Context: an optimization exercise on an open-source flow, tuned for small area, a short achievable clock period and few clock cycles. The choices shown serve that exercise and are no tape-out recipe.
In this exercise RTL edits were held to simulation tests only and were not proved equivalent to the original.
The series may have gaps, and a smaller design here may also do less where the tests do not look.
Power is estimated from default activity; no workload was simulated.

Run 1, full-chip view from the flow's report step:
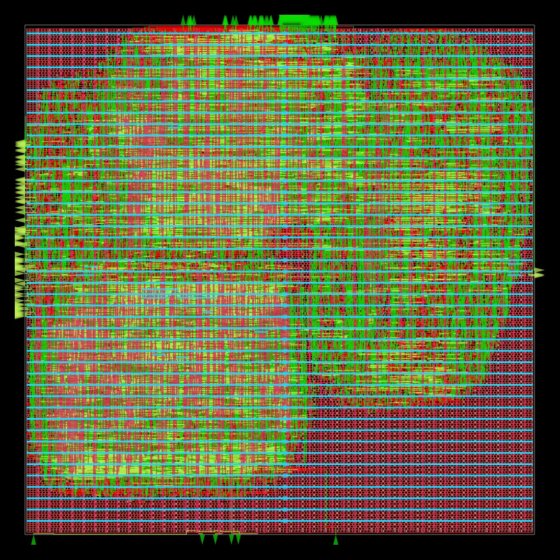
Run 1, power grid:
Pins as bars on the die edge. Tap cells in grey.
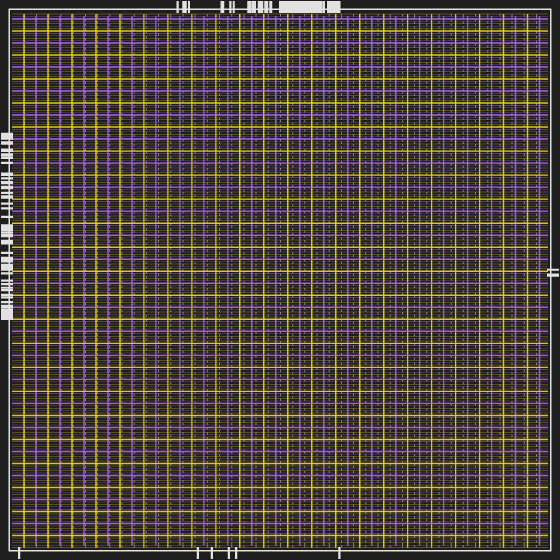
Run 1, wires at chosen ports, followed through buffers:
Scale: 1 px per um.
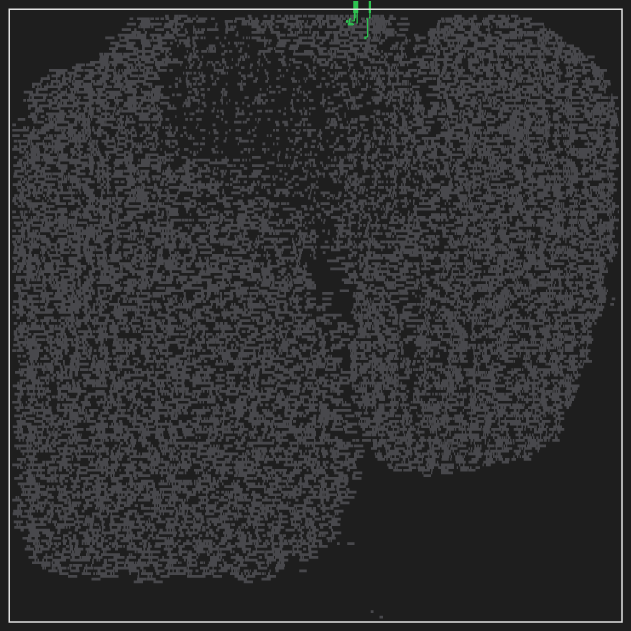
Run 1, routed metal, one colour a layer:
Scale: 1 px per um. Two of the layers only.
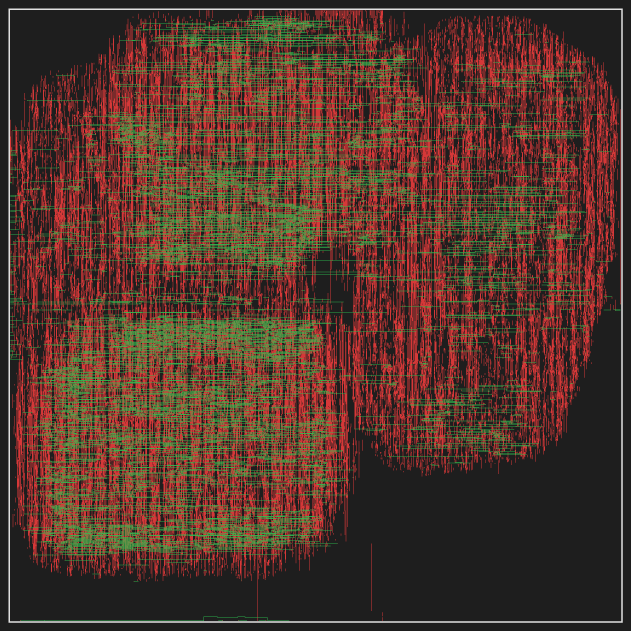
==> flow/run.sh <==
#!/bin/bash
# synth_recipe.tcl (not shown) runs the flow's synth.tcl, then flattens the netlist and writes it again
# the make line also repeats each setting of config.mk as NAME=value (left out here)
make -C /OpenROAD-flow-scripts/flow DESIGN_CONFIG=/design/flow/config.mk WORK_HOME=/design/flow/orfs CLKGATE_MAP_FILE= SYNTH_SCRIPT=/design/flow/synth_recipe.tcl finish
==> flow/config.mk <==
export PLATFORM = sky130hd
export DESIGN_NAME = riscv
export DESIGN_NICKNAME = riscv
export VERILOG_FILES = /design/flow/design.v
export SDC_FILE = /design/flow/constraint.sdc
export NUM_CORES = 8
export LEC_CHECK = 0
export CAP_MARGIN = 20
export CORE_MARGIN = 2
export CORE_UTILIZATION = 40
export SLEW_MARGIN = 20
==> flow/constraint.sdc <==
create_clock -name core_clock -period 12.0 [get_ports {clk}]
set_input_delay 2.4000 -clock core_clock [delete_from_list [all_inputs] [get_ports {clk}]]
set_output_delay 2.4000 -clock core_clock [all_outputs]
set_load 0.01 [all_outputs]
==> flow/design.v <==
module adder (input [31:0] a, b,
                output [31:0] y);
    assign y =  a + b;
endmodule  
module mux2 (input logic [31:0] d0, d1,
              input logic s,
              output logic [31:0] y);
    assign y = s ? d1: d0;
endmodule  
module mux3 (input logic [31:0] d0, d1, d2,
                 input logic [1:0] s,
                 output logic [31:0] y);
    assign y = s[1] ? d2 : (s[0] ? d1 : d0);
endmodule  
module mux4 (input logic [31:0] d0, d1, d2, d3,
             input logic [1:0] s,
             output logic [31:0] y);
    always_comb begin
        case (s)
            2'b00: y = d0;
            2'b01: y = d1;
            2'b10: y = d2;
            2'b11: y = d3;
            default: y = 32'b0;
        endcase
    end
endmodule  
module regfile (input logic clk, we3, clr,
                input logic [4:0] a1, a2, a3,
                input logic [31:0] wd3,
                output logic [31:0] rd1, rd2);
    logic [31:0] rf[31:0];
    always_ff @(posedge clk or posedge clr) begin
        if (clr) begin
            integer i;
            for (i = 0; i < 32; i=i+1)
                rf[i] <= 32'b0;
        end else if (we3) rf[a3] <= wd3;
    end
    always_comb begin
        if (we3 && (a3 == a1) && (a1 != 0)) rd1 = wd3;  
        else if (a1 == 0) rd1 = 32'b0;  
        else rd1 = rf[a1];  
        if (we3 && (a3 == a2) && (a2 != 0)) rd2 = wd3;
        else if (a2 == 0) rd2 = 32'b0;
        else rd2 = rf[a2];
    end
endmodule  
module alu (input logic [31:0] d0, d1,
            input logic [3:0] s,
            output logic [31:0] y);
    always_comb begin
        case (s)
            4'b0000: y = d0 + d1;  
            4'b0001: y = d0 - d1;  
            4'b0111: y = d0 << d1[4:0];  
            4'b0101: y = ($signed(d0) < $signed(d1)) ? 32'b1 : 32'b0;  
            4'b0110: y = (d0 < d1) ? 32'b1 : 32'b0;  
            4'b0100: y = d0 ^ d1;  
            4'b1001: y = $signed(d0) >>> d1[4:0];  
            4'b1000: y = d0 >> d1[4:0];  
            4'b0011: y = d0 | d1;  
            4'b0010: y = d0 & d1;  
            default: y = 32'b0;
        endcase
    end
endmodule  
module branch_unit (input logic [31:0] SrcAE, SrcBE,
                    input logic [2:0] funct3E,
                    output logic branchTakenE
);
    logic eqE, ltE, ltuE;
    assign eqE = (SrcAE == SrcBE);
    assign ltE = $signed(SrcAE) < $signed(SrcBE);
    assign ltuE = $unsigned(SrcAE) < $unsigned(SrcBE);
    always_comb begin
        case (funct3E)
            3'b000: branchTakenE = eqE;  
            3'b001: branchTakenE = !eqE;  
            3'b100: branchTakenE = ltE;  
            3'b101: branchTakenE = !ltE;  
            3'b110: branchTakenE = ltuE;  
            3'b111: branchTakenE = !ltuE;  
            default: branchTakenE =  1'b0;
        endcase
    end
endmodule  
module IFregister (input logic clk, en, clr,
                    input logic [31:0] d,
                    output logic [31:0] q);
    always_ff @(posedge clk or posedge clr)
        if (clr) begin
            q <= 32'b0;
        end
        else if (en) q <= d;
endmodule  
module IFIDregister (input logic clk, clr, flush, en,
                    input logic [31:0] RD_instr, PCF, PCPlus4F,
                    output logic [31:0] InstrD, PCD, PCPlus4D);
    always_ff @(posedge clk or posedge clr)
        if (clr) begin
            InstrD <= 32'b0;
            PCD <= 32'b0;
            PCPlus4D <= 32'b0;
        end
        else if (flush) begin
            InstrD <= 32'b0;
            PCD <= 32'b0;
            PCPlus4D <= 32'b0;
        end
        else if (en) begin
            InstrD <= RD_instr;
            PCD <= PCF;
            PCPlus4D <= PCPlus4F;
        end
endmodule  
module IDEXregister (input logic clk, clr, flush,
                    input logic RegWriteD,
                    input logic [2:0] ResultSrcD,
                    input logic MemWriteD,
                    input logic JumpD,
                    input logic BranchD,
                    input logic [3:0] ALUControlD,
                    input logic ALUSrcD,
                    input logic SrcAsrcD,
                    input logic [2:0] funct3D,
                    input logic jumpRegD,
                    input logic is_M,
                    output logic RegWriteE,
                    output logic [2:0] ResultSrcE,
                    output logic MemWriteE,
                    output logic JumpE,
                    output logic BranchE,
                    output logic [3:0] ALUControlE,
                    output logic ALUSrcE,
                    output logic SrcAsrcE,
                    output logic [2:0] funct3E,
                    output logic jumpRegE,
                    output logic is_ME,
                    input logic [31:0] RD1, RD2, PCD,
                    input logic [4:0] Rs1D, Rs2D, RdD,
                    input logic [31:0] ImmExtD,
                    input logic [31:0] PCPlus4D,
                    output logic [31:0] RD1E, RD2E, PCE,
                    output logic [4:0] Rs1E, Rs2E, RdE,
                    output logic [31:0] ImmExtE,
                    output logic [31:0] PCPlus4E
);
    always_ff @(posedge clk or posedge clr) begin
        if (clr) begin
            RegWriteE <= 1'b0;
            ResultSrcE <= 3'b0;
            MemWriteE <= 1'b0;
            JumpE <= 1'b0;
            BranchE <= 1'b0;
            ALUControlE <= 4'b0;
            ALUSrcE <= 1'b0;
            SrcAsrcE <= 1'b0;
            funct3E <= 3'b0;
            jumpRegE <= 1'b0;
            is_ME <= 1'b0;
            RD1E <= 32'b0; RD2E <= 32'b0; PCE <= 32'b0;
            Rs1E <= 5'b0; Rs2E <= 5'b0; RdE <= 5'b0;
            ImmExtE <= 32'b0;
            PCPlus4E <= 32'b0;
        end else if (flush) begin
            RegWriteE <= 1'b0;
            ResultSrcE <= 3'b0;
            MemWriteE <= 1'b0;
            JumpE <= 1'b0;
            BranchE <= 1'b0;
            ALUControlE <= 4'b0;
            ALUSrcE <= 1'b0;
            SrcAsrcE <= 1'b0;
            funct3E <= 3'b0;
            jumpRegE <= 1'b0;
            is_ME <= 1'b0;
            RD1E <= 32'b0; RD2E <= 32'b0; PCE <= 32'b0;
            Rs1E <= 5'b0; Rs2E <= 5'b0; RdE <= 5'b0;
            ImmExtE <= 32'b0;
            PCPlus4E <= 32'b0;
        end else begin
            RegWriteE <= RegWriteD;
            ResultSrcE <= ResultSrcD;
            MemWriteE <= MemWriteD;
            JumpE <= JumpD;
            BranchE <= BranchD;
            ALUControlE <= ALUControlD;
            ALUSrcE <= ALUSrcD;
            SrcAsrcE <= SrcAsrcD;
            funct3E <= funct3D;
            jumpRegE <= jumpRegD;
            is_ME <= is_M;
            RD1E <= RD1; RD2E <= RD2; PCE <= PCD;
            Rs1E <= Rs1D; Rs2E <= Rs2D; RdE <= RdD;
            ImmExtE <= ImmExtD;
            PCPlus4E <= PCPlus4D;
        end
    end   
endmodule
module Intemediate_register (input logic clk, clr,
                    input logic RegWriteE,
                    input logic [2:0] ResultSrcE,
                    input logic MemWriteE,
                    input logic [2:0] funct3E,
                    input logic is_ME,
                    output logic RegWrite_interm,
                    output logic [2:0] ResultSrc_interm,
                    output logic MemWrite_interm,
                    output logic [2:0] funct3_interm,
                    output logic is_M_interm,
                    input logic [31:0] ALUResultE,
                    input logic [31:0] WriteDataE,
                    input logic [4:0] RdE,
                    input logic [31:0] ImmExtE,
                    input logic [31:0] PCPlus4E,
                    input logic [31:0] SrcAE,
                    input logic [31:0] SrcBE,
                    output logic [31:0] ALUResult_interm,
                    output logic [31:0] WriteData_interm,
                    output logic [4:0] Rd_interm,
                    output logic [31:0] ImmExt_interm,
                    output logic [31:0] PCPlus4_interm,
                    output logic [31:0] SrcA_interm,
                    output logic [31:0] SrcB_interm
);
    always_ff @(posedge clk or posedge clr) begin
        if (clr) begin
            RegWrite_interm <= 1'b0;
            ResultSrc_interm <= 3'b0;
            MemWrite_interm <= 1'b0;
            funct3_interm <= 3'b0;
            is_M_interm <= 1'b0;
            ALUResult_interm <= 32'b0;
            WriteData_interm <= 32'b0;
            Rd_interm <= 5'b0;
            ImmExt_interm <= 32'b0;
            PCPlus4_interm <= 32'b0;
            SrcA_interm <= 32'b0;
            SrcB_interm <= 32'b0;
        end else begin
            RegWrite_interm <= RegWriteE;
            ResultSrc_interm <= ResultSrcE;
            MemWrite_interm <= MemWriteE;
            funct3_interm <= funct3E;
            is_M_interm <= is_ME;
            ALUResult_interm <= ALUResultE;
            WriteData_interm <= WriteDataE;
            Rd_interm <= RdE;
            ImmExt_interm <= ImmExtE;
            PCPlus4_interm <= PCPlus4E;
            SrcA_interm <= SrcAE;
            SrcB_interm <= SrcBE;
        end
    end  
endmodule
module IntermMEMregister (input logic clk, clr,  
                    input logic RegWrite_interm,
                    input logic [2:0] ResultSrc_interm,
                    input logic MemWrite_interm,
                    input logic [2:0] funct3_interm,
                    input logic is_M_interm,
                    output logic RegWriteM,
                    output logic [2:0] ResultSrcM,
                    output logic MemWriteM,
                    output logic [2:0] funct3M,
                    output logic is_MM,
                    input logic [31:0] ALUResult_interm,
                    input logic [31:0] WriteData_interm,
                    input logic [4:0] Rd_interm,
                    input logic [31:0] ImmExt_interm,
                    input logic [31:0] PCPlus4_interm,
                    input logic [63:0] mul_interm,
                    input logic [63:0] mul_s_interm,
                    input logic SrcA_b31_interm,
                    input logic [31:0] SrcB_interm,
                    output logic [31:0] ALUResultM,
                    output logic [31:0] WriteDataM,
                    output logic [4:0] RdM,
                    output logic [31:0] ImmExtM,
                    output logic [31:0] PCPlus4M,
                    output logic [63:0] mulM,
                    output logic [63:0] mul_sM,
                    output logic SrcA_b31M,
                    output logic [31:0] SrcBM
);
    always_ff @(posedge clk or posedge clr) begin
        if (clr) begin
            RegWriteM <= 1'b0;
            ResultSrcM <= 3'b0;
            MemWriteM <= 1'b0;
            funct3M <= 3'b0;
            is_MM <= 1'b0;
            ALUResultM <= 32'b0;
            WriteDataM <= 32'b0;
            RdM <= 5'b0;
            ImmExtM <= 32'b0;
            PCPlus4M <= 32'b0;
            mulM <= 64'b0;
            mul_sM <= 64'b0;
            SrcA_b31M <= 1'b0;
            SrcBM <= 32'b0;
        end else begin
            RegWriteM <= RegWrite_interm;
            ResultSrcM <= ResultSrc_interm;
            MemWriteM <= MemWrite_interm;
            funct3M <= funct3_interm;
            is_MM <= is_M_interm;
            ALUResultM <= ALUResult_interm;
            WriteDataM <= WriteData_interm;
            RdM <= Rd_interm;
            ImmExtM <= ImmExt_interm;
            PCPlus4M <= PCPlus4_interm;
            mulM <= mul_interm;
            mul_sM <= mul_s_interm;
            SrcA_b31M <= SrcA_b31_interm;
            SrcBM <= SrcB_interm;
        end
    end  
endmodule
module MEMWBregister (input logic clk, clr,  
                    input logic RegWriteM,
                    input logic [2:0] ResultSrcM,
                    output logic RegWriteW,
                    output logic [2:0] ResultSrcW,
                    input logic [31:0] ALUResultM,
                    input logic [31:0] load_data,
                    input logic [4:0] RdM,
                    input logic [31:0] ImmExtM,
                    input logic [31:0] PCPlus4M,
                    input logic [31:0] mul_resultM,
                    output logic [31:0] ALUResultW,
                    output logic [31:0] ReadDataW,
                    output logic [4:0] RdW,
                    output logic [31:0] ImmExtW,
                    output logic [31:0] PCPlus4W,
                    output logic [31:0] mul_resultW
);
    always_ff @(posedge clk or posedge clr) begin
        if (clr) begin
            RegWriteW <= 1'b0;
            ResultSrcW <= 3'b0;
            ALUResultW <= 32'b0;
            ReadDataW <= 32'b0;
            RdW <= 5'b0;
            ImmExtW <= 32'b0;
            PCPlus4W <= 32'b0;
            mul_resultW <= 32'b0;
        end else begin
            RegWriteW <= RegWriteM;
            ResultSrcW <= ResultSrcM;
            ALUResultW <= ALUResultM;
            ReadDataW <= load_data;
            RdW <= RdM;
            ImmExtW <= ImmExtM;
            PCPlus4W <= PCPlus4M;
            mul_resultW <= mul_resultM;
        end
    end   
endmodule
module extend (input logic [31:0] instr,
               input logic [2:0] immsrc,
               output logic [31:0] immext);
    always_comb
        case (immsrc)
            3'b000: immext = { {20{ instr[31] }}, instr[31:20] };
            3'b001: immext = { {20{instr[31]} }, instr[31:25], instr[11:7] };
            3'b010: immext = { {20{instr[31]} }, instr[7], instr[30:25], instr[11:8], 1'b0 };
            3'b011: immext = { {12{instr[31]}}, instr[19:12], instr[20], instr[30:21], 1'b0 };
            3'b100: immext = {instr[31:12], 12'b0};
            default: immext = 32'b0;  
        endcase
endmodule
module loadext (
    input logic [2:0] LoadTypeM,  
    input logic [31:0] RD_data,
    input logic [1:0] byteAddrM,
    output logic [31:0] load_data
);
    always_comb begin
        case (LoadTypeM)
            3'b000: case (byteAddrM)  
                2'b00: load_data = {{24{RD_data[7]}}, RD_data[7:0]};
                2'b01: load_data = {{24{RD_data[15]}}, RD_data[15:8]};
                2'b10: load_data = {{24{RD_data[23]}}, RD_data[23:16]};
                2'b11: load_data = {{24{RD_data[31]}}, RD_data[31:24]};
                default: load_data = 31'b0;
            endcase
            3'b100: case (byteAddrM)  
                2'b00: load_data = {24'b0, RD_data[7:0]};
                2'b01: load_data = {24'b0, RD_data[15:8]};
                2'b10: load_data = {24'b0, RD_data[23:16]};
                2'b11: load_data = {24'b0, RD_data[31:24]};
                default: load_data = 31'b0;
            endcase
            3'b001: if (byteAddrM[1] == 1'b0)  
                        load_data = {{16{RD_data[15]}}, RD_data[15:0]};
                    else
                        load_data = {{16{RD_data[31]}}, RD_data[31:16]};
            3'b101: if (byteAddrM[1] == 1'b0)  
                        load_data = {16'b0, RD_data[15:0]};
                    else
                        load_data = {16'b0, RD_data[31:16]};
            3'b010: load_data = RD_data;  
            default: load_data = 32'b0;  
        endcase
    end
endmodule
module multiplier (
	dataa,
	datab,
	result);
	input	[31:0]  dataa;
	input	[31:0]  datab;
	output	[63:0]  result;
	assign result = dataa * datab;
endmodule
module multiplier_s (
	dataa,
	datab,
	result);
	input	[31:0]  dataa;
	input	[31:0]  datab;
	output	[63:0]  result;
	assign result = $signed(dataa) * $signed(datab);
endmodule
module maindec (input logic [6:0] op,
                input logic [2:0] funct3,
                input logic [6:0] funct7,
                output logic [2:0] ResultSrcD,
                output logic MemWriteD,
                output logic BranchD, ALUSrcD,
                output logic RegWriteD, JumpD,
                output logic [2:0] ImmSrcD,
                output logic [1:0] ALUOp,
                output logic SrcAsrcD,
                output logic jumpRegD,
                output logic is_M);
    logic [14:0] controls;
    assign {RegWriteD, ImmSrcD, ALUSrcD, MemWriteD,
            ResultSrcD, BranchD, ALUOp, JumpD, SrcAsrcD, jumpRegD} = controls;
    always_comb begin
        is_M = 1'b0;
        case (op)
            7'b0110011: begin
                if (funct7 == 7'b0000001) begin
                    controls = 15'b1_000_0_0_100_0_00_0_1_0;  
                    is_M = 1'b1;
                end else controls = 15'b1_000_0_0_000_0_10_0_1_0;  
            end
            7'b0000011: controls = 15'b1_000_1_0_001_0_00_0_1_0;  
            7'b0100011: controls = 15'b0_001_1_1_000_0_00_0_1_0;  
            7'b0010011: controls = 15'b1_000_1_0_000_0_10_0_1_0;  
            7'b1100011: controls = 15'b0_010_0_0_000_1_01_0_1_0;  
            7'b0110111: controls = 15'b1_100_1_0_011_0_00_0_0_0;  
            7'b0010111: controls = 15'b1_100_1_0_000_0_00_0_0_0;  
            7'b1101111: controls = 15'b1_011_0_0_010_0_00_1_1_0;  
            7'b1100111: controls = 15'b1_000_0_0_010_0_00_1_1_1;  
            default: controls = 15'b0;  
        endcase
    end
endmodule
module aludec (input logic opb5,  
                input logic [2:0] funct3,  
                input logic funct7b5,  
                input logic [1:0] ALUOp,
                output logic [3:0] ALUControl
);
    logic RtypeSub;
    assign RtypeSub = funct7b5 & opb5;  
    localparam [3:0]
        ADD = 4'b0000,
        SUB = 4'b0001,
        AND = 4'b0010,
        OR = 4'b0011,
        XOR = 4'b0100,
        SLT = 4'b0101,
        SLTU = 4'b0110,
        SLL = 4'b0111,
        SRL = 4'b1000,
        SRA = 4'b1001;
    always_comb begin
            case (ALUOp)
                2'b00: ALUControl = ADD;  
                2'b01: ALUControl = SUB;  
                default: begin
                    case (funct3)
                        3'b000: ALUControl = RtypeSub ? SUB : ADD;
                        3'b001: ALUControl = SLL;
                        3'b010: ALUControl = SLT;  
                        3'b011: ALUControl = SLTU;  
                        3'b100: ALUControl = XOR;
                        3'b101: ALUControl = funct7b5
                                            ? SRA  
                                            : SRL;  
                        3'b110: ALUControl = OR;  
                        3'b111: ALUControl = AND;  
                        default: ALUControl = 4'b0;
                    endcase
                end
            endcase
        end
endmodule
module controller (input logic [6:0] op,
                   input logic [2:0] funct3,
                   input logic [6:0] funct7,
                   output logic RegWriteD,
                   output logic [2:0] ResultSrcD,
                   output logic MemWriteD,
                   output logic JumpD,
                   output logic BranchD,
                   output logic [3:0] ALUControlD,
                   output logic ALUSrcD,
                   output logic [2:0] ImmSrcD,
                   output logic SrcAsrcD,
                   output logic [2:0] funct3D,
                   output logic jumpRegD,
                   output logic is_M);
    logic [1:0] ALUOp;
    assign funct3D = funct3;
    maindec md(
        .op(op),
        .funct3(funct3),
        .funct7(funct7),
        .ResultSrcD(ResultSrcD),
        .MemWriteD(MemWriteD),
        .BranchD(BranchD),
        .ALUSrcD(ALUSrcD),
        .RegWriteD(RegWriteD),
        .JumpD(JumpD),
        .ImmSrcD(ImmSrcD),
        .ALUOp(ALUOp),
        .SrcAsrcD(SrcAsrcD),
        .jumpRegD(jumpRegD),
        .is_M(is_M)
    );
    aludec ad(
        .opb5(op[5]),
        .funct3(funct3),
        .funct7b5(funct7[5]),
        .ALUOp(ALUOp),
        .ALUControl(ALUControlD)
    );
endmodule
module hazard (input logic [4:0] Rs1D, Rs2D,
                input logic [4:0] Rs1E, Rs2E, RdE,
                input logic PCSrcE, 
                input logic LoadMulE,  
                input logic [4:0] Rd_interm,
                input logic RegWrite_interm,
                input logic Load_interm,  
                input logic [4:0] RdM,
                input logic RegWriteM,
                input logic [4:0] RdW,
                input logic RegWriteW,
                output logic StallF,
                output logic StallD, FlushD,
                output logic FlushE,
                output logic [1:0] ForwardAE, ForwardBE
);
    logic lwStall;
    always_comb begin
        if ( ( (Rs1E == Rd_interm) && RegWrite_interm ) && (Rs1E != 0) ) begin
            ForwardAE = 2'b11;
        end else if ( ( (Rs1E == RdM) && RegWriteM ) && (Rs1E != 0) ) begin
            ForwardAE = 2'b10;
        end else if ( ((Rs1E == RdW) && RegWriteW) && (Rs1E != 0) ) begin
            ForwardAE = 2'b01;
        end else begin
            ForwardAE = 2'b00;
        end
        if ( ( (Rs2E == Rd_interm) && RegWrite_interm ) && (Rs2E != 0) ) begin
            ForwardBE = 2'b11;
        end else if ( ( (Rs2E == RdM) && RegWriteM ) && (Rs2E != 0) ) begin
            ForwardBE = 2'b10;
        end else if ( ((Rs2E == RdW) && RegWriteW) && (Rs2E != 0) ) begin
            ForwardBE = 2'b01;
        end else ForwardBE = 2'b00;
    end
    assign lwStall = ~PCSrcE & (
                       ( LoadMulE & ( (Rs1D == RdE) | (Rs2D == RdE) ) ) |
                       ( Load_interm & ( (Rs1D == Rd_interm) | (Rs2D == Rd_interm) ) ) );
    assign StallF = lwStall;
    assign StallD = lwStall;
    assign FlushD = PCSrcE ? 1'b1 : 1'b0;
    assign FlushE = (lwStall | PCSrcE) ? 1'b1 : 1'b0;
endmodule
module datapath (input logic clk, clr,
                input logic RegWriteD,
                input logic [2:0] ResultSrcD,
                input logic MemWriteD,
                input logic JumpD,
                input logic BranchD,
                input logic [3:0] ALUControlD,
                input logic ALUSrcD,
                input logic [2:0] ImmSrcD,
                input logic SrcAsrcD,
                input logic [2:0] funct3D,
                input logic jumpRegD,
                input logic is_M,
                input logic StallF, StallD, FlushD, FlushE,
                input logic [1:0] ForwardAE, ForwardBE,
                input logic [31:0] RD_instr, RD_data,
                output logic [31:0] PCF,  
                output logic [31:0] ALUResultM, WriteDataM,  
                output logic MemWriteM,  
                output logic [31:0] InstrD,  
                output logic [3:0] byteEnable,  
                output logic [4:0] Rs1D, Rs2D,  
                output logic [4:0] Rs1E, Rs2E,
                output logic [4:0] RdE,  
                output logic PCSrcE, LoadMulE, RegWriteM, RegWriteW,
                output logic [4:0] Rd_interm,  
                output logic RegWrite_interm, Load_interm,
                output logic [4:0] RdM,  
                output logic [4:0] RdW  
);  
    logic [31:0] PCPlus4F, PCTargetE, PCF_new;
    logic PCSrcE_int;
    logic [31:0] PCF_int;
    assign PCSrcE = PCSrcE_int;
    assign PCF = PCF_int;
    mux2 pcmux(
        .d0(PCPlus4F),
        .d1(PCTargetE),
        .s(PCSrcE_int),
        .y(PCF_new)
    );
    IFregister ifreg(
        .clk(clk),
        .en(~StallF),
        .clr(clr),
        .d(PCF_new),
        .q(PCF_int)
    );
    adder pcplus4(
        .a(PCF_int),
        .b(32'd4),
        .y(PCPlus4F)
    );
    logic [31:0] PCD, PCPlus4D;
    logic [31:0] RD1, RD2;
    logic [31:0] ResultW;
    logic [31:0] ImmExtD;
    logic [4:0] RdD;
    logic [31:0] InstrD_int;
    assign InstrD = InstrD_int;
    logic [4:0] Rs1D_int, Rs2D_int;
    assign Rs1D = Rs1D_int;
    assign Rs2D = Rs2D_int;
    assign Rs1D_int = InstrD_int[19:15];
    assign Rs2D_int = InstrD_int[24:20];
    assign RdD = InstrD_int[11:7];
    IFIDregister ifidreg(
        .clk(clk),
        .clr(clr),
        .flush(FlushD),
        .en(~StallD),
        .RD_instr(RD_instr), .PCF(PCF_int), .PCPlus4F(PCPlus4F),
        .InstrD(InstrD_int), .PCD(PCD), .PCPlus4D(PCPlus4D)
    );
	logic RegWriteW_int;
    assign RegWriteW = RegWriteW_int;
    regfile rf(
        .clk(clk), .we3(RegWriteW_int), .clr(clr),
        .a1(Rs1D_int), .a2(Rs2D_int), .a3(RdW),
        .wd3(ResultW), .rd1(RD1), .rd2(RD2)
    );
    extend ext(
        .instr(InstrD_int),
        .immsrc(ImmSrcD),
        .immext(ImmExtD)
    );
    logic [31:0] RD1E, RD2E, PCE;
    logic [31:0] ImmExtE;
    logic [31:0] PCPlus4E;
    logic [31:0] SrcAE, SrcBE;
    logic [31:0] WriteDataE;
    logic [31:0] SrcAE_input1;
    logic [31:0] ALUResultE;
    logic RegWriteE;
    logic [2:0] ResultSrcE;
    logic MemWriteE, JumpE, BranchE;
    logic [3:0] ALUControlE;
    logic ALUSrcE;
    logic SrcAsrcE;
    logic [2:0] funct3E;
    logic branchTakenE;
    logic jumpRegE;
    logic is_ME;
    IDEXregister idexreg(
        .clk(clk), .clr(clr), .flush(FlushE),
        .RegWriteD(RegWriteD),
        .ResultSrcD(ResultSrcD),
        .MemWriteD(MemWriteD),
        .JumpD(JumpD),
        .BranchD(BranchD),
        .ALUControlD(ALUControlD),
        .ALUSrcD(ALUSrcD),
        .SrcAsrcD(SrcAsrcD),
        .funct3D(funct3D),
        .jumpRegD(jumpRegD),
        .is_M(is_M),
        .RegWriteE(RegWriteE),
        .ResultSrcE(ResultSrcE),
        .MemWriteE(MemWriteE),
        .JumpE(JumpE),
        .BranchE(BranchE),
        .ALUControlE(ALUControlE),
        .ALUSrcE(ALUSrcE),
        .SrcAsrcE(SrcAsrcE),
        .funct3E(funct3E),
        .jumpRegE(jumpRegE),
        .is_ME(is_ME),
        .RD1(RD1), .RD2(RD2), .PCD(PCD),
        .Rs1D(Rs1D_int), .Rs2D(Rs2D_int), .RdD(RdD),
        .ImmExtD(ImmExtD),
        .PCPlus4D(PCPlus4D),
        .RD1E(RD1E), .RD2E(RD2E), .PCE(PCE),
        .Rs1E(Rs1E), .Rs2E(Rs2E), .RdE(RdE),
        .ImmExtE(ImmExtE),
        .PCPlus4E(PCPlus4E)
    );
    assign PCSrcE_int = (BranchE & branchTakenE) | JumpE;
    assign LoadMulE = (ResultSrcE == 3'b001) | (ResultSrcE == 3'b100);
	logic [31:0] ALUResultM_int;
    assign ALUResultM_int = ALUResultM;
    logic [31:0] Result_interm_fwd, ResultM_fwd;
    mux4 SrcAE_input1mux(
        .d0(RD1E), .d1(ResultW), .d2(ResultM_fwd), .d3(Result_interm_fwd),  
        .s(ForwardAE),  
        .y(SrcAE_input1)  
    );
    mux2 SrcAEmux(
        .d0(PCE), .d1(SrcAE_input1),
        .s(SrcAsrcE),  
        .y(SrcAE)
    );
    mux4 WriteDataEmux(
        .d0(RD2E), .d1(ResultW), .d2(ResultM_fwd), .d3(Result_interm_fwd),
        .s(ForwardBE),
        .y(WriteDataE)
    );
    mux2 SrcBEmux(
        .d0(WriteDataE), .d1(ImmExtE),  
        .s(ALUSrcE),  
        .y(SrcBE)  
    );
    branch_unit bu(
        .SrcAE(SrcAE), .SrcBE(SrcBE),
        .funct3E(funct3E),
        .branchTakenE(branchTakenE)
    );
    logic [31:0] adder_base;
    assign adder_base = jumpRegE ? SrcAE_input1 : PCE;
    logic [31:0] PCTargetE_sum;
    adder add(
        .a(adder_base), .b(ImmExtE),  
        .y(PCTargetE_sum)  
    );
    assign PCTargetE = {PCTargetE_sum[31:1], 1'b0};  
    alu alu(
        .d0(SrcAE), .d1(SrcBE),  
        .s(ALUControlE),  
        .y(ALUResultE)  
    );
    logic [2:0] ResultSrc_interm;
    logic MemWrite_interm;
    logic [2:0] funct3_interm;
    logic is_M_interm;
    logic [31:0] ALUResult_interm;
    logic [31:0] WriteData_interm;
    logic [31:0] ImmExt_interm;
    logic [31:0] PCPlus4_interm;
    logic [31:0] SrcA_interm, SrcB_interm;
    Intemediate_register interm_reg (
        .clk(clk), .clr(clr),
        .RegWriteE(RegWriteE),
        .ResultSrcE(ResultSrcE),
        .MemWriteE(MemWriteE),
        .funct3E(funct3E),
        .is_ME(is_ME),
        .RegWrite_interm(RegWrite_interm),
        .ResultSrc_interm(ResultSrc_interm),
        .MemWrite_interm(MemWrite_interm),
        .funct3_interm(funct3_interm),
        .is_M_interm(is_M_interm),
        .ALUResultE(ALUResultE),
        .WriteDataE(WriteDataE),
        .RdE(RdE),
        .ImmExtE(ImmExtE),
        .PCPlus4E(PCPlus4E),
        .SrcAE(SrcAE),
        .SrcBE(SrcBE),
        .ALUResult_interm(ALUResult_interm),
        .WriteData_interm(WriteData_interm),
        .Rd_interm(Rd_interm),
        .ImmExt_interm(ImmExt_interm),
        .PCPlus4_interm(PCPlus4_interm),
        .SrcA_interm(SrcA_interm),
        .SrcB_interm(SrcB_interm)
    );
    assign Load_interm = (ResultSrc_interm == 3'b001);
    always_comb begin
        case (ResultSrc_interm)
            3'b010: Result_interm_fwd = PCPlus4_interm;
            3'b011: Result_interm_fwd = ImmExt_interm;
            default: Result_interm_fwd = ALUResult_interm;
        endcase
    end
    logic [31:0] WriteData_interm_lanes;
    assign WriteData_interm_lanes = WriteData_interm << {ALUResult_interm[1:0], 3'b000};
    logic [63:0] mul_interm, mul_s_interm;
    multiplier multiplier (
        .dataa(SrcA_interm),
        .datab(SrcB_interm),
        .result(mul_interm)
    );
    multiplier_s multiplier_s (
        .dataa(SrcA_interm),
        .datab(SrcB_interm),
        .result(mul_s_interm)
    );
    logic [31:0] PCPlus4M;
    logic [2:0] funct3M;
    logic RegWriteM_int;
    assign RegWriteM = RegWriteM_int;
    logic [2:0] ResultSrcM;
    logic [1:0] byteAddrM;
    assign byteAddrM = ALUResultM_int[1:0];
    logic [31:0] load_data;
    logic [31:0] ImmExtM;
    logic is_MM;
    logic [63:0] mulM, mul_sM;
    logic [31:0] mul_resultM;
    logic SrcA_b31M;
    logic [31:0] SrcBM;
    IntermMEMregister interm_memreg(
        .clk(clk), .clr(clr),
        .RegWrite_interm(RegWrite_interm),
        .ResultSrc_interm(ResultSrc_interm),
        .MemWrite_interm(MemWrite_interm),
        .funct3_interm(funct3_interm),
        .is_M_interm(is_M_interm),
        .RegWriteM(RegWriteM_int),
        .ResultSrcM(ResultSrcM),
        .MemWriteM(MemWriteM),
        .funct3M(funct3M),
        .is_MM(is_MM),
        .ALUResult_interm(ALUResult_interm),
        .WriteData_interm(WriteData_interm_lanes),
        .Rd_interm(Rd_interm),
        .ImmExt_interm(ImmExt_interm),
        .PCPlus4_interm(PCPlus4_interm),
        .mul_interm(mul_interm),
        .mul_s_interm(mul_s_interm),
        .SrcA_b31_interm(SrcA_interm[31]),
        .SrcB_interm(SrcB_interm),
        .ALUResultM(ALUResultM),  
        .WriteDataM(WriteDataM),
        .RdM(RdM),
        .ImmExtM(ImmExtM),
        .PCPlus4M(PCPlus4M),
        .mulM(mulM),
        .mul_sM(mul_sM),
        .SrcA_b31M(SrcA_b31M),
        .SrcBM(SrcBM)
    );
    always_comb begin
        byteEnable = 4'b0000;
        case (funct3M)  
            3'b000: case (byteAddrM)
                2'b00: byteEnable = 4'b0001;  
                2'b01: byteEnable = 4'b0010;  
                2'b10: byteEnable = 4'b0100;  
                2'b11: byteEnable = 4'b1000;  
                default: byteEnable = 4'b0000;
            endcase
            3'b001: byteEnable = (byteAddrM[1] == 0)  
                                    ? 4'b0011  
                                    : 4'b1100;  
            3'b010: byteEnable = 4'b1111;
            default: byteEnable = 4'b0000;
        endcase
    end
    loadext loadext(
        .LoadTypeM(funct3M),
        .RD_data(RD_data),
        .byteAddrM(byteAddrM),
        .load_data(load_data)
    );
    always_comb begin
        if (is_MM) begin
            case (funct3M)
                3'b000: mul_resultM = mulM[31:0];  
                3'b001: mul_resultM = mul_sM[63:32];  
                3'b010: mul_resultM = mulM[63:32] - (SrcA_b31M ? SrcBM : 32'b0);  
                3'b011: mul_resultM = mulM[63:32];  
                default: mul_resultM = 32'b0;
            endcase
        end else mul_resultM = 32'b0;
    end  
    logic [31:0] ALUResultW;
    logic [31:0] ReadDataW;
    logic [31:0] PCPlus4W;
    logic [31:0] ImmExtW;
    logic [2:0] ResultSrcW;
    logic [31:0] mul_resultW;
    MEMWBregister wbreg(
        .clk(clk), .clr(clr),
        .RegWriteM(RegWriteM_int),
        .ResultSrcM(ResultSrcM),
        .RegWriteW(RegWriteW_int),
        .ResultSrcW(ResultSrcW),
        .ALUResultM(ALUResultM_int),
        .load_data(load_data),
        .RdM(RdM),
        .ImmExtM(ImmExtM),
        .PCPlus4M(PCPlus4M),
        .mul_resultM(mul_resultM),
        .ALUResultW(ALUResultW),
        .ReadDataW(ReadDataW),
        .RdW(RdW),
        .ImmExtW(ImmExtW),
        .PCPlus4W(PCPlus4W),
        .mul_resultW(mul_resultW)
    );
    always_comb begin
        case (ResultSrcM)
            3'b010: ResultM_fwd = PCPlus4M;
            3'b011: ResultM_fwd = ImmExtM;
            3'b100: ResultM_fwd = mul_resultM;
            default: ResultM_fwd = ALUResultM_int;
        endcase
    end
    always_comb begin
        case (ResultSrcW)
            3'b001: ResultW = ReadDataW;
            3'b010: ResultW = PCPlus4W;
            3'b011: ResultW = ImmExtW;
            3'b100: ResultW = mul_resultW;
            default: ResultW = ALUResultW;
        endcase
    end
endmodule
module riscv (input logic clk, clr,
                        input logic [31:0] RD_instr, RD_data,
                        output logic [31:0] PCF,
                        output logic [31:0] ALUResultM, WriteDataM,
                        output logic MemWriteM,
                        output logic [3:0] byteEnable);
    logic RegWriteD;
    logic [2:0] ResultSrcD;
    logic MemWriteD;
    logic JumpD;
    logic BranchD;
    logic [3:0] ALUControlD;
    logic ALUSrcD;
    logic [2:0] ImmSrcD;
    logic SrcAsrcD;
    logic is_M;
    logic [31:0] InstrD;
    logic LoadMulE;
    logic [4:0] Rd_interm;
    logic RegWrite_interm, Load_interm;
    logic StallF;
    logic StallD, FlushD;
    logic FlushE;
    logic [1:0] ForwardAE, ForwardBE;
    logic PCSrcE;
    logic [4:0] Rs1D, Rs2D;
    logic [4:0] Rs1E, Rs2E, RdE;
    logic [4:0] RdM, RdW;
    logic RegWriteM, RegWriteW;
    logic [2:0] funct3;
    logic jumpRegD;
    logic [1:0] src1;
    controller c(
        .op(InstrD[6:0]),
        .funct3(InstrD[14:12]),
        .funct7(InstrD[31:25]),
        .RegWriteD(RegWriteD),
        .ResultSrcD(ResultSrcD),
        .MemWriteD(MemWriteD),
        .JumpD(JumpD),
        .BranchD(BranchD),
        .ALUControlD(ALUControlD),
        .ALUSrcD(ALUSrcD),
        .ImmSrcD(ImmSrcD),
        .SrcAsrcD(SrcAsrcD),
        .funct3D(funct3),
        .jumpRegD(jumpRegD),
        .is_M(is_M)
    );
    datapath dp(.clk(clk), .clr(clr),
                .RegWriteD(RegWriteD),
                .ResultSrcD(ResultSrcD),
                .MemWriteD(MemWriteD),
                .JumpD(JumpD),
                .BranchD(BranchD),
                .ALUControlD(ALUControlD),
                .ALUSrcD(ALUSrcD),
                .ImmSrcD(ImmSrcD),
                .SrcAsrcD(SrcAsrcD),
                .funct3D(funct3),
                .jumpRegD(jumpRegD),
                .is_M(is_M),
                .StallF(StallF), .StallD(StallD), .FlushD(FlushD), .FlushE(FlushE),
                .ForwardAE(ForwardAE), .ForwardBE(ForwardBE),
                .RD_instr(RD_instr), .RD_data(RD_data),
                .PCF(PCF),
                .ALUResultM(ALUResultM), .WriteDataM(WriteDataM),
				.MemWriteM(MemWriteM),
                .InstrD(InstrD),
                .byteEnable(byteEnable),
                .Rs1D(Rs1D), .Rs2D(Rs2D),
                .Rs1E(Rs1E), .Rs2E(Rs2E),
                .PCSrcE(PCSrcE), .LoadMulE(LoadMulE),
                .Rd_interm(Rd_interm), .RegWrite_interm(RegWrite_interm), .Load_interm(Load_interm),
                .RegWriteM(RegWriteM), .RegWriteW(RegWriteW),
                .RdE(RdE),
                .RdM(RdM),
                .RdW(RdW));
    hazard hu(
        .Rs1D(Rs1D), .Rs2D(Rs2D),
        .Rs1E(Rs1E), .Rs2E(Rs2E), .RdE(RdE),
        .PCSrcE(PCSrcE),
        .LoadMulE(LoadMulE),
        .Rd_interm(Rd_interm),
        .RegWrite_interm(RegWrite_interm),
        .Load_interm(Load_interm),
        .RdM(RdM),
        .RegWriteM(RegWriteM),
        .RdW(RdW),
        .RegWriteW(RegWriteW),
        .StallF(StallF),
        .StallD(StallD), .FlushD(FlushD),
        .FlushE(FlushE),
        .ForwardAE(ForwardAE), .ForwardBE(ForwardBE)
    );
endmodule
==> results_dict.tcl, run 1 <==
set metrics [dict create \
    synth_top_family_by_area "adder cells" \
    p_comb_share_pct 57.6 \
    path_delay_family "adder cells" \
    slowest_delay_ns 0.80 \
    drt-wirelength-per-cell_um 32.8 \
    regToRegSetupSlack_ns 2.45 \
    grt_usage_pct 35.6 \
    leakage_nw 74.0 \
    muxShareOfSynthArea_pct 2.38 \
    skew_ns 0.123 \
    overflow 0 \
    path_buf_inv 6 \
    ys_top_cells_by_area "dfrtp_1 (33%), fa_1 (20%), nand2_1 (6.1%)" \
    yosys.area_share.simple_pct 13.1 \
    seq_cells 1954 \
    switching_power_w 0.0189 \
    synth_cell_types 112 \
    globalRouteMet3Util_pct 11.8 \
    syn_avg_cell_area_um2 9.42 \
    hold_slack_ns 0.314 \
    fmax_mhz 105 \
    cts_tree "yes" \
    worst_slack_ns 2.45 \
    wl_met2_um 271000 \
    clock_power_w 0.00723 \
    p_sw_share_pct 49.0 \
    wl_met1_um 264000 \
    num_antenna_cells 51 \
    required_ns 12.84 \
    io_pins 167 \
    root_buffer "clkbuf_16" \
    final_core_util_pct 44.4 \
    crit_top_cell "fa_1" \
    status "complete, no violations" \
    synth_ff_type "dfrtp_1" \
    drv_slew 0 \
    top_layer "met5" \
    drv_cap 0 \
    largest_class "multi-input combinational cells" \
    hold_viol 0 \
    internal_power_w 0.0196 \
    grt_busiest_layer "met2" \
    hold_depth 0 \
    numCtsBuffers 222 \
    synth-xor-area-share_pct 1.72 \
    largest_reg_flops 992 \
    taps 4816 \
    startpoint "dp.interm_reg.SrcB_interm[2]" \
    end_kind "flip-flop" \
    hold_class "flip-flop to flip-flop" \
    drt_iter0_drc 17916 \
    r2r_cells 28 \
    hp-start "dp.interm_reg.funct3_interm[2]" \
    pg_seq_w 0.00907 \
    place_inst 19947 \
    fin_crit_sh_pct 79.6 \
    ys_seq_area_share_pct 33.2 \
    crit_fanout 20 \
    cts_setup_buffers 0 \
    cp.arrival_ns 10.39 \
    drc 0 \
    syn_to_final_growth_pct 10.3 \
    synth_top_area_share_pct 33.2 \
    critPathCapture "dp.interm_memreg.mul_sM[59]" \
    holdBufCountCts 0 \
    die_x_um 611 \
    seq_power_share_pct 23.6 \
    rsz0062_at_grt "false" \
]
Testbench counts for the RTL of run 1, summed over its fixed seeds: cycles 20,150.
Back to the opening pictures, 'full-chip view from the flow's report step':
post-route insts no fill: 20408
Design Area, Final: 163000 um2

Back to the opening pictures, 'power grid':
VSS -> yellow
VDD -> purple
met1 rails = 223
met4 straps = 44
met5 straps = 44

Back to the opening pictures, 'wires at chosen ports, followed through buffers':
byteEnable -> green  # bits 4, direction output, edge top, end cells 4, wire 74.1 um

Back to the opening pictures, 'routed metal, one colour a layer':
M3 -> green  # wire length 87.7 mm
M2 -> red  # wire length 271 mm

Run 1, track usage over the die:
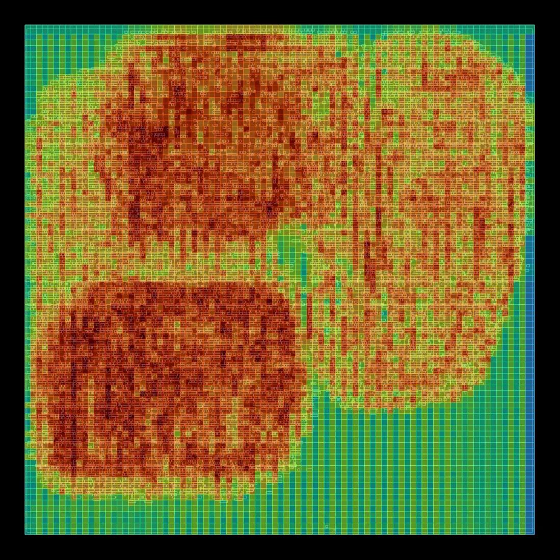

--- run 2 (changed files replaced; the others as in run 1) ---
==> flow/design.v <==
module mul_booth (input logic clk,
                  input logic [31:0] a, b,
                  input logic sa, sb,
                  output logic [63:0] p);
  wire [33:0] ax = {{2{sa & a[31]}}, a};
  wire [34:0] bx = {{3{sb & b[31]}}, b};
  wire s1;
  wire c2;
  wire s3;
  wire c4;
  wire s5;
  wire c6;
  wire s7;
  wire c8;
  wire s9;
  wire c10;
  wire s11;
  wire c12;
  wire s13;
  wire c14;
  wire s15;
  wire c16;
  wire s17;
  wire c18;
  wire s19;
  wire c20;
  wire s21;
  wire c22;
  wire s23;
  wire c24;
  wire s25;
  wire c26;
  wire s27;
  wire c28;
  wire s29;
  wire c30;
  wire s31;
  wire c32;
  wire s33;
  wire c34;
  wire s35;
  wire c36;
  wire s37;
  wire c38;
  wire s39;
  wire c40;
  wire s41;
  wire c42;
  wire s43;
  wire c44;
  wire s45;
  wire c46;
  wire s47;
  wire c48;
  wire s49;
  wire c50;
  wire s51;
  wire c52;
  wire s53;
  wire c54;
  wire s55;
  wire c56;
  wire s57;
  wire c58;
  wire s59;
  wire c60;
  wire s61;
  wire c62;
  wire s63;
  wire c64;
  wire s65;
  wire c66;
  wire s67;
  wire c68;
  wire s69;
  wire c70;
  wire s71;
  wire c72;
  wire s73;
  wire c74;
  wire s75;
  wire c76;
  wire s77;
  wire c78;
  wire s79;
  wire c80;
  wire s81;
  wire c82;
  wire s83;
  wire c84;
  wire s85;
  wire c86;
  wire s87;
  wire c88;
  wire s89;
  wire c90;
  wire s91;
  wire c92;
  wire s93;
  wire c94;
  wire s95;
  wire c96;
  wire s97;
  wire c98;
  wire s99;
  wire c100;
  wire s101;
  wire c102;
  wire s103;
  wire c104;
  wire s105;
  wire c106;
  wire s107;
  wire c108;
  wire s109;
  wire c110;
  wire s111;
  wire c112;
  wire s113;
  wire c114;
  wire s115;
  wire c116;
  wire s117;
  wire c118;
  wire s119;
  wire c120;
  wire s121;
  wire c122;
  wire s123;
  wire c124;
  wire s125;
  wire c126;
  wire s127;
  wire c128;
  wire s129;
  wire c130;
  wire s131;
  wire c132;
  wire s133;
  wire c134;
  wire s135;
  wire c136;
  wire s137;
  wire c138;
  wire s139;
  wire c140;
  wire s141;
  wire c142;
  wire s143;
  wire c144;
  wire s145;
  wire c146;
  wire s147;
  wire c148;
  wire s149;
  wire c150;
  wire s151;
  wire c152;
  wire s153;
  wire c154;
  wire s155;
  wire c156;
  wire s157;
  wire c158;
  wire s159;
  wire c160;
  wire s161;
  wire c162;
  wire s163;
  wire c164;
  wire s165;
  wire c166;
  wire s167;
  wire c168;
  wire s169;
  wire c170;
  wire s171;
  wire c172;
  wire s173;
  wire c174;
  wire s175;
  wire c176;
  wire s177;
  wire c178;
  wire s179;
  wire c180;
  wire s181;
  wire c182;
  wire s183;
  wire c184;
  wire s185;
  wire c186;
  wire s187;
  wire c188;
  wire s189;
  wire c190;
  wire s191;
  wire c192;
  wire s193;
  wire c194;
  wire s195;
  wire c196;
  wire s197;
  wire c198;
  wire s199;
  wire c200;
  wire s201;
  wire c202;
  wire s203;
  wire c204;
  wire s205;
  wire c206;
  wire s207;
  wire c208;
  wire s209;
  wire c210;
  wire s211;
  wire c212;
  wire s213;
  wire c214;
  wire s215;
  wire c216;
  wire s217;
  wire c218;
  wire s219;
  wire c220;
  wire s221;
  wire c222;
  wire s223;
  wire c224;
  wire s225;
  wire c226;
  wire s227;
  wire c228;
  wire s229;
  wire c230;
  wire s231;
  wire c232;
  wire s233;
  wire c234;
  wire s235;
  wire c236;
  wire s237;
  wire c238;
  wire s239;
  wire c240;
  wire s241;
  wire c242;
  wire s243;
  wire c244;
  wire s245;
  wire c246;
  wire s247;
  wire c248;
  wire s249;
  wire c250;
  wire s251;
  wire c252;
  wire s253;
  wire c254;
  wire s255;
  wire c256;
  wire s257;
  wire c258;
  wire s259;
  wire c260;
  wire s261;
  wire c262;
  wire s263;
  wire c264;
  wire s265;
  wire c266;
  wire s267;
  wire c268;
  wire s269;
  wire c270;
  wire s271;
  wire c272;
  wire s273;
  wire c274;
  wire s275;
  wire c276;
  wire s277;
  wire c278;
  wire s279;
  wire c280;
  wire s281;
  wire c282;
  wire s283;
  wire c284;
  wire s285;
  wire c286;
  wire s287;
  wire c288;
  wire s289;
  wire c290;
  wire s291;
  wire c292;
  wire s293;
  wire c294;
  wire s295;
  wire c296;
  wire s297;
  wire c298;
  wire s299;
  wire c300;
  wire s301;
  wire c302;
  wire s303;
  wire c304;
  wire s305;
  wire c306;
  wire s307;
  wire c308;
  wire s309;
  wire c310;
  wire s311;
  wire c312;
  wire s313;
  wire c314;
  wire s315;
  wire c316;
  wire s317;
  wire c318;
  wire s319;
  wire c320;
  wire s321;
  wire c322;
  wire s323;
  wire c324;
  wire s325;
  wire c326;
  wire s327;
  wire c328;
  wire s329;
  wire c330;
  wire s331;
  wire c332;
  wire s333;
  wire c334;
  wire s335;
  wire c336;
  wire s337;
  wire c338;
  wire s339;
  wire c340;
  wire s341;
  wire c342;
  wire s343;
  wire c344;
  wire s345;
  wire c346;
  wire s347;
  wire c348;
  wire s349;
  wire c350;
  wire s351;
  wire c352;
  wire s353;
  wire c354;
  wire s355;
  wire c356;
  wire s357;
  wire c358;
  wire s359;
  wire c360;
  wire s361;
  wire c362;
  wire s363;
  wire c364;
  wire s365;
  wire c366;
  wire s367;
  wire c368;
  wire s369;
  wire c370;
  wire s371;
  wire c372;
  wire s373;
  wire c374;
  wire s375;
  wire c376;
  wire s377;
  wire c378;
  wire s379;
  wire c380;
  wire s381;
  wire c382;
  wire s383;
  wire c384;
  wire s385;
  wire c386;
  wire s387;
  wire c388;
  wire s389;
  wire c390;
  wire s391;
  wire c392;
  wire s393;
  wire c394;
  wire s395;
  wire c396;
  wire s397;
  wire c398;
  wire s399;
  wire c400;
  wire s401;
  wire c402;
  wire s403;
  wire c404;
  wire s405;
  wire c406;
  wire s407;
  wire c408;
  wire s409;
  wire c410;
  wire s411;
  wire c412;
  wire s413;
  wire c414;
  wire s415;
  wire c416;
  wire s417;
  wire c418;
  wire s419;
  wire c420;
  wire s421;
  wire c422;
  wire s423;
  wire c424;
  wire s425;
  wire c426;
  wire s427;
  wire c428;
  wire s429;
  wire c430;
  wire s431;
  wire c432;
  wire s433;
  wire c434;
  wire s435;
  wire c436;
  wire s437;
  wire c438;
  wire s439;
  wire c440;
  wire s441;
  wire c442;
  wire s443;
  wire c444;
  wire s445;
  wire c446;
  wire s447;
  wire c448;
  wire s449;
  wire c450;
  wire s451;
  wire c452;
  wire s453;
  wire c454;
  wire s455;
  wire c456;
  wire s457;
  wire c458;
  wire s459;
  wire c460;
  wire s461;
  wire c462;
  wire s463;
  wire c464;
  wire s465;
  wire c466;
  wire s467;
  wire c468;
  wire s469;
  wire c470;
  wire s471;
  wire c472;
  wire s473;
  wire c474;
  wire s475;
  wire c476;
  wire s477;
  wire c478;
  wire s479;
  wire c480;
  wire s481;
  wire c482;
  wire s483;
  wire c484;
  wire s485;
  wire c486;
  wire s487;
  wire c488;
  wire s489;
  wire c490;
  wire s491;
  wire c492;
  wire s493;
  wire c494;
  wire s495;
  wire c496;
  wire s497;
  wire c498;
  wire s499;
  wire c500;
  wire s501;
  wire c502;
  wire s503;
  wire c504;
  wire s505;
  wire c506;
  wire s507;
  wire c508;
  wire s509;
  wire c510;
  wire s511;
  wire c512;
  wire s513;
  wire c514;
  wire s515;
  wire c516;
  wire s517;
  wire c518;
  wire s519;
  wire c520;
  wire s521;
  wire c522;
  wire s523;
  wire c524;
  wire s525;
  wire c526;
  wire s527;
  wire c528;
  wire s529;
  wire c530;
  wire s531;
  wire c532;
  wire s533;
  wire c534;
  wire s535;
  wire c536;
  wire s537;
  wire c538;
  wire s539;
  wire c540;
  wire s541;
  wire c542;
  wire s543;
  wire c544;
  wire s545;
  wire c546;
  wire s547;
  wire c548;
  wire s549;
  wire c550;
  wire s551;
  wire c552;
  wire s553;
  wire c554;
  wire s555;
  wire c556;
  wire s557;
  wire c558;
  wire s559;
  wire c560;
  wire s561;
  wire c562;
  wire s563;
  wire c564;
  wire s565;
  wire c566;
  wire s567;
  wire c568;
  wire s569;
  wire c570;
  wire s571;
  wire c572;
  wire s573;
  wire c574;
  wire s575;
  wire c576;
  wire s577;
  wire c578;
  wire s579;
  wire c580;
  wire s581;
  wire c582;
  wire s583;
  wire c584;
  wire s585;
  wire c586;
  wire s587;
  wire c588;
  wire s589;
  wire c590;
  wire s591;
  wire c592;
  wire s593;
  wire c594;
  wire s595;
  wire c596;
  wire s597;
  wire c598;
  wire s599;
  wire c600;
  wire s601;
  wire c602;
  wire s603;
  wire c604;
  wire s605;
  wire c606;
  wire s607;
  wire c608;
  wire s609;
  wire c610;
  wire s611;
  wire c612;
  wire s613;
  wire c614;
  wire s615;
  wire c616;
  wire s617;
  wire c618;
  wire s619;
  wire c620;
  wire s621;
  wire c622;
  wire s623;
  wire c624;
  wire s625;
  wire c626;
  wire s627;
  wire c628;
  wire s629;
  wire c630;
  wire s631;
  wire c632;
  wire s633;
  wire c634;
  wire s635;
  wire c636;
  wire s637;
  wire c638;
  wire s639;
  wire c640;
  wire s641;
  wire c642;
  wire s643;
  wire c644;
  wire s645;
  wire c646;
  wire s647;
  wire c648;
  wire s649;
  wire c650;
  wire s651;
  wire c652;
  wire s653;
  wire c654;
  wire s655;
  wire c656;
  wire s657;
  wire c658;
  wire s659;
  wire c660;
  wire s661;
  wire c662;
  wire s663;
  wire c664;
  wire s665;
  wire c666;
  wire s667;
  wire c668;
  wire s669;
  wire c670;
  wire s671;
  wire c672;
  wire s673;
  wire c674;
  wire s675;
  wire c676;
  wire s677;
  wire c678;
  wire s679;
  wire c680;
  wire s681;
  wire c682;
  wire s683;
  wire c684;
  wire s685;
  wire c686;
  wire s687;
  wire c688;
  wire s689;
  wire c690;
  wire s691;
  wire c692;
  wire s693;
  wire c694;
  wire s695;
  wire c696;
  wire s697;
  wire c698;
  wire s699;
  wire c700;
  wire s701;
  wire c702;
  wire s703;
  wire c704;
  wire s705;
  wire c706;
  wire s707;
  wire c708;
  wire s709;
  wire c710;
  wire s711;
  wire c712;
  wire s713;
  wire c714;
  wire s715;
  wire c716;
  wire s717;
  wire c718;
  wire s719;
  wire c720;
  wire s721;
  wire c722;
  wire s723;
  wire c724;
  wire s725;
  wire c726;
  wire s727;
  wire c728;
  wire s729;
  wire c730;
  wire s731;
  wire c732;
  wire s733;
  wire c734;
  wire s735;
  wire c736;
  wire s737;
  wire c738;
  wire s739;
  wire c740;
  wire s741;
  wire c742;
  wire s743;
  wire c744;
  wire s745;
  wire c746;
  wire s747;
  wire c748;
  wire s749;
  wire c750;
  wire s751;
  wire c752;
  wire s753;
  wire c754;
  wire s755;
  wire c756;
  wire s757;
  wire c758;
  wire s759;
  wire c760;
  wire s761;
  wire c762;
  wire s763;
  wire c764;
  wire s765;
  wire c766;
  wire s767;
  wire c768;
  wire s769;
  wire c770;
  wire s771;
  wire c772;
  wire s773;
  wire c774;
  wire s775;
  wire c776;
  wire s777;
  wire c778;
  wire s779;
  wire c780;
  wire s781;
  wire c782;
  wire s783;
  wire c784;
  wire s785;
  wire c786;
  wire s787;
  wire c788;
  wire s789;
  wire c790;
  wire s791;
  wire c792;
  wire s793;
  wire c794;
  wire s795;
  wire c796;
  wire s797;
  wire c798;
  wire s799;
  wire c800;
  wire s801;
  wire c802;
  wire s803;
  wire c804;
  wire s805;
  wire c806;
  wire s807;
  wire c808;
  wire s809;
  wire c810;
  wire s811;
  wire c812;
  wire s813;
  wire c814;
  wire s815;
  wire c816;
  wire s817;
  wire c818;
  wire s819;
  wire c820;
  wire s821;
  wire c822;
  wire s823;
  wire c824;
  wire s825;
  wire c826;
  wire s827;
  wire c828;
  wire s829;
  wire c830;
  wire s831;
  wire c832;
  wire s833;
  wire c834;
  wire s835;
  wire c836;
  wire s837;
  wire c838;
  wire s839;
  wire c840;
  wire s841;
  wire c842;
  wire s843;
  wire c844;
  wire s845;
  wire c846;
  wire s847;
  wire c848;
  wire s849;
  wire c850;
  wire s851;
  wire c852;
  wire s853;
  wire c854;
  wire s855;
  wire c856;
  wire s857;
  wire c858;
  wire s859;
  wire c860;
  wire s861;
  wire c862;
  wire s863;
  wire c864;
  wire s865;
  wire c866;
  wire s867;
  wire c868;
  wire s869;
  wire c870;
  wire s871;
  wire c872;
  wire s873;
  wire c874;
  wire s875;
  wire c876;
  wire s877;
  wire c878;
  wire s879;
  wire c880;
  wire s881;
  wire c882;
  wire s883;
  wire c884;
  wire s885;
  wire c886;
  wire s887;
  wire c888;
  wire s889;
  wire c890;
  wire s891;
  wire c892;
  wire s893;
  wire c894;
  wire s895;
  wire c896;
  wire s897;
  wire c898;
  wire s899;
  wire c900;
  wire s901;
  wire c902;
  wire s903;
  wire c904;
  wire s905;
  wire c906;
  wire s907;
  wire c908;
  wire s909;
  wire c910;
  wire s911;
  wire c912;
  wire s913;
  wire c914;
  wire s915;
  wire c916;
  wire s917;
  wire c918;
  wire s919;
  wire c920;
  wire s921;
  wire c922;
  wire s923;
  wire c924;
  wire s925;
  wire c926;
  wire s927;
  wire c928;
  wire s929;
  wire c930;
  wire s931;
  wire c932;
  wire s933;
  wire c934;
  wire s935;
  wire c936;
  wire s937;
  wire c938;
  wire s939;
  wire c940;
  wire s941;
  wire c942;
  wire s943;
  wire c944;
  wire s945;
  wire c946;
  wire s947;
  wire c948;
  wire s949;
  wire c950;
  wire s951;
  wire c952;
  wire s953;
  wire c954;
  wire s955;
  wire c956;
  wire s957;
  wire c958;
  wire s959;
  wire c960;
  wire s961;
  wire c962;
  wire s963;
  wire c964;
  wire s965;
  wire c966;
  wire s967;
  wire c968;
  wire s969;
  wire c970;
  wire s971;
  wire c972;
  wire s973;
  wire c974;
  wire s975;
  wire c976;
  wire s977;
  wire c978;
  wire s979;
  wire c980;
  wire s981;
  wire c982;
  wire s983;
  wire c984;
  wire s985;
  wire c986;
  wire s987;
  wire c988;
  wire s989;
  wire c990;
  wire s991;
  wire c992;
  wire s993;
  wire c994;
  wire s995;
  wire c996;
  wire s997;
  wire c998;
  wire s999;
  wire c1000;
  wire s1001;
  wire c1002;
  wire s1003;
  wire c1004;
  wire s1005;
  wire c1006;
  wire s1007;
  wire c1008;
  wire s1009;
  wire c1010;
  wire s1011;
  wire c1012;
  wire s1013;
  wire c1014;
  wire s1015;
  wire c1016;
  wire s1017;
  wire c1018;
  wire s1019;
  wire c1020;
  wire s1021;
  wire c1022;
  wire s1023;
  wire c1024;
  wire s1025;
  wire c1026;
  wire s1027;
  wire c1028;
  wire s1029;
  wire c1030;
  wire s1031;
  wire c1032;
  wire s1033;
  wire c1034;
  wire s1035;
  wire c1036;
  wire s1037;
  wire c1038;
  wire s1039;
  wire c1040;
  wire s1041;
  wire c1042;
  wire s1043;
  wire c1044;
  wire s1045;
  wire c1046;
  wire s1047;
  wire c1048;
  wire s1049;
  wire c1050;
  wire s1051;
  wire c1052;
  wire s1053;
  wire c1054;
  reg [241:0] q;
  wire q0 = q[0];
  wire q1 = q[1];
  wire q2 = q[2];
  wire q3 = q[3];
  wire q4 = q[4];
  wire q5 = q[5];
  wire q6 = q[6];
  wire q7 = q[7];
  wire q8 = q[8];
  wire q9 = q[9];
  wire q10 = q[10];
  wire q11 = q[11];
  wire q12 = q[12];
  wire q13 = q[13];
  wire q14 = q[14];
  wire q15 = q[15];
  wire q16 = q[16];
  wire q17 = q[17];
  wire q18 = q[18];
  wire q19 = q[19];
  wire q20 = q[20];
  wire q21 = q[21];
  wire q22 = q[22];
  wire q23 = q[23];
  wire q24 = q[24];
  wire q25 = q[25];
  wire q26 = q[26];
  wire q27 = q[27];
  wire q28 = q[28];
  wire q29 = q[29];
  wire q30 = q[30];
  wire q31 = q[31];
  wire q32 = q[32];
  wire q33 = q[33];
  wire q34 = q[34];
  wire q35 = q[35];
  wire q36 = q[36];
  wire q37 = q[37];
  wire q38 = q[38];
  wire q39 = q[39];
  wire q40 = q[40];
  wire q41 = q[41];
  wire q42 = q[42];
  wire q43 = q[43];
  wire q44 = q[44];
  wire q45 = q[45];
  wire q46 = q[46];
  wire q47 = q[47];
  wire q48 = q[48];
  wire q49 = q[49];
  wire q50 = q[50];
  wire q51 = q[51];
  wire q52 = q[52];
  wire q53 = q[53];
  wire q54 = q[54];
  wire q55 = q[55];
  wire q56 = q[56];
  wire q57 = q[57];
  wire q58 = q[58];
  wire q59 = q[59];
  wire q60 = q[60];
  wire q61 = q[61];
  wire q62 = q[62];
  wire q63 = q[63];
  wire q64 = q[64];
  wire q65 = q[65];
  wire q66 = q[66];
  wire q67 = q[67];
  wire q68 = q[68];
  wire q69 = q[69];
  wire q70 = q[70];
  wire q71 = q[71];
  wire q72 = q[72];
  wire q73 = q[73];
  wire q74 = q[74];
  wire q75 = q[75];
  wire q76 = q[76];
  wire q77 = q[77];
  wire q78 = q[78];
  wire q79 = q[79];
  wire q80 = q[80];
  wire q81 = q[81];
  wire q82 = q[82];
  wire q83 = q[83];
  wire q84 = q[84];
  wire q85 = q[85];
  wire q86 = q[86];
  wire q87 = q[87];
  wire q88 = q[88];
  wire q89 = q[89];
  wire q90 = q[90];
  wire q91 = q[91];
  wire q92 = q[92];
  wire q93 = q[93];
  wire q94 = q[94];
  wire q95 = q[95];
  wire q96 = q[96];
  wire q97 = q[97];
  wire q98 = q[98];
  wire q99 = q[99];
  wire q100 = q[100];
  wire q101 = q[101];
  wire q102 = q[102];
  wire q103 = q[103];
  wire q104 = q[104];
  wire q105 = q[105];
  wire q106 = q[106];
  wire q107 = q[107];
  wire q108 = q[108];
  wire q109 = q[109];
  wire q110 = q[110];
  wire q111 = q[111];
  wire q112 = q[112];
  wire q113 = q[113];
  wire q114 = q[114];
  wire q115 = q[115];
  wire q116 = q[116];
  wire q117 = q[117];
  wire q118 = q[118];
  wire q119 = q[119];
  wire q120 = q[120];
  wire q121 = q[121];
  wire q122 = q[122];
  wire q123 = q[123];
  wire q124 = q[124];
  wire q125 = q[125];
  wire q126 = q[126];
  wire q127 = q[127];
  wire q128 = q[128];
  wire q129 = q[129];
  wire q130 = q[130];
  wire q131 = q[131];
  wire q132 = q[132];
  wire q133 = q[133];
  wire q134 = q[134];
  wire q135 = q[135];
  wire q136 = q[136];
  wire q137 = q[137];
  wire q138 = q[138];
  wire q139 = q[139];
  wire q140 = q[140];
  wire q141 = q[141];
  wire q142 = q[142];
  wire q143 = q[143];
  wire q144 = q[144];
  wire q145 = q[145];
  wire q146 = q[146];
  wire q147 = q[147];
  wire q148 = q[148];
  wire q149 = q[149];
  wire q150 = q[150];
  wire q151 = q[151];
  wire q152 = q[152];
  wire q153 = q[153];
  wire q154 = q[154];
  wire q155 = q[155];
  wire q156 = q[156];
  wire q157 = q[157];
  wire q158 = q[158];
  wire q159 = q[159];
  wire q160 = q[160];
  wire q161 = q[161];
  wire q162 = q[162];
  wire q163 = q[163];
  wire q164 = q[164];
  wire q165 = q[165];
  wire q166 = q[166];
  wire q167 = q[167];
  wire q168 = q[168];
  wire q169 = q[169];
  wire q170 = q[170];
  wire q171 = q[171];
  wire q172 = q[172];
  wire q173 = q[173];
  wire q174 = q[174];
  wire q175 = q[175];
  wire q176 = q[176];
  wire q177 = q[177];
  wire q178 = q[178];
  wire q179 = q[179];
  wire q180 = q[180];
  wire q181 = q[181];
  wire q182 = q[182];
  wire q183 = q[183];
  wire q184 = q[184];
  wire q185 = q[185];
  wire q186 = q[186];
  wire q187 = q[187];
  wire q188 = q[188];
  wire q189 = q[189];
  wire q190 = q[190];
  wire q191 = q[191];
  wire q192 = q[192];
  wire q193 = q[193];
  wire q194 = q[194];
  wire q195 = q[195];
  wire q196 = q[196];
  wire q197 = q[197];
  wire q198 = q[198];
  wire q199 = q[199];
  wire q200 = q[200];
  wire q201 = q[201];
  wire q202 = q[202];
  wire q203 = q[203];
  wire q204 = q[204];
  wire q205 = q[205];
  wire q206 = q[206];
  wire q207 = q[207];
  wire q208 = q[208];
  wire q209 = q[209];
  wire q210 = q[210];
  wire q211 = q[211];
  wire q212 = q[212];
  wire q213 = q[213];
  wire q214 = q[214];
  wire q215 = q[215];
  wire q216 = q[216];
  wire q217 = q[217];
  wire q218 = q[218];
  wire q219 = q[219];
  wire q220 = q[220];
  wire q221 = q[221];
  wire q222 = q[222];
  wire q223 = q[223];
  wire q224 = q[224];
  wire q225 = q[225];
  wire q226 = q[226];
  wire q227 = q[227];
  wire q228 = q[228];
  wire q229 = q[229];
  wire q230 = q[230];
  wire q231 = q[231];
  wire q232 = q[232];
  wire q233 = q[233];
  wire q234 = q[234];
  wire q235 = q[235];
  wire q236 = q[236];
  wire q237 = q[237];
  wire q238 = q[238];
  wire q239 = q[239];
  wire q240 = q[240];
  wire q241 = q[241];
  wire neg0 = bx[1];
  wire one0 = bx[0] ^ 1'b0;
  wire two0 = (bx[1] & ~bx[0] & ~1'b0) | (~bx[1] & bx[0] & 1'b0);
  wire [33:0] pp0;
  assign pp0 = ({34{one0}} & ax[33:0] | {34{two0}} & {ax[32:0],1'b0}) ^ {34{neg0}};
  wire ns0 = ~pp0[33];
  wire neg1 = bx[3];
  wire one1 = bx[2] ^ bx[1];
  wire two1 = (bx[3] & ~bx[2] & ~bx[1]) | (~bx[3] & bx[2] & bx[1]);
  wire [33:0] pp1;
  assign pp1 = ({34{one1}} & ax[33:0] | {34{two1}} & {ax[32:0],1'b0}) ^ {34{neg1}};
  wire ns1 = ~pp1[33];
  wire neg2 = bx[5];
  wire one2 = bx[4] ^ bx[3];
  wire two2 = (bx[5] & ~bx[4] & ~bx[3]) | (~bx[5] & bx[4] & bx[3]);
  wire [33:0] pp2;
  assign pp2 = ({34{one2}} & ax[33:0] | {34{two2}} & {ax[32:0],1'b0}) ^ {34{neg2}};
  wire ns2 = ~pp2[33];
  wire neg3 = bx[7];
  wire one3 = bx[6] ^ bx[5];
  wire two3 = (bx[7] & ~bx[6] & ~bx[5]) | (~bx[7] & bx[6] & bx[5]);
  wire [33:0] pp3;
  assign pp3 = ({34{one3}} & ax[33:0] | {34{two3}} & {ax[32:0],1'b0}) ^ {34{neg3}};
  wire ns3 = ~pp3[33];
  wire neg4 = bx[9];
  wire one4 = bx[8] ^ bx[7];
  wire two4 = (bx[9] & ~bx[8] & ~bx[7]) | (~bx[9] & bx[8] & bx[7]);
  wire [33:0] pp4;
  assign pp4 = ({34{one4}} & ax[33:0] | {34{two4}} & {ax[32:0],1'b0}) ^ {34{neg4}};
  wire ns4 = ~pp4[33];
  wire neg5 = bx[11];
  wire one5 = bx[10] ^ bx[9];
  wire two5 = (bx[11] & ~bx[10] & ~bx[9]) | (~bx[11] & bx[10] & bx[9]);
  wire [33:0] pp5;
  assign pp5 = ({34{one5}} & ax[33:0] | {34{two5}} & {ax[32:0],1'b0}) ^ {34{neg5}};
  wire ns5 = ~pp5[33];
  wire neg6 = bx[13];
  wire one6 = bx[12] ^ bx[11];
  wire two6 = (bx[13] & ~bx[12] & ~bx[11]) | (~bx[13] & bx[12] & bx[11]);
  wire [33:0] pp6;
  assign pp6 = ({34{one6}} & ax[33:0] | {34{two6}} & {ax[32:0],1'b0}) ^ {34{neg6}};
  wire ns6 = ~pp6[33];
  wire neg7 = bx[15];
  wire one7 = bx[14] ^ bx[13];
  wire two7 = (bx[15] & ~bx[14] & ~bx[13]) | (~bx[15] & bx[14] & bx[13]);
  wire [33:0] pp7;
  assign pp7 = ({34{one7}} & ax[33:0] | {34{two7}} & {ax[32:0],1'b0}) ^ {34{neg7}};
  wire ns7 = ~pp7[33];
  wire neg8 = bx[17];
  wire one8 = bx[16] ^ bx[15];
  wire two8 = (bx[17] & ~bx[16] & ~bx[15]) | (~bx[17] & bx[16] & bx[15]);
  wire [33:0] pp8;
  assign pp8 = ({34{one8}} & ax[33:0] | {34{two8}} & {ax[32:0],1'b0}) ^ {34{neg8}};
  wire ns8 = ~pp8[33];
  wire neg9 = bx[19];
  wire one9 = bx[18] ^ bx[17];
  wire two9 = (bx[19] & ~bx[18] & ~bx[17]) | (~bx[19] & bx[18] & bx[17]);
  wire [33:0] pp9;
  assign pp9 = ({34{one9}} & ax[33:0] | {34{two9}} & {ax[32:0],1'b0}) ^ {34{neg9}};
  wire ns9 = ~pp9[33];
  wire neg10 = bx[21];
  wire one10 = bx[20] ^ bx[19];
  wire two10 = (bx[21] & ~bx[20] & ~bx[19]) | (~bx[21] & bx[20] & bx[19]);
  wire [33:0] pp10;
  assign pp10 = ({34{one10}} & ax[33:0] | {34{two10}} & {ax[32:0],1'b0}) ^ {34{neg10}};
  wire ns10 = ~pp10[33];
  wire neg11 = bx[23];
  wire one11 = bx[22] ^ bx[21];
  wire two11 = (bx[23] & ~bx[22] & ~bx[21]) | (~bx[23] & bx[22] & bx[21]);
  wire [33:0] pp11;
  assign pp11 = ({34{one11}} & ax[33:0] | {34{two11}} & {ax[32:0],1'b0}) ^ {34{neg11}};
  wire ns11 = ~pp11[33];
  wire neg12 = bx[25];
  wire one12 = bx[24] ^ bx[23];
  wire two12 = (bx[25] & ~bx[24] & ~bx[23]) | (~bx[25] & bx[24] & bx[23]);
  wire [33:0] pp12;
  assign pp12 = ({34{one12}} & ax[33:0] | {34{two12}} & {ax[32:0],1'b0}) ^ {34{neg12}};
  wire ns12 = ~pp12[33];
  wire neg13 = bx[27];
  wire one13 = bx[26] ^ bx[25];
  wire two13 = (bx[27] & ~bx[26] & ~bx[25]) | (~bx[27] & bx[26] & bx[25]);
  wire [33:0] pp13;
  assign pp13 = ({34{one13}} & ax[33:0] | {34{two13}} & {ax[32:0],1'b0}) ^ {34{neg13}};
  wire ns13 = ~pp13[33];
  wire neg14 = bx[29];
  wire one14 = bx[28] ^ bx[27];
  wire two14 = (bx[29] & ~bx[28] & ~bx[27]) | (~bx[29] & bx[28] & bx[27]);
  wire [33:0] pp14;
  assign pp14 = ({34{one14}} & ax[33:0] | {34{two14}} & {ax[32:0],1'b0}) ^ {34{neg14}};
  wire ns14 = ~pp14[33];
  wire neg15 = bx[31];
  wire one15 = bx[30] ^ bx[29];
  wire two15 = (bx[31] & ~bx[30] & ~bx[29]) | (~bx[31] & bx[30] & bx[29]);
  wire [33:0] pp15;
  assign pp15 = ({34{one15}} & ax[33:0] | {34{two15}} & {ax[32:0],1'b0}) ^ {34{neg15}};
  wire ns15 = ~pp15[33];
  wire neg16 = bx[33];
  wire one16 = bx[32] ^ bx[31];
  wire two16 = (bx[33] & ~bx[32] & ~bx[31]) | (~bx[33] & bx[32] & bx[31]);
  wire [33:0] pp16;
  assign pp16 = ({34{one16}} & ax[33:0] | {34{two16}} & {ax[32:0],1'b0}) ^ {34{neg16}};
  assign {c2,s1} = pp0[24] + pp1[22];
  assign {c4,s3} = pp0[25] + pp1[23];
  assign {c6,s5} = pp0[26] + pp1[24] + pp2[22];
  assign {c8,s7} = pp3[20] + pp4[18];
  assign {c10,s9} = pp0[27] + pp1[25] + pp2[23];
  assign {c12,s11} = pp3[21] + pp4[19];
  assign {c14,s13} = pp0[28] + pp1[26] + pp2[24];
  assign {c16,s15} = pp3[22] + pp4[20] + pp5[18];
  assign {c18,s17} = pp6[16] + pp7[14];
  assign {c20,s19} = pp0[29] + pp1[27] + pp2[25];
  assign {c22,s21} = pp3[23] + pp4[21] + pp5[19];
  assign {c24,s23} = pp6[17] + pp7[15];
  assign {c26,s25} = pp0[30] + pp1[28] + pp2[26];
  assign {c28,s27} = pp3[24] + pp4[22] + pp5[20];
  assign {c30,s29} = pp6[18] + pp7[16] + pp8[14];
  assign {c32,s31} = pp9[12] + pp10[10];
  assign {c34,s33} = pp0[31] + pp1[29] + pp2[27];
  assign {c36,s35} = pp3[25] + pp4[23] + pp5[21];
  assign {c38,s37} = pp6[19] + pp7[17] + pp8[15];
  assign {c40,s39} = pp9[13] + pp10[11];
  assign {c42,s41} = pp0[32] + pp1[30] + pp2[28];
  assign {c44,s43} = pp3[26] + pp4[24] + pp5[22];
  assign {c46,s45} = pp6[20] + pp7[18] + pp8[16];
  assign {c48,s47} = pp9[14] + pp10[12] + pp11[10];
  assign {c50,s49} = pp12[8] + pp13[6];
  assign {c52,s51} = ns0 + pp1[31] + pp2[29];
  assign {c54,s53} = pp3[27] + pp4[25] + pp5[23];
  assign {c56,s55} = pp6[21] + pp7[19] + pp8[17];
  assign {c58,s57} = pp9[15] + pp10[13] + pp11[11];
  assign {c60,s59} = pp12[9] + pp13[7] + pp14[5];
  assign {c62,s61} = pp1[32] + pp2[30] + pp3[28];
  assign {c64,s63} = pp4[26] + pp5[24] + pp6[22];
  assign {c66,s65} = pp7[20] + pp8[18] + pp9[16];
  assign {c68,s67} = pp10[14] + pp11[12] + pp12[10];
  assign {c70,s69} = pp13[8] + pp14[6];
  assign {c72,s71} = ns1 + pp2[31] + pp3[29];
  assign {c74,s73} = pp4[27] + pp5[25] + pp6[23];
  assign {c76,s75} = pp7[21] + pp8[19] + pp9[17];
  assign {c78,s77} = pp10[15] + pp11[13] + pp12[11];
  assign {c80,s79} = pp2[32] + pp3[30] + pp4[28];
  assign {c82,s81} = pp5[26] + pp6[24] + pp7[22];
  assign {c84,s83} = pp8[20] + pp9[18] + pp10[16];
  assign {c86,s85} = pp11[14] + pp12[12];
  assign {c88,s87} = ns2 + pp3[31] + pp4[29];
  assign {c90,s89} = pp5[27] + pp6[25] + pp7[23];
  assign {c92,s91} = pp8[21] + pp9[19] + pp10[17];
  assign {c94,s93} = pp3[32] + pp4[30] + pp5[28];
  assign {c96,s95} = pp6[26] + pp7[24] + pp8[22];
  assign {c98,s97} = pp9[20] + pp10[18];
  assign {c100,s99} = ns3 + pp4[31] + pp5[29];
  assign {c102,s101} = pp6[27] + pp7[25] + pp8[23];
  assign {c104,s103} = pp4[32] + pp5[30] + pp6[28];
  assign {c106,s105} = pp7[26] + pp8[24];
  assign {c108,s107} = ns4 + pp5[31] + pp6[29];
  assign {c110,s109} = pp5[32] + pp6[30];
  assign {c112,s111} = pp0[16] + pp1[14];
  assign {c114,s113} = pp0[17] + pp1[15];
  assign {c116,s115} = pp0[18] + pp1[16] + pp2[14];
  assign {c118,s117} = pp3[12] + pp4[10];
  assign {c120,s119} = pp0[19] + pp1[17] + pp2[15];
  assign {c122,s121} = pp3[13] + pp4[11];
  assign {c124,s123} = pp0[20] + pp1[18] + pp2[16];
  assign {c126,s125} = pp3[14] + pp4[12] + pp5[10];
  assign {c128,s127} = pp6[8] + pp7[6];
  assign {c130,s129} = pp0[21] + pp1[19] + pp2[17];
  assign {c132,s131} = pp3[15] + pp4[13] + pp5[11];
  assign {c134,s133} = pp6[9] + pp7[7];
  assign {c136,s135} = pp0[22] + pp1[20] + pp2[18];
  assign {c138,s137} = pp3[16] + pp4[14] + pp5[12];
  assign {c140,s139} = pp6[10] + pp7[8] + pp8[6];
  assign {c142,s141} = pp9[4] + pp10[2];
  assign {c144,s143} = pp0[23] + pp1[21] + pp2[19];
  assign {c146,s145} = pp3[17] + pp4[15] + pp5[13];
  assign {c148,s147} = pp6[11] + pp7[9] + pp8[7];
  assign {c150,s149} = pp9[5] + pp10[3];
  assign {c152,s151} = pp2[20] + pp3[18] + pp4[16];
  assign {c154,s153} = pp5[14] + pp6[12] + pp7[10];
  assign {c156,s155} = pp8[8] + pp9[6] + pp10[4];
  assign {c158,s157} = pp11[2] + pp12[0] + neg12;
  assign {c160,s159} = pp2[21] + pp3[19] + pp4[17];
  assign {c162,s161} = pp5[15] + pp6[13] + pp7[11];
  assign {c164,s163} = pp8[9] + pp9[7] + pp10[5];
  assign {c166,s165} = pp11[3] + pp12[1] + s3;
  assign {c168,s167} = pp5[16] + pp6[14] + pp7[12];
  assign {c170,s169} = pp8[10] + pp9[8] + pp10[6];
  assign {c172,s171} = pp11[4] + pp12[2] + pp13[0];
  assign {c174,s173} = neg13 + s5 + s7;
  assign {c176,s175} = pp5[17] + pp6[15] + pp7[13];
  assign {c178,s177} = pp8[11] + pp9[9] + pp10[7];
  assign {c180,s179} = pp11[5] + pp12[3] + pp13[1];
  assign {c182,s181} = s9 + s11 + c6;
  assign {c184,s183} = pp8[12] + pp9[10] + pp10[8];
  assign {c186,s185} = pp11[6] + pp12[4] + pp13[2];
  assign {c188,s187} = pp14[0] + neg14 + s13;
  assign {c190,s189} = s15 + s17 + c10;
  assign {c192,s191} = pp8[13] + pp9[11] + pp10[9];
  assign {c194,s193} = pp11[7] + pp12[5] + pp13[3];
  assign {c196,s195} = pp14[1] + s19 + s21;
  assign {c198,s197} = s23 + c14 + c16;
  assign {c200,s199} = pp11[8] + pp12[6] + pp13[4];
  assign {c202,s201} = pp14[2] + pp15[0] + neg15;
  assign {c204,s203} = s25 + s27 + s29;
  assign {c206,s205} = s31 + c20 + c22;
  assign {c208,s207} = pp11[9] + pp12[7] + pp13[5];
  assign {c210,s209} = pp14[3] + pp15[1] + s33;
  assign {c212,s211} = s35 + s37 + s39;
  assign {c214,s213} = c26 + c28 + c30;
  assign {c216,s215} = pp14[4] + pp15[2] + pp16[0];
  assign {c218,s217} = neg16 + s41 + s43;
  assign {c220,s219} = s45 + s47 + s49;
  assign {c222,s221} = c34 + c36 + c38;
  assign {c224,s223} = pp15[3] + pp16[1] + 1'b1;
  assign {c226,s225} = s51 + s53 + s55;
  assign {c228,s227} = s57 + s59 + c42;
  assign {c230,s229} = c44 + c46 + c48;
  assign {c232,s231} = pp15[4] + pp16[2] + 1'b1;
  assign {c234,s233} = s61 + s63 + s65;
  assign {c236,s235} = s67 + s69 + c52;
  assign {c238,s237} = c54 + c56 + c58;
  assign {c240,s239} = pp13[9] + pp14[7] + pp15[5];
  assign {c242,s241} = pp16[3] + s71 + s73;
  assign {c244,s243} = s75 + s77 + c62;
  assign {c246,s245} = c64 + c66 + c68;
  assign {c248,s247} = pp13[10] + pp14[8] + pp15[6];
  assign {c250,s249} = pp16[4] + 1'b1 + s79;
  assign {c252,s251} = s81 + s83 + s85;
  assign {c254,s253} = c72 + c74 + c76;
  assign {c256,s255} = pp11[15] + pp12[13] + pp13[11];
  assign {c258,s257} = pp14[9] + pp15[7] + pp16[5];
  assign {c260,s259} = s87 + s89 + s91;
  assign {c262,s261} = c80 + c82 + c84;
  assign {c264,s263} = pp11[16] + pp12[14] + pp13[12];
  assign {c266,s265} = pp14[10] + pp15[8] + pp16[6];
  assign {c268,s267} = 1'b1 + s93 + s95;
  assign {c270,s269} = s97 + c88 + c90;
  assign {c272,s271} = pp9[21] + pp10[19] + pp11[17];
  assign {c274,s273} = pp12[15] + pp13[13] + pp14[11];
  assign {c276,s275} = pp15[9] + pp16[7] + s99;
  assign {c278,s277} = s101 + c94 + c96;
  assign {c280,s279} = pp9[22] + pp10[20] + pp11[18];
  assign {c282,s281} = pp12[16] + pp13[14] + pp14[12];
  assign {c284,s283} = pp15[10] + pp16[8] + 1'b1;
  assign {c286,s285} = s103 + s105 + c100;
  assign {c288,s287} = pp7[27] + pp8[25] + pp9[23];
  assign {c290,s289} = pp10[21] + pp11[19] + pp12[17];
  assign {c292,s291} = pp13[15] + pp14[13] + pp15[11];
  assign {c294,s293} = pp16[9] + s107 + c104;
  assign {c296,s295} = pp7[28] + pp8[26] + pp9[24];
  assign {c298,s297} = pp10[22] + pp11[20] + pp12[18];
  assign {c300,s299} = pp13[16] + pp14[14] + pp15[12];
  assign {c302,s301} = pp16[10] + 1'b1 + s109;
  assign {c304,s303} = ns5 + pp6[31] + pp7[29];
  assign {c306,s305} = pp8[27] + pp9[25] + pp10[23];
  assign {c308,s307} = pp11[21] + pp12[19] + pp13[17];
  assign {c310,s309} = pp14[15] + pp15[13] + pp16[11];
  assign {c312,s311} = pp6[32] + pp7[30] + pp8[28];
  assign {c314,s313} = pp9[26] + pp10[24] + pp11[22];
  assign {c316,s315} = pp12[20] + pp13[18] + pp14[16];
  assign {c318,s317} = pp15[14] + pp16[12];
  assign {c320,s319} = ns6 + pp7[31] + pp8[29];
  assign {c322,s321} = pp9[27] + pp10[25] + pp11[23];
  assign {c324,s323} = pp12[21] + pp13[19] + pp14[17];
  assign {c326,s325} = pp7[32] + pp8[30] + pp9[28];
  assign {c328,s327} = pp10[26] + pp11[24] + pp12[22];
  assign {c330,s329} = pp13[20] + pp14[18];
  assign {c332,s331} = ns7 + pp8[31] + pp9[29];
  assign {c334,s333} = pp10[27] + pp11[25] + pp12[23];
  assign {c336,s335} = pp8[32] + pp9[30] + pp10[28];
  assign {c338,s337} = pp11[26] + pp12[24];
  assign {c340,s339} = ns8 + pp9[31] + pp10[29];
  assign {c342,s341} = pp9[32] + pp10[30];
  assign {c344,s343} = pp0[10] + pp1[8];
  assign {c346,s345} = pp0[11] + pp1[9];
  assign {c348,s347} = pp0[12] + pp1[10] + pp2[8];
  assign {c350,s349} = pp3[6] + pp4[4];
  assign {c352,s351} = pp0[13] + pp1[11] + pp2[9];
  assign {c354,s353} = pp3[7] + pp4[5];
  assign {c356,s355} = pp0[14] + pp1[12] + pp2[10];
  assign {c358,s357} = pp3[8] + pp4[6] + pp5[4];
  assign {c360,s359} = pp6[2] + pp7[0];
  assign {c362,s361} = pp0[15] + pp1[13] + pp2[11];
  assign {c364,s363} = pp3[9] + pp4[7] + pp5[5];
  assign {c366,s365} = pp6[3] + pp7[1];
  assign {c368,s367} = pp2[12] + pp3[10] + pp4[8];
  assign {c370,s369} = pp5[6] + pp6[4] + pp7[2];
  assign {c372,s371} = pp8[0] + neg8 + s111;
  assign {c374,s373} = pp2[13] + pp3[11] + pp4[9];
  assign {c376,s375} = pp5[7] + pp6[5] + pp7[3];
  assign {c378,s377} = pp8[1] + s113 + c112;
  assign {c380,s379} = pp5[8] + pp6[6] + pp7[4];
  assign {c382,s381} = pp8[2] + pp9[0] + neg9;
  assign {c384,s383} = s115 + s117 + c114;
  assign {c386,s385} = pp5[9] + pp6[7] + pp7[5];
  assign {c388,s387} = pp8[3] + pp9[1] + s119;
  assign {c390,s389} = s121 + c116 + c118;
  assign {c392,s391} = pp8[4] + pp9[2] + pp10[0];
  assign {c394,s393} = neg10 + s123 + s125;
  assign {c396,s395} = s127 + c120 + c122;
  assign {c398,s397} = pp8[5] + pp9[3] + pp10[1];
  assign {c400,s399} = s129 + s131 + s133;
  assign {c402,s401} = c124 + c126 + c128;
  assign {c404,s403} = pp11[0] + neg11 + s135;
  assign {c406,s405} = s137 + s139 + s141;
  assign {c408,s407} = c130 + c132 + c134;
  assign {c410,s409} = pp11[1] + s143 + s145;
  assign {c412,s411} = s147 + s149 + c136;
  assign {c414,s413} = c138 + c140 + c142;
  assign {c416,s415} = s1 + s151 + s153;
  assign {c418,s417} = s155 + s157 + c144;
  assign {c420,s419} = c146 + c148 + c150;
  assign {c422,s421} = c2 + s159 + s161;
  assign {c424,s423} = s163 + s165 + c152;
  assign {c426,s425} = c154 + c156 + c158;
  assign {c428,s427} = c4 + s167 + s169;
  assign {c430,s429} = s171 + s173 + c160;
  assign {c432,s431} = c162 + c164 + c166;
  assign {c434,s433} = c8 + s175 + s177;
  assign {c436,s435} = s179 + s181 + c168;
  assign {c438,s437} = c170 + c172 + c174;
  assign {c440,s439} = c12 + s183 + s185;
  assign {c442,s441} = s187 + s189 + c176;
  assign {c444,s443} = c178 + c180 + c182;
  assign {c446,s445} = c18 + s191 + s193;
  assign {c448,s447} = s195 + s197 + c184;
  assign {c450,s449} = c186 + c188 + c190;
  assign {c452,s451} = c24 + s199 + s201;
  assign {c454,s453} = s203 + s205 + c192;
  assign {c456,s455} = c194 + c196 + c198;
  assign {c458,s457} = c32 + s207 + s209;
  assign {c460,s459} = s211 + s213 + c200;
  assign {c462,s461} = c202 + c204 + c206;
  assign {c464,s463} = c40 + s215 + s217;
  assign {c466,s465} = s219 + s221 + c208;
  assign {c468,s467} = c210 + c212 + c214;
  assign {c470,s469} = c50 + s223 + s225;
  assign {c472,s471} = s227 + s229 + c216;
  assign {c474,s473} = c218 + c220 + c222;
  assign {c476,s475} = c60 + s231 + s233;
  assign {c478,s477} = s235 + s237 + c224;
  assign {c480,s479} = c226 + c228 + c230;
  assign {c482,s481} = c70 + s239 + s241;
  assign {c484,s483} = s243 + s245 + c232;
  assign {c486,s485} = c234 + c236 + c238;
  assign {c488,s487} = c78 + s247 + s249;
  assign {c490,s489} = s251 + s253 + c240;
  assign {c492,s491} = c242 + c244 + c246;
  assign {c494,s493} = c86 + s255 + s257;
  assign {c496,s495} = s259 + s261 + c248;
  assign {c498,s497} = c250 + c252 + c254;
  assign {c500,s499} = c92 + s263 + s265;
  assign {c502,s501} = s267 + s269 + c256;
  assign {c504,s503} = c258 + c260 + c262;
  assign {c506,s505} = c98 + s271 + s273;
  assign {c508,s507} = s275 + s277 + c264;
  assign {c510,s509} = c266 + c268 + c270;
  assign {c512,s511} = c102 + s279 + s281;
  assign {c514,s513} = s283 + s285 + c272;
  assign {c516,s515} = c274 + c276 + c278;
  assign {c518,s517} = c106 + s287 + s289;
  assign {c520,s519} = s291 + s293 + c280;
  assign {c522,s521} = c282 + c284 + c286;
  assign {c524,s523} = c108 + s295 + s297;
  assign {c526,s525} = s299 + s301 + c288;
  assign {c528,s527} = c290 + c292 + c294;
  assign {c530,s529} = c110 + s303 + s305;
  assign {c532,s531} = s307 + s309 + c296;
  assign {c534,s533} = c298 + c300 + c302;
  assign {c536,s535} = 1'b1 + s311 + s313;
  assign {c538,s537} = s315 + s317 + c304;
  assign {c540,s539} = c306 + c308 + c310;
  assign {c542,s541} = pp15[15] + pp16[13] + s319;
  assign {c544,s543} = s321 + s323 + c312;
  assign {c546,s545} = c314 + c316 + c318;
  assign {c548,s547} = pp15[16] + pp16[14] + 1'b1;
  assign {c550,s549} = s325 + s327 + s329;
  assign {c552,s551} = c320 + c322 + c324;
  assign {c554,s553} = pp13[21] + pp14[19] + pp15[17];
  assign {c556,s555} = pp16[15] + s331 + s333;
  assign {c558,s557} = c326 + c328 + c330;
  assign {c560,s559} = pp13[22] + pp14[20] + pp15[18];
  assign {c562,s561} = pp16[16] + 1'b1 + s335;
  assign {c564,s563} = s337 + c332 + c334;
  assign {c566,s565} = pp11[27] + pp12[25] + pp13[23];
  assign {c568,s567} = pp14[21] + pp15[19] + pp16[17];
  assign {c570,s569} = s339 + c336 + c338;
  assign {c572,s571} = pp11[28] + pp12[26] + pp13[24];
  assign {c574,s573} = pp14[22] + pp15[20] + pp16[18];
  assign {c576,s575} = 1'b1 + s341 + c340;
  assign {c578,s577} = ns9 + pp10[31] + pp11[29];
  assign {c580,s579} = pp12[27] + pp13[25] + pp14[23];
  assign {c582,s581} = pp15[21] + pp16[19] + c342;
  assign {c584,s583} = pp10[32] + pp11[30] + pp12[28];
  assign {c586,s585} = pp13[26] + pp14[24] + pp15[22];
  assign {c588,s587} = pp16[20] + 1'b1;
  assign {c590,s589} = ns10 + pp11[31] + pp12[29];
  assign {c592,s591} = pp13[27] + pp14[25] + pp15[23];
  assign {c594,s593} = pp11[32] + pp12[30] + pp13[28];
  assign {c596,s595} = pp14[26] + pp15[24];
  assign {c598,s597} = ns11 + pp12[31] + pp13[29];
  assign {c600,s599} = pp12[32] + pp13[30];
  assign {c602,s601} = pp0[6] + pp1[4];
  assign {c604,s603} = pp0[7] + pp1[5];
  assign {c606,s605} = pp0[8] + pp1[6] + pp2[4];
  assign {c608,s607} = pp3[2] + pp4[0];
  assign {c610,s609} = pp0[9] + pp1[7] + pp2[5];
  assign {c612,s611} = pp3[3] + pp4[1];
  assign {c614,s613} = pp2[6] + pp3[4] + pp4[2];
  assign {c616,s615} = pp5[0] + neg5 + s343;
  assign {c618,s617} = pp2[7] + pp3[5] + pp4[3];
  assign {c620,s619} = pp5[1] + s345 + c344;
  assign {c622,s621} = pp5[2] + pp6[0] + neg6;
  assign {c624,s623} = s347 + s349 + c346;
  assign {c626,s625} = pp5[3] + pp6[1] + s351;
  assign {c628,s627} = s353 + c348 + c350;
  assign {c630,s629} = neg7 + s355 + s357;
  assign {c632,s631} = s359 + c352 + c354;
  assign {c634,s633} = s361 + s363 + s365;
  assign {c636,s635} = c356 + c358 + c360;
  assign {c638,s637} = s367 + s369 + s371;
  assign {c640,s639} = c362 + c364 + c366;
  assign {c642,s641} = s373 + s375 + s377;
  assign {c644,s643} = c368 + c370 + c372;
  assign {c646,s645} = s379 + s381 + s383;
  assign {c648,s647} = c374 + c376 + c378;
  assign {c650,s649} = s385 + s387 + s389;
  assign {c652,s651} = c380 + c382 + c384;
  assign {c654,s653} = s391 + s393 + s395;
  assign {c656,s655} = c386 + c388 + c390;
  assign {c658,s657} = s397 + s399 + s401;
  assign {c660,s659} = c392 + c394 + c396;
  assign {c662,s661} = s403 + s405 + s407;
  assign {c664,s663} = c398 + c400 + c402;
  assign {c666,s665} = s409 + s411 + s413;
  assign {c668,s667} = c404 + c406 + c408;
  assign {c670,s669} = s415 + s417 + s419;
  assign {c672,s671} = c410 + c412 + c414;
  assign {c674,s673} = s421 + s423 + s425;
  assign {c676,s675} = c416 + c418 + c420;
  assign {c678,s677} = s427 + s429 + s431;
  assign {c680,s679} = c422 + c424 + c426;
  assign {c682,s681} = s433 + s435 + s437;
  assign {c684,s683} = c428 + c430 + c432;
  assign {c686,s685} = s439 + s441 + s443;
  assign {c688,s687} = c434 + c436 + c438;
  assign {c690,s689} = s445 + s447 + s449;
  assign {c692,s691} = c440 + c442 + c444;
  assign {c694,s693} = s451 + s453 + s455;
  assign {c696,s695} = c446 + c448 + c450;
  assign {c698,s697} = s457 + s459 + s461;
  assign {c700,s699} = c452 + c454 + c456;
  assign {c702,s701} = s463 + s465 + s467;
  assign {c704,s703} = c458 + c460 + c462;
  assign {c706,s705} = s469 + s471 + s473;
  assign {c708,s707} = c464 + c466 + c468;
  assign {c710,s709} = s475 + s477 + s479;
  assign {c712,s711} = c470 + c472 + c474;
  assign {c714,s713} = s481 + s483 + s485;
  assign {c716,s715} = c476 + c478 + c480;
  assign {c718,s717} = s487 + s489 + s491;
  assign {c720,s719} = c482 + c484 + c486;
  assign {c722,s721} = s493 + s495 + s497;
  assign {c724,s723} = c488 + c490 + c492;
  assign {c726,s725} = s499 + s501 + s503;
  assign {c728,s727} = c494 + c496 + c498;
  assign {c730,s729} = s505 + s507 + s509;
  assign {c732,s731} = c500 + c502 + c504;
  assign {c734,s733} = s511 + s513 + s515;
  assign {c736,s735} = c506 + c508 + c510;
  assign {c738,s737} = s517 + s519 + s521;
  assign {c740,s739} = c512 + c514 + c516;
  assign {c742,s741} = s523 + s525 + s527;
  assign {c744,s743} = c518 + c520 + c522;
  assign {c746,s745} = s529 + s531 + s533;
  assign {c748,s747} = c524 + c526 + c528;
  assign {c750,s749} = s535 + s537 + s539;
  assign {c752,s751} = c530 + c532 + c534;
  assign {c754,s753} = s541 + s543 + s545;
  assign {c756,s755} = c536 + c538 + c540;
  assign {c758,s757} = s547 + s549 + s551;
  assign {c760,s759} = c542 + c544 + c546;
  assign {c762,s761} = s553 + s555 + s557;
  assign {c764,s763} = c548 + c550 + c552;
  assign {c766,s765} = s559 + s561 + s563;
  assign {c768,s767} = c554 + c556 + c558;
  assign {c770,s769} = s565 + s567 + s569;
  assign {c772,s771} = c560 + c562 + c564;
  assign {c774,s773} = s571 + s573 + s575;
  assign {c776,s775} = c566 + c568 + c570;
  assign {c778,s777} = s577 + s579 + s581;
  assign {c780,s779} = c572 + c574 + c576;
  assign {c782,s781} = s583 + s585 + s587;
  assign {c784,s783} = c578 + c580 + c582;
  assign {c786,s785} = pp16[21] + s589 + s591;
  assign {c788,s787} = c584 + c586 + c588;
  assign {c790,s789} = pp16[22] + 1'b1 + s593;
  assign {c792,s791} = s595 + c590 + c592;
  assign {c794,s793} = pp14[27] + pp15[25] + pp16[23];
  assign {c796,s795} = s597 + c594 + c596;
  assign {c798,s797} = pp14[28] + pp15[26] + pp16[24];
  assign {c800,s799} = 1'b1 + s599 + c598;
  assign {c802,s801} = ns12 + pp13[31] + pp14[29];
  assign {c804,s803} = pp15[27] + pp16[25] + c600;
  assign {c806,s805} = pp13[32] + pp14[30] + pp15[28];
  assign {c808,s807} = pp16[26] + 1'b1;
  assign {c810,s809} = ns13 + pp14[31] + pp15[29];
  assign {c812,s811} = pp14[32] + pp15[30];
  assign {c814,s813} = q8 + q9;
  assign {c816,s815} = q12 + q13;
  assign {c818,s817} = q15 + q16 + q17;
  assign {c820,s819} = q19 + q20 + q21;
  assign {c822,s821} = q23 + q24 + q25;
  assign {c824,s823} = q27 + q28 + q29;
  assign {c826,s825} = q31 + q32 + q33;
  assign {c828,s827} = q35 + q36 + q37;
  assign {c830,s829} = q39 + q40 + q41;
  assign {c832,s831} = q43 + q44 + q45;
  assign {c834,s833} = q47 + q48 + q49;
  assign {c836,s835} = q51 + q52 + q53;
  assign {c838,s837} = q55 + q56 + q57;
  assign {c840,s839} = q59 + q60 + q61;
  assign {c842,s841} = q63 + q64 + q65;
  assign {c844,s843} = q67 + q68 + q69;
  assign {c846,s845} = q71 + q72 + q73;
  assign {c848,s847} = q75 + q76 + q77;
  assign {c850,s849} = q79 + q80 + q81;
  assign {c852,s851} = q83 + q84 + q85;
  assign {c854,s853} = q87 + q88 + q89;
  assign {c856,s855} = q91 + q92 + q93;
  assign {c858,s857} = q95 + q96 + q97;
  assign {c860,s859} = q99 + q100 + q101;
  assign {c862,s861} = q103 + q104 + q105;
  assign {c864,s863} = q107 + q108 + q109;
  assign {c866,s865} = q111 + q112 + q113;
  assign {c868,s867} = q115 + q116 + q117;
  assign {c870,s869} = q119 + q120 + q121;
  assign {c872,s871} = q123 + q124 + q125;
  assign {c874,s873} = q127 + q128 + q129;
  assign {c876,s875} = q131 + q132 + q133;
  assign {c878,s877} = q135 + q136 + q137;
  assign {c880,s879} = q139 + q140 + q141;
  assign {c882,s881} = q143 + q144 + q145;
  assign {c884,s883} = q147 + q148 + q149;
  assign {c886,s885} = q151 + q152 + q153;
  assign {c888,s887} = q155 + q156 + q157;
  assign {c890,s889} = q159 + q160 + q161;
  assign {c892,s891} = q163 + q164 + q165;
  assign {c894,s893} = q167 + q168 + q169;
  assign {c896,s895} = q171 + q172 + q173;
  assign {c898,s897} = q175 + q176 + q177;
  assign {c900,s899} = q179 + q180 + q181;
  assign {c902,s901} = q183 + q184 + q185;
  assign {c904,s903} = q187 + q188 + q189;
  assign {c906,s905} = q191 + q192 + q193;
  assign {c908,s907} = q195 + q196 + q197;
  assign {c910,s909} = q199 + q200 + q201;
  assign {c912,s911} = q203 + q204 + q205;
  assign {c914,s913} = q207 + q208 + q209;
  assign {c916,s915} = q211 + q212 + q213;
  assign {c918,s917} = q215 + q216 + q217;
  assign {c920,s919} = q219 + q220 + q221;
  assign {c922,s921} = q223 + q224 + q225;
  assign {c924,s923} = q227 + q228 + q229;
  assign {c926,s925} = q231 + 1'b1 + q232;
  assign {c928,s927} = q234 + q235 + q236;
  assign {c930,s929} = q238 + q239;
  assign {c932,s931} = q3 + q4;
  assign {c934,s933} = q6 + q7;
  assign {c936,s935} = q10 + q11 + s813;
  assign {c938,s937} = q14 + s815 + c814;
  assign {c940,s939} = q18 + s817 + c816;
  assign {c942,s941} = q22 + s819 + c818;
  assign {c944,s943} = q26 + s821 + c820;
  assign {c946,s945} = q30 + s823 + c822;
  assign {c948,s947} = q34 + s825 + c824;
  assign {c950,s949} = q38 + s827 + c826;
  assign {c952,s951} = q42 + s829 + c828;
  assign {c954,s953} = q46 + s831 + c830;
  assign {c956,s955} = q50 + s833 + c832;
  assign {c958,s957} = q54 + s835 + c834;
  assign {c960,s959} = q58 + s837 + c836;
  assign {c962,s961} = q62 + s839 + c838;
  assign {c964,s963} = q66 + s841 + c840;
  assign {c966,s965} = q70 + s843 + c842;
  assign {c968,s967} = q74 + s845 + c844;
  assign {c970,s969} = q78 + s847 + c846;
  assign {c972,s971} = q82 + s849 + c848;
  assign {c974,s973} = q86 + s851 + c850;
  assign {c976,s975} = q90 + s853 + c852;
  assign {c978,s977} = q94 + s855 + c854;
  assign {c980,s979} = q98 + s857 + c856;
  assign {c982,s981} = q102 + s859 + c858;
  assign {c984,s983} = q106 + s861 + c860;
  assign {c986,s985} = q110 + s863 + c862;
  assign {c988,s987} = q114 + s865 + c864;
  assign {c990,s989} = q118 + s867 + c866;
  assign {c992,s991} = q122 + s869 + c868;
  assign {c994,s993} = q126 + s871 + c870;
  assign {c996,s995} = q130 + s873 + c872;
  assign {c998,s997} = q134 + s875 + c874;
  assign {c1000,s999} = q138 + s877 + c876;
  assign {c1002,s1001} = q142 + s879 + c878;
  assign {c1004,s1003} = q146 + s881 + c880;
  assign {c1006,s1005} = q150 + s883 + c882;
  assign {c1008,s1007} = q154 + s885 + c884;
  assign {c1010,s1009} = q158 + s887 + c886;
  assign {c1012,s1011} = q162 + s889 + c888;
  assign {c1014,s1013} = q166 + s891 + c890;
  assign {c1016,s1015} = q170 + s893 + c892;
  assign {c1018,s1017} = q174 + s895 + c894;
  assign {c1020,s1019} = q178 + s897 + c896;
  assign {c1022,s1021} = q182 + s899 + c898;
  assign {c1024,s1023} = q186 + s901 + c900;
  assign {c1026,s1025} = q190 + s903 + c902;
  assign {c1028,s1027} = q194 + s905 + c904;
  assign {c1030,s1029} = q198 + s907 + c906;
  assign {c1032,s1031} = q202 + s909 + c908;
  assign {c1034,s1033} = q206 + s911 + c910;
  assign {c1036,s1035} = q210 + s913 + c912;
  assign {c1038,s1037} = q214 + s915 + c914;
  assign {c1040,s1039} = q218 + s917 + c916;
  assign {c1042,s1041} = q222 + s919 + c918;
  assign {c1044,s1043} = q226 + s921 + c920;
  assign {c1046,s1045} = q230 + s923 + c922;
  assign {c1048,s1047} = q233 + s925 + c924;
  assign {c1050,s1049} = q237 + s927 + c926;
  assign {c1052,s1051} = 1'b1 + s929 + c928;
  assign {c1054,s1053} = q240 + q241 + c930;
  always_ff @(posedge clk) begin
    q <= {pp16[31], ns15, pp16[30], pp15[32], c812, pp16[29], pp15[31], ns14, c810, s811, pp16[28], c808, c806, s809, pp16[27], c804, c802, s807, s805, c800, c798, s803, s801, c796, c794, s799, s797, c792, c790, s795, s793, c788, c786, s791, s789, c784, c782, s787, s785, c780, c778, s783, s781, c776, c774, s779, s777, c772, c770, s775, s773, c768, c766, s771, s769, c764, c762, s767, s765, c760, c758, s763, s761, c756, c754, s759, s757, c752, c750, s755, s753, c748, c746, s751, s749, c744, c742, s747, s745, c740, c738, s743, s741, c736, c734, s739, s737, c732, c730, s735, s733, c728, c726, s731, s729, c724, c722, s727, s725, c720, c718, s723, s721, c716, c714, s719, s717, c712, c710, s715, s713, c708, c706, s711, s709, c704, c702, s707, s705, c700, c698, s703, s701, c696, c694, s699, s697, c692, c690, s695, s693, c688, c686, s691, s689, c684, c682, s687, s685, c680, c678, s683, s681, c676, c674, s679, s677, c672, c670, s675, s673, c668, c666, s671, s669, c664, c662, s667, s665, c660, c658, s663, s661, c656, c654, s659, s657, c652, c650, s655, s653, c648, c646, s651, s649, c644, c642, s647, s645, c640, c638, s643, s641, c636, c634, s639, s637, c632, c630, s635, s633, c628, c626, s631, s629, c624, c622, s627, s625, c620, c618, s623, s621, c616, c614, s619, s617, c612, c610, s615, s613, c608, c606, s611, s609, c604, s607, s605, neg4, c602, s603, pp3[1], pp2[3], s601, neg3, pp3[0], pp2[2], pp2[1], pp1[3], pp0[5], neg2, pp2[0], pp1[2], pp0[4], pp1[1], pp0[3], neg1, pp1[0], pp0[2], pp0[1], neg0, pp0[0]};
  end
  wire [63:0] ra = {s1053, s1051, s1049, s1047, s1045, s1043, s1041, s1039, s1037, s1035, s1033, s1031, s1029, s1027, s1025, s1023, s1021, s1019, s1017, s1015, s1013, s1011, s1009, s1007, s1005, s1003, s1001, s999, s997, s995, s993, s991, s989, s987, s985, s983, s981, s979, s977, s975, s973, s971, s969, s967, s965, s963, s961, s959, s957, s955, s953, s951, s949, s947, s945, s943, s941, s939, s937, s935, s933, q5, q2, q0};
  wire [63:0] rb = {c1052, c1050, c1048, c1046, c1044, c1042, c1040, c1038, c1036, c1034, c1032, c1030, c1028, c1026, c1024, c1022, c1020, c1018, c1016, c1014, c1012, c1010, c1008, c1006, c1004, c1002, c1000, c998, c996, c994, c992, c990, c988, c986, c984, c982, c980, c978, c976, c974, c972, c970, c968, c966, c964, c962, c960, c958, c956, c954, c952, c950, c948, c946, c944, c942, c940, c938, c936, c934, c932, s931, 1'b0, q1};
  assign p = ra + rb;
endmodule
module riscv (input  logic        clk, clr,
              input  logic [31:0] RD_instr, RD_data,
              output logic [31:0] PCF,
              output logic [31:0] ALUResultM, WriteDataM,
              output logic        MemWriteM,
              output logic [3:0]  byteEnable);
    logic        stallD, redirD, redirE;
    logic [31:0] targetE, pcImmD;
    logic [31:1] pcF;
    assign PCF = {pcF, 1'b0};
    wire  [31:1] pcPlus4F = pcF + 31'd2;
    always_ff @(posedge clk or posedge clr)
        if (clr)          pcF <= '0;
        else if (redirE)  pcF <= targetE[31:1];
        else if (redirD)  pcF <= pcImmD[31:1];
        else if (!stallD) pcF <= pcPlus4F;
    logic        validD;
    logic [31:0] instrD;
    logic [31:1] pcD;
    always_ff @(posedge clk or posedge clr)
        if (clr)                   validD <= 1'b0;
        else if (redirE | redirD)  validD <= 1'b0;
        else if (!stallD)          validD <= 1'b1;
    always_ff @(posedge clk)
        if (!stallD) begin
            instrD <= RD_instr;
            pcD    <= pcF;
        end
    wire [4:0] op  = instrD[6:2];
    wire [2:0] f3  = instrD[14:12];
    wire [4:0] rdD = instrD[11:7];
    wire [4:0] rs1D = instrD[19:15];
    wire [4:0] rs2D = instrD[24:20];
    wire isLUI   = op == 5'b01101;
    wire isAUIPC = op == 5'b00101;
    wire isJAL   = op == 5'b11011;
    wire isJALR  = op == 5'b11001;
    wire isBr    = op == 5'b11000;
    wire isLd    = op == 5'b00000;
    wire isSt    = op == 5'b01000;
    wire isOpI   = op == 5'b00100;
    wire isOp    = op == 5'b01100;
    wire isMul   = isOp & instrD[25];
    wire isAlu   = isOpI | isOp & ~instrD[25];
    wire writesRd = isLUI | isAUIPC | isJAL | isJALR | isLd | isOpI | isOp;
    wire useRs1   = isJALR | isBr | isLd | isSt | isOpI | isOp;
    wire useRs2   = isBr | isSt | isOp;
    wire regwD    = validD & writesRd & (rdD != 5'd0);
    wire [31:0] immI = {{20{instrD[31]}}, instrD[31:20]};
    wire [31:0] immS = {{20{instrD[31]}}, instrD[31:25], instrD[11:7]};
    wire [31:0] immB = {{20{instrD[31]}}, instrD[7], instrD[30:25], instrD[11:8], 1'b0};
    wire [31:0] immJ = {{12{instrD[31]}}, instrD[19:12], instrD[20], instrD[30:21], 1'b0};
    wire [31:0] immU = {instrD[31:12], 12'b0};
    wire [31:0] immPC = isJAL ? immJ : isBr ? immB : immU;
    assign pcImmD = {pcD, 1'b0} + immPC;
    wire [31:0] cD = isLUI ? immU : (isJAL | isJALR) ? {pcF, 1'b0} : pcImmD;
    assign redirD = validD & isJAL;
    wire subD  = isOp & instrD[30] & (f3 == 3'b000) | (isAlu & f3[2:1] == 2'b01) | isBr;
    wire selAdd = isAlu & (f3 == 3'b000) | isLd | isSt;
    wire selSlt = isAlu & (f3[2:1] == 2'b01);
    wire selSh  = isAlu & (f3[1:0] == 2'b01);
    wire selXor = isAlu & (f3 == 3'b100);
    wire selOr  = isAlu & (f3 == 3'b110);
    wire selAnd = isAlu & (f3 == 3'b111);
    wire selC   = isLUI | isAUIPC | isJAL | isJALR;
    wire bImm   = isOpI | isLd | isSt | isJALR;
    logic [31:0] regs [31:1];
    logic        regwW;
    logic [4:0]  rdW;
    logic [31:0] resW;
    genvar gi;
    generate
        for (gi = 1; gi < 32; gi = gi + 1) begin : g_rf
            always_ff @(posedge clk)
                if (regwW && rdW == gi) regs[gi] <= resW;
        end
    endgenerate
    logic [31:0] rf1, rf2;
    always_comb begin
        rf1 = '0;
        rf2 = '0;
        for (int k = 1; k < 32; k++) begin
            rf1 = rf1 | ({32{rs1D == k}} & regs[k]);
            rf2 = rf2 | ({32{rs2D == k}} & regs[k]);
        end
    end
    wire [31:0] r1D = (regwW && rdW == rs1D) ? resW : rf1;
    wire [31:0] r2D = (regwW && rdW == rs2D) ? resW : rf2;
    logic        regwE, isLdE, isMulE, isStE, isBrE, isJALRE;
    logic [4:0]  rdE;
    logic [31:0] aE, bE, immE, cE;
    logic [2:0]  f3E;
    logic        fAME, fAWE, fBME, fBWE;
    logic        subE, selAddE, selSltE, selShE, selXorE, selOrE, selAndE, selCE, bImmE;
    logic        shLeftE, shArithE, saE, sbE, mulHiE;
    logic        regwM, isLdM, isMulM, mulHiM;
    logic [4:0]  rdM;
    logic [2:0]  f3M;
    wire fAM = regwE & (rdE == rs1D);
    wire fAW = regwM & (rdM == rs1D);
    wire fBM = regwE & (rdE == rs2D);
    wire fBW = regwM & (rdM == rs2D);
    assign stallD = validD & (isLdE | isMulE) & regwE &
                    ((useRs1 & (rdE == rs1D)) | (useRs2 & (rdE == rs2D)));
    wire bubble = stallD | redirE;
    always_ff @(posedge clk or posedge clr)
        if (clr) begin
            regwE <= 1'b0; isLdE <= 1'b0; isMulE <= 1'b0; isStE <= 1'b0; isBrE <= 1'b0; isJALRE <= 1'b0;
        end else if (bubble) begin
            regwE <= 1'b0; isLdE <= 1'b0; isMulE <= 1'b0; isStE <= 1'b0; isBrE <= 1'b0; isJALRE <= 1'b0;
        end else begin
            regwE   <= regwD;
            isLdE   <= validD & isLd;
            isMulE  <= validD & isMul;
            isStE   <= validD & isSt;
            isBrE   <= validD & isBr;
            isJALRE <= validD & isJALR;
        end
    always_ff @(posedge clk) begin
        rdE  <= rdD;
        aE   <= r1D;
        bE   <= r2D;
        immE <= isSt ? immS : immI;
        cE   <= cD;
        f3E  <= f3;
        fAME <= fAM; fAWE <= fAW & ~fAM;
        fBME <= fBM; fBWE <= fBW & ~fBM;
        subE <= subD;
        selAddE <= selAdd; selSltE <= selSlt; selShE <= selSh; selXorE <= selXor;
        selOrE <= selOr; selAndE <= selAnd; selCE <= selC; bImmE <= bImm;
        shLeftE  <= ~f3[2];
        shArithE <= instrD[30] & f3[2];
        saE    <= f3[1] ^ f3[0];
        sbE    <= ~f3[1] & f3[0];
        mulHiE <= f3[1] | f3[0];
    end
    wire [31:0] A   = fAME ? ALUResultM : fAWE ? resW : aE;
    wire [31:0] B   = fBME ? ALUResultM : fBWE ? resW : bE;
    wire [31:0] opB = bImmE ? immE : B;
    wire [32:0] sum = {1'b0, A} + {1'b0, opB ^ {32{subE}}} + {32'b0, subE};
    wire ltU = ~sum[32];
    wire ltS = (A[31] ^ opB[31]) ? A[31] : sum[31];
    wire eq  = A == opB;
    logic [31:0] shIn, shOut, shRes;
    always_comb
        for (int k = 0; k < 32; k++) shIn[k] = shLeftE ? A[31-k] : A[k];
    assign shOut = 32'($signed({shArithE & A[31], shIn}) >>> opB[4:0]);
    always_comb
        for (int k = 0; k < 32; k++) shRes[k] = shLeftE ? shOut[31-k] : shOut[k];
    wire slt = f3E[0] ? ltU : ltS;
    wire [31:0] resE = ({32{selAddE}} & sum[31:0])
                     | ({32{selSltE}} & {31'b0, slt})
                     | ({32{selShE}}  & shRes)
                     | ({32{selXorE}} & (A ^ opB))
                     | ({32{selOrE}}  & (A | opB))
                     | ({32{selAndE}} & (A & opB))
                     | ({32{selCE}}   & cE);
    logic taken;
    always_comb
        case (f3E[2:1])
            2'b00:   taken = eq ^ f3E[0];
            2'b10:   taken = ltS ^ f3E[0];
            2'b11:   taken = ltU ^ f3E[0];
            default: taken = 1'b0;
        endcase
    assign redirE  = isBrE & taken | isJALRE;
    assign targetE = isJALRE ? {sum[31:1], 1'b0} : cE;
    wire [63:0] prodM;
    mul_booth mul (.clk(clk), .a(A), .b(B), .sa(saE), .sb(sbE), .p(prodM));
    always_ff @(posedge clk or posedge clr)
        if (clr) begin
            MemWriteM <= 1'b0; regwM <= 1'b0; isLdM <= 1'b0; isMulM <= 1'b0;
        end else begin
            MemWriteM <= isStE; regwM <= regwE; isLdM <= isLdE; isMulM <= isMulE;
        end
    always_ff @(posedge clk) begin
        ALUResultM <= resE;
        WriteDataM <= f3E[1] ? B : f3E[0] ? {2{B[15:0]}} : {4{B[7:0]}};
        byteEnable <= f3E[1] ? 4'b1111 :
                      f3E[0] ? (sum[1] ? 4'b1100 : 4'b0011) :
                      (4'b0001 << sum[1:0]);
        rdM    <= rdE;
        f3M    <= f3E;
        mulHiM <= mulHiE;
    end
    wire [7:0]  ldByte = ALUResultM[1] ? (ALUResultM[0] ? RD_data[31:24] : RD_data[23:16])
                                       : (ALUResultM[0] ? RD_data[15:8]  : RD_data[7:0]);
    wire [15:0] ldHalf = ALUResultM[1] ? RD_data[31:16] : RD_data[15:0];
    wire [31:0] ldData = f3M[1] ? RD_data :
                         f3M[0] ? {{16{~f3M[2] & ldHalf[15]}}, ldHalf} :
                                  {{24{~f3M[2] & ldByte[7]}}, ldByte};
    wire [31:0] mulRes = mulHiM ? prodM[63:32] : prodM[31:0];
    wire [31:0] resM   = isLdM ? ldData : isMulM ? mulRes : ALUResultM;
    always_ff @(posedge clk or posedge clr)
        if (clr) regwW <= 1'b0;
        else     regwW <= regwM;
    always_ff @(posedge clk) begin
        resW <= resM;
        rdW  <= rdM;
    end
endmodule
Run 2, track usage over the die:
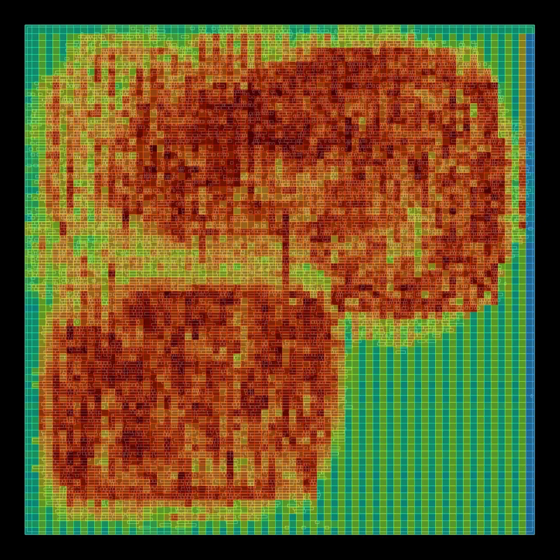
Most Crowded Layer GR: met2
wire per inst: 40.0 um
met1 usage: 48.8%
M3 GR Usage: 19.7%

Run 2, wires at chosen ports, followed through buffers:
Scale: 1 px per um.
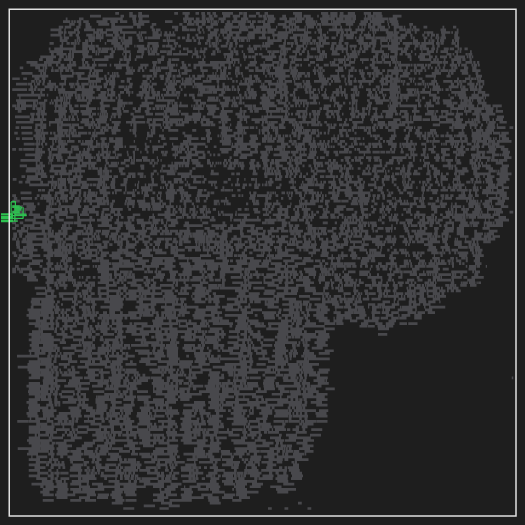
byteEnable -> green  # bits 4, direction output, edge left, end cells 4, wire 98.6 um

==> run 2 against run 1 <==
Against the previous run:
- first-iteration DRC count grew 25%
- die area decreased by 32%
- worst hold slack better by 0.067 ns
- design area decreased by 31%
- via count fell by 22%
- sequential cell count shrank 373
- core utilization up 0.50 points
- synthesized cell count decreased by 35%
- routed wire length fell by 20%
- clock power down 23%
- critical path depth fell by 14
- critical path type unchanged
- critical endpoint is now mul.q[119]
- largest power group unchanged
==> results_dict.tcl, run 2 <==
set metrics [dict create \
    rsz0062_at_grt "false" \
    internal_power_w 0.0177 \
    hold_slack_ns 0.380 \
    path_delay_family "adder cells" \
    fmax_mhz 138 \
    status "complete, no violations" \
    wl_met2_um 204000 \
    place_inst 12977 \
    grt_usage_pct 40.1 \
    drv_slew 0 \
    yosys.area_share.simple_pct 7.98 \
    crit_top_cell "fa_1" \
    skew_ns 0.120 \
    critical_path.cell_chain "buf_4 > mux2i_1 > o21a_2 > buf_4 > clkinv_1 > nand2_1 > o21ai_0 > o21ai_0 > o221ai_1 > fa_1 > fa_1 > fa_1 > fa_1 > inv_1" \
    drt_iter0_drc 22468 \
    sh_seq_area_pct 37.7 \
    synth_ff_type "edfxtp_1" \
    startpoint "fBWE" \
    route.met3.wl_um 94000 \
    worst_slack_ns 4.77 \
    pg_seq_w 0.00764 \
    nMultiInputCombCells 6977 \
    syn_avg_cell_area_um2 9.91 \
    critPathCapture "mul.q[119]" \
    syn_to_final_growth_pct 12.0 \
    overflow 0 \
    final_core_util_pct 44.9 \
    hp-start "isStE" \
    wl_met1_um 180000 \
    num_antenna_cells 42 \
    numCtsBuffers 174 \
    p_comb_share_pct 63.6 \
    cp.depth 14 \
    ys_top_cells_by_area "edfxtp_1 (31%), dfxtp_1 (9.7%), fa_1 (9.2%)" \
    ys_seq_area_share_pct 42.2 \
    switching_power_w 0.0185 \
    pre_cts_slack_ns 4.80 \
    synth-xor-area-share_pct 1.91 \
    clock_power_w 0.00554 \
    leakage_nw 40.2 \
    final_common_cell "edfxtp_1" \
    regToRegSetupSlack_ns 4.77 \
    cts_setup_buffers 0 \
    path_buf_inv 4 \
    synth_edf_count 1053 \
    end_kind "flip-flop" \
    p_sw_share_pct 51.0 \
    root_buffer "clkbuf_16" \
    r2r_cells 14 \
    synth_cell_types 97 \
    largest_reg_flops 992 \
    cp.arrival_ns 7.98 \
    taps 3348 \
    clkTransAtPathRegs_ns 0.06 \
    seq_cells 1581 \
    hold_depth 0 \
    io_pins 167 \
    drv_cap 0 \
    slowest_delay_ns 1.17 \
    timing.rr.end "mul.q[119]" \
    largest_class "multi-input combinational cells" \
    hold_class "flip-flop to flip-flop" \
    holdBufCountCts 0 \
    fp.dieArea_um2 255000 \
    reg_top3 "regs x992, mul.q x242" \
    crit_fanout 33 \
    muxShareOfSynthArea_pct 2.39 \
    required_ns 12.75 \
    fin_crit_sh_pct 60.2 \
    synth_top_family_by_area "compound AO/OA/AOI/OAI gates" \
    synth_top_area_share_pct 31.5 \
    cts_tree "yes" \
    hold_viol 0 \
    seq_power_share_pct 21.1 \
    drc 0 \
    top_layer "met5" \
]
Testbench counts for the RTL of run 2, summed over its fixed seeds: cycles 19,604.
Run 2, full-chip view from the flow's report step:
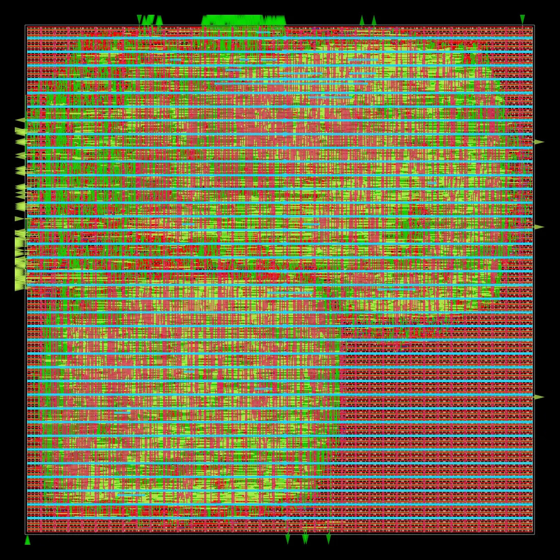
die width: 505 um
post-route insts no fill: 13347
# rows: 184
Design Area, Final: 113000 um2

Run 2, power grid:
Scale: 1 px per um. Pins as bars on the die edge. Tap cells in grey.
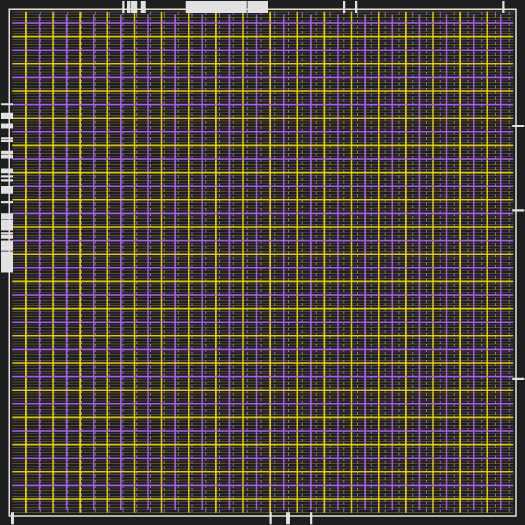
VSS -> yellow
VDD -> purple
met5 straps = 36
rows = 184
met4 straps = 36

Run 2, routed metal, one colour a layer:
Scale: 1 px per um. Two of the layers only.
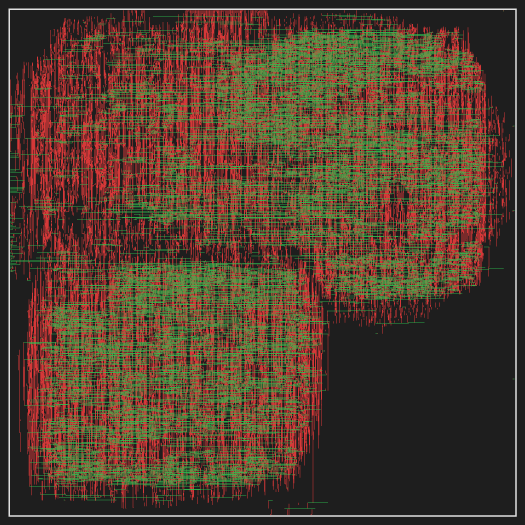

==> run 3, diff against run 2 <==
--- a/flow/design.v
+++ b/flow/design.v
@@ -1942,33 +1942,20 @@
               output logic [31:0] ALUResultM, WriteDataM,
               output logic        MemWriteM,
               output logic [3:0]  byteEnable);
-    logic        stallD, redirD, redirE;
-    logic [31:0] targetE, pcImmD;
+    logic        stallF, redirE;
+    logic [31:0] targetE;
     logic [31:1] pcF;
     assign PCF = {pcF, 1'b0};
-    wire  [31:1] pcPlus4F = pcF + 31'd2;
     always_ff @(posedge clk or posedge clr)
         if (clr)          pcF <= '0;
         else if (redirE)  pcF <= targetE[31:1];
-        else if (redirD)  pcF <= pcImmD[31:1];
-        else if (!stallD) pcF <= pcPlus4F;
-    logic        validD;
-    logic [31:0] instrD;
-    logic [31:1] pcD;
-    always_ff @(posedge clk or posedge clr)
-        if (clr)                   validD <= 1'b0;
-        else if (redirE | redirD)  validD <= 1'b0;
-        else if (!stallD)          validD <= 1'b1;
-    always_ff @(posedge clk)
-        if (!stallD) begin
-            instrD <= RD_instr;
-            pcD    <= pcF;
-        end
-    wire [4:0] op  = instrD[6:2];
-    wire [2:0] f3  = instrD[14:12];
-    wire [4:0] rdD = instrD[11:7];
-    wire [4:0] rs1D = instrD[19:15];
-    wire [4:0] rs2D = instrD[24:20];
+        else if (!stallF) pcF <= pcF + 31'd1 + 31'd1;
+    wire [31:0] iF   = RD_instr;
+    wire [4:0]  op   = iF[6:2];
+    wire [2:0]  f3   = iF[14:12];
+    wire [4:0]  rdF  = iF[11:7];
+    wire [4:0]  rs1F = iF[19:15];
+    wire [4:0]  rs2F = iF[24:20];
     wire isLUI   = op == 5'b01101;
     wire isAUIPC = op == 5'b00101;
     wire isJAL   = op == 5'b11011;
@@ -1978,96 +1965,96 @@
     wire isSt    = op == 5'b01000;
     wire isOpI   = op == 5'b00100;
     wire isOp    = op == 5'b01100;
-    wire isMul   = isOp & instrD[25];
-    wire isAlu   = isOpI | isOp & ~instrD[25];
+    wire isMul   = isOp & iF[25];
+    wire isAlu   = isOpI | isOp & ~iF[25];
     wire writesRd = isLUI | isAUIPC | isJAL | isJALR | isLd | isOpI | isOp;
     wire useRs1   = isJALR | isBr | isLd | isSt | isOpI | isOp;
     wire useRs2   = isBr | isSt | isOp;
-    wire regwD    = validD & writesRd & (rdD != 5'd0);
-    wire [31:0] immI = {{20{instrD[31]}}, instrD[31:20]};
-    wire [31:0] immS = {{20{instrD[31]}}, instrD[31:25], instrD[11:7]};
-    wire [31:0] immB = {{20{instrD[31]}}, instrD[7], instrD[30:25], instrD[11:8], 1'b0};
-    wire [31:0] immJ = {{12{instrD[31]}}, instrD[19:12], instrD[20], instrD[30:21], 1'b0};
-    wire [31:0] immU = {instrD[31:12], 12'b0};
-    wire [31:0] immPC = isJAL ? immJ : isBr ? immB : immU;
-    assign pcImmD = {pcD, 1'b0} + immPC;
-    wire [31:0] cD = isLUI ? immU : (isJAL | isJALR) ? {pcF, 1'b0} : pcImmD;
-    assign redirD = validD & isJAL;
-    wire subD  = isOp & instrD[30] & (f3 == 3'b000) | (isAlu & f3[2:1] == 2'b01) | isBr;
+    wire [31:0] immI = {{20{iF[31]}}, iF[31:20]};
+    wire [31:0] immS = {{20{iF[31]}}, iF[31:25], iF[11:7]};
+    wire [31:0] immB = {{20{iF[31]}}, iF[7], iF[30:25], iF[11:8], 1'b0};
+    wire [31:0] immJ = {{12{iF[31]}}, iF[19:12], iF[20], iF[30:21], 1'b0};
+    wire [31:0] immU = {iF[31:12], 12'b0};
+    wire [31:0] immF = (isLUI | isAUIPC) ? immU : isJAL ? immJ : isBr ? immB : isSt ? immS : immI;
+    wire subF   = isOp & iF[30] & (f3 == 3'b000) | (isAlu & f3[2:1] == 2'b01) | isBr;
     wire selAdd = isAlu & (f3 == 3'b000) | isLd | isSt;
     wire selSlt = isAlu & (f3[2:1] == 2'b01);
     wire selSh  = isAlu & (f3[1:0] == 2'b01);
     wire selXor = isAlu & (f3 == 3'b100);
     wire selOr  = isAlu & (f3 == 3'b110);
     wire selAnd = isAlu & (f3 == 3'b111);
-    wire selC   = isLUI | isAUIPC | isJAL | isJALR;
     wire bImm   = isOpI | isLd | isSt | isJALR;
     logic [31:0] regs [31:1];
     logic        regwW;
     logic [4:0]  rdW;
-    logic [31:0] resW;
+    logic [31:0] resW, resWr;
+    logic [31:1] wdec;
+    always_comb
+        for (int k = 1; k < 32; k++) wdec[k] = regwW & (rdW == k);
     genvar gi;
     generate
         for (gi = 1; gi < 32; gi = gi + 1) begin : g_rf
             always_ff @(posedge clk)
-                if (regwW && rdW == gi) regs[gi] <= resW;
+                if (wdec[gi]) regs[gi] <= resWr;
         end
     endgenerate
-    logic [31:0] rf1, rf2;
+    logic [31:0] r1F, r2F;
     always_comb begin
-        rf1 = '0;
-        rf2 = '0;
+        r1F = {32{regwW & (rdW == rs1F) & (rs1F != 5'd0)}} & resWr;
+        r2F = {32{regwW & (rdW == rs2F) & (rs2F != 5'd0)}} & resWr;
         for (int k = 1; k < 32; k++) begin
-            rf1 = rf1 | ({32{rs1D == k}} & regs[k]);
-            rf2 = rf2 | ({32{rs2D == k}} & regs[k]);
+            r1F = r1F | ({32{(rs1F == k) & ~wdec[k]}} & regs[k]);
+            r2F = r2F | ({32{(rs2F == k) & ~wdec[k]}} & regs[k]);
         end
     end
-    wire [31:0] r1D = (regwW && rdW == rs1D) ? resW : rf1;
-    wire [31:0] r2D = (regwW && rdW == rs2D) ? resW : rf2;
-    logic        regwE, isLdE, isMulE, isStE, isBrE, isJALRE;
+    logic        regwE, isLdE, isMulE, isStE, isBrE, isJALE, isJALRE;
     logic [4:0]  rdE;
-    logic [31:0] aE, bE, immE, cE;
+    logic [31:0] aE, bE, immE;
+    logic [31:1] pcE;
     logic [2:0]  f3E;
     logic        fAME, fAWE, fBME, fBWE;
-    logic        subE, selAddE, selSltE, selShE, selXorE, selOrE, selAndE, selCE, bImmE;
+    logic        subE, selAddE, selSltE, selShE, selXorE, selOrE, selAndE, bImmE;
+    logic        selLuiE, selAuipcE, selLinkE;
     logic        shLeftE, shArithE, saE, sbE, mulHiE;
     logic        regwM, isLdM, isMulM, mulHiM;
     logic [4:0]  rdM;
     logic [2:0]  f3M;
-    wire fAM = regwE & (rdE == rs1D);
-    wire fAW = regwM & (rdM == rs1D);
-    wire fBM = regwE & (rdE == rs2D);
-    wire fBW = regwM & (rdM == rs2D);
-    assign stallD = validD & (isLdE | isMulE) & regwE &
-                    ((useRs1 & (rdE == rs1D)) | (useRs2 & (rdE == rs2D)));
-    wire bubble = stallD | redirE;
+    assign stallF = (isLdE | isMulE) & regwE &
+                    ((useRs1 & (rdE == rs1F)) | (useRs2 & (rdE == rs2F)));
+    wire bubble = stallF | redirE;
     always_ff @(posedge clk or posedge clr)
         if (clr) begin
-            regwE <= 1'b0; isLdE <= 1'b0; isMulE <= 1'b0; isStE <= 1'b0; isBrE <= 1'b0; isJALRE <= 1'b0;
+            regwE <= 1'b0; isLdE <= 1'b0; isMulE <= 1'b0; isStE <= 1'b0;
+            isBrE <= 1'b0; isJALE <= 1'b0; isJALRE <= 1'b0;
         end else if (bubble) begin
-            regwE <= 1'b0; isLdE <= 1'b0; isMulE <= 1'b0; isStE <= 1'b0; isBrE <= 1'b0; isJALRE <= 1'b0;
+            regwE <= 1'b0; isLdE <= 1'b0; isMulE <= 1'b0; isStE <= 1'b0;
+            isBrE <= 1'b0; isJALE <= 1'b0; isJALRE <= 1'b0;
         end else begin
-            regwE   <= regwD;
-            isLdE   <= validD & isLd;
-            isMulE  <= validD & isMul;
-            isStE   <= validD & isSt;
-            isBrE   <= validD & isBr;
-            isJALRE <= validD & isJALR;
+            regwE   <= writesRd & (rdF != 5'd0);
+            isLdE   <= isLd;
+            isMulE  <= isMul;
+            isStE   <= isSt;
+            isBrE   <= isBr;
+            isJALE  <= isJAL;
+            isJALRE <= isJALR;
         end
     always_ff @(posedge clk) begin
-        rdE  <= rdD;
-        aE   <= r1D;
-        bE   <= r2D;
-        immE <= isSt ? immS : immI;
-        cE   <= cD;
+        rdE  <= rdF;
+        aE   <= r1F;
+        bE   <= r2F;
+        immE <= immF;
+        pcE  <= pcF;
         f3E  <= f3;
-        fAME <= fAM; fAWE <= fAW & ~fAM;
-        fBME <= fBM; fBWE <= fBW & ~fBM;
-        subE <= subD;
+        fAME <= regwE & (rdE == rs1F);
+        fAWE <= regwM & (rdM == rs1F) & ~(regwE & (rdE == rs1F));
+        fBME <= regwE & (rdE == rs2F);
+        fBWE <= regwM & (rdM == rs2F) & ~(regwE & (rdE == rs2F));
+        subE <= subF;
         selAddE <= selAdd; selSltE <= selSlt; selShE <= selSh; selXorE <= selXor;
-        selOrE <= selOr; selAndE <= selAnd; selCE <= selC; bImmE <= bImm;
+        selOrE <= selOr; selAndE <= selAnd; bImmE <= bImm;
+        selLuiE <= isLUI; selAuipcE <= isAUIPC; selLinkE <= isJAL | isJALR;
         shLeftE  <= ~f3[2];
-        shArithE <= instrD[30] & f3[2];
+        shArithE <= iF[30] & f3[2];
         saE    <= f3[1] ^ f3[0];
         sbE    <= ~f3[1] & f3[0];
         mulHiE <= f3[1] | f3[0];
@@ -2079,6 +2066,7 @@
     wire ltU = ~sum[32];
     wire ltS = (A[31] ^ opB[31]) ? A[31] : sum[31];
     wire eq  = A == opB;
+    wire [31:0] pcImmE = {pcE, 1'b0} + immE;
     logic [31:0] shIn, shOut, shRes;
     always_comb
         for (int k = 0; k < 32; k++) shIn[k] = shLeftE ? A[31-k] : A[k];
@@ -2086,13 +2074,15 @@
     always_comb
         for (int k = 0; k < 32; k++) shRes[k] = shLeftE ? shOut[31-k] : shOut[k];
     wire slt = f3E[0] ? ltU : ltS;
-    wire [31:0] resE = ({32{selAddE}} & sum[31:0])
-                     | ({32{selSltE}} & {31'b0, slt})
-                     | ({32{selShE}}  & shRes)
-                     | ({32{selXorE}} & (A ^ opB))
-                     | ({32{selOrE}}  & (A | opB))
-                     | ({32{selAndE}} & (A & opB))
-                     | ({32{selCE}}   & cE);
+    wire [31:0] resE = ({32{selAddE}}   & sum[31:0])
+                     | ({32{selSltE}}   & {31'b0, slt})
+                     | ({32{selShE}}    & shRes)
+                     | ({32{selXorE}}   & (A ^ opB))
+                     | ({32{selOrE}}    & (A | opB))
+                     | ({32{selAndE}}   & (A & opB))
+                     | ({32{selLuiE}}   & immE)
+                     | ({32{selAuipcE}} & pcImmE)
+                     | ({32{selLinkE}}  & {pcF, 1'b0});
     logic taken;
     always_comb
         case (f3E[2:1])
@@ -2101,8 +2091,8 @@
             2'b11:   taken = ltU ^ f3E[0];
             default: taken = 1'b0;
         endcase
-    assign redirE  = isBrE & taken | isJALRE;
-    assign targetE = isJALRE ? {sum[31:1], 1'b0} : cE;
+    assign redirE  = isBrE & taken | isJALE | isJALRE;
+    assign targetE = isJALRE ? {sum[31:1], 1'b0} : pcImmE;
     wire [63:0] prodM;
     mul_booth mul (.clk(clk), .a(A), .b(B), .sa(saE), .sb(sbE), .p(prodM));
     always_ff @(posedge clk or posedge clr)
@@ -2135,5 +2125,6 @@
     always_ff @(posedge clk) begin
         resW <= resM;
         rdW  <= rdM;
+        if (regwM) resWr <= resM;
     end
 endmodule
==> flow/flow/run.sh (new file) <==
#!/bin/bash
set -euo pipefail
bash standard.sh SETUP_SLACK_MARGIN=7.5 finish > standard_flow.log 2>&1
==> flow/standard.sh (new file) <==
#!/bin/bash
# synth_recipe.tcl (not shown) runs the flow's synth.tcl, then flattens the netlist and writes it again
# the make line also repeats each setting of config.mk as NAME=value (left out here)
make -C /OpenROAD-flow-scripts/flow DESIGN_CONFIG=/design/flow/config.mk WORK_HOME=/design/flow/orfs CLKGATE_MAP_FILE= SYNTH_SCRIPT=/design/flow/synth_recipe.tcl "${@:-finish}"
--- a/flow/config.mk
+++ b/flow/config.mk
@@ -5,6 +5,7 @@
 export SDC_FILE = /design/flow/constraint.sdc
 export NUM_CORES = 8
 export LEC_CHECK = 0
+export ABC_AREA = 1
 export CAP_MARGIN = 20
 export CORE_MARGIN = 2
 export CORE_UTILIZATION = 40
removed: flow/run.sh
Run 3, routed metal, one colour a layer:
Scale: 1 px per um. Two of the layers only.
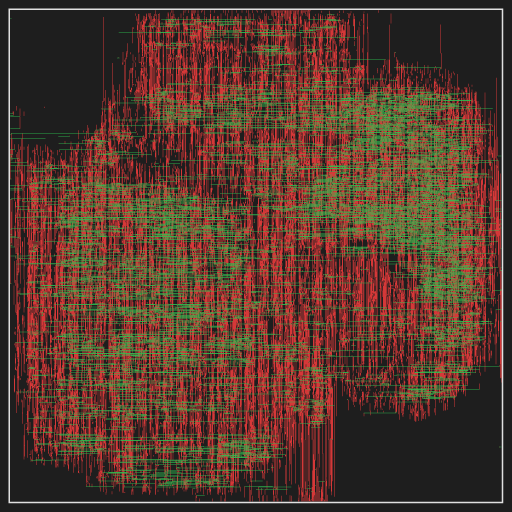
M2 -> red  # wire length 196 mm
M3 -> green  # wire length 68.6 mm

Run 3, track usage over the die:
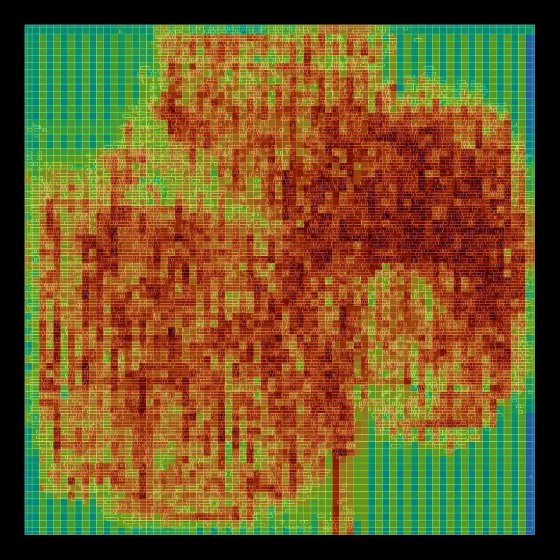
total track usage: 37.8%
wire per inst: 34.5 um

Run 3, full-chip view from the flow's report step:
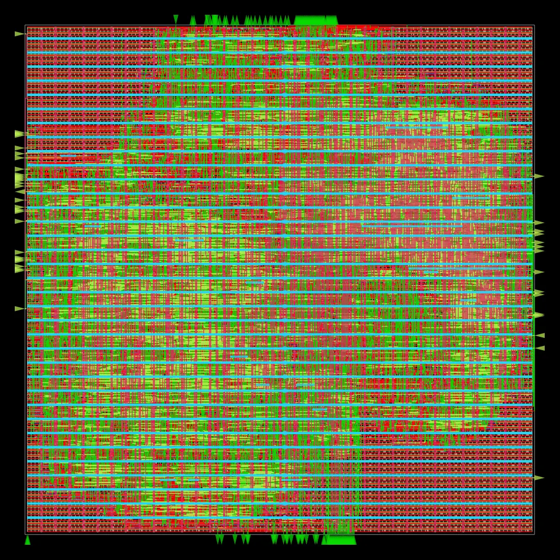
Die Y: 492 um
die area: 242000 um2
Final Core Density: 48.8%
post-route insts no fill: 13807
die width: 492 um

Run 3, wires at chosen ports, followed through buffers:
Scale: 1 px per um.
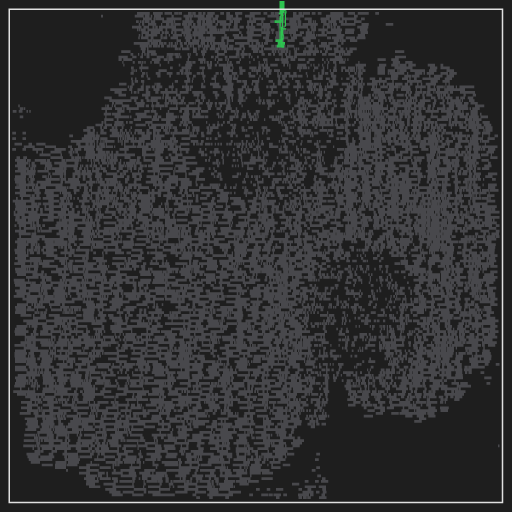
byteEnable -> green  # bits 4, direction output, edge top, end cells 4, wire 128 um

==> run 3 against run 2 <==
Against the previous run:
- still clean
- cell count rose by 3.4%
- clock skew fell by 0.012 ns
- sequential cell count shrank 7
- via count is 11% lower
- worst hold slack got worse by 0.065 ns
- first-iteration DRC count decreased by 34%
==> results_dict.tcl, run 3 <==
set metrics [dict create \
    hp-start "isStE" \
    place_inst 13086 \
    hold_slack_ns 0.315 \
    async_flop_share_pct 2.73 \
    largest_reg_flops 992 \
    top_layer "met5" \
    drv_slew 0 \
    critPathCapture "mul.q[119]" \
    overflow 0 \
    timing.rr.end "mul.q[119]" \
    drv_cap 0 \
    crit_type "flip-flop to flip-flop" \
    pre_cts_slack_ns 4.92 \
    syn_avg_cell_area_um2 9.48 \
    use_met2_pct 53.9 \
    yosys.area_share.simple_pct 11.5 \
    wl_met2_um 196000 \
    synth_top_area_share_pct 32.3 \
    synth_cell_types 71 \
    startpoint "fBWE" \
    root_buffer "clkbuf_16" \
    routabilityCongestion 1.02 \
    critical_path.cell_chain "buf_12 > clkinv_16 > o211ai_1 > o21ai_2 > inv_2 > buf_6 > nand2_4 > nand2_4 > nand2_4 > buf_12 > buf_12 > o22ai_4 > xor2_1 > fa_1 > fa_1 > fa_2 > fa_2 > inv_1" \
    seq_power_share_pct 19.7 \
    viasPerCell 6.43 \
    p_comb_share_pct 65.3 \
    grt_max_degree 52 \
    yosys.area.top_type "edfxtp_1" \
    hold_class "flip-flop to flip-flop" \
    top_register "regs" \
    synth_ff_type "edfxtp_1" \
    clkTransAtPathRegs_ns 0.07 \
    muxShareOfSynthArea_pct 0.231 \
    crit_fanout 8 \
    io_pins 167 \
    synth_edf_count 1024 \
    antenna_left 0 \
    grt_busiest_layer "met2" \
    reg_top3 "regs x992, mul.q x242" \
    pg_seq_w 0.00731 \
    hold_depth 0 \
    final_area_um2 116000 \
    path_delay_family "adder cells" \
    clock_power_w 0.00554 \
    slowest_delay_ns 0.90 \
    wl_met1_um 167000 \
    ys_seq_area_share_pct 44.1 \
    end_kind "flip-flop" \
    num_antenna_cells 29 \
    r2r_cells 18 \
    synth_top_family_by_area "compound AO/OA/AOI/OAI gates" \
    hold_viol 0 \
    skew_ns 0.108 \
    cp.depth 18 \
    numCtsBuffers 174 \
    required_ns 12.77 \
    worst_slack_ns 6.96 \
    leakage_nw 46.7 \
    std_cell_rows 179 \
    seq_cells 1574 \
    internal_power_w 0.0185 \
    syn_to_final_growth_pct 21.8 \
    globalRouteMet3Util_pct 13.9 \
    rsz0062_at_grt "true" \
    synth-xor-area-share_pct 6.10 \
    pwr-share-clk_pct 15.0 \
    route.met3.wl_um 68600 \
    final_common_cell "nand2_1" \
    switching_power_w 0.0186 \
    cellPowerDensity_nw_per_um2 320 \
    p_total_w 0.0371 \
    holdBufCountCts 0 \
    drc 0 \
    finalSetupTns_ns 0 \
    cts_tree "yes" \
    io_buffers 163 \
    synth_area_um2 95200 \
    drt_iter0_drc 14778 \
    nMultiInputCombCells 6507 \
    taps 3167 \
    largest_class "multi-input combinational cells" \
    cts_setup_buffers 170 \
    ys_top_cells_by_area "edfxtp_1 (32%), dfxtp_1 (11%), fa_1 (9.7%)" \
    fmax_mhz 198 \
    regToRegSetupSlack_ns 6.96 \
    p_sw_share_pct 50.1 \
    fin_crit_sh_pct 42.0 \
    buffers 832 \
    path_buf_inv 7 \
    cp.arrival_ns 5.81 \
    status "complete, no violations" \
    sh_seq_area_pct 36.3 \
]
Testbench counts for the RTL of run 3, summed over its fixed seeds: cycles 18,062.
==> run 4, diff against run 3 <==
--- a/flow/design.v
+++ b/flow/design.v
@@ -1942,14 +1942,17 @@
               output logic [31:0] ALUResultM, WriteDataM,
               output logic        MemWriteM,
               output logic [3:0]  byteEnable);
-    logic        stallF, redirE;
+    logic        stallF, redirE, predF;
+    logic [31:0] pcTgtF;
     logic [31:0] targetE;
     logic [31:1] pcF;
     assign PCF = {pcF, 1'b0};
     always_ff @(posedge clk or posedge clr)
         if (clr)          pcF <= '0;
         else if (redirE)  pcF <= targetE[31:1];
-        else if (!stallF) pcF <= pcF + 31'd1 + 31'd1;
+        else if (stallF)  pcF <= pcF;
+        else if (predF)   pcF <= pcTgtF[31:1];
+        else              pcF <= pcF + 31'd1 + 31'd1;
     wire [31:0] iF   = RD_instr;
     wire [4:0]  op   = iF[6:2];
     wire [2:0]  f3   = iF[14:12];
@@ -1975,7 +1978,9 @@
     wire [31:0] immB = {{20{iF[31]}}, iF[7], iF[30:25], iF[11:8], 1'b0};
     wire [31:0] immJ = {{12{iF[31]}}, iF[19:12], iF[20], iF[30:21], 1'b0};
     wire [31:0] immU = {iF[31:12], 12'b0};
-    wire [31:0] immF = (isLUI | isAUIPC) ? immU : isJAL ? immJ : isBr ? immB : isSt ? immS : immI;
+    assign predF  = isJAL | isBr & iF[31];
+    assign pcTgtF = {pcF, 1'b0} + (iF[3] ? immJ : immB);
+    wire [31:0] immF = (isLUI | isAUIPC) ? immU : predF ? 32'd4 : isBr ? immB : isSt ? immS : immI;
     wire subF   = isOp & iF[30] & (f3 == 3'b000) | (isAlu & f3[2:1] == 2'b01) | isBr;
     wire selAdd = isAlu & (f3 == 3'b000) | isLd | isSt;
     wire selSlt = isAlu & (f3[2:1] == 2'b01);
@@ -2007,14 +2012,14 @@
             r2F = r2F | ({32{(rs2F == k) & ~wdec[k]}} & regs[k]);
         end
     end
-    logic        regwE, isLdE, isMulE, isStE, isBrE, isJALE, isJALRE;
+    logic        regwE, isLdE, isMulE, isStE, isBrE, isJALRE, predE;
     logic [4:0]  rdE;
     logic [31:0] aE, bE, immE;
     logic [31:1] pcE;
     logic [2:0]  f3E;
     logic        fAME, fAWE, fBME, fBWE;
     logic        subE, selAddE, selSltE, selShE, selXorE, selOrE, selAndE, bImmE;
-    logic        selLuiE, selAuipcE, selLinkE;
+    logic        selLuiE, selAuipcE, selLinkE;    
     logic        shLeftE, shArithE, saE, sbE, mulHiE;
     logic        regwM, isLdM, isMulM, mulHiM;
     logic [4:0]  rdM;
@@ -2025,17 +2030,16 @@
     always_ff @(posedge clk or posedge clr)
         if (clr) begin
             regwE <= 1'b0; isLdE <= 1'b0; isMulE <= 1'b0; isStE <= 1'b0;
-            isBrE <= 1'b0; isJALE <= 1'b0; isJALRE <= 1'b0;
+            isBrE <= 1'b0; isJALRE <= 1'b0;
         end else if (bubble) begin
             regwE <= 1'b0; isLdE <= 1'b0; isMulE <= 1'b0; isStE <= 1'b0;
-            isBrE <= 1'b0; isJALE <= 1'b0; isJALRE <= 1'b0;
+            isBrE <= 1'b0; isJALRE <= 1'b0;
         end else begin
             regwE   <= writesRd & (rdF != 5'd0);
             isLdE   <= isLd;
             isMulE  <= isMul;
             isStE   <= isSt;
             isBrE   <= isBr;
-            isJALE  <= isJAL;
             isJALRE <= isJALR;
         end
     always_ff @(posedge clk) begin
@@ -2052,7 +2056,8 @@
         subE <= subF;
         selAddE <= selAdd; selSltE <= selSlt; selShE <= selSh; selXorE <= selXor;
         selOrE <= selOr; selAndE <= selAnd; bImmE <= bImm;
-        selLuiE <= isLUI; selAuipcE <= isAUIPC; selLinkE <= isJAL | isJALR;
+        selLuiE <= isLUI; selAuipcE <= isAUIPC | isJAL; selLinkE <= isJALR;
+        predE <= iF[31];
         shLeftE  <= ~f3[2];
         shArithE <= iF[30] & f3[2];
         saE    <= f3[1] ^ f3[0];
@@ -2091,7 +2096,7 @@
             2'b11:   taken = ltU ^ f3E[0];
             default: taken = 1'b0;
         endcase
-    assign redirE  = isBrE & taken | isJALE | isJALRE;
+    assign redirE  = isBrE & (taken ^ predE) | isJALRE;
     assign targetE = isJALRE ? {sum[31:1], 1'b0} : pcImmE;
     wire [63:0] prodM;
     mul_booth mul (.clk(clk), .a(A), .b(B), .sa(saE), .sb(sbE), .p(prodM));
--- a/flow/config.mk
+++ b/flow/config.mk
@@ -8,5 +8,5 @@
 export ABC_AREA = 1
 export CAP_MARGIN = 20
 export CORE_MARGIN = 2
-export CORE_UTILIZATION = 40
+export CORE_UTILIZATION = 65
 export SLEW_MARGIN = 20
==> run 4 against run 3 <==
Against the previous run:
- the flow now stops in global routing
- synthesized area up 1.2%
- synthesized cell count up 2.3%
==> results_dict.tcl, run 4 <==
set metrics [dict create \
    synth_area_um2 96300 \
    grt_max_degree 74 \
    yosys.area_share.simple_pct 11.9 \
    holdBufCountCts 0 \
    routabilityCongestion 1.07 \
    synthCells 10262 \
    numCtsBuffers 165 \
    overflow 11 \
    grt_usage_pct 69.7 \
    synth_edf_count 1024 \
    yosys.area_share.adder_pct 13.2 \
    hpwl_um 290000 \
    synth_top_area_share_pct 31.9 \
    place_inst 12037 \
    synth_ff_type "edfxtp_1" \
    grt_busiest_layer "met2" \
    synthTopCellsByCount "nand2_1 (1698), inv_1 (1247), edfxtp_1 (1024)" \
    synth_top_family_by_area "compound AO/OA/AOI/OAI gates" \
    synth-xor-area-share_pct 6.04 \
    globalRouteMet3Util_pct 52.7 \
    ys_seq_area_share_pct 43.6 \
    stop_stage "global routing" \
    synth.ff_latch_count 1574 \
    cts_htree_levels 4 \
    root_buffer "clkbuf_16" \
    ys_top_cells_by_area "edfxtp_1 (32%), dfxtp_1 (11%), fa_1 (9.6%)" \
    yosys.area.top_type "edfxtp_1" \
    synth_cell_types 72 \
    stop_error "[ERROR GRT-0232] Routing congestion too high. Check the congestion heatmap in the GUI." \
    syn_avg_cell_area_um2 9.38 \
    place_area_um2 101000 \
    io_buffers 163 \
    muxShareOfSynthArea_pct 0.252 \
    pre_cts_slack_ns 4.84 \
    use_met1_pct 73.6 \
    die_x_um 389 \
    std_cell_rows 141 \
    synth.most_common_cell "nand2_1" \
    status "did not finish" \
    clkSinkCount 1574 \
    cts_setup_buffers 301 \
    clk_path_buf_depth 3 \
    start_util_pct 65.3 \
    io_pins 167 \
    die_h_um 389 \
    async_flop_share_pct 2.67 \
    use_met2_pct 86.1 \
    synth-compound-area-share_pct 17.5 \
    cts_resized 892 \
    ys_warn_count 3 \
]
Testbench counts for the RTL of run 4, summed over its fixed seeds: cycles 17,224.
--- run 5: outline of the changes from run 4 ---
flow/design.v: 2135 -> 2170 lines; modules unchanged: 0
  aoi222: new, 3 lines
  aoi22: new, 3 lines
  rdmux32: new, 12 lines
  fa_cell: new, 3 lines
  ha_cell: new, 3 lines
  mul_booth: edited, 1938 -> 1938 lines
  riscv: edited, 197 -> 208 lines
==> module fa_cell as of run 5 <==
module fa_cell (input logic a, b, c, output logic s, co);
  assign {co, s} = a + b + c;
endmodule
==> module ha_cell as of run 5 <==
module ha_cell (input logic a, b, output logic s, co);
  assign {co, s} = a + b;
endmodule
==> module rdmux32 as of run 5 <==
module rdmux32 (input logic [31:0] sel, d, output logic y);
    logic [10:0] n;
    genvar t;
    generate
        for (t = 0; t < 10; t = t + 1) begin : g_t
            aoi222 u (.a0(sel[3*t]), .b0(d[3*t]), .a1(sel[3*t+1]), .b1(d[3*t+1]),
                      .a2(sel[3*t+2]), .b2(d[3*t+2]), .y(n[t]));
        end
    endgenerate
    aoi22 u_last (.a0(sel[30]), .b0(d[30]), .a1(sel[31]), .b1(d[31]), .y(n[10]));
    assign y = ~(&n);
endmodule
==> module aoi222 as of run 5 <==
module aoi222 (input logic a0, b0, a1, b1, a2, b2, output logic y);
    assign y = ~(a0 & b0 | a1 & b1 | a2 & b2);
endmodule
==> module riscv as of run 5 <==
module riscv (input  logic        clk, clr,
              input  logic [31:0] RD_instr, RD_data,
              output logic [31:0] PCF,
              output logic [31:0] ALUResultM, WriteDataM,
              output logic        MemWriteM,
              output logic [3:0]  byteEnable);
    logic        stallF, redirE, predF;
    logic [31:0] pcTgtF;
    logic [31:0] targetE;
    logic [31:1] pcF;
    assign PCF = {pcF, 1'b0};
    always_ff @(posedge clk or posedge clr)
        if (clr)          pcF <= '0;
        else if (redirE)  pcF <= targetE[31:1];
        else if (stallF)  pcF <= pcF;
        else if (predF)   pcF <= pcTgtF[31:1];
        else              pcF <= pcF + 31'd1 + 31'd1;
    wire [31:0] iF   = RD_instr;
    wire [4:0]  op   = iF[6:2];
    wire [2:0]  f3   = iF[14:12];
    wire [4:0]  rdF  = iF[11:7];
    wire [4:0]  rs1F = iF[19:15];
    wire [4:0]  rs2F = iF[24:20];
    wire isLUI   = op == 5'b01101;
    wire isAUIPC = op == 5'b00101;
    wire isJAL   = op == 5'b11011;
    wire isJALR  = op == 5'b11001;
    wire isBr    = op == 5'b11000;
    wire isLd    = op == 5'b00000;
    wire isSt    = op == 5'b01000;
    wire isOpI   = op == 5'b00100;
    wire isOp    = op == 5'b01100;
    wire isMul   = isOp & iF[25];
    wire isAlu   = isOpI | isOp & ~iF[25];
    wire writesRd = isLUI | isAUIPC | isJAL | isJALR | isLd | isOpI | isOp;
    wire useRs1   = isJALR | isBr | isLd | isSt | isOpI | isOp;
    wire useRs2   = isBr | isSt | isOp;
    wire [31:0] immI = {{20{iF[31]}}, iF[31:20]};
    wire [31:0] immS = {{20{iF[31]}}, iF[31:25], iF[11:7]};
    wire [31:0] immB = {{20{iF[31]}}, iF[7], iF[30:25], iF[11:8], 1'b0};
    wire [31:0] immJ = {{12{iF[31]}}, iF[19:12], iF[20], iF[30:21], 1'b0};
    wire [31:0] immU = {iF[31:12], 12'b0};
    assign predF  = isJAL | isBr & iF[31];
    assign pcTgtF = {pcF, 1'b0} + (iF[3] ? immJ : immB);
    wire [31:0] immF = (isLUI | isAUIPC) ? immU : predF ? 32'd4 : isBr ? immB : isSt ? immS : immI;
    wire subF   = isOp & iF[30] & (f3 == 3'b000) | (isAlu & f3[2:1] == 2'b01) | isBr;
    wire selAdd = isAlu & (f3 == 3'b000) | isLd | isSt;
    wire selSlt = isAlu & (f3[2:1] == 2'b01);
    wire selSh  = isAlu & (f3[1:0] == 2'b01);
    wire selXor = isAlu & (f3 == 3'b100);
    wire selOr  = isAlu & (f3 == 3'b110);
    wire selAnd = isAlu & (f3 == 3'b111);
    wire bImm   = isOpI | isLd | isSt | isJALR;
    logic [31:0] regs [31:1];
    logic        regwW;
    logic [4:0]  rdW;
    logic [31:0] resW, resWr;
    logic [31:1] wdec;
    always_comb
        for (int k = 1; k < 32; k++) wdec[k] = regwW & (rdW == k);
    genvar gi;
    generate
        for (gi = 1; gi < 32; gi = gi + 1) begin : g_rf
            always_ff @(posedge clk)
                if (wdec[gi]) regs[gi] <= resWr;
        end
    endgenerate
    logic [31:0] sel1, sel2, r1F, r2F;
    assign sel1[0] = regwW & (rdW == rs1F) & (rs1F != 5'd0);
    assign sel2[0] = regwW & (rdW == rs2F) & (rs2F != 5'd0);
    always_comb
        for (int k = 1; k < 32; k++) begin
            sel1[k] = (rs1F == k) & ~wdec[k];
            sel2[k] = (rs2F == k) & ~wdec[k];
        end
    genvar bi, ki;
    generate
        for (bi = 0; bi < 32; bi = bi + 1) begin : g_rd
            wire [31:0] col;
            assign col[0] = resWr[bi];
            for (ki = 1; ki < 32; ki = ki + 1) begin : g_c
                assign col[ki] = regs[ki][bi];
            end
            rdmux32 u1 (.sel(sel1), .d(col), .y(r1F[bi]));
            rdmux32 u2 (.sel(sel2), .d(col), .y(r2F[bi]));
        end
    endgenerate
    logic        regwE, isLdE, isMulE, isStE, isBrE, isJALRE, predE;
    logic [4:0]  rdE;
    logic [31:0] aE, bE, immE;
    logic [31:1] pcE;
    logic [2:0]  f3E;
    logic        fAME, fAWE, fBME, fBWE;
    logic        subE, selAddE, selSltE, selShE, selXorE, selOrE, selAndE, bImmE;
    logic        selLuiE, selAuipcE, selLinkE;    
    logic        shLeftE, shArithE, saE, sbE, mulHiE;
    logic        regwM, isLdM, isMulM, mulHiM;
    logic [4:0]  rdM;
    logic [2:0]  f3M;
    assign stallF = (isLdE | isMulE) & regwE &
                    ((useRs1 & (rdE == rs1F)) | (useRs2 & (rdE == rs2F)));
    wire bubble = stallF | redirE;
    always_ff @(posedge clk or posedge clr)
        if (clr) begin
            regwE <= 1'b0; isLdE <= 1'b0; isMulE <= 1'b0; isStE <= 1'b0;
            isBrE <= 1'b0; isJALRE <= 1'b0;
        end else if (bubble) begin
            regwE <= 1'b0; isLdE <= 1'b0; isMulE <= 1'b0; isStE <= 1'b0;
            isBrE <= 1'b0; isJALRE <= 1'b0;
        end else begin
            regwE   <= writesRd & (rdF != 5'd0);
            isLdE   <= isLd;
            isMulE  <= isMul;
            isStE   <= isSt;
            isBrE   <= isBr;
            isJALRE <= isJALR;
        end
    always_ff @(posedge clk) begin
        rdE  <= rdF;
        aE   <= r1F;
        bE   <= r2F;
        immE <= immF;
        pcE  <= pcF;
        f3E  <= f3;
        fAME <= regwE & (rdE == rs1F);
        fAWE <= regwM & (rdM == rs1F) & ~(regwE & (rdE == rs1F));
        fBME <= regwE & (rdE == rs2F);
        fBWE <= regwM & (rdM == rs2F) & ~(regwE & (rdE == rs2F));
        subE <= subF;
        selAddE <= selAdd; selSltE <= selSlt; selShE <= selSh; selXorE <= selXor;
        selOrE <= selOr; selAndE <= selAnd; bImmE <= bImm;
        selLuiE <= isLUI; selAuipcE <= isAUIPC | isJAL; selLinkE <= isJALR;
        predE <= iF[31];
        shLeftE  <= ~f3[2];
        shArithE <= iF[30] & f3[2];
        saE    <= f3[1] ^ f3[0];
        sbE    <= ~f3[1] & f3[0];
        mulHiE <= f3[1] | f3[0];
    end
    wire [31:0] A   = fAME ? ALUResultM : fAWE ? resW : aE;
    wire [31:0] B   = fBME ? ALUResultM : fBWE ? resW : bE;
    wire [31:0] opB = bImmE ? immE : B;
    wire [32:0] sum = {1'b0, A} + {1'b0, opB ^ {32{subE}}} + {32'b0, subE};
    wire ltU = ~sum[32];
    wire ltS = (A[31] ^ opB[31]) ? A[31] : sum[31];
    wire eq  = A == opB;
    wire [31:0] pcImmE = {pcE, 1'b0} + immE;
    logic [31:0] shIn, shOut, shRes;
    always_comb
        for (int k = 0; k < 32; k++) shIn[k] = shLeftE ? A[31-k] : A[k];
    assign shOut = 32'($signed({shArithE & A[31], shIn}) >>> opB[4:0]);
    always_comb
        for (int k = 0; k < 32; k++) shRes[k] = shLeftE ? shOut[31-k] : shOut[k];
    wire slt = f3E[0] ? ltU : ltS;
    wire [31:0] resE = ({32{selAddE}}   & sum[31:0])
                     | ({32{selSltE}}   & {31'b0, slt})
                     | ({32{selShE}}    & shRes)
                     | ({32{selXorE}}   & (A ^ opB))
                     | ({32{selOrE}}    & (A | opB))
                     | ({32{selAndE}}   & (A & opB))
                     | ({32{selLuiE}}   & immE)
                     | ({32{selAuipcE}} & pcImmE)
                     | ({32{selLinkE}}  & {pcF, 1'b0});
    logic taken;
    always_comb
        case (f3E[2:1])
            2'b00:   taken = eq ^ f3E[0];
            2'b10:   taken = ltS ^ f3E[0];
            2'b11:   taken = ltU ^ f3E[0];
            default: taken = 1'b0;
        endcase
    assign redirE  = isBrE & (taken ^ predE) | isJALRE;
    assign targetE = isJALRE ? {sum[31:1], 1'b0} : pcImmE;
    wire [63:0] prodM;
    mul_booth mul (.clk(clk), .a(A), .b(B), .sa(saE), .sb(sbE), .p(prodM));
    always_ff @(posedge clk or posedge clr)
        if (clr) begin
            MemWriteM <= 1'b0; regwM <= 1'b0; isLdM <= 1'b0; isMulM <= 1'b0;
        end else begin
            MemWriteM <= isStE; regwM <= regwE; isLdM <= isLdE; isMulM <= isMulE;
        end
    always_ff @(posedge clk) begin
        ALUResultM <= resE;
        WriteDataM <= f3E[1] ? B : f3E[0] ? {2{B[15:0]}} : {4{B[7:0]}};
        byteEnable <= f3E[1] ? 4'b1111 :
                      f3E[0] ? (sum[1] ? 4'b1100 : 4'b0011) :
                      (4'b0001 << sum[1:0]);
        rdM    <= rdE;
        f3M    <= f3E;
        mulHiM <= mulHiE;
    end
    wire [7:0]  ldByte = ALUResultM[1] ? (ALUResultM[0] ? RD_data[31:24] : RD_data[23:16])
                                       : (ALUResultM[0] ? RD_data[15:8]  : RD_data[7:0]);
    wire [15:0] ldHalf = ALUResultM[1] ? RD_data[31:16] : RD_data[15:0];
    wire [31:0] ldData = f3M[1] ? RD_data :
                         f3M[0] ? {{16{~f3M[2] & ldHalf[15]}}, ldHalf} :
                                  {{24{~f3M[2] & ldByte[7]}}, ldByte};
    wire [31:0] mulRes = mulHiM ? prodM[63:32] : prodM[31:0];
    wire [31:0] resM   = isLdM ? ldData : isMulM ? mulRes : ALUResultM;
    always_ff @(posedge clk or posedge clr)
        if (clr) regwW <= 1'b0;
        else     regwW <= regwM;
    always_ff @(posedge clk) begin
        resW <= resM;
        rdW  <= rdM;
        if (regwM) resWr <= resM;
    end
endmodule
==> module aoi22 as of run 5 <==
module aoi22 (input logic a0, b0, a1, b1, output logic y);
    assign y = ~(a0 & b0 | a1 & b1);
endmodule
==> flow/flow/run.sh (replaced) <==
#!/bin/bash
set -euo pipefail
R=orfs/results/sky130hd/riscv/base
DU="sky130_fd_sc_hd__probe_p_8 sky130_fd_sc_hd__probec_p_8 sky130_fd_sc_hd__lpflow_bleeder_1 sky130_fd_sc_hd__lpflow_clkbufkapwr_1 sky130_fd_sc_hd__lpflow_clkbufkapwr_16 sky130_fd_sc_hd__lpflow_clkbufkapwr_2 sky130_fd_sc_hd__lpflow_clkbufkapwr_4 sky130_fd_sc_hd__lpflow_clkbufkapwr_8 sky130_fd_sc_hd__lpflow_clkinvkapwr_1 sky130_fd_sc_hd__lpflow_clkinvkapwr_16 sky130_fd_sc_hd__lpflow_clkinvkapwr_2 sky130_fd_sc_hd__lpflow_clkinvkapwr_4 sky130_fd_sc_hd__lpflow_clkinvkapwr_8 sky130_fd_sc_hd__lpflow_decapkapwr_12 sky130_fd_sc_hd__lpflow_decapkapwr_3 sky130_fd_sc_hd__lpflow_decapkapwr_4 sky130_fd_sc_hd__lpflow_decapkapwr_6 sky130_fd_sc_hd__lpflow_decapkapwr_8 sky130_fd_sc_hd__lpflow_inputiso0n_1 sky130_fd_sc_hd__lpflow_inputiso0p_1 sky130_fd_sc_hd__lpflow_inputiso1n_1 sky130_fd_sc_hd__lpflow_inputiso1p_1 sky130_fd_sc_hd__lpflow_inputisolatch_1 sky130_fd_sc_hd__lpflow_isobufsrc_1 sky130_fd_sc_hd__lpflow_isobufsrc_16 sky130_fd_sc_hd__lpflow_isobufsrc_2 sky130_fd_sc_hd__lpflow_isobufsrc_4 sky130_fd_sc_hd__lpflow_isobufsrc_8 sky130_fd_sc_hd__lpflow_isobufsrckapwr_16 sky130_fd_sc_hd__lpflow_lsbuf_lh_hl_isowell_tap_1 sky130_fd_sc_hd__lpflow_lsbuf_lh_hl_isowell_tap_2 sky130_fd_sc_hd__lpflow_lsbuf_lh_hl_isowell_tap_4 sky130_fd_sc_hd__lpflow_lsbuf_lh_isowell_4 sky130_fd_sc_hd__lpflow_lsbuf_lh_isowell_tap_1 sky130_fd_sc_hd__lpflow_lsbuf_lh_isowell_tap_2 sky130_fd_sc_hd__lpflow_lsbuf_lh_isowell_tap_4 sky130_fd_sc_hd__clkdlybuf4s* sky130_fd_sc_hd__dlygate4sd* sky130_fd_sc_hd__dlymetal6s*"

bash standard.sh synth > std_synth.log 2>&1
cp $R/1_2_yosys.v std_1_2_yosys.v
cp orfs/logs/sky130hd/riscv/base/1_2_yosys.log std_1_2_yosys.log

sed "s|SYNTH_SCRIPT=[^ ]*|SYNTH_SCRIPT=$PWD/flow/synth_split.tcl|" standard.sh > split.sh
rm -f $R/1_2_yosys.v $R/1_2_yosys.sdc $R/1_synth.odb $R/1_synth.sdc
bash split.sh synth > split_synth.log 2>&1
python3 flow/regcheck.py std_1_2_yosys.v $R/1_2_yosys.v > regcheck.log 2>&1

bash split.sh SETUP_SLACK_MARGIN=7.5 "DONT_USE_CELLS=$DU" finish > layout.log 2>&1
==> flow/flow/regcheck.py (new file) <==
#!/usr/bin/env python3
"""regcheck.py STD.v NEW.v: exit 1 unless both netlists hold the same registers (instance names
and cell types, drive strength aside)."""
import re, sys

def regs(path):
    text = open(path).read()
    out = {}
    for typ, name in re.findall(r'^\s*(sky130_fd_sc_hd__\w+)\s+(\S+)\s*\(', text, re.M):
        base = re.sub(r'_\d+$', '', typ)
        if re.search(r'__(s?e?df|dl)', base):
            out[name] = base
    return out

a, b = regs(sys.argv[1]), regs(sys.argv[2])
bad = [n for n in set(a) | set(b) if a.get(n) != b.get(n)]
print(f"registers: standard {len(a)}, this synthesis {len(b)}, differing {len(bad)}")
for n in sorted(bad)[:20]:
    print(f"  {n}: {a.get(n)} vs {b.get(n)}")
sys.exit(1 if bad else 0)
==> flow/flow/synth_split.tcl (new file) <==
# The standard synthesis script (synth_recipe.tcl), except that technology mapping with ABC
# runs per module: the small gate modules of blocks.sv (aoi222, aoi22, rdmux32) with ORFS's speed
# script, which maps each one to a single complex cell, and every other module with ORFS's area
# script.  Registers are mapped before ABC runs, so they are the standard synthesis's.
proc synth {args} { yosys synth -nofsm -noshare {*}$args }
proc abc {args} {
  set speed_mods {aoi222 aoi22 rdmux32}
  set base [list]
  set skip 0
  foreach a $args {
    if {$skip} { set skip 0; continue }
    if {$a eq "-script"} { set skip 1; continue }
    lappend base $a
  }
  set sd $::env(SCRIPTS_DIR)
  yosys abc -script $sd/abc_speed.script {*}$base {*}$speed_mods
  set rest [list *]
  foreach m $speed_mods { lappend rest $m %d }
  yosys abc -script $sd/abc_area.script {*}$base {*}$rest
}
source $::env(SCRIPTS_DIR)/synth.tcl
# left out here: clear keep_hierarchy, flatten, clean up, hide names made inside functions, write 1_2_yosys.v
--- a/flow/config.mk
+++ b/flow/config.mk
@@ -6,7 +6,7 @@
 export NUM_CORES = 8
 export LEC_CHECK = 0
-export ABC_AREA = 1
 export CAP_MARGIN = 20
 export CORE_MARGIN = 2
-export CORE_UTILIZATION = 65
+export CORE_UTILIZATION = 55
 export SLEW_MARGIN = 20
+export SYNTH_HIERARCHICAL = 1
Run 5, full-chip view from the flow's report step:
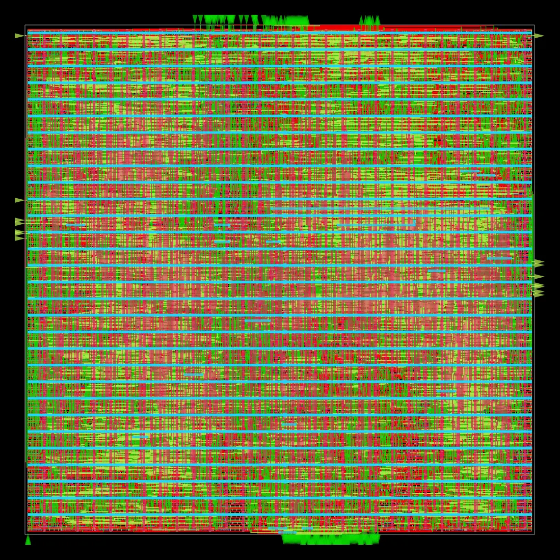
die area: 174000 um2
die width: 417 um
IO Pins: 167
post-route insts no fill: 12192

Run 5, routed metal, one colour a layer:
Scale: 1 px per um. Two of the layers only.
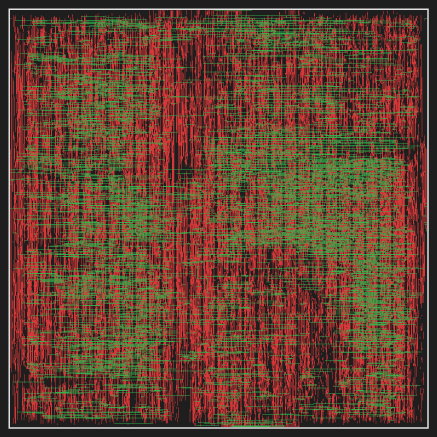
M3 -> green  # wire length 69.1 mm
M2 -> red  # wire length 182 mm

==> run 5 against run 4 <==
Against the previous run:
- the run now finishes clean
- synthesized area shrank 2.5%
- synthesized cell count fell by 11%
==> results_dict.tcl, run 5 <==
set metrics [dict create \
    cts_htree_levels 4 \
    clock_power_w 0.00540 \
    cts_resized 574 \
    hold_depth 0 \
    numCtsBuffers 169 \
    muxShareOfSynthArea_pct 0.245 \
    synth_area_um2 93900 \
    reg_top3 "regs x992, mul.q x242" \
    num_antenna_cells 53 \
    timing.rr.end "mul.q[123]" \
    sh_seq_area_pct 38.1 \
    yosys.area_share.adder_pct 13.8 \
    cp.arrival_ns 5.73 \
    crit_type "flip-flop to flip-flop" \
    synth-xor-area-share_pct 6.28 \
    status "complete, no violations" \
    nMultiInputCombCells 6378 \
    finalSetupTns_ns 0 \
    hold_viol 0 \
    internal_power_w 0.0189 \
    pwr-share-clk_pct 13.9 \
    drc 0 \
    grt_busiest_layer "met2" \
    syn_avg_cell_area_um2 10.3 \
    hp-start "isStE" \
    p_comb_share_pct 66.8 \
    required_ns 12.68 \
    cp.depth 16 \
    pg_seq_w 0.00751 \
    synth.most_common_cell "nand2_1" \
    hold_class "flip-flop to flip-flop" \
    viasPerCell 7.23 \
    worst_slack_ns 6.95 \
    async_flop_share_pct 2.66 \
    hold_slack_ns 0.350 \
    end_kind "flip-flop" \
    cellPowerDensity_nw_per_um2 353 \
    clkSinkCount 1578 \
    critPathCapture "mul.q[123]" \
    largest_reg_flops 992 \
    synth-compound-area-share_pct 17.3 \
    final_area_um2 110000 \
    r2r_cells 16 \
    clk_path_buf_depth 3 \
    taps 2218 \
    seq_cells 1578 \
    synthTopCellsByCount "nand2_1 (1490), edfxtp_1 (1024), inv_1 (681)" \
    ys_warn_count 9 \
    synthCells 9108 \
    leakage_nw 43.1 \
    largest_class "multi-input combinational cells" \
    yosys.area.top_type "edfxtp_1" \
    startpoint "fBWE" \
    synth_edf_count 1024 \
    ys_seq_area_share_pct 44.8 \
    clkTransAtPathRegs_ns 0.06 \
    overflow 0 \
    syn_to_final_growth_pct 17.6 \
    yosys.area_share.simple_pct 12.6 \
    seq_power_share_pct 19.3 \
    synth.ff_latch_count 1578 \
    drv_slew 0 \
    path_delay_family "adder cells" \
    switching_power_w 0.0201 \
    p_total_w 0.0389 \
    ys_top_cells_by_area "edfxtp_1 (33%), dfxtp_1 (11%), fa_1 (10%)" \
    std_cell_rows 151 \
    path_buf_inv 6 \
    synth_cell_types 66 \
    use_met2_pct 69.8 \
    synth_top_family_by_area "compound AO/OA/AOI/OAI gates" \
    start_util_pct 55.4 \
    place_inst 11343 \
    synth_top_area_share_pct 32.7 \
    wl_met2_um 182000 \
    critical_path.cell_chain "clkinv_8 > o211ai_1 > o21ai_4 > buf_2 > buf_12 > buf_16 > nand2_2 > inv_1 > nor2_4 > bufinv_16 > o22ai_2 > xor2_1 > fa_1 > fa_2 > fa_2 > fa_1" \
    wl_met1_um 147000 \
    holdBufCountCts 0 \
    grt_max_degree 58 \
    regToRegSetupSlack_ns 6.95 \
    place_area_um2 97800 \
    rsz0062_at_grt "true" \
    root_buffer "clkbuf_16" \
]
Testbench counts for the RTL of run 5, summed over its fixed seeds: cycles 17,224.
Run 5, power grid:
Scale: 1 px per um. Pins as bars on the die edge. Tap cells in grey.
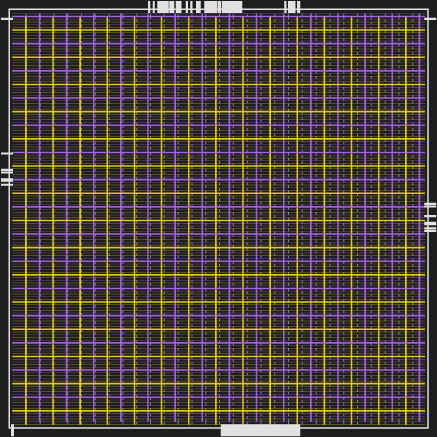
VDD -> purple
VSS -> yellow
met4 straps = 30
met1 rails = 152
met5 straps = 30

Run 5, track usage over the die:
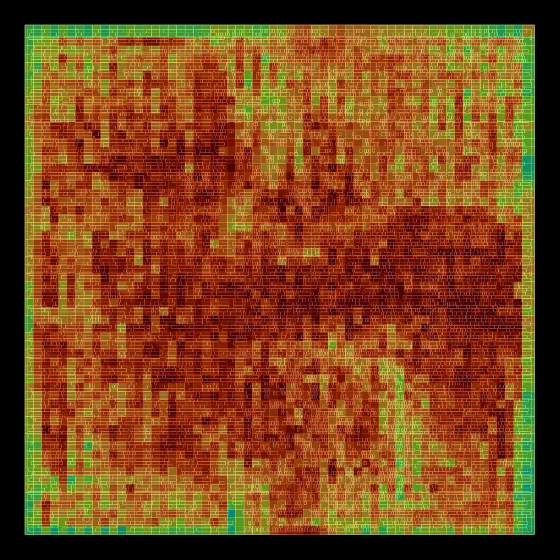
wire per inst: 36.8 um
met1 usage: 58.8%
total track usage: 49.5%
Final Core Density: 65.1%
M3 GR Usage: 20.7%

Run 5, wires at chosen ports, followed through buffers:
Scale: 1.5 px per um.
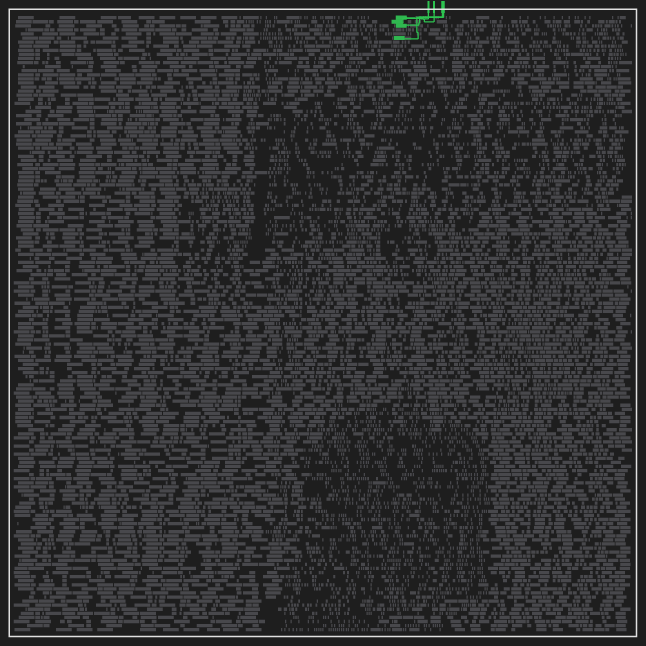

==> run 6, diff against run 5 <==
--- a/flow/design.v
+++ b/flow/design.v
@@ -22,12 +22,23 @@
 module ha_cell (input logic a, b, output logic s, co);
   assign {co, s} = a + b;
 endmodule
+module booth_digit (input logic [2:0] m, w, r, input logic fm, fw,
+                    output logic neg, one, two);
+  wire [2:0] t = fm ? m : fw ? w : r;
+  assign neg = t[2];
+  assign one = t[1] ^ t[0];
+  assign two = (t[2] & ~t[1] & ~t[0]) | (~t[2] & t[1] & t[0]);
+endmodule
 module mul_booth (input logic clk,
-                  input logic [31:0] a, b,
+                  input logic [31:0] a,
+                  input logic [31:0] bm, bw, br,   
+                  input logic fm, fw,
                   input logic sa, sb,
                   output logic [63:0] p);
   wire [33:0] ax = {{2{sa & a[31]}}, a};
-  wire [34:0] bx = {{3{sb & b[31]}}, b};
+  wire [34:0] bxm = {{3{sb & bm[31]}}, bm};
+  wire [34:0] bxw = {{3{sb & bw[31]}}, bw};
+  wire [34:0] bxr = {{3{sb & br[31]}}, br};
   wire s1;
   wire c2;
   wire s3;
@@ -1325,105 +1336,88 @@
   wire q239 = q[239];
   wire q240 = q[240];
   wire q241 = q[241];
-  wire neg0 = bx[1];
-  wire one0 = bx[0] ^ 1'b0;
-  wire two0 = (bx[1] & ~bx[0] & ~1'b0) | (~bx[1] & bx[0] & 1'b0);
+  wire neg0, one0, two0;
+  booth_digit u_bd0 (.m({bxm[1], bxm[0], 1'b0}), .w({bxw[1], bxw[0], 1'b0}), .r({bxr[1], bxr[0], 1'b0}), .fm(fm), .fw(fw), .neg(neg0), .one(one0), .two(two0));
   wire [33:0] pp0;
   assign pp0 = ({34{one0}} & ax[33:0] | {34{two0}} & {ax[32:0],1'b0}) ^ {34{neg0}};
   wire ns0 = ~pp0[33];
-  wire neg1 = bx[3];
-  wire one1 = bx[2] ^ bx[1];
-  wire two1 = (bx[3] & ~bx[2] & ~bx[1]) | (~bx[3] & bx[2] & bx[1]);
+  wire neg1, one1, two1;
+  booth_digit u_bd1 (.m({bxm[3], bxm[2], bxm[1]}), .w({bxw[3], bxw[2], bxw[1]}), .r({bxr[3], bxr[2], bxr[1]}), .fm(fm), .fw(fw), .neg(neg1), .one(one1), .two(two1));
   wire [33:0] pp1;
   assign pp1 = ({34{one1}} & ax[33:0] | {34{two1}} & {ax[32:0],1'b0}) ^ {34{neg1}};
   wire ns1 = ~pp1[33];
-  wire neg2 = bx[5];
-  wire one2 = bx[4] ^ bx[3];
-  wire two2 = (bx[5] & ~bx[4] & ~bx[3]) | (~bx[5] & bx[4] & bx[3]);
+  wire neg2, one2, two2;
+  booth_digit u_bd2 (.m({bxm[5], bxm[4], bxm[3]}), .w({bxw[5], bxw[4], bxw[3]}), .r({bxr[5], bxr[4], bxr[3]}), .fm(fm), .fw(fw), .neg(neg2), .one(one2), .two(two2));
   wire [33:0] pp2;
   assign pp2 = ({34{one2}} & ax[33:0] | {34{two2}} & {ax[32:0],1'b0}) ^ {34{neg2}};
   wire ns2 = ~pp2[33];
-  wire neg3 = bx[7];
-  wire one3 = bx[6] ^ bx[5];
-  wire two3 = (bx[7] & ~bx[6] & ~bx[5]) | (~bx[7] & bx[6] & bx[5]);
+  wire neg3, one3, two3;
+  booth_digit u_bd3 (.m({bxm[7], bxm[6], bxm[5]}), .w({bxw[7], bxw[6], bxw[5]}), .r({bxr[7], bxr[6], bxr[5]}), .fm(fm), .fw(fw), .neg(neg3), .one(one3), .two(two3));
   wire [33:0] pp3;
   assign pp3 = ({34{one3}} & ax[33:0] | {34{two3}} & {ax[32:0],1'b0}) ^ {34{neg3}};
   wire ns3 = ~pp3[33];
-  wire neg4 = bx[9];
-  wire one4 = bx[8] ^ bx[7];
-  wire two4 = (bx[9] & ~bx[8] & ~bx[7]) | (~bx[9] & bx[8] & bx[7]);
+  wire neg4, one4, two4;
+  booth_digit u_bd4 (.m({bxm[9], bxm[8], bxm[7]}), .w({bxw[9], bxw[8], bxw[7]}), .r({bxr[9], bxr[8], bxr[7]}), .fm(fm), .fw(fw), .neg(neg4), .one(one4), .two(two4));
   wire [33:0] pp4;
   assign pp4 = ({34{one4}} & ax[33:0] | {34{two4}} & {ax[32:0],1'b0}) ^ {34{neg4}};
   wire ns4 = ~pp4[33];
-  wire neg5 = bx[11];
-  wire one5 = bx[10] ^ bx[9];
-  wire two5 = (bx[11] & ~bx[10] & ~bx[9]) | (~bx[11] & bx[10] & bx[9]);
+  wire neg5, one5, two5;
+  booth_digit u_bd5 (.m({bxm[11], bxm[10], bxm[9]}), .w({bxw[11], bxw[10], bxw[9]}), .r({bxr[11], bxr[10], bxr[9]}), .fm(fm), .fw(fw), .neg(neg5), .one(one5), .two(two5));
   wire [33:0] pp5;
   assign pp5 = ({34{one5}} & ax[33:0] | {34{two5}} & {ax[32:0],1'b0}) ^ {34{neg5}};
   wire ns5 = ~pp5[33];
-  wire neg6 = bx[13];
-  wire one6 = bx[12] ^ bx[11];
-  wire two6 = (bx[13] & ~bx[12] & ~bx[11]) | (~bx[13] & bx[12] & bx[11]);
+  wire neg6, one6, two6;
+  booth_digit u_bd6 (.m({bxm[13], bxm[12], bxm[11]}), .w({bxw[13], bxw[12], bxw[11]}), .r({bxr[13], bxr[12], bxr[11]}), .fm(fm), .fw(fw), .neg(neg6), .one(one6), .two(two6));
   wire [33:0] pp6;
   assign pp6 = ({34{one6}} & ax[33:0] | {34{two6}} & {ax[32:0],1'b0}) ^ {34{neg6}};
   wire ns6 = ~pp6[33];
-  wire neg7 = bx[15];
-  wire one7 = bx[14] ^ bx[13];
-  wire two7 = (bx[15] & ~bx[14] & ~bx[13]) | (~bx[15] & bx[14] & bx[13]);
+  wire neg7, one7, two7;
+  booth_digit u_bd7 (.m({bxm[15], bxm[14], bxm[13]}), .w({bxw[15], bxw[14], bxw[13]}), .r({bxr[15], bxr[14], bxr[13]}), .fm(fm), .fw(fw), .neg(neg7), .one(one7), .two(two7));
   wire [33:0] pp7;
   assign pp7 = ({34{one7}} & ax[33:0] | {34{two7}} & {ax[32:0],1'b0}) ^ {34{neg7}};
   wire ns7 = ~pp7[33];
-  wire neg8 = bx[17];
-  wire one8 = bx[16] ^ bx[15];
-  wire two8 = (bx[17] & ~bx[16] & ~bx[15]) | (~bx[17] & bx[16] & bx[15]);
+  wire neg8, one8, two8;
+  booth_digit u_bd8 (.m({bxm[17], bxm[16], bxm[15]}), .w({bxw[17], bxw[16], bxw[15]}), .r({bxr[17], bxr[16], bxr[15]}), .fm(fm), .fw(fw), .neg(neg8), .one(one8), .two(two8));
   wire [33:0] pp8;
   assign pp8 = ({34{one8}} & ax[33:0] | {34{two8}} & {ax[32:0],1'b0}) ^ {34{neg8}};
   wire ns8 = ~pp8[33];
-  wire neg9 = bx[19];
-  wire one9 = bx[18] ^ bx[17];
-  wire two9 = (bx[19] & ~bx[18] & ~bx[17]) | (~bx[19] & bx[18] & bx[17]);
+  wire neg9, one9, two9;
+  booth_digit u_bd9 (.m({bxm[19], bxm[18], bxm[17]}), .w({bxw[19], bxw[18], bxw[17]}), .r({bxr[19], bxr[18], bxr[17]}), .fm(fm), .fw(fw), .neg(neg9), .one(one9), .two(two9));
   wire [33:0] pp9;
   assign pp9 = ({34{one9}} & ax[33:0] | {34{two9}} & {ax[32:0],1'b0}) ^ {34{neg9}};
   wire ns9 = ~pp9[33];
-  wire neg10 = bx[21];
-  wire one10 = bx[20] ^ bx[19];
-  wire two10 = (bx[21] & ~bx[20] & ~bx[19]) | (~bx[21] & bx[20] & bx[19]);
+  wire neg10, one10, two10;
+  booth_digit u_bd10 (.m({bxm[21], bxm[20], bxm[19]}), .w({bxw[21], bxw[20], bxw[19]}), .r({bxr[21], bxr[20], bxr[19]}), .fm(fm), .fw(fw), .neg(neg10), .one(one10), .two(two10));
   wire [33:0] pp10;
   assign pp10 = ({34{one10}} & ax[33:0] | {34{two10}} & {ax[32:0],1'b0}) ^ {34{neg10}};
   wire ns10 = ~pp10[33];
-  wire neg11 = bx[23];
-  wire one11 = bx[22] ^ bx[21];
-  wire two11 = (bx[23] & ~bx[22] & ~bx[21]) | (~bx[23] & bx[22] & bx[21]);
+  wire neg11, one11, two11;
+  booth_digit u_bd11 (.m({bxm[23], bxm[22], bxm[21]}), .w({bxw[23], bxw[22], bxw[21]}), .r({bxr[23], bxr[22], bxr[21]}), .fm(fm), .fw(fw), .neg(neg11), .one(one11), .two(two11));
   wire [33:0] pp11;
   assign pp11 = ({34{one11}} & ax[33:0] | {34{two11}} & {ax[32:0],1'b0}) ^ {34{neg11}};
   wire ns11 = ~pp11[33];
-  wire neg12 = bx[25];
-  wire one12 = bx[24] ^ bx[23];
-  wire two12 = (bx[25] & ~bx[24] & ~bx[23]) | (~bx[25] & bx[24] & bx[23]);
+  wire neg12, one12, two12;
+  booth_digit u_bd12 (.m({bxm[25], bxm[24], bxm[23]}), .w({bxw[25], bxw[24], bxw[23]}), .r({bxr[25], bxr[24], bxr[23]}), .fm(fm), .fw(fw), .neg(neg12), .one(one12), .two(two12));
   wire [33:0] pp12;
   assign pp12 = ({34{one12}} & ax[33:0] | {34{two12}} & {ax[32:0],1'b0}) ^ {34{neg12}};
   wire ns12 = ~pp12[33];
-  wire neg13 = bx[27];
-  wire one13 = bx[26] ^ bx[25];
-  wire two13 = (bx[27] & ~bx[26] & ~bx[25]) | (~bx[27] & bx[26] & bx[25]);
+  wire neg13, one13, two13;
+  booth_digit u_bd13 (.m({bxm[27], bxm[26], bxm[25]}), .w({bxw[27], bxw[26], bxw[25]}), .r({bxr[27], bxr[26], bxr[25]}), .fm(fm), .fw(fw), .neg(neg13), .one(one13), .two(two13));
   wire [33:0] pp13;
   assign pp13 = ({34{one13}} & ax[33:0] | {34{two13}} & {ax[32:0],1'b0}) ^ {34{neg13}};
   wire ns13 = ~pp13[33];
-  wire neg14 = bx[29];
-  wire one14 = bx[28] ^ bx[27];
-  wire two14 = (bx[29] & ~bx[28] & ~bx[27]) | (~bx[29] & bx[28] & bx[27]);
+  wire neg14, one14, two14;
+  booth_digit u_bd14 (.m({bxm[29], bxm[28], bxm[27]}), .w({bxw[29], bxw[28], bxw[27]}), .r({bxr[29], bxr[28], bxr[27]}), .fm(fm), .fw(fw), .neg(neg14), .one(one14), .two(two14));
   wire [33:0] pp14;
   assign pp14 = ({34{one14}} & ax[33:0] | {34{two14}} & {ax[32:0],1'b0}) ^ {34{neg14}};
   wire ns14 = ~pp14[33];
-  wire neg15 = bx[31];
-  wire one15 = bx[30] ^ bx[29];
-  wire two15 = (bx[31] & ~bx[30] & ~bx[29]) | (~bx[31] & bx[30] & bx[29]);
+  wire neg15, one15, two15;
+  booth_digit u_bd15 (.m({bxm[31], bxm[30], bxm[29]}), .w({bxw[31], bxw[30], bxw[29]}), .r({bxr[31], bxr[30], bxr[29]}), .fm(fm), .fw(fw), .neg(neg15), .one(one15), .two(two15));
   wire [33:0] pp15;
   assign pp15 = ({34{one15}} & ax[33:0] | {34{two15}} & {ax[32:0],1'b0}) ^ {34{neg15}};
   wire ns15 = ~pp15[33];
-  wire neg16 = bx[33];
-  wire one16 = bx[32] ^ bx[31];
-  wire two16 = (bx[33] & ~bx[32] & ~bx[31]) | (~bx[33] & bx[32] & bx[31]);
+  wire neg16, one16, two16;
+  booth_digit u_bd16 (.m({bxm[33], bxm[32], bxm[31]}), .w({bxw[33], bxw[32], bxw[31]}), .r({bxr[33], bxr[32], bxr[31]}), .fm(fm), .fw(fw), .neg(neg16), .one(one16), .two(two16));
   wire [33:0] pp16;
   assign pp16 = ({34{one16}} & ax[33:0] | {34{two16}} & {ax[32:0],1'b0}) ^ {34{neg16}};
   ha_cell u_s1 (.a(pp0[24]), .b(pp1[22]), .s(s1), .co(c2));
@@ -1966,17 +1960,16 @@
               output logic [31:0] ALUResultM, WriteDataM,
               output logic        MemWriteM,
               output logic [3:0]  byteEnable);
-    logic        stallF, redirE, predF;
+    logic        stallF, redirE, predF, takeTgtF;
     logic [31:0] pcTgtF;
     logic [31:0] targetE;
     logic [31:1] pcF;
     assign PCF = {pcF, 1'b0};
     always_ff @(posedge clk or posedge clr)
-        if (clr)          pcF <= '0;
-        else if (redirE)  pcF <= targetE[31:1];
-        else if (stallF)  pcF <= pcF;
-        else if (predF)   pcF <= pcTgtF[31:1];
-        else              pcF <= pcF + 31'd1 + 31'd1;
+        if (clr)           pcF <= '0;
+        else if (takeTgtF) pcF <= pcTgtF[31:1];
+        else if (redirE)   pcF <= targetE[31:1];
+        else if (!stallF)  pcF <= pcF + 31'd1 + 31'd1;
     wire [31:0] iF   = RD_instr;
     wire [4:0]  op   = iF[6:2];
     wire [2:0]  f3   = iF[14:12];
@@ -1995,8 +1988,8 @@
     wire isMul   = isOp & iF[25];
     wire isAlu   = isOpI | isOp & ~iF[25];
     wire writesRd = isLUI | isAUIPC | isJAL | isJALR | isLd | isOpI | isOp;
-    wire useRs1   = isJALR | isBr | isLd | isSt | isOpI | isOp;
-    wire useRs2   = isBr | isSt | isOp;
+    wire useRs1   = ~op[0] | ~op[2] & ~op[1];
+    wire useRs2   = op[3] & ~op[0];
     wire [31:0] immI = {{20{iF[31]}}, iF[31:20]};
     wire [31:0] immS = {{20{iF[31]}}, iF[31:25], iF[11:7]};
     wire [31:0] immB = {{20{iF[31]}}, iF[7], iF[30:25], iF[11:8], 1'b0};
@@ -2004,8 +1997,9 @@
     wire [31:0] immU = {iF[31:12], 12'b0};
     assign predF  = isJAL | isBr & iF[31];
     assign pcTgtF = {pcF, 1'b0} + (iF[3] ? immJ : immB);
+    assign takeTgtF = predF & ~stallF & ~redirE;
     wire [31:0] immF = (isLUI | isAUIPC) ? immU : predF ? 32'd4 : isBr ? immB : isSt ? immS : immI;
-    wire subF   = isOp & iF[30] & (f3 == 3'b000) | (isAlu & f3[2:1] == 2'b01) | isBr;
+    wire subF   = isOp & iF[30] & (f3 == 3'b000) | (isAlu & f3[2:1] == 2'b01);
     wire selAdd = isAlu & (f3 == 3'b000) | isLd | isSt;
     wire selSlt = isAlu & (f3[2:1] == 2'b01);
     wire selSh  = isAlu & (f3[1:0] == 2'b01);
@@ -2016,7 +2010,7 @@
     logic [31:0] regs [31:1];
     logic        regwW;
     logic [4:0]  rdW;
-    logic [31:0] resW, resWr;
+    logic [31:0] resW;
     logic [31:1] wdec;
     always_comb
         for (int k = 1; k < 32; k++) wdec[k] = regwW & (rdW == k);
@@ -2024,7 +2018,7 @@
     generate
         for (gi = 1; gi < 32; gi = gi + 1) begin : g_rf
             always_ff @(posedge clk)
-                if (wdec[gi]) regs[gi] <= resWr;
+                if (wdec[gi]) regs[gi] <= resW;
         end
     endgenerate
     logic [31:0] sel1, sel2, r1F, r2F;
@@ -2039,7 +2033,7 @@
     generate
         for (bi = 0; bi < 32; bi = bi + 1) begin : g_rd
             wire [31:0] col;
-            assign col[0] = resWr[bi];
+            assign col[0] = resW[bi];
             for (ki = 1; ki < 32; ki = ki + 1) begin : g_c
                 assign col[ki] = regs[ki][bi];
             end
@@ -2048,6 +2042,7 @@
         end
     endgenerate
     logic        regwE, isLdE, isMulE, isStE, isBrE, isJALRE, predE;
+    logic        ldmulE;    
     logic [4:0]  rdE;
     logic [31:0] aE, bE, immE;
     logic [31:1] pcE;
@@ -2059,18 +2054,18 @@
     logic        regwM, isLdM, isMulM, mulHiM;
     logic [4:0]  rdM;
     logic [2:0]  f3M;
-    assign stallF = (isLdE | isMulE) & regwE &
-                    ((useRs1 & (rdE == rs1F)) | (useRs2 & (rdE == rs2F)));
+    assign stallF = ldmulE & ((useRs1 & (rdE == rs1F)) | (useRs2 & (rdE == rs2F)));
     wire bubble = stallF | redirE;
     always_ff @(posedge clk or posedge clr)
         if (clr) begin
-            regwE <= 1'b0; isLdE <= 1'b0; isMulE <= 1'b0; isStE <= 1'b0;
+            regwE <= 1'b0; isLdE <= 1'b0; isMulE <= 1'b0; isStE <= 1'b0; ldmulE <= 1'b0;
             isBrE <= 1'b0; isJALRE <= 1'b0;
         end else if (bubble) begin
-            regwE <= 1'b0; isLdE <= 1'b0; isMulE <= 1'b0; isStE <= 1'b0;
+            regwE <= 1'b0; isLdE <= 1'b0; isMulE <= 1'b0; isStE <= 1'b0; ldmulE <= 1'b0;
             isBrE <= 1'b0; isJALRE <= 1'b0;
         end else begin
             regwE   <= writesRd & (rdF != 5'd0);
+            ldmulE  <= (isLd | isMul) & (rdF != 5'd0);
             isLdE   <= isLd;
             isMulE  <= isMul;
             isStE   <= isSt;
@@ -2105,7 +2100,9 @@
     wire [32:0] sum = {1'b0, A} + {1'b0, opB ^ {32{subE}}} + {32'b0, subE};
     wire ltU = ~sum[32];
     wire ltS = (A[31] ^ opB[31]) ? A[31] : sum[31];
-    wire eq  = A == opB;
+    wire brEq  = A == B;
+    wire brLtU = A < B;
+    wire brLtS = (A[31] ^ B[31]) ? A[31] : brLtU;
     wire [31:0] pcImmE = {pcE, 1'b0} + immE;
     logic [31:0] shIn, shOut, shRes;
     always_comb
@@ -2126,15 +2123,16 @@
     logic taken;
     always_comb
         case (f3E[2:1])
-            2'b00:   taken = eq ^ f3E[0];
-            2'b10:   taken = ltS ^ f3E[0];
-            2'b11:   taken = ltU ^ f3E[0];
+            2'b00:   taken = brEq ^ f3E[0];
+            2'b10:   taken = brLtS ^ f3E[0];
+            2'b11:   taken = brLtU ^ f3E[0];
             default: taken = 1'b0;
         endcase
     assign redirE  = isBrE & (taken ^ predE) | isJALRE;
     assign targetE = isJALRE ? {sum[31:1], 1'b0} : pcImmE;
     wire [63:0] prodM;
-    mul_booth mul (.clk(clk), .a(A), .b(B), .sa(saE), .sb(sbE), .p(prodM));
+    mul_booth mul (.clk(clk), .a(A), .bm(ALUResultM), .bw(resW), .br(bE), .fm(fBME), .fw(fBWE),
+                   .sa(saE), .sb(sbE), .p(prodM));
     always_ff @(posedge clk or posedge clr)
         if (clr) begin
             MemWriteM <= 1'b0; regwM <= 1'b0; isLdM <= 1'b0; isMulM <= 1'b0;
@@ -2165,6 +2163,5 @@
     always_ff @(posedge clk) begin
         resW <= resM;
         rdW  <= rdM;
-        if (regwM) resWr <= resM;
     end
 endmodule
--- a/flow/flow/synth_split.tcl
+++ b/flow/flow/synth_split.tcl
@@ -1,10 +1,10 @@
 # The standard synthesis script (synth_recipe.tcl), except that technology mapping with ABC
-# runs per module: the small gate modules of blocks.sv (aoi222, aoi22, rdmux32) with ORFS's speed
-# script, which maps each one to a single complex cell, and every other module with ORFS's area
+# runs per module: the small gate modules (aoi222, aoi22, rdmux32, booth_digit) with ORFS's speed
+# script, which maps each small module to few complex cells, and every other module with ORFS's area
 # script.  Registers are mapped before ABC runs, so they are the standard synthesis's.
 proc synth {args} { yosys synth -nofsm -noshare {*}$args }
 proc abc {args} {
-  set speed_mods {aoi222 aoi22 rdmux32}
+  set speed_mods {aoi222 aoi22 rdmux32 booth_digit}
   set base [list]
   set skip 0
   foreach a $args {
--- a/flow/config.mk
+++ b/flow/config.mk
@@ -7,6 +7,6 @@
 export LEC_CHECK = 0
 export CAP_MARGIN = 20
 export CORE_MARGIN = 2
-export CORE_UTILIZATION = 55
+export CORE_UTILIZATION = 45
 export SLEW_MARGIN = 20
 export SYNTH_HIERARCHICAL = 1
Run 6, wires at chosen ports, followed through buffers:
Scale: 1 px per um.
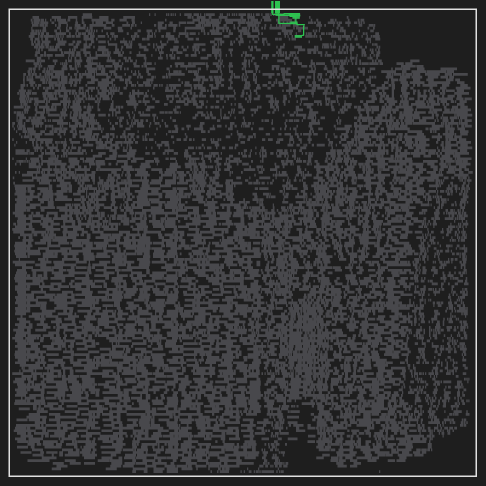
byteEnable -> green  # bits 4, direction output, edge top, end cells 4, wire 151 um

Run 6, track usage over the die:
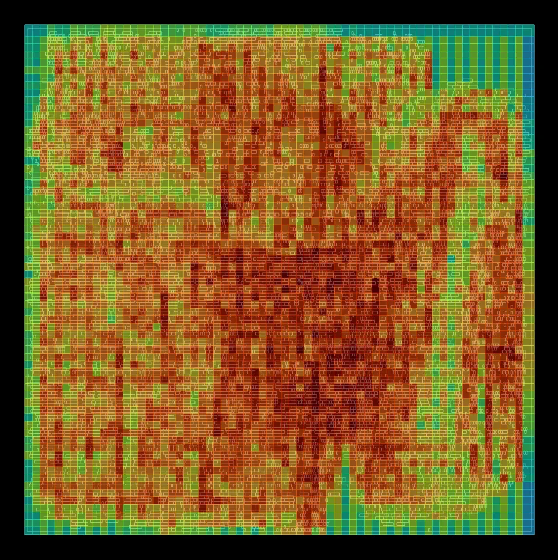
met1 usage: 51.4%
M3 GR Usage: 11.6%
GRT met2 Usage: 59.3%
total track usage: 39.7%
wire per inst: 34.2 um

==> run 6 against run 5 <==
Against the previous run:
- still clean on timing, DRC and antenna
- register-to-register slack improved by 0.41 ns
- sequential share of layout area fell by 1.3 points
- cell count increased by 6.8%
- critical endpoint is now mul.q[139]
- highest routed layer unchanged
==> results_dict.tcl, run 6 <==
set metrics [dict create \
    timing.rr.end "mul.q[139]" \
    largest_class "multi-input combinational cells" \
    route.met3.wl_um 57800 \
    pre_cts_slack_ns 4.71 \
    rsz0062_at_grt "true" \
    cts_setup_buffers 191 \
    status "complete, no violations" \
    cp.depth 16 \
    seq_power_share_pct 19.1 \
    skew_ns 0.0576 \
    critical_path.cell_chain "buf_12 > buf_16 > buf_12 > mux2i_4 > nor2_2 > a21oi_4 > buf_6 > mux2i_4 > clkinvlp_4 > buf_6 > o22ai_2 > xor2_2 > fa_1 > fa_1 > fa_2 > fa_2" \
    finalSetupTns_ns 0 \
    clock_power_w 0.00528 \
    drc 0 \
    grt_busiest_layer "met2" \
    wl_met2_um 191000 \
    start_util_pct 45.3 \
    hp-start "mulHiE" \
    io_buffers 163 \
    die_x_um 466 \
    reg_top3 "regs x992, mul.q x242" \
    syn_to_final_growth_pct 16.4 \
    final_common_cell "nand2_1" \
    place_inst 12364 \
    drv_cap 0 \
    required_ns 12.69 \
    io_pins 167 \
    pwr-share-clk_pct 13.4 \
    synth_top_area_share_pct 31.1 \
    synth_cell_types 71 \
    yosys.area.top_type "edfxtp_1" \
    ys_top_cells_by_area "edfxtp_1 (31%), dfxtp_1 (11%), fa_1 (9.8%)" \
    pg_seq_w 0.00754 \
    synth_edf_count 992 \
    seq_cells 1547 \
    synth-xor-area-share_pct 6.98 \
    routabilityCongestion 1.04 \
    clkSinkCount 1547 \
    crit_type "flip-flop to flip-flop" \
    crit_fanout 9 \
    hold_slack_ns 0.319 \
    muxShareOfSynthArea_pct 1.35 \
    regToRegSetupSlack_ns 7.36 \
    hold_viol 0 \
    internal_power_w 0.0188 \
    top_layer "met5" \
    die_h_um 466 \
    hpwl_um 313000 \
    yosys.area_share.adder_pct 13.9 \
    overflow 0 \
    p_total_w 0.0395 \
    nMultiInputCombCells 6838 \
    leakage_nw 43.8 \
    viasPerCell 6.62 \
    critPathCapture "mul.q[139]" \
    std_cell_rows 169 \
    end_kind "flip-flop" \
    slowest_delay_ns 0.58 \
    hold_class "flip-flop to flip-flop" \
    yosys.area_share.simple_pct 13.8 \
    cts_resized 625 \
    taps 2821 \
    numCtsBuffers 167 \
    synthTopCellsByCount "nand2_1 (1698), edfxtp_1 (992), xor2_1 (713)" \
    async_flop_share_pct 2.78 \
    r2r_cells 16 \
    largest_reg_flops 992 \
    fp.dieArea_um2 217000 \
    root_buffer "clkbuf_16" \
    ys_seq_area_share_pct 42.9 \
    final_core_util_pct 52.7 \
    synth.ff_latch_count 1547 \
    final_cell_count_no_fill 13026 \
    path_buf_inv 6 \
    drt_iter0_drc 14561 \
    path_delay_family "adder cells" \
    cts_htree_levels 4 \
    p_sw_share_pct 52.3 \
    clkTransAtPathRegs_ns 0.06 \
    synth.most_common_cell "nand2_1" \
    startpoint "fBWE" \
    buffers 784 \
]
Testbench counts for the RTL of run 6, summed over its fixed seeds: cycles 17,224.
Run 6, routed metal, one colour a layer:
Scale: 1 px per um. Two of the layers only.
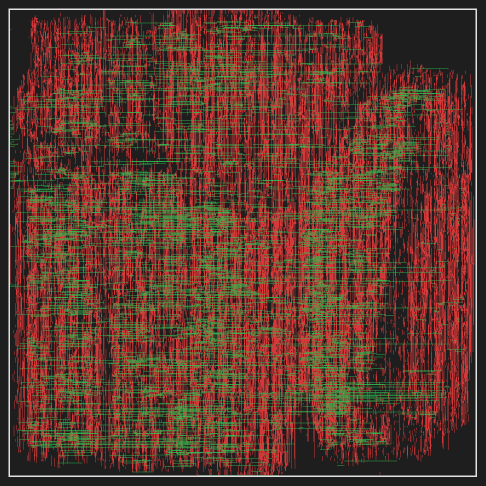
M2 -> red  # wire length 191 mm
M3 -> green  # wire length 57.8 mm

Run 6, power grid:
Scale: 1 px per um. Pins as bars on the die edge. Tap cells in grey.
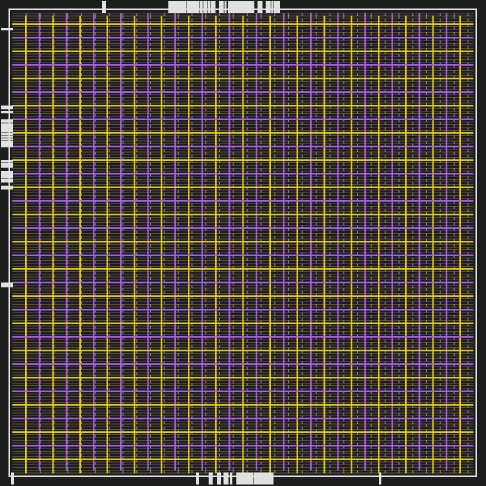
VDD -> purple
VSS -> yellow
signal pins = 167
met1 rails = 170
met5 straps = 33
rows = 169
met4 straps = 33

Run 6, full-chip view from the flow's report step:
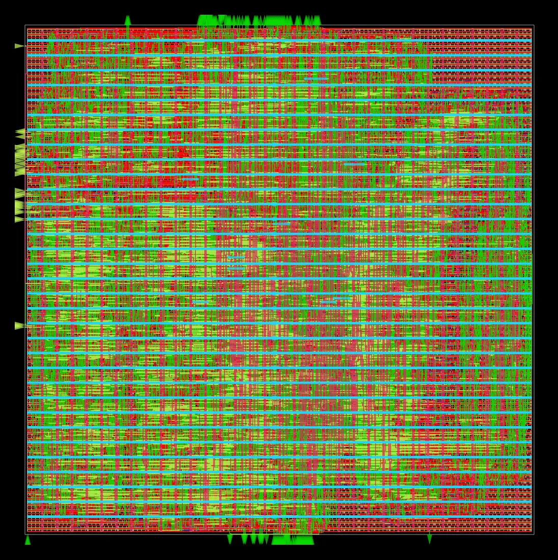

==> run 7, diff against run 6 <==
--- a/flow/config.mk
+++ b/flow/config.mk
@@ -10,3 +10,4 @@
 export CORE_UTILIZATION = 45
 export SLEW_MARGIN = 20
 export SYNTH_HIERARCHICAL = 1
+export TNS_END_PERCENT = 20
Run 7, full-chip view from the flow's report step:
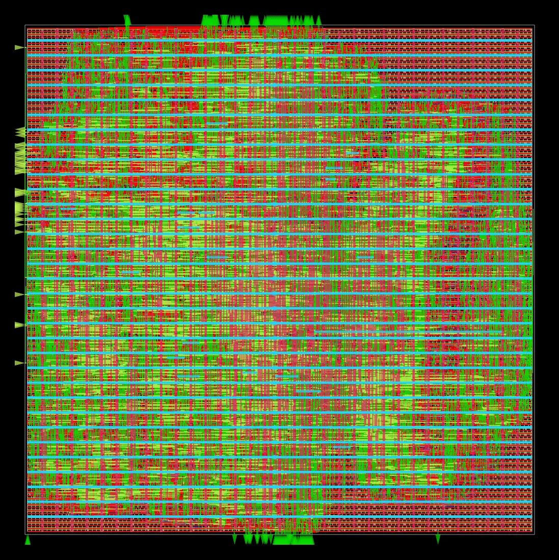
Routed Wire Length: 433000 um
Design Area, Final: 110000 um2

Run 7, track usage over the die:
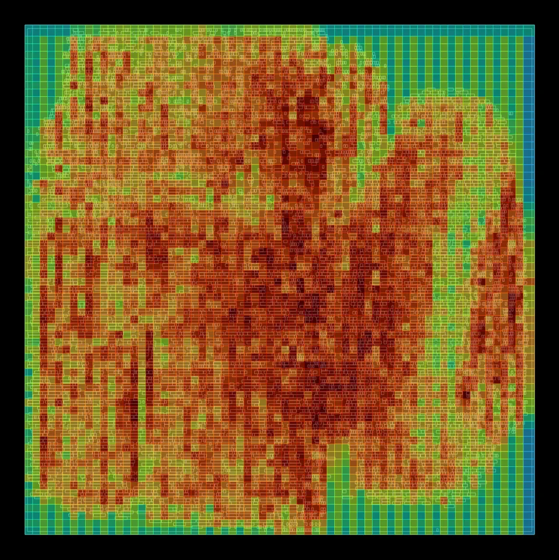
met1 usage: 48.6%
wire per inst: 33.5 um
GRT met2 Usage: 57.5%

==> run 7 against run 6 <==
Against the previous run:
- highest routed layer unchanged
- die area is the same
- clock skew grew 0.027 ns
- maximum frequency shrank 0.41%
- still clean
- critical endpoint is now resW[24]
- non-clock buffer count shrank 98
==> results_dict.tcl, run 7 <==
set metrics [dict create \
    clk_path_buf_depth 3 \
    largest_class "multi-input combinational cells" \
    pg_seq_w 0.00758 \
    ys_warn_count 9 \
    pre_cts_slack_ns 4.87 \
    final_common_cell "nand2_1" \
    wl_met2_um 185000 \
    grt_busiest_layer "met2" \
    drc 0 \
    synth_area_um2 95900 \
    synth.most_common_cell "nand2_1" \
    largest_reg_flops 992 \
    hold_class "flip-flop to flip-flop" \
    nMultiInputCombCells 6840 \
    hpwl_um 302000 \
    ys_seq_area_share_pct 42.9 \
    grt_max_degree 85 \
    clock_power_w 0.00502 \
    synth_cell_types 71 \
    status "complete, no violations" \
    p_total_w 0.0386 \
    switching_power_w 0.0202 \
    seq_cells 1547 \
    io_buffers 163 \
    routabilityCongestion 1.06 \
    p_sw_share_pct 52.3 \
    std_cell_rows 169 \
    syn_avg_cell_area_um2 10.1 \
    place_area_um2 100000 \
    synth-xor-area-share_pct 6.98 \
    worst_slack_ns 7.34 \
    die_x_um 466 \
    top_register "regs" \
    cp.depth 15 \
    cts_setup_buffers 140 \
    startpoint "mul.q[59]" \
    finalSetupTns_ns 0 \
    final_cell_count_no_fill 12906 \
    viasPerCell 6.69 \
    root_buffer "clkbuf_16" \
    wl_met1_um 155000 \
    internal_power_w 0.0184 \
    cts_tree "yes" \
    route.met3.wl_um 60000 \
    synth_edf_count 992 \
    cp.arrival_ns 5.33 \
    numCtsBuffers 162 \
    cts_htree_levels 4 \
    globalRouteMet3Util_pct 13.0 \
    muxShareOfSynthArea_pct 1.35 \
    io_pins 167 \
    top_layer "met5" \
    antenna_left 0 \
    drv_slew 0 \
    synthCells 9529 \
    overflow 0 \
    clkSinkCount 1547 \
    synth_ff_type "edfxtp_1" \
    critPathCapture "resW[24]" \
    clkTransAtPathRegs_ns 0.07 \
    yosys.area.top_type "edfxtp_1" \
    num_antenna_cells 10 \
]
Run 7, wires at chosen ports, followed through buffers:
Scale: 1 px per um.
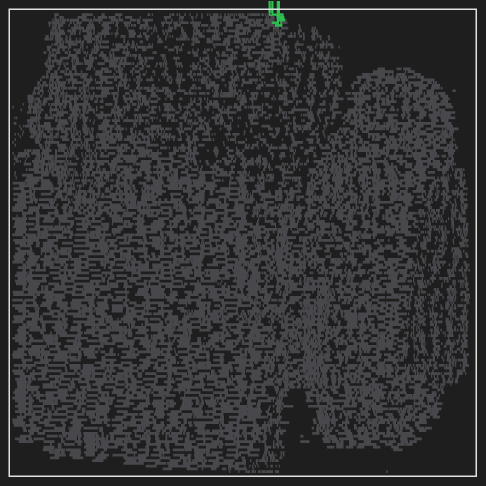
byteEnable -> green  # bits 4, direction output, edge top, end cells 4, wire 77.0 um

Run 7, routed metal, one colour a layer:
Scale: 1 px per um. Two of the layers only.
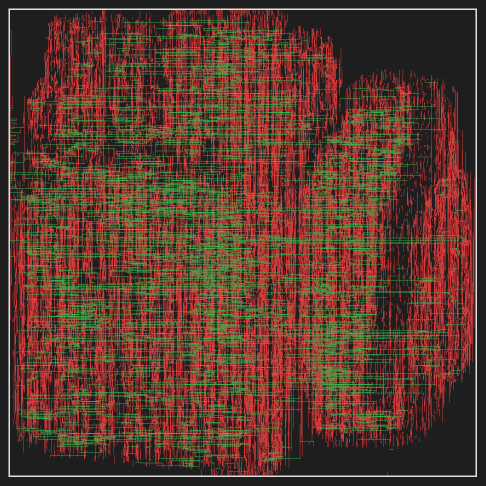
M2 -> red  # wire length 185 mm
M3 -> green  # wire length 60.0 mm

Run 7, power grid:
Scale: 1 px per um. Pins as bars on the die edge. Tap cells in grey.
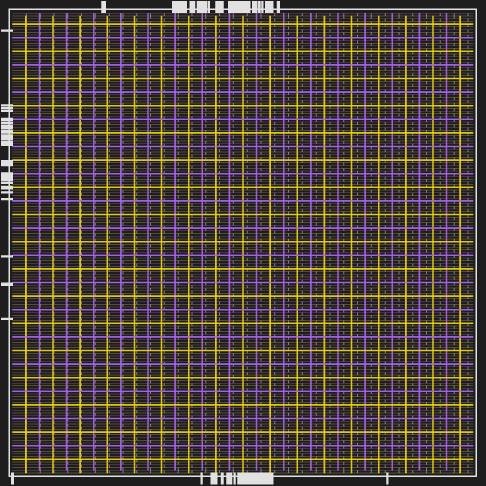

==> run 8, diff against run 7 <==
--- a/flow/config.mk
+++ b/flow/config.mk
@@ -7,7 +7,6 @@
 export LEC_CHECK = 0
 export CAP_MARGIN = 20
 export CORE_MARGIN = 2
-export CORE_UTILIZATION = 45
+export CORE_UTILIZATION = 38
 export SLEW_MARGIN = 20
 export SYNTH_HIERARCHICAL = 1
-export TNS_END_PERCENT = 20
Run 8, power grid:
Scale: 1 px per um. Pins as bars on the die edge. Tap cells in grey.
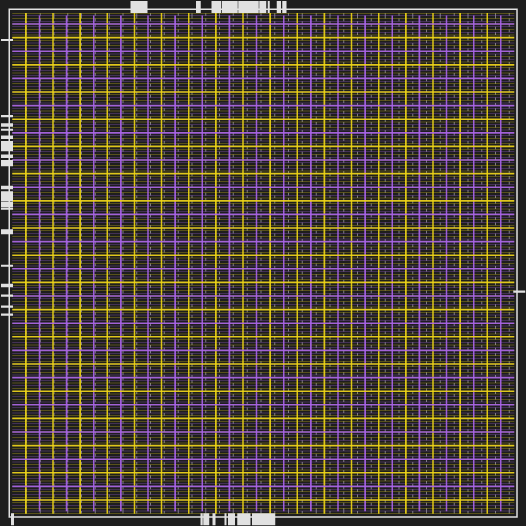
VDD -> purple
VSS -> yellow
met5 straps = 36
rows = 184

Run 8, track usage over the die:
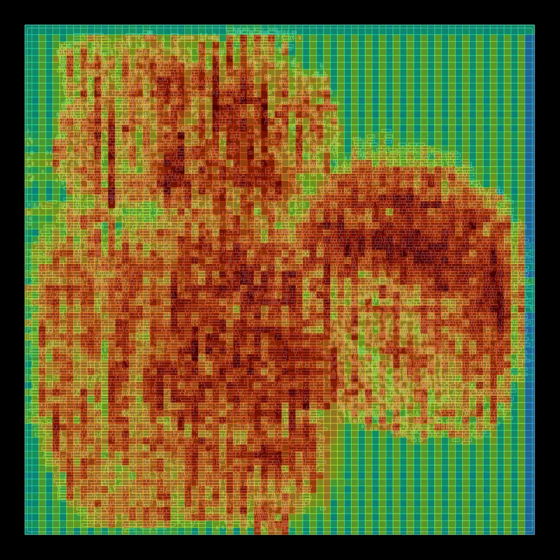
M3 GR Usage: 10.1%
Final Core Density: 45.1%
wire per inst: 33.7 um

Run 8, wires at chosen ports, followed through buffers:
Scale: 1 px per um.
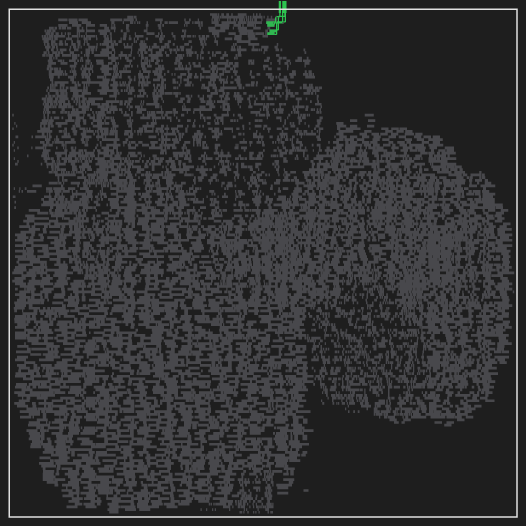
byteEnable -> green  # bits 4, direction output, edge top, end cells 4, wire 97.7 um

Run 8, full-chip view from the flow's report step:
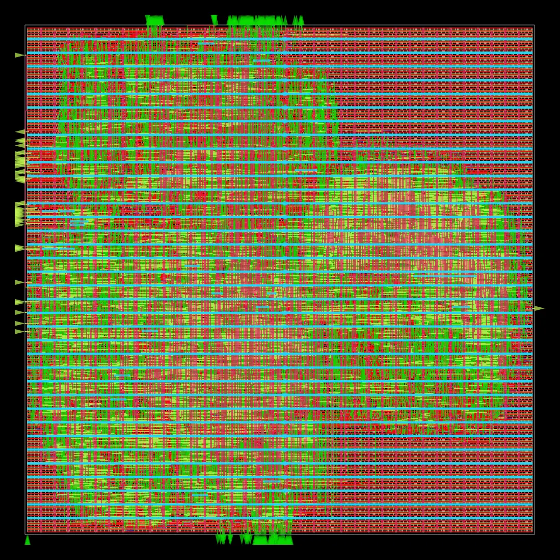
Design Area, Final: 113000 um2
Die Y: 506 um
die width: 506 um
Routed Wire Length: 456000 um
post-route insts no fill: 13551

==> run 8 against run 7 <==
Against the previous run:
- still clean on timing, DRC and antenna
- synthesized cell count is the same
- non-clock buffer count increased by 75
- first-iteration DRC count grew 10%
- routed wire length rose by 5.4%
- clock power up 11%
- synthesized area is the same
- global-route usage fell by 4.8 points
==> results_dict.tcl, run 8 <==
set metrics [dict create \
    root_buffer "clkbuf_16" \
    synthCells 9529 \
    antenna_left 0 \
    cts_htree_levels 4 \
    finalSetupTns_ns 0 \
    seq_cells 1547 \
    seq_power_share_pct 19.4 \
    synth.most_common_cell "nand2_1" \
    wl_met1_um 161000 \
    async_flop_share_pct 2.78 \
    place_area_um2 101000 \
    clkTransAtPathRegs_ns 0.07 \
    synth_cell_types 71 \
    ys_top_cells_by_area "edfxtp_1 (31%), dfxtp_1 (11%), fa_1 (9.8%)" \
    crit_type "flip-flop to flip-flop" \
    buffers 761 \
    ys_seq_area_share_pct 42.9 \
    path_buf_inv 2 \
    fmax_mhz 213 \
    hold_depth 0 \
    pre_cts_slack_ns 4.55 \
    fin_crit_sh_pct 39.1 \
    final_common_cell "nand2_1" \
    viasPerCell 6.55 \
    synth_top_area_share_pct 31.1 \
    synth.ff_latch_count 1547 \
    cts_tree "yes" \
    drt_iter0_drc 16311 \
    muxShareOfSynthArea_pct 1.35 \
    top_layer "met5" \
    grt_usage_pct 33.8 \
    grt_max_degree 89 \
    internal_power_w 0.0190 \
    use_met2_pct 50.4 \
    route.met3.wl_um 62600 \
    drc 0 \
    switching_power_w 0.0203 \
    synth-xor-area-share_pct 6.98 \
    sh_seq_area_pct 36.3 \
    cts_setup_buffers 192 \
    start_util_pct 38.2 \
    largest_class "multi-input combinational cells" \
    use_met1_pct 42.5 \
    syn_to_final_growth_pct 18.2 \
    end_kind "flip-flop" \
    status "complete, no violations" \
    drv_cap 0 \
    cp.arrival_ns 5.39 \
    grt_busiest_layer "met2" \
    holdBufCountCts 0 \
    timing.rr.end "aE[17]" \
    drv_slew 0 \
    largest_reg_flops 992 \
    syn_avg_cell_area_um2 10.1 \
    place_inst 12861 \
    cts_resized 644 \
    hold_slack_ns 0.357 \
    clkSinkCount 1547 \
    cp.depth 8 \
    reg_top3 "regs x992, mul.q x242" \
    synth_top_family_by_area "compound AO/OA/AOI/OAI gates" \
    skew_ns 0.102 \
    ys_warn_count 9 \
    path_delay_family "simple AND/OR/NAND/NOR gates" \
    fp.dieArea_um2 256000 \
    p_sw_share_pct 51.6 \
    r2r_cells 8 \
    crit_top_cell "buf_2" \
    required_ns 12.69 \
    numCtsBuffers 173 \
    io_pins 167 \
]
Run 8, routed metal, one colour a layer:
Scale: 1 px per um. Two of the layers only.
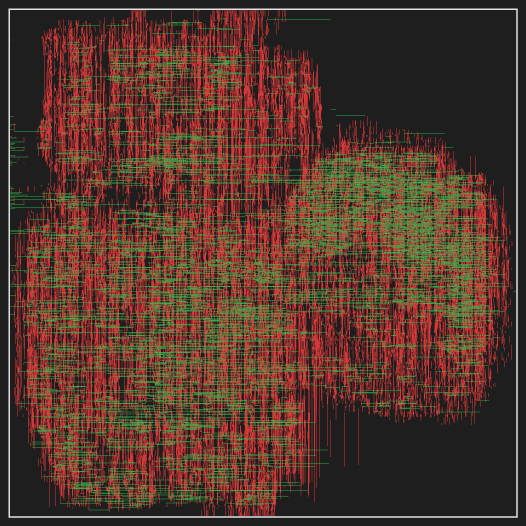

==> run 9, diff against run 8 <==
--- a/flow/config.mk
+++ b/flow/config.mk
@@ -7,6 +7,6 @@
 export LEC_CHECK = 0
 export CAP_MARGIN = 20
 export CORE_MARGIN = 2
-export CORE_UTILIZATION = 38
-export SLEW_MARGIN = 20
+export CORE_UTILIZATION = 45
+export SLEW_MARGIN = 60
 export SYNTH_HIERARCHICAL = 1
Run 9, routed metal, one colour a layer:
Scale: 1 px per um. Two of the layers only.
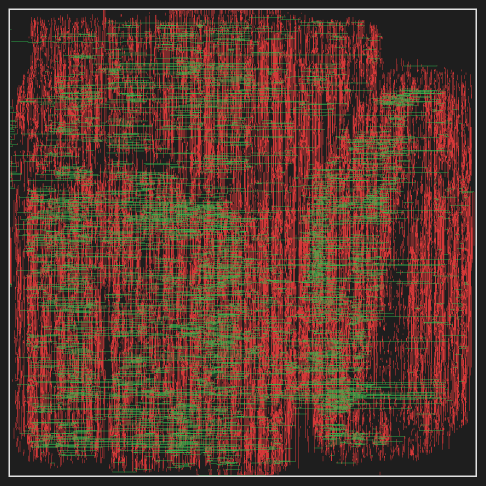
M2 -> red  # wire length 192 mm
M3 -> green  # wire length 56.5 mm

Run 9, full-chip view from the flow's report step:
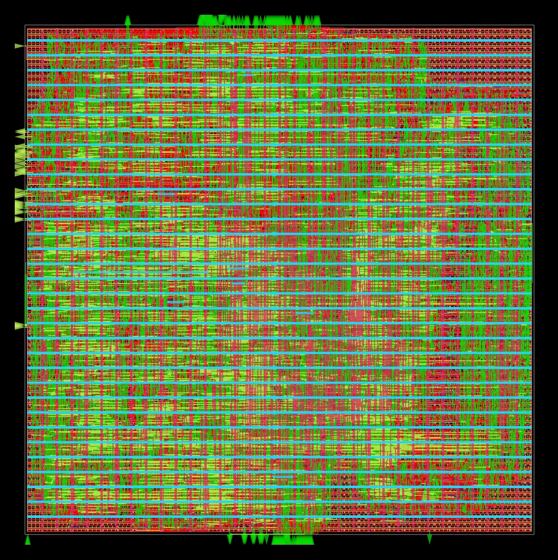
die width: 466 um
post-route insts no fill: 13066
Die Y: 466 um
Routed Wire Length: 445000 um

Run 9, wires at chosen ports, followed through buffers:
Scale: 1 px per um.
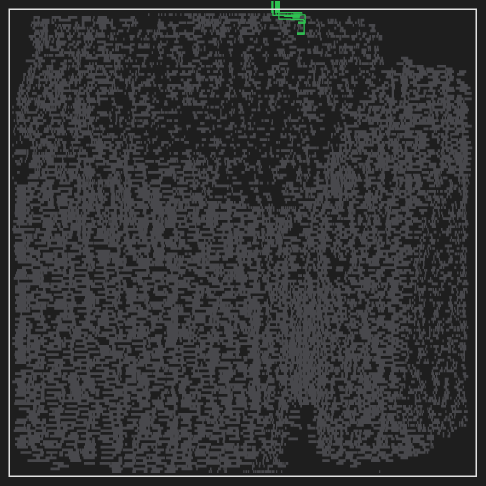
byteEnable -> green  # bits 4, direction output, edge top, end cells 4, wire 156 um

Run 9, track usage over the die:
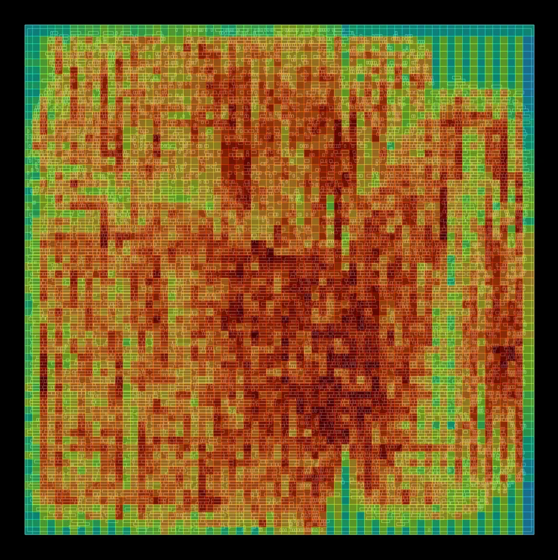
M3 GR Usage: 11.6%
GRT met2 Usage: 59.7%
Final Core Density: 53.5%
wire per inst: 34.0 um
total track usage: 39.4%

==> run 9 against run 8 <==
Against the previous run:
- still clean
- routed wire length shrank 2.5%
- power grew 1.0%
- highest routed layer unchanged
- via count shrank 2.0%
- worst setup slack lost 0.011 ns
- core utilization grew 8.4 points
- clock power shrank 4.1%
==> results_dict.tcl, run 9 <==
set metrics [dict create \
    place_inst 12466 \
    fmax_mhz 212 \
    cts_resized 316 \
    taps 2821 \
    routabilityCongestion 1.04 \
    path_delay_family "adder cells" \
    synth_ff_type "edfxtp_1" \
    hpwl_um 319000 \
    top_register "regs" \
    critical_path.cell_chain "buf_8 > clkbuf_16 > clkbuf_16 > mux2_1 > mux2i_4 > buf_6 > xor2_4 > o21ai_2 > xor2_1 > fa_1 > fa_1 > fa_2 > fa_1" \
    drv_cap 0 \
    wl_met2_um 192000 \
    finalSetupTns_ns 0 \
    io_pins 167 \
    grt_busiest_layer "met2" \
    muxShareOfSynthArea_pct 1.35 \
    crit_fanout 6 \
    clkTransAtPathRegs_ns 0.07 \
    cp.depth 13 \
    rsz0062_at_grt "true" \
    synth_edf_count 992 \
    holdBufCountCts 0 \
    final_common_cell "nand2_1" \
    leakage_nw 44.7 \
    pre_cts_slack_ns 6.01 \
    clkSinkCount 1547 \
    syn_avg_cell_area_um2 10.1 \
    startpoint "fBWE" \
    drv_slew 0 \
    p_comb_share_pct 67.5 \
    cp.arrival_ns 5.42 \
    async_flop_share_pct 2.78 \
    largest_reg_flops 992 \
    p_sw_share_pct 52.3 \
    path_buf_inv 4 \
    synthTopCellsByCount "nand2_1 (1698), edfxtp_1 (992), xor2_1 (713)" \
    viasPerCell 6.66 \
    synth_top_family_by_area "compound AO/OA/AOI/OAI gates" \
    synthCells 9529 \
    yosys.area.top_type "edfxtp_1" \
    use_met1_pct 50.5 \
    grt_max_degree 57 \
    hold_slack_ns 0.338 \
    numCtsBuffers 168 \
    regToRegSetupSlack_ns 7.29 \
    status "complete, no violations" \
    r2r_cells 13 \
    cts_setup_buffers 102 \
    top_layer "met5" \
    hp-start "isMulE" \
    root_buffer "clkbuf_16" \
    worst_slack_ns 7.29 \
    cts_tree "yes" \
    required_ns 12.72 \
    final_area_um2 113000 \
    overflow 0 \
    hold_depth 0 \
    syn_to_final_growth_pct 18.2 \
    antenna_left 0 \
    drt_iter0_drc 14468 \
    route.met3.wl_um 56500 \
    end_kind "flip-flop" \
    seq_cells 1547 \
    ys_warn_count 9 \
    skew_ns 0.0886 \
    buffers 839 \
    critPathCapture "mul.q[139]" \
    largest_class "multi-input combinational cells" \
    switching_power_w 0.0208 \
    cellPowerDensity_nw_per_um2 350 \
    clock_power_w 0.00536 \
    place_area_um2 103000 \
    wl_met1_um 165000 \
    reg_top3 "regs x992, mul.q x242" \
    ys_top_cells_by_area "edfxtp_1 (31%), dfxtp_1 (11%), fa_1 (9.8%)" \
    start_util_pct 45.3 \
    seq_power_share_pct 19.0 \
    fin_crit_sh_pct 39.2 \
    ys_seq_area_share_pct 42.9 \
    std_cell_rows 169 \
    synth.most_common_cell "nand2_1" \
    yosys.area_share.adder_pct 13.9 \
    nMultiInputCombCells 6829 \
    cts_htree_levels 4 \
    internal_power_w 0.0189 \
    drc 0 \
    io_buffers 163 \
    pg_seq_w 0.00753 \
]
==> run 10, diff against run 9 <==
--- a/flow/flow/run.sh
+++ b/flow/flow/run.sh
@@ -12,4 +12,4 @@
 bash split.sh synth > split_synth.log 2>&1
 python3 flow/regcheck.py std_1_2_yosys.v $R/1_2_yosys.v > regcheck.log 2>&1
 
-bash split.sh SETUP_SLACK_MARGIN=7.5 "DONT_USE_CELLS=$DU" finish > layout.log 2>&1
+bash split.sh SETUP_SLACK_MARGIN=7.2 "DONT_USE_CELLS=$DU" finish > layout.log 2>&1
--- a/flow/config.mk
+++ b/flow/config.mk
@@ -8,5 +8,5 @@
 export CAP_MARGIN = 20
 export CORE_MARGIN = 2
 export CORE_UTILIZATION = 45
-export SLEW_MARGIN = 60
+export SLEW_MARGIN = 20
 export SYNTH_HIERARCHICAL = 1
Run 10, full-chip view from the flow's report step:
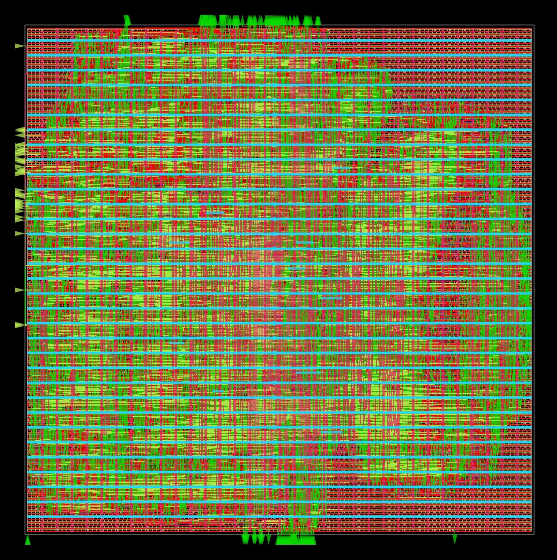
die area: 217000 um2
Design Area, Final: 109000 um2
# rows: 169
Final Core Density: 51.3%
Routed Wire Length: 419000 um

Run 10, wires at chosen ports, followed through buffers:
Scale: 1 px per um.
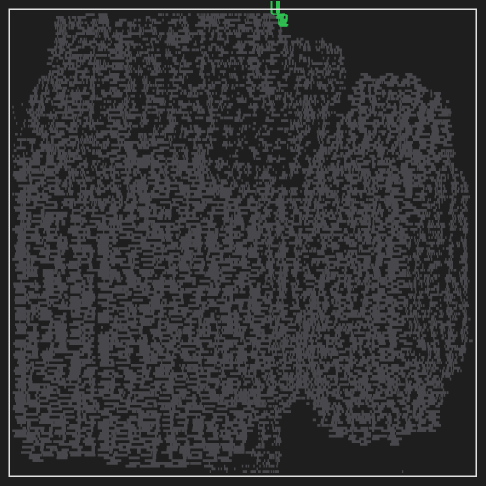
byteEnable -> green  # bits 4, direction output, edge top, end cells 4, wire 83.9 um

==> run 10 against run 9 <==
Against the previous run:
- still clean
- cell count down 1.8%
- worst hold slack improved by 0.016 ns
- sequential share of layout area is 1.5 points higher
- sequential power about the same
- largest cell class unchanged
- highest routed layer unchanged
==> results_dict.tcl, run 10 <==
set metrics [dict create \
    holdBufCountCts 0 \
    r2r_cells 11 \
    yosys.area_share.simple_pct 13.8 \
    place_inst 12347 \
    muxShareOfSynthArea_pct 1.35 \
    timing.rr.end "mul.q[139]" \
    slowest_delay_ns 0.61 \
    seq_power_share_pct 19.6 \
    grt_max_degree 57 \
    hold_viol 0 \
    cts_resized 303 \
    top_register "regs" \
    io_pins 167 \
    finalSetupTns_ns 0 \
    clkTransAtPathRegs_ns 0.07 \
    fmax_mhz 203 \
    drt_iter0_drc 14758 \
    drc 0 \
    synth_top_family_by_area "compound AO/OA/AOI/OAI gates" \
    nMultiInputCombCells 6833 \
    place_area_um2 100000 \
    sh_seq_area_pct 37.9 \
    pwr-share-clk_pct 13.4 \
    clkSinkCount 1547 \
    hp-start "mulHiE" \
    yosys.area.top_type "edfxtp_1" \
    synth_edf_count 992 \
    yosys.area_share.adder_pct 13.9 \
    status "complete, no violations" \
    critical_path.cell_chain "buf_1 > inv_1 > nor2_1 > nand2_1 > nor3_4 > buf_6 > a222oi_1 > nand4_1 > or3_1" \
    regToRegSetupSlack_ns 7.09 \
    cts_setup_buffers 83 \
    skew_ns 0.0803 \
    viasPerCell 6.63 \
    synth-xor-area-share_pct 6.98 \
    synth_top_area_share_pct 31.1 \
    final_cell_count_no_fill 12836 \
    startpoint "RD_instr[15]" \
    ys_seq_area_share_pct 42.9 \
    path_buf_inv 3 \
    pg_seq_w 0.00753 \
    largest_class "multi-input combinational cells" \
    hpwl_um 294000 \
]
Run 10, routed metal, one colour a layer:
Scale: 1 px per um. Two of the layers only.
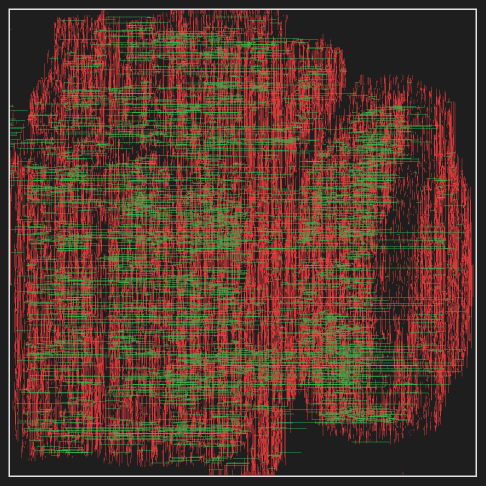
M2 -> red  # wire length 177 mm
M3 -> green  # wire length 59.7 mm

Run 10, track usage over the die:
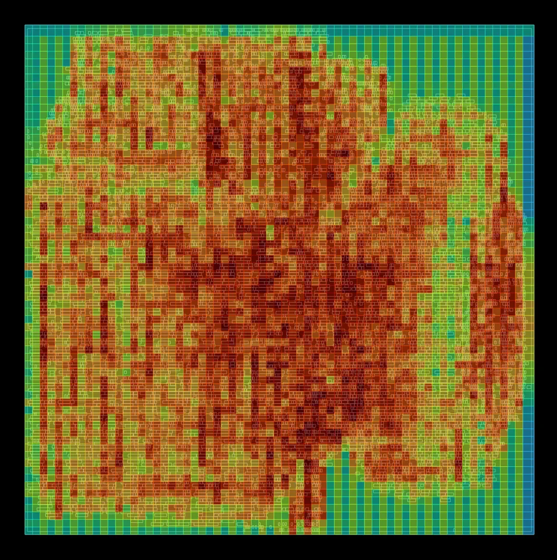
GRT met2 Usage: 55.3%
wire per inst: 32.7 um
met1 usage: 46.6%
M3 GR Usage: 13.4%

Run 10, power grid:
Scale: 1 px per um. Pins as bars on the die edge. Tap cells in grey.
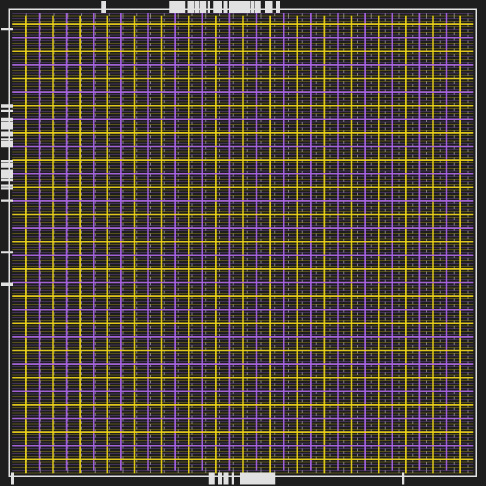

==> run 11, diff against run 10 <==
--- a/flow/flow/run.sh
+++ b/flow/flow/run.sh
@@ -12,4 +12,4 @@
 bash split.sh synth > split_synth.log 2>&1
 python3 flow/regcheck.py std_1_2_yosys.v $R/1_2_yosys.v > regcheck.log 2>&1
 
-bash split.sh SETUP_SLACK_MARGIN=7.2 "DONT_USE_CELLS=$DU" finish > layout.log 2>&1
+bash split.sh SETUP_SLACK_MARGIN=6.9 "DONT_USE_CELLS=$DU" finish > layout.log 2>&1
Run 11, power grid:
Scale: 1 px per um. Pins as bars on the die edge. Tap cells in grey.
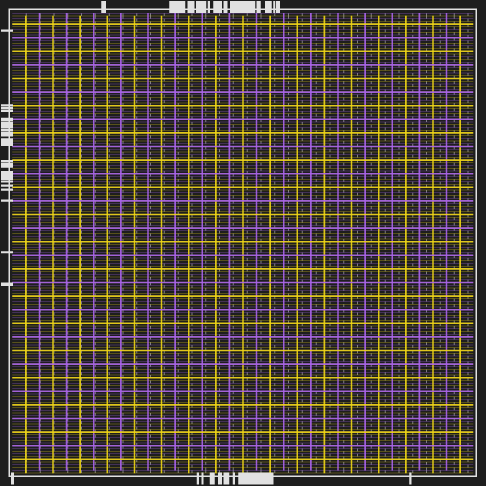
VSS -> yellow
VDD -> purple
signal pins = 167
met1 rails = 170
rows = 169

Run 11, track usage over the die:
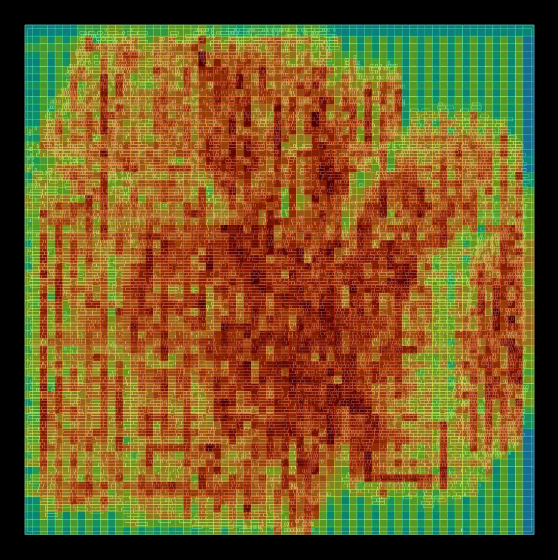
met1 usage: 48.6%
GRT met2 Usage: 57.0%

==> run 11 against run 10 <==
Against the previous run:
- still clean
- largest cell class unchanged
- clock skew increased by 0.022 ns
- clock power increased by 5.0%
- die area unchanged
- design area decreased by 0.65%
==> results_dict.tcl, run 11 <==
set metrics [dict create \
    syn_to_final_growth_pct 12.5 \
    p_total_w 0.0388 \
    path_delay_family "simple AND/OR/NAND/NOR gates" \
    grt_usage_pct 38.2 \
    slowest_delay_ns 0.83 \
    synth_top_family_by_area "compound AO/OA/AOI/OAI gates" \
    grt_busiest_layer "met2" \
    synth.ff_latch_count 1547 \
    synthTopCellsByCount "nand2_1 (1698), edfxtp_1 (992), xor2_1 (713)" \
    die_h_um 466 \
    hold_viol 0 \
    worst_slack_ns 6.81 \
    top_layer "met5" \
    wl_met2_um 182000 \
    clkTransAtPathRegs_ns 0.06 \
    timing.rr.end "mul.q[147]" \
    final_core_util_pct 50.9 \
    cts_htree_levels 4 \
    place_inst 12349 \
    seq_cells 1547 \
    clk_path_buf_depth 3 \
    drv_slew 0 \
    fmax_mhz 193 \
    wl_um 427000 \
    fin_crit_sh_pct 43.3 \
    internal_power_w 0.0186 \
    drc 0 \
    io_pins 167 \
    largest_class "multi-input combinational cells" \
    num_antenna_cells 19 \
    grt_max_degree 61 \
    skew_ns 0.103 \
    nMultiInputCombCells 6830 \
    regToRegSetupSlack_ns 6.85 \
    viasPerCell 6.72 \
    syn_avg_cell_area_um2 10.1 \
    clkSinkCount 1547 \
    die_x_um 466 \
    cp.arrival_ns 5.91 \
    overflow 0 \
    cellPowerDensity_nw_per_um2 360 \
    crit_fanout 21 \
    fp.dieArea_um2 217000 \
    numCtsBuffers 167 \
    wl_met1_um 155000 \
    synth_top_area_share_pct 31.1 \
    final_common_cell "nand2_1" \
    required_ns 12.72 \
    pg_seq_w 0.00758 \
    place_area_um2 100000 \
    hpwl_um 300000 \
    end_kind "flip-flop" \
    pwr-share-clk_pct 14.0 \
    crit_type "input port to flip-flop" \
    globalRouteMet3Util_pct 12.5 \
    drt-wirelength-per-cell_um 33.4 \
    muxShareOfSynthArea_pct 1.35 \
    drv_cap 0 \
    final_cell_count_no_fill 12789 \
    r2r_cells 14 \
    start_util_pct 45.3 \
    cts_tree "yes" \
    p_sw_share_pct 52.0 \
    hp-start "isLdE" \
    status "complete, no violations" \
    synth_cell_types 71 \
    leakage_nw 42.6 \
    root_buffer "clkbuf_16" \
    taps 2821 \
    hold_slack_ns 0.352 \
    synthCells 9529 \
    async_flop_share_pct 2.78 \
    cts_resized 203 \
    drt_iter0_drc 15452 \
    synth-compound-area-share_pct 16.2 \
]
Run 11, routed metal, one colour a layer:
Scale: 1 px per um. Two of the layers only.
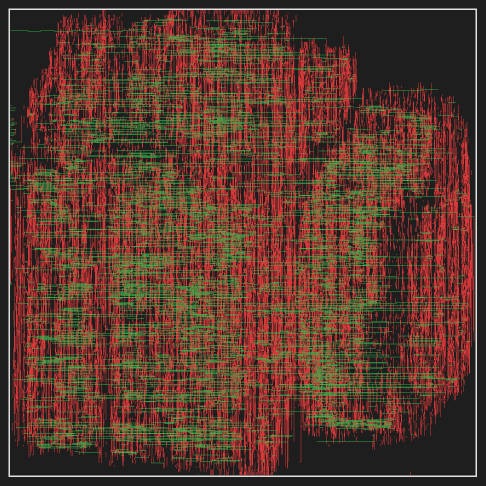
M3 -> green  # wire length 59.5 mm
M2 -> red  # wire length 182 mm

Run 11, wires at chosen ports, followed through buffers:
Scale: 1 px per um.
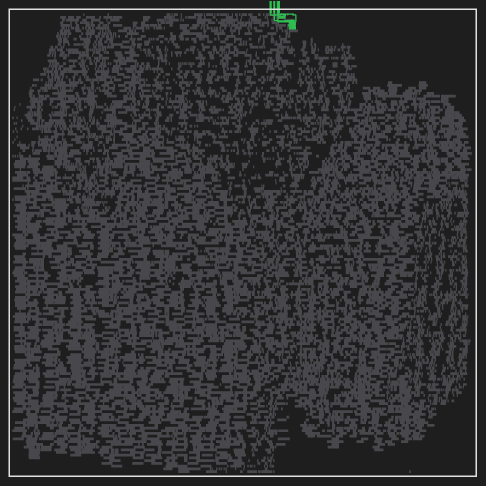
byteEnable -> green  # bits 4, direction output, edge top, end cells 4, wire 132 um

Run 11, full-chip view from the flow's report step:
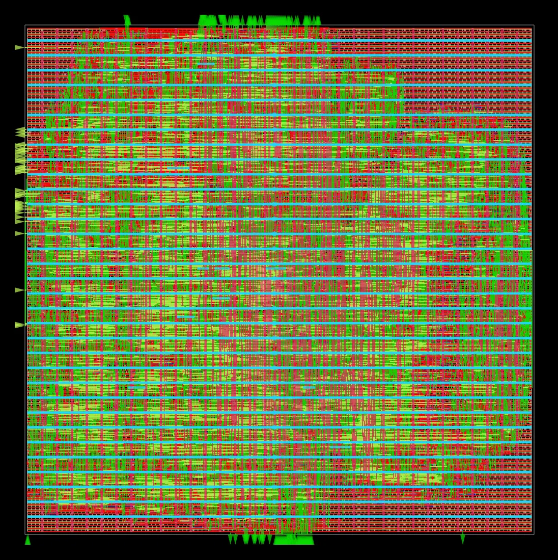

==> run 12, diff against run 11 <==
--- a/flow/flow/run.sh
+++ b/flow/flow/run.sh
@@ -12,4 +12,4 @@
 bash split.sh synth > split_synth.log 2>&1
 python3 flow/regcheck.py std_1_2_yosys.v $R/1_2_yosys.v > regcheck.log 2>&1
 
-bash split.sh SETUP_SLACK_MARGIN=6.9 "DONT_USE_CELLS=$DU" finish > layout.log 2>&1
+bash split.sh SETUP_SLACK_MARGIN=7.5 "DONT_USE_CELLS=$DU" finish > layout.log 2>&1
--- a/flow/config.mk
+++ b/flow/config.mk
@@ -8,5 +8,6 @@
 export CAP_MARGIN = 20
 export CORE_MARGIN = 2
 export CORE_UTILIZATION = 45
+export CTS_BUF_LIST = sky130_fd_sc_hd__clkbuf_4 sky130_fd_sc_hd__clkbuf_8 sky130_fd_sc_hd__clkbuf_16
 export SLEW_MARGIN = 20
 export SYNTH_HIERARCHICAL = 1
Run 12, full-chip view from the flow's report step:
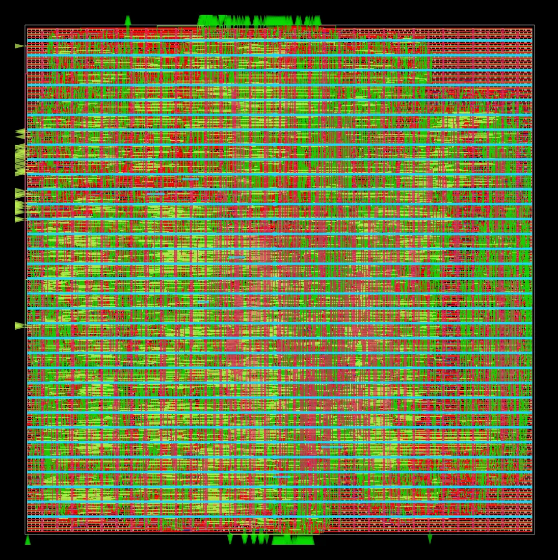
Routed Wire Length: 446000 um
post-route insts no fill: 12984
Final Core Density: 52.5%
Design Area, Final: 111000 um2

Run 12, track usage over the die:
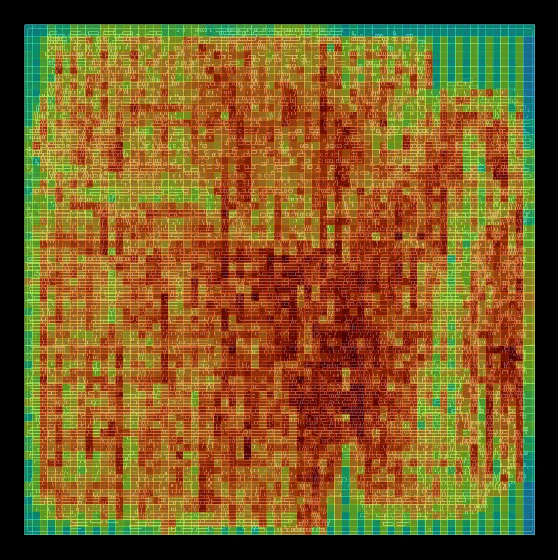
total track usage: 39.7%
GRT met2 Usage: 59.8%

==> run 12 against run 11 <==
Against the previous run:
- still clean on timing, DRC and antenna
- worst setup slack improved by 0.55 ns
- routed wire length rose by 4.3%
- cell count rose by 1.5%
- power rose by 1.8%
- sequential share of layout area fell by 1.1 points
- synthesized cell count did not move
- worst hold slack got worse by 0.0054 ns
- global-route usage rose by 1.5 points
- maximum frequency rose by 12%
- via count rose by 0.49%
- core utilization rose by 1.6 points
- sequential cell count did not move
- critical path type is now flip-flop to flip-flop
- largest power group unchanged
==> results_dict.tcl, run 12 <==
set metrics [dict create \
    status "complete, no violations" \
    cellPowerDensity_nw_per_um2 355 \
    timing.rr.end "ALUResultM[1]" \
    fin_crit_sh_pct 38.7 \
    leakage_nw 43.8 \
    required_ns 12.43 \
    ys_warn_count 9 \
    seq_cells 1547 \
    synth_top_family_by_area "compound AO/OA/AOI/OAI gates" \
    yosys.area_share.simple_pct 13.8 \
    antenna_left 0 \
    drt_iter0_drc 14395 \
    syn_to_final_growth_pct 16.1 \
    path_buf_inv 6 \
    synth_top_area_share_pct 31.1 \
    fp.dieArea_um2 217000 \
    synth.ff_latch_count 1547 \
    drv_slew 0 \
    final_common_cell "nand2_1" \
    cts_htree_levels 4 \
    drt-wirelength-per-cell_um 34.3 \
    fmax_mhz 215 \
    synthTopCellsByCount "nand2_1 (1698), edfxtp_1 (992), xor2_1 (713)" \
    cts_resized 587 \
    synthCells 9529 \
    seq_power_share_pct 19.1 \
    num_antenna_cells 20 \
    routabilityCongestion 1.04 \
    root_buffer "clkbuf_16" \
    synth.most_common_cell "nand2_1" \
    buffers 739 \
    holdBufCountCts 0 \
    crit_type "flip-flop to flip-flop" \
    grt_busiest_layer "met2" \
    hold_depth 0 \
    cts_tree "yes" \
    start_util_pct 45.3 \
    cp.depth 17 \
    wl_met2_um 192000 \
    syn_avg_cell_area_um2 10.1 \
    wl_met1_um 167000 \
    ys_seq_area_share_pct 42.9 \
    use_met1_pct 51.9 \
]
Run 12, routed metal, one colour a layer:
Scale: 1 px per um. Two of the layers only.
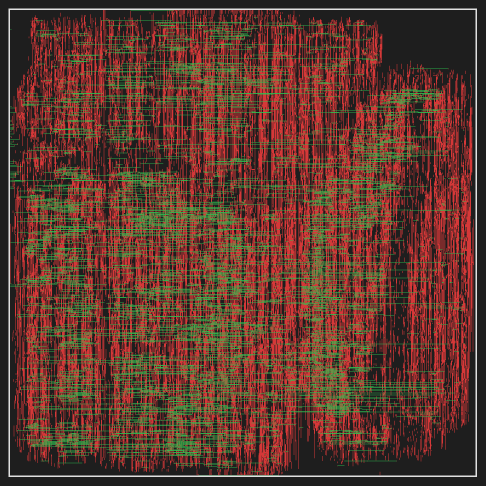
M2 -> red  # wire length 192 mm
M3 -> green  # wire length 55.9 mm

Run 12, wires at chosen ports, followed through buffers:
Scale: 1 px per um.
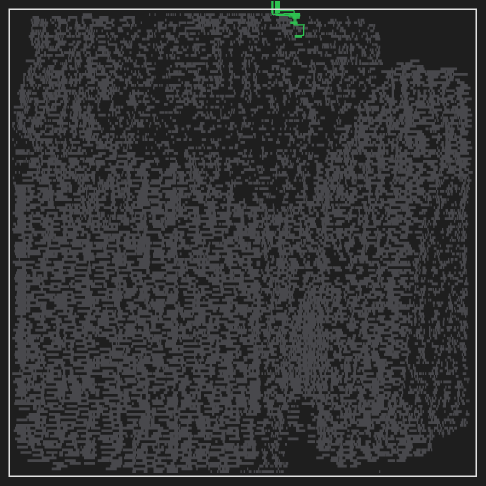
byteEnable -> green  # bits 4, direction output, edge top, end cells 4, wire 151 um

==> run 13, diff against run 12 <==
--- a/flow/design.v
+++ b/flow/design.v
@@ -2048,6 +2048,7 @@
     logic [31:1] pcE;
     logic [2:0]  f3E;
     logic        fAME, fAWE, fBME, fBWE;
+    logic        nfAME, nfAWE;    
     logic        subE, selAddE, selSltE, selShE, selXorE, selOrE, selAndE, bImmE;
     logic        selLuiE, selAuipcE, selLinkE;    
     logic        shLeftE, shArithE, saE, sbE, mulHiE;
@@ -2081,6 +2082,8 @@
         f3E  <= f3;
         fAME <= regwE & (rdE == rs1F);
         fAWE <= regwM & (rdM == rs1F) & ~(regwE & (rdE == rs1F));
+        nfAME <= ~(regwE & (rdE == rs1F));
+        nfAWE <= ~(regwM & (rdM == rs1F) & ~(regwE & (rdE == rs1F)));
         fBME <= regwE & (rdE == rs2F);
         fBWE <= regwM & (rdM == rs2F) & ~(regwE & (rdE == rs2F));
         subE <= subF;
@@ -2095,6 +2098,7 @@
         mulHiE <= f3[1] | f3[0];
     end
     wire [31:0] A   = fAME ? ALUResultM : fAWE ? resW : aE;
+    wire [31:0] mulA = ~nfAME ? ALUResultM : ~nfAWE ? resW : aE;
     wire [31:0] B   = fBME ? ALUResultM : fBWE ? resW : bE;
     wire [31:0] opB = bImmE ? immE : B;
     wire [32:0] sum = {1'b0, A} + {1'b0, opB ^ {32{subE}}} + {32'b0, subE};
@@ -2131,7 +2135,7 @@
     assign redirE  = isBrE & (taken ^ predE) | isJALRE;
     assign targetE = isJALRE ? {sum[31:1], 1'b0} : pcImmE;
     wire [63:0] prodM;
-    mul_booth mul (.clk(clk), .a(A), .bm(ALUResultM), .bw(resW), .br(bE), .fm(fBME), .fw(fBWE),
+    mul_booth mul (.clk(clk), .a(mulA), .bm(ALUResultM), .bw(resW), .br(bE), .fm(fBME), .fw(fBWE),
                    .sa(saE), .sb(sbE), .p(prodM));
     always_ff @(posedge clk or posedge clr)
         if (clr) begin
--- a/flow/config.mk
+++ b/flow/config.mk
@@ -8,6 +8,5 @@
 export CAP_MARGIN = 20
 export CORE_MARGIN = 2
 export CORE_UTILIZATION = 45
-export CTS_BUF_LIST = sky130_fd_sc_hd__clkbuf_4 sky130_fd_sc_hd__clkbuf_8 sky130_fd_sc_hd__clkbuf_16
 export SLEW_MARGIN = 20
 export SYNTH_HIERARCHICAL = 1
Run 13, routed metal, one colour a layer:
Scale: 1 px per um. Two of the layers only.
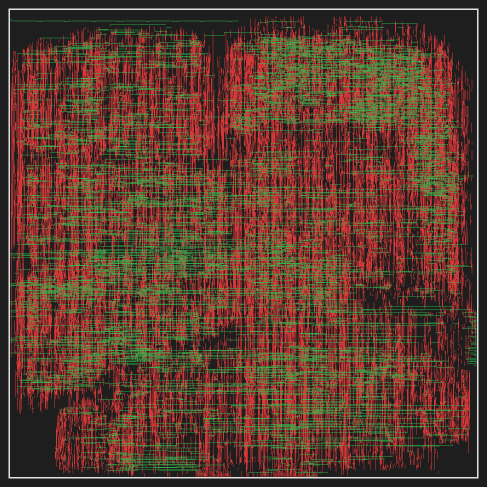
M3 -> green  # wire length 68.2 mm
M2 -> red  # wire length 195 mm

Run 13, power grid:
Scale: 1 px per um. Pins as bars on the die edge. Tap cells in grey.
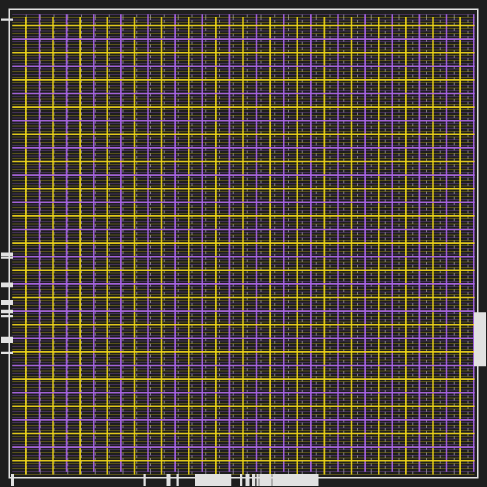
VDD -> purple
VSS -> yellow
tap cells = 2821
met1 rails = 170
rows = 169
met5 straps = 33
signal pins = 167

==> run 13 against run 12 <==
Against the previous run:
- worst hold slack lost 0.0050 ns
- via count increased by 4.4%
- non-clock buffer count rose by 56
- largest cell class unchanged
- global-route usage up 3.0 points
- clock power rose by 1%
==> results_dict.tcl, run 13 <==
set metrics [dict create \
    critical_path.cell_chain "nor2_1 > a31oi_2 > clkinv_2 > buf_4 > o22ai_4 > xor2_2 > fa_1 > fa_1 > fa_2 > fa_2" \
    top_register "regs" \
    top_layer "met5" \
    synth.ff_latch_count 1549 \
    clkTransAtPathRegs_ns 0.07 \
    syn_to_final_growth_pct 17.8 \
    regToRegSetupSlack_ns 7.19 \
    synth_area_um2 96500 \
    status "complete, no violations" \
    final_common_cell "nand2_1" \
    fin_crit_sh_pct 40.1 \
    grt_busiest_layer "met2" \
    taps 2821 \
    overflow 0 \
    critPathCapture "mul.q[119]" \
    cts_setup_buffers 182 \
    clock_power_w 0.00541 \
    io_pins 167 \
    reg_top3 "regs x992, mul.q x242" \
    leakage_nw 44.5 \
    cp.arrival_ns 5.55 \
    cts_htree_levels 4 \
    final_cell_count_no_fill 13126 \
    slowest_delay_ns 0.79 \
    clkSinkCount 1549 \
    nMultiInputCombCells 6885 \
    fp.dieArea_um2 218000 \
    final_area_um2 114000 \
    seq_cells 1549 \
    grt_usage_pct 42.7 \
    synth-xor-area-share_pct 7.00 \
    drv_slew 0 \
    syn_avg_cell_area_um2 10.0 \
    path_delay_family "adder cells" \
    yosys.area_share.adder_pct 13.8 \
    largest_class "multi-input combinational cells" \
    ys_top_cells_by_area "edfxtp_1 (31%), dfxtp_1 (11%), fa_1 (9.8%)" \
    hold_depth 0 \
    cts_tree "yes" \
    path_buf_inv 2 \
    pg_seq_w 0.00774 \
    route.met3.wl_um 68200 \
    p_sw_share_pct 52.6 \
    finalSetupTns_ns 0 \
    skew_ns 0.0583 \
    rsz0062_at_grt "true" \
    drv_cap 0 \
    seq_power_share_pct 19.2 \
    buffers 795 \
    crit_fanout 22 \
    end_kind "flip-flop" \
    drt_iter0_drc 16735 \
    wl_um 482000 \
    yosys.area_share.simple_pct 13.7 \
    fmax_mhz 208 \
    synthTopCellsByCount "nand2_1 (1661), edfxtp_1 (992), xor2_1 (707)" \
    hp-start "mulHiE" \
    synth_top_area_share_pct 30.9 \
    internal_power_w 0.0191 \
    cellPowerDensity_nw_per_um2 355 \
    routabilityCongestion 1.08 \
    switching_power_w 0.0212 \
    synth_top_family_by_area "compound AO/OA/AOI/OAI gates" \
    hold_slack_ns 0.341 \
    async_flop_share_pct 2.78 \
    synthCells 9620 \
    holdBufCountCts 0 \
    ys_warn_count 9 \
    worst_slack_ns 7.19 \
    grt_max_degree 93 \
    place_inst 12476 \
    largest_reg_flops 992 \
    required_ns 12.74 \
    cts_resized 751 \
    synth.most_common_cell "nand2_1" \
    cp.depth 10 \
    yosys.area.top_type "edfxtp_1" \
]
Testbench counts for the RTL of run 13, summed over its fixed seeds: cycles 17,224.
Run 13, track usage over the die:
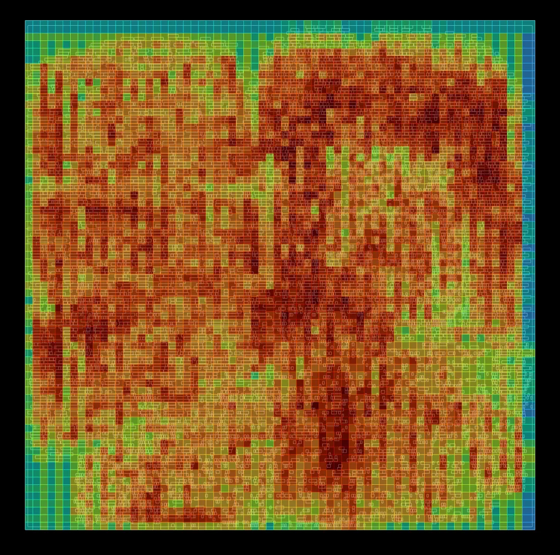
GRT met2 Usage: 60.3%
wire per inst: 36.7 um
met1 usage: 56.9%
Final Core Density: 53.5%
M3 GR Usage: 13.3%

Run 13, full-chip view from the flow's report step:
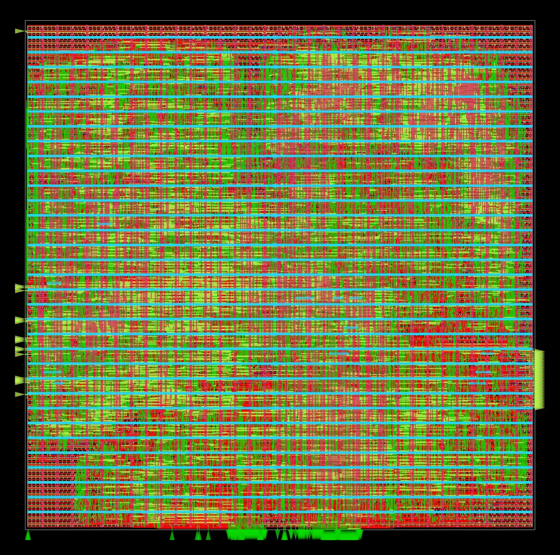
die width: 467 um
Die Y: 467 um

Run 13, wires at chosen ports, followed through buffers:
Scale: 1 px per um.
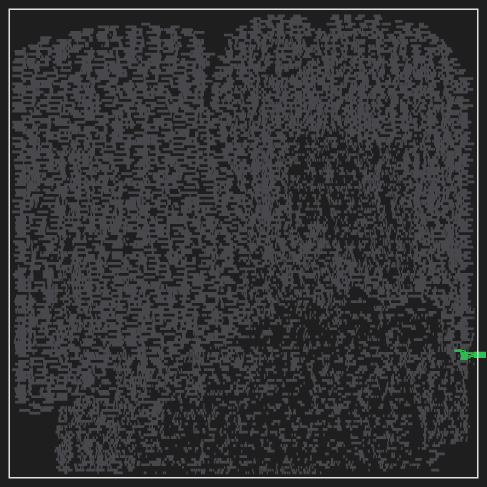

==> run 14, diff against run 13 <==
--- a/flow/flow/run.sh
+++ b/flow/flow/run.sh
@@ -12,4 +12,4 @@
 bash split.sh synth > split_synth.log 2>&1
 python3 flow/regcheck.py std_1_2_yosys.v $R/1_2_yosys.v > regcheck.log 2>&1
 
-bash split.sh SETUP_SLACK_MARGIN=7.5 "DONT_USE_CELLS=$DU" finish > layout.log 2>&1
+bash split.sh SETUP_SLACK_MARGIN=7.8 "DONT_USE_CELLS=$DU" finish > layout.log 2>&1
Run 14, wires at chosen ports, followed through buffers:
Scale: 1 px per um.
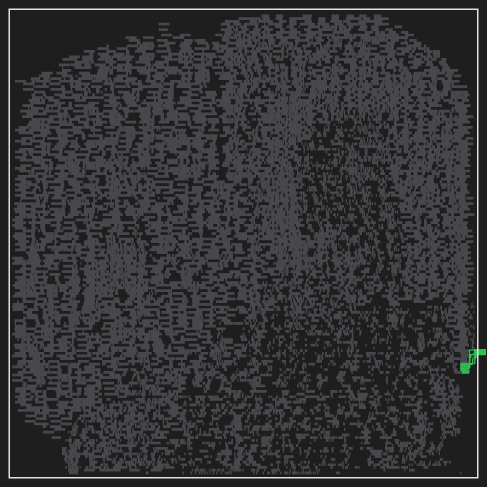
byteEnable -> green  # bits 4, direction output, edge right, end cells 4, wire 91.4 um

Run 14, routed metal, one colour a layer:
Scale: 1 px per um. Two of the layers only.
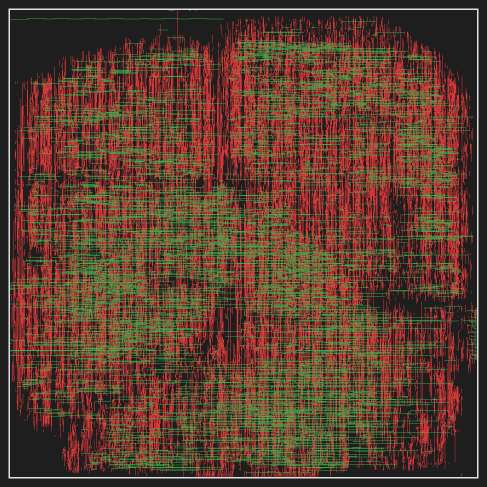
M2 -> red  # wire length 194 mm
M3 -> green  # wire length 73.3 mm

==> run 14 against run 13 <==
Against the previous run:
- highest routed layer unchanged
- worst hold slack better by 0.0053 ns
- clock-buffer cell count is 10 higher
- die area did not move
- combinational power up 1%
==> results_dict.tcl, run 14 <==
set metrics [dict create \
    final_common_cell "nand2_1" \
    die_x_um 467 \
    hold_depth 0 \
    hold_class "flip-flop to flip-flop" \
    cp.arrival_ns 5.53 \
    path_buf_inv 10 \
    synth_edf_count 992 \
    cp.depth 19 \
    pg_seq_w 0.00769 \
    timing.rr.end "mul.q[107]" \
    cts_resized 867 \
    hpwl_um 328000 \
    drv_slew 0 \
    grt_busiest_layer "met2" \
    regToRegSetupSlack_ns 7.24 \
    fmax_mhz 210 \
    startpoint "fBWE" \
    route.met3.wl_um 73300 \
    cellPowerDensity_nw_per_um2 351 \
    drv_cap 0 \
    switching_power_w 0.0213 \
    status "complete, no violations" \
    clock_power_w 0.00543 \
    clkTransAtPathRegs_ns 0.08 \
    antenna_left 0 \
    yosys.area.top_type "edfxtp_1" \
    synthCells 9620 \
    pwr-share-clk_pct 13.3 \
    end_kind "flip-flop" \
    syn_to_final_growth_pct 20.1 \
    required_ns 12.77 \
    grt_max_degree 64 \
    reg_top3 "regs x992, mul.q x242" \
    place_inst 12485 \
    std_cell_rows 169 \
    critPathCapture "mul.q[107]" \
    yosys.area_share.simple_pct 13.7 \
    finalSetupTns_ns 0 \
    skew_ns 0.0707 \
    synth_top_family_by_area "compound AO/OA/AOI/OAI gates" \
    synthTopCellsByCount "nand2_1 (1661), edfxtp_1 (992), xor2_1 (707)" \
    drt_iter0_drc 17625 \
    path_delay_family "adder cells" \
]
Run 14, track usage over the die:
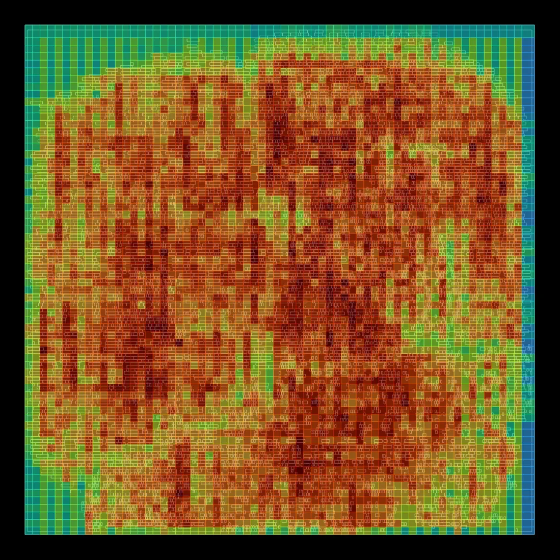
M3 GR Usage: 14.1%
total track usage: 42.0%
wire per inst: 36.3 um
GRT met2 Usage: 59.5%
met1 usage: 54.9%

Run 14, power grid:
Scale: 1 px per um. Pins as bars on the die edge. Tap cells in grey.
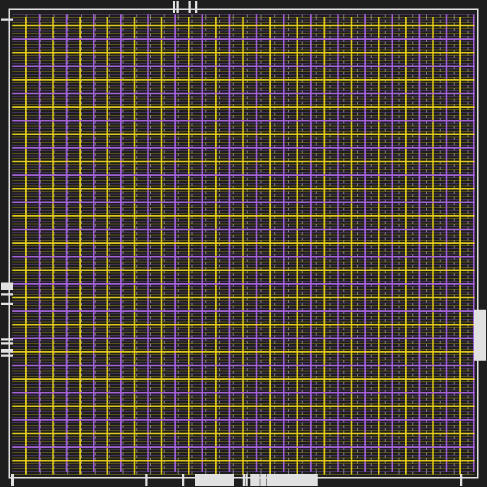
VSS -> yellow
VDD -> purple
tap cells = 2821
signal pins = 167
met4 straps = 34

==> port drivers added, routing unchanged <==
The results above use ideal ports. As a check the final layouts listed here were re-extracted and re-timed, cells and wires unchanged.
Step 1 (the two cells are an assumption about what drives the block):
set clk [get_ports {clk}]
set_driving_cell -lib_cell sky130_fd_sc_hd__clkbuf_16 $clk
set_driving_cell -lib_cell sky130_fd_sc_hd__buf_2 [delete_from_list [all_inputs] $clk]
Step 2 moves the port delays by t, midway between the first and last clock arrival at a register: inputs arrive t later, outputs are due t later. That takes back most of the time a late clock gives input paths.
Three values: no drivers, after step 1, after step 2; two values: the first two.
run	t (ns)	setup WS [ns]	hold WS [ns]	slew at the worst register clock pin (ns)
run 1	1.028	2.451 / 2.451 / 2.451	0.314 / 0.314 / 0.314	0.09 / 0.09
run 2	1.005	4.771 / 4.771 / 4.771	0.380 / 0.380 / 0.380	0.07 / 0.07
run 3	0.943	6.957 / 6.957 / 6.440	0.315 / 0.315 / 0.315	0.08 / 0.08
run 5	0.938	6.946 / 6.946 / 6.231	0.350 / 0.350 / 0.350	0.08 / 0.08
run 6	0.924	7.359 / 7.293 / 6.369	0.319 / 0.319 / 0.319	0.07 / 0.07
run 7	0.933	7.340 / 7.340 / 6.444	0.316 / 0.316 / 0.316	0.08 / 0.08
run 8	0.942	7.302 / 7.302 / 6.462	0.357 / 0.357 / 0.357	0.07 / 0.07
run 9	0.960	7.291 / 7.291 / 6.519	0.338 / 0.338 / 0.338	0.07 / 0.07
run 10	0.952	7.080 / 7.077 / 6.125	0.354 / 0.354 / 0.354	0.07 / 0.07
run 11	0.948	6.807 / 6.746 / 5.799	0.352 / 0.352 / 0.352	0.07 / 0.07
run 12	0.929	7.353 / 7.353 / 6.442	0.346 / 0.346 / 0.346	0.07 / 0.07
run 13	0.942	7.187 / 7.187 / 6.481	0.341 / 0.341 / 0.341	0.07 / 0.07
run 14	0.929	7.243 / 7.243 / 6.651	0.347 / 0.347 / 0.347	0.08 / 0.08
After both steps setup and hold are still met in every run listed. The setup slack of run 11, which loses most, moves by -0.061 ns with the drivers and by -1.008 ns with both steps.
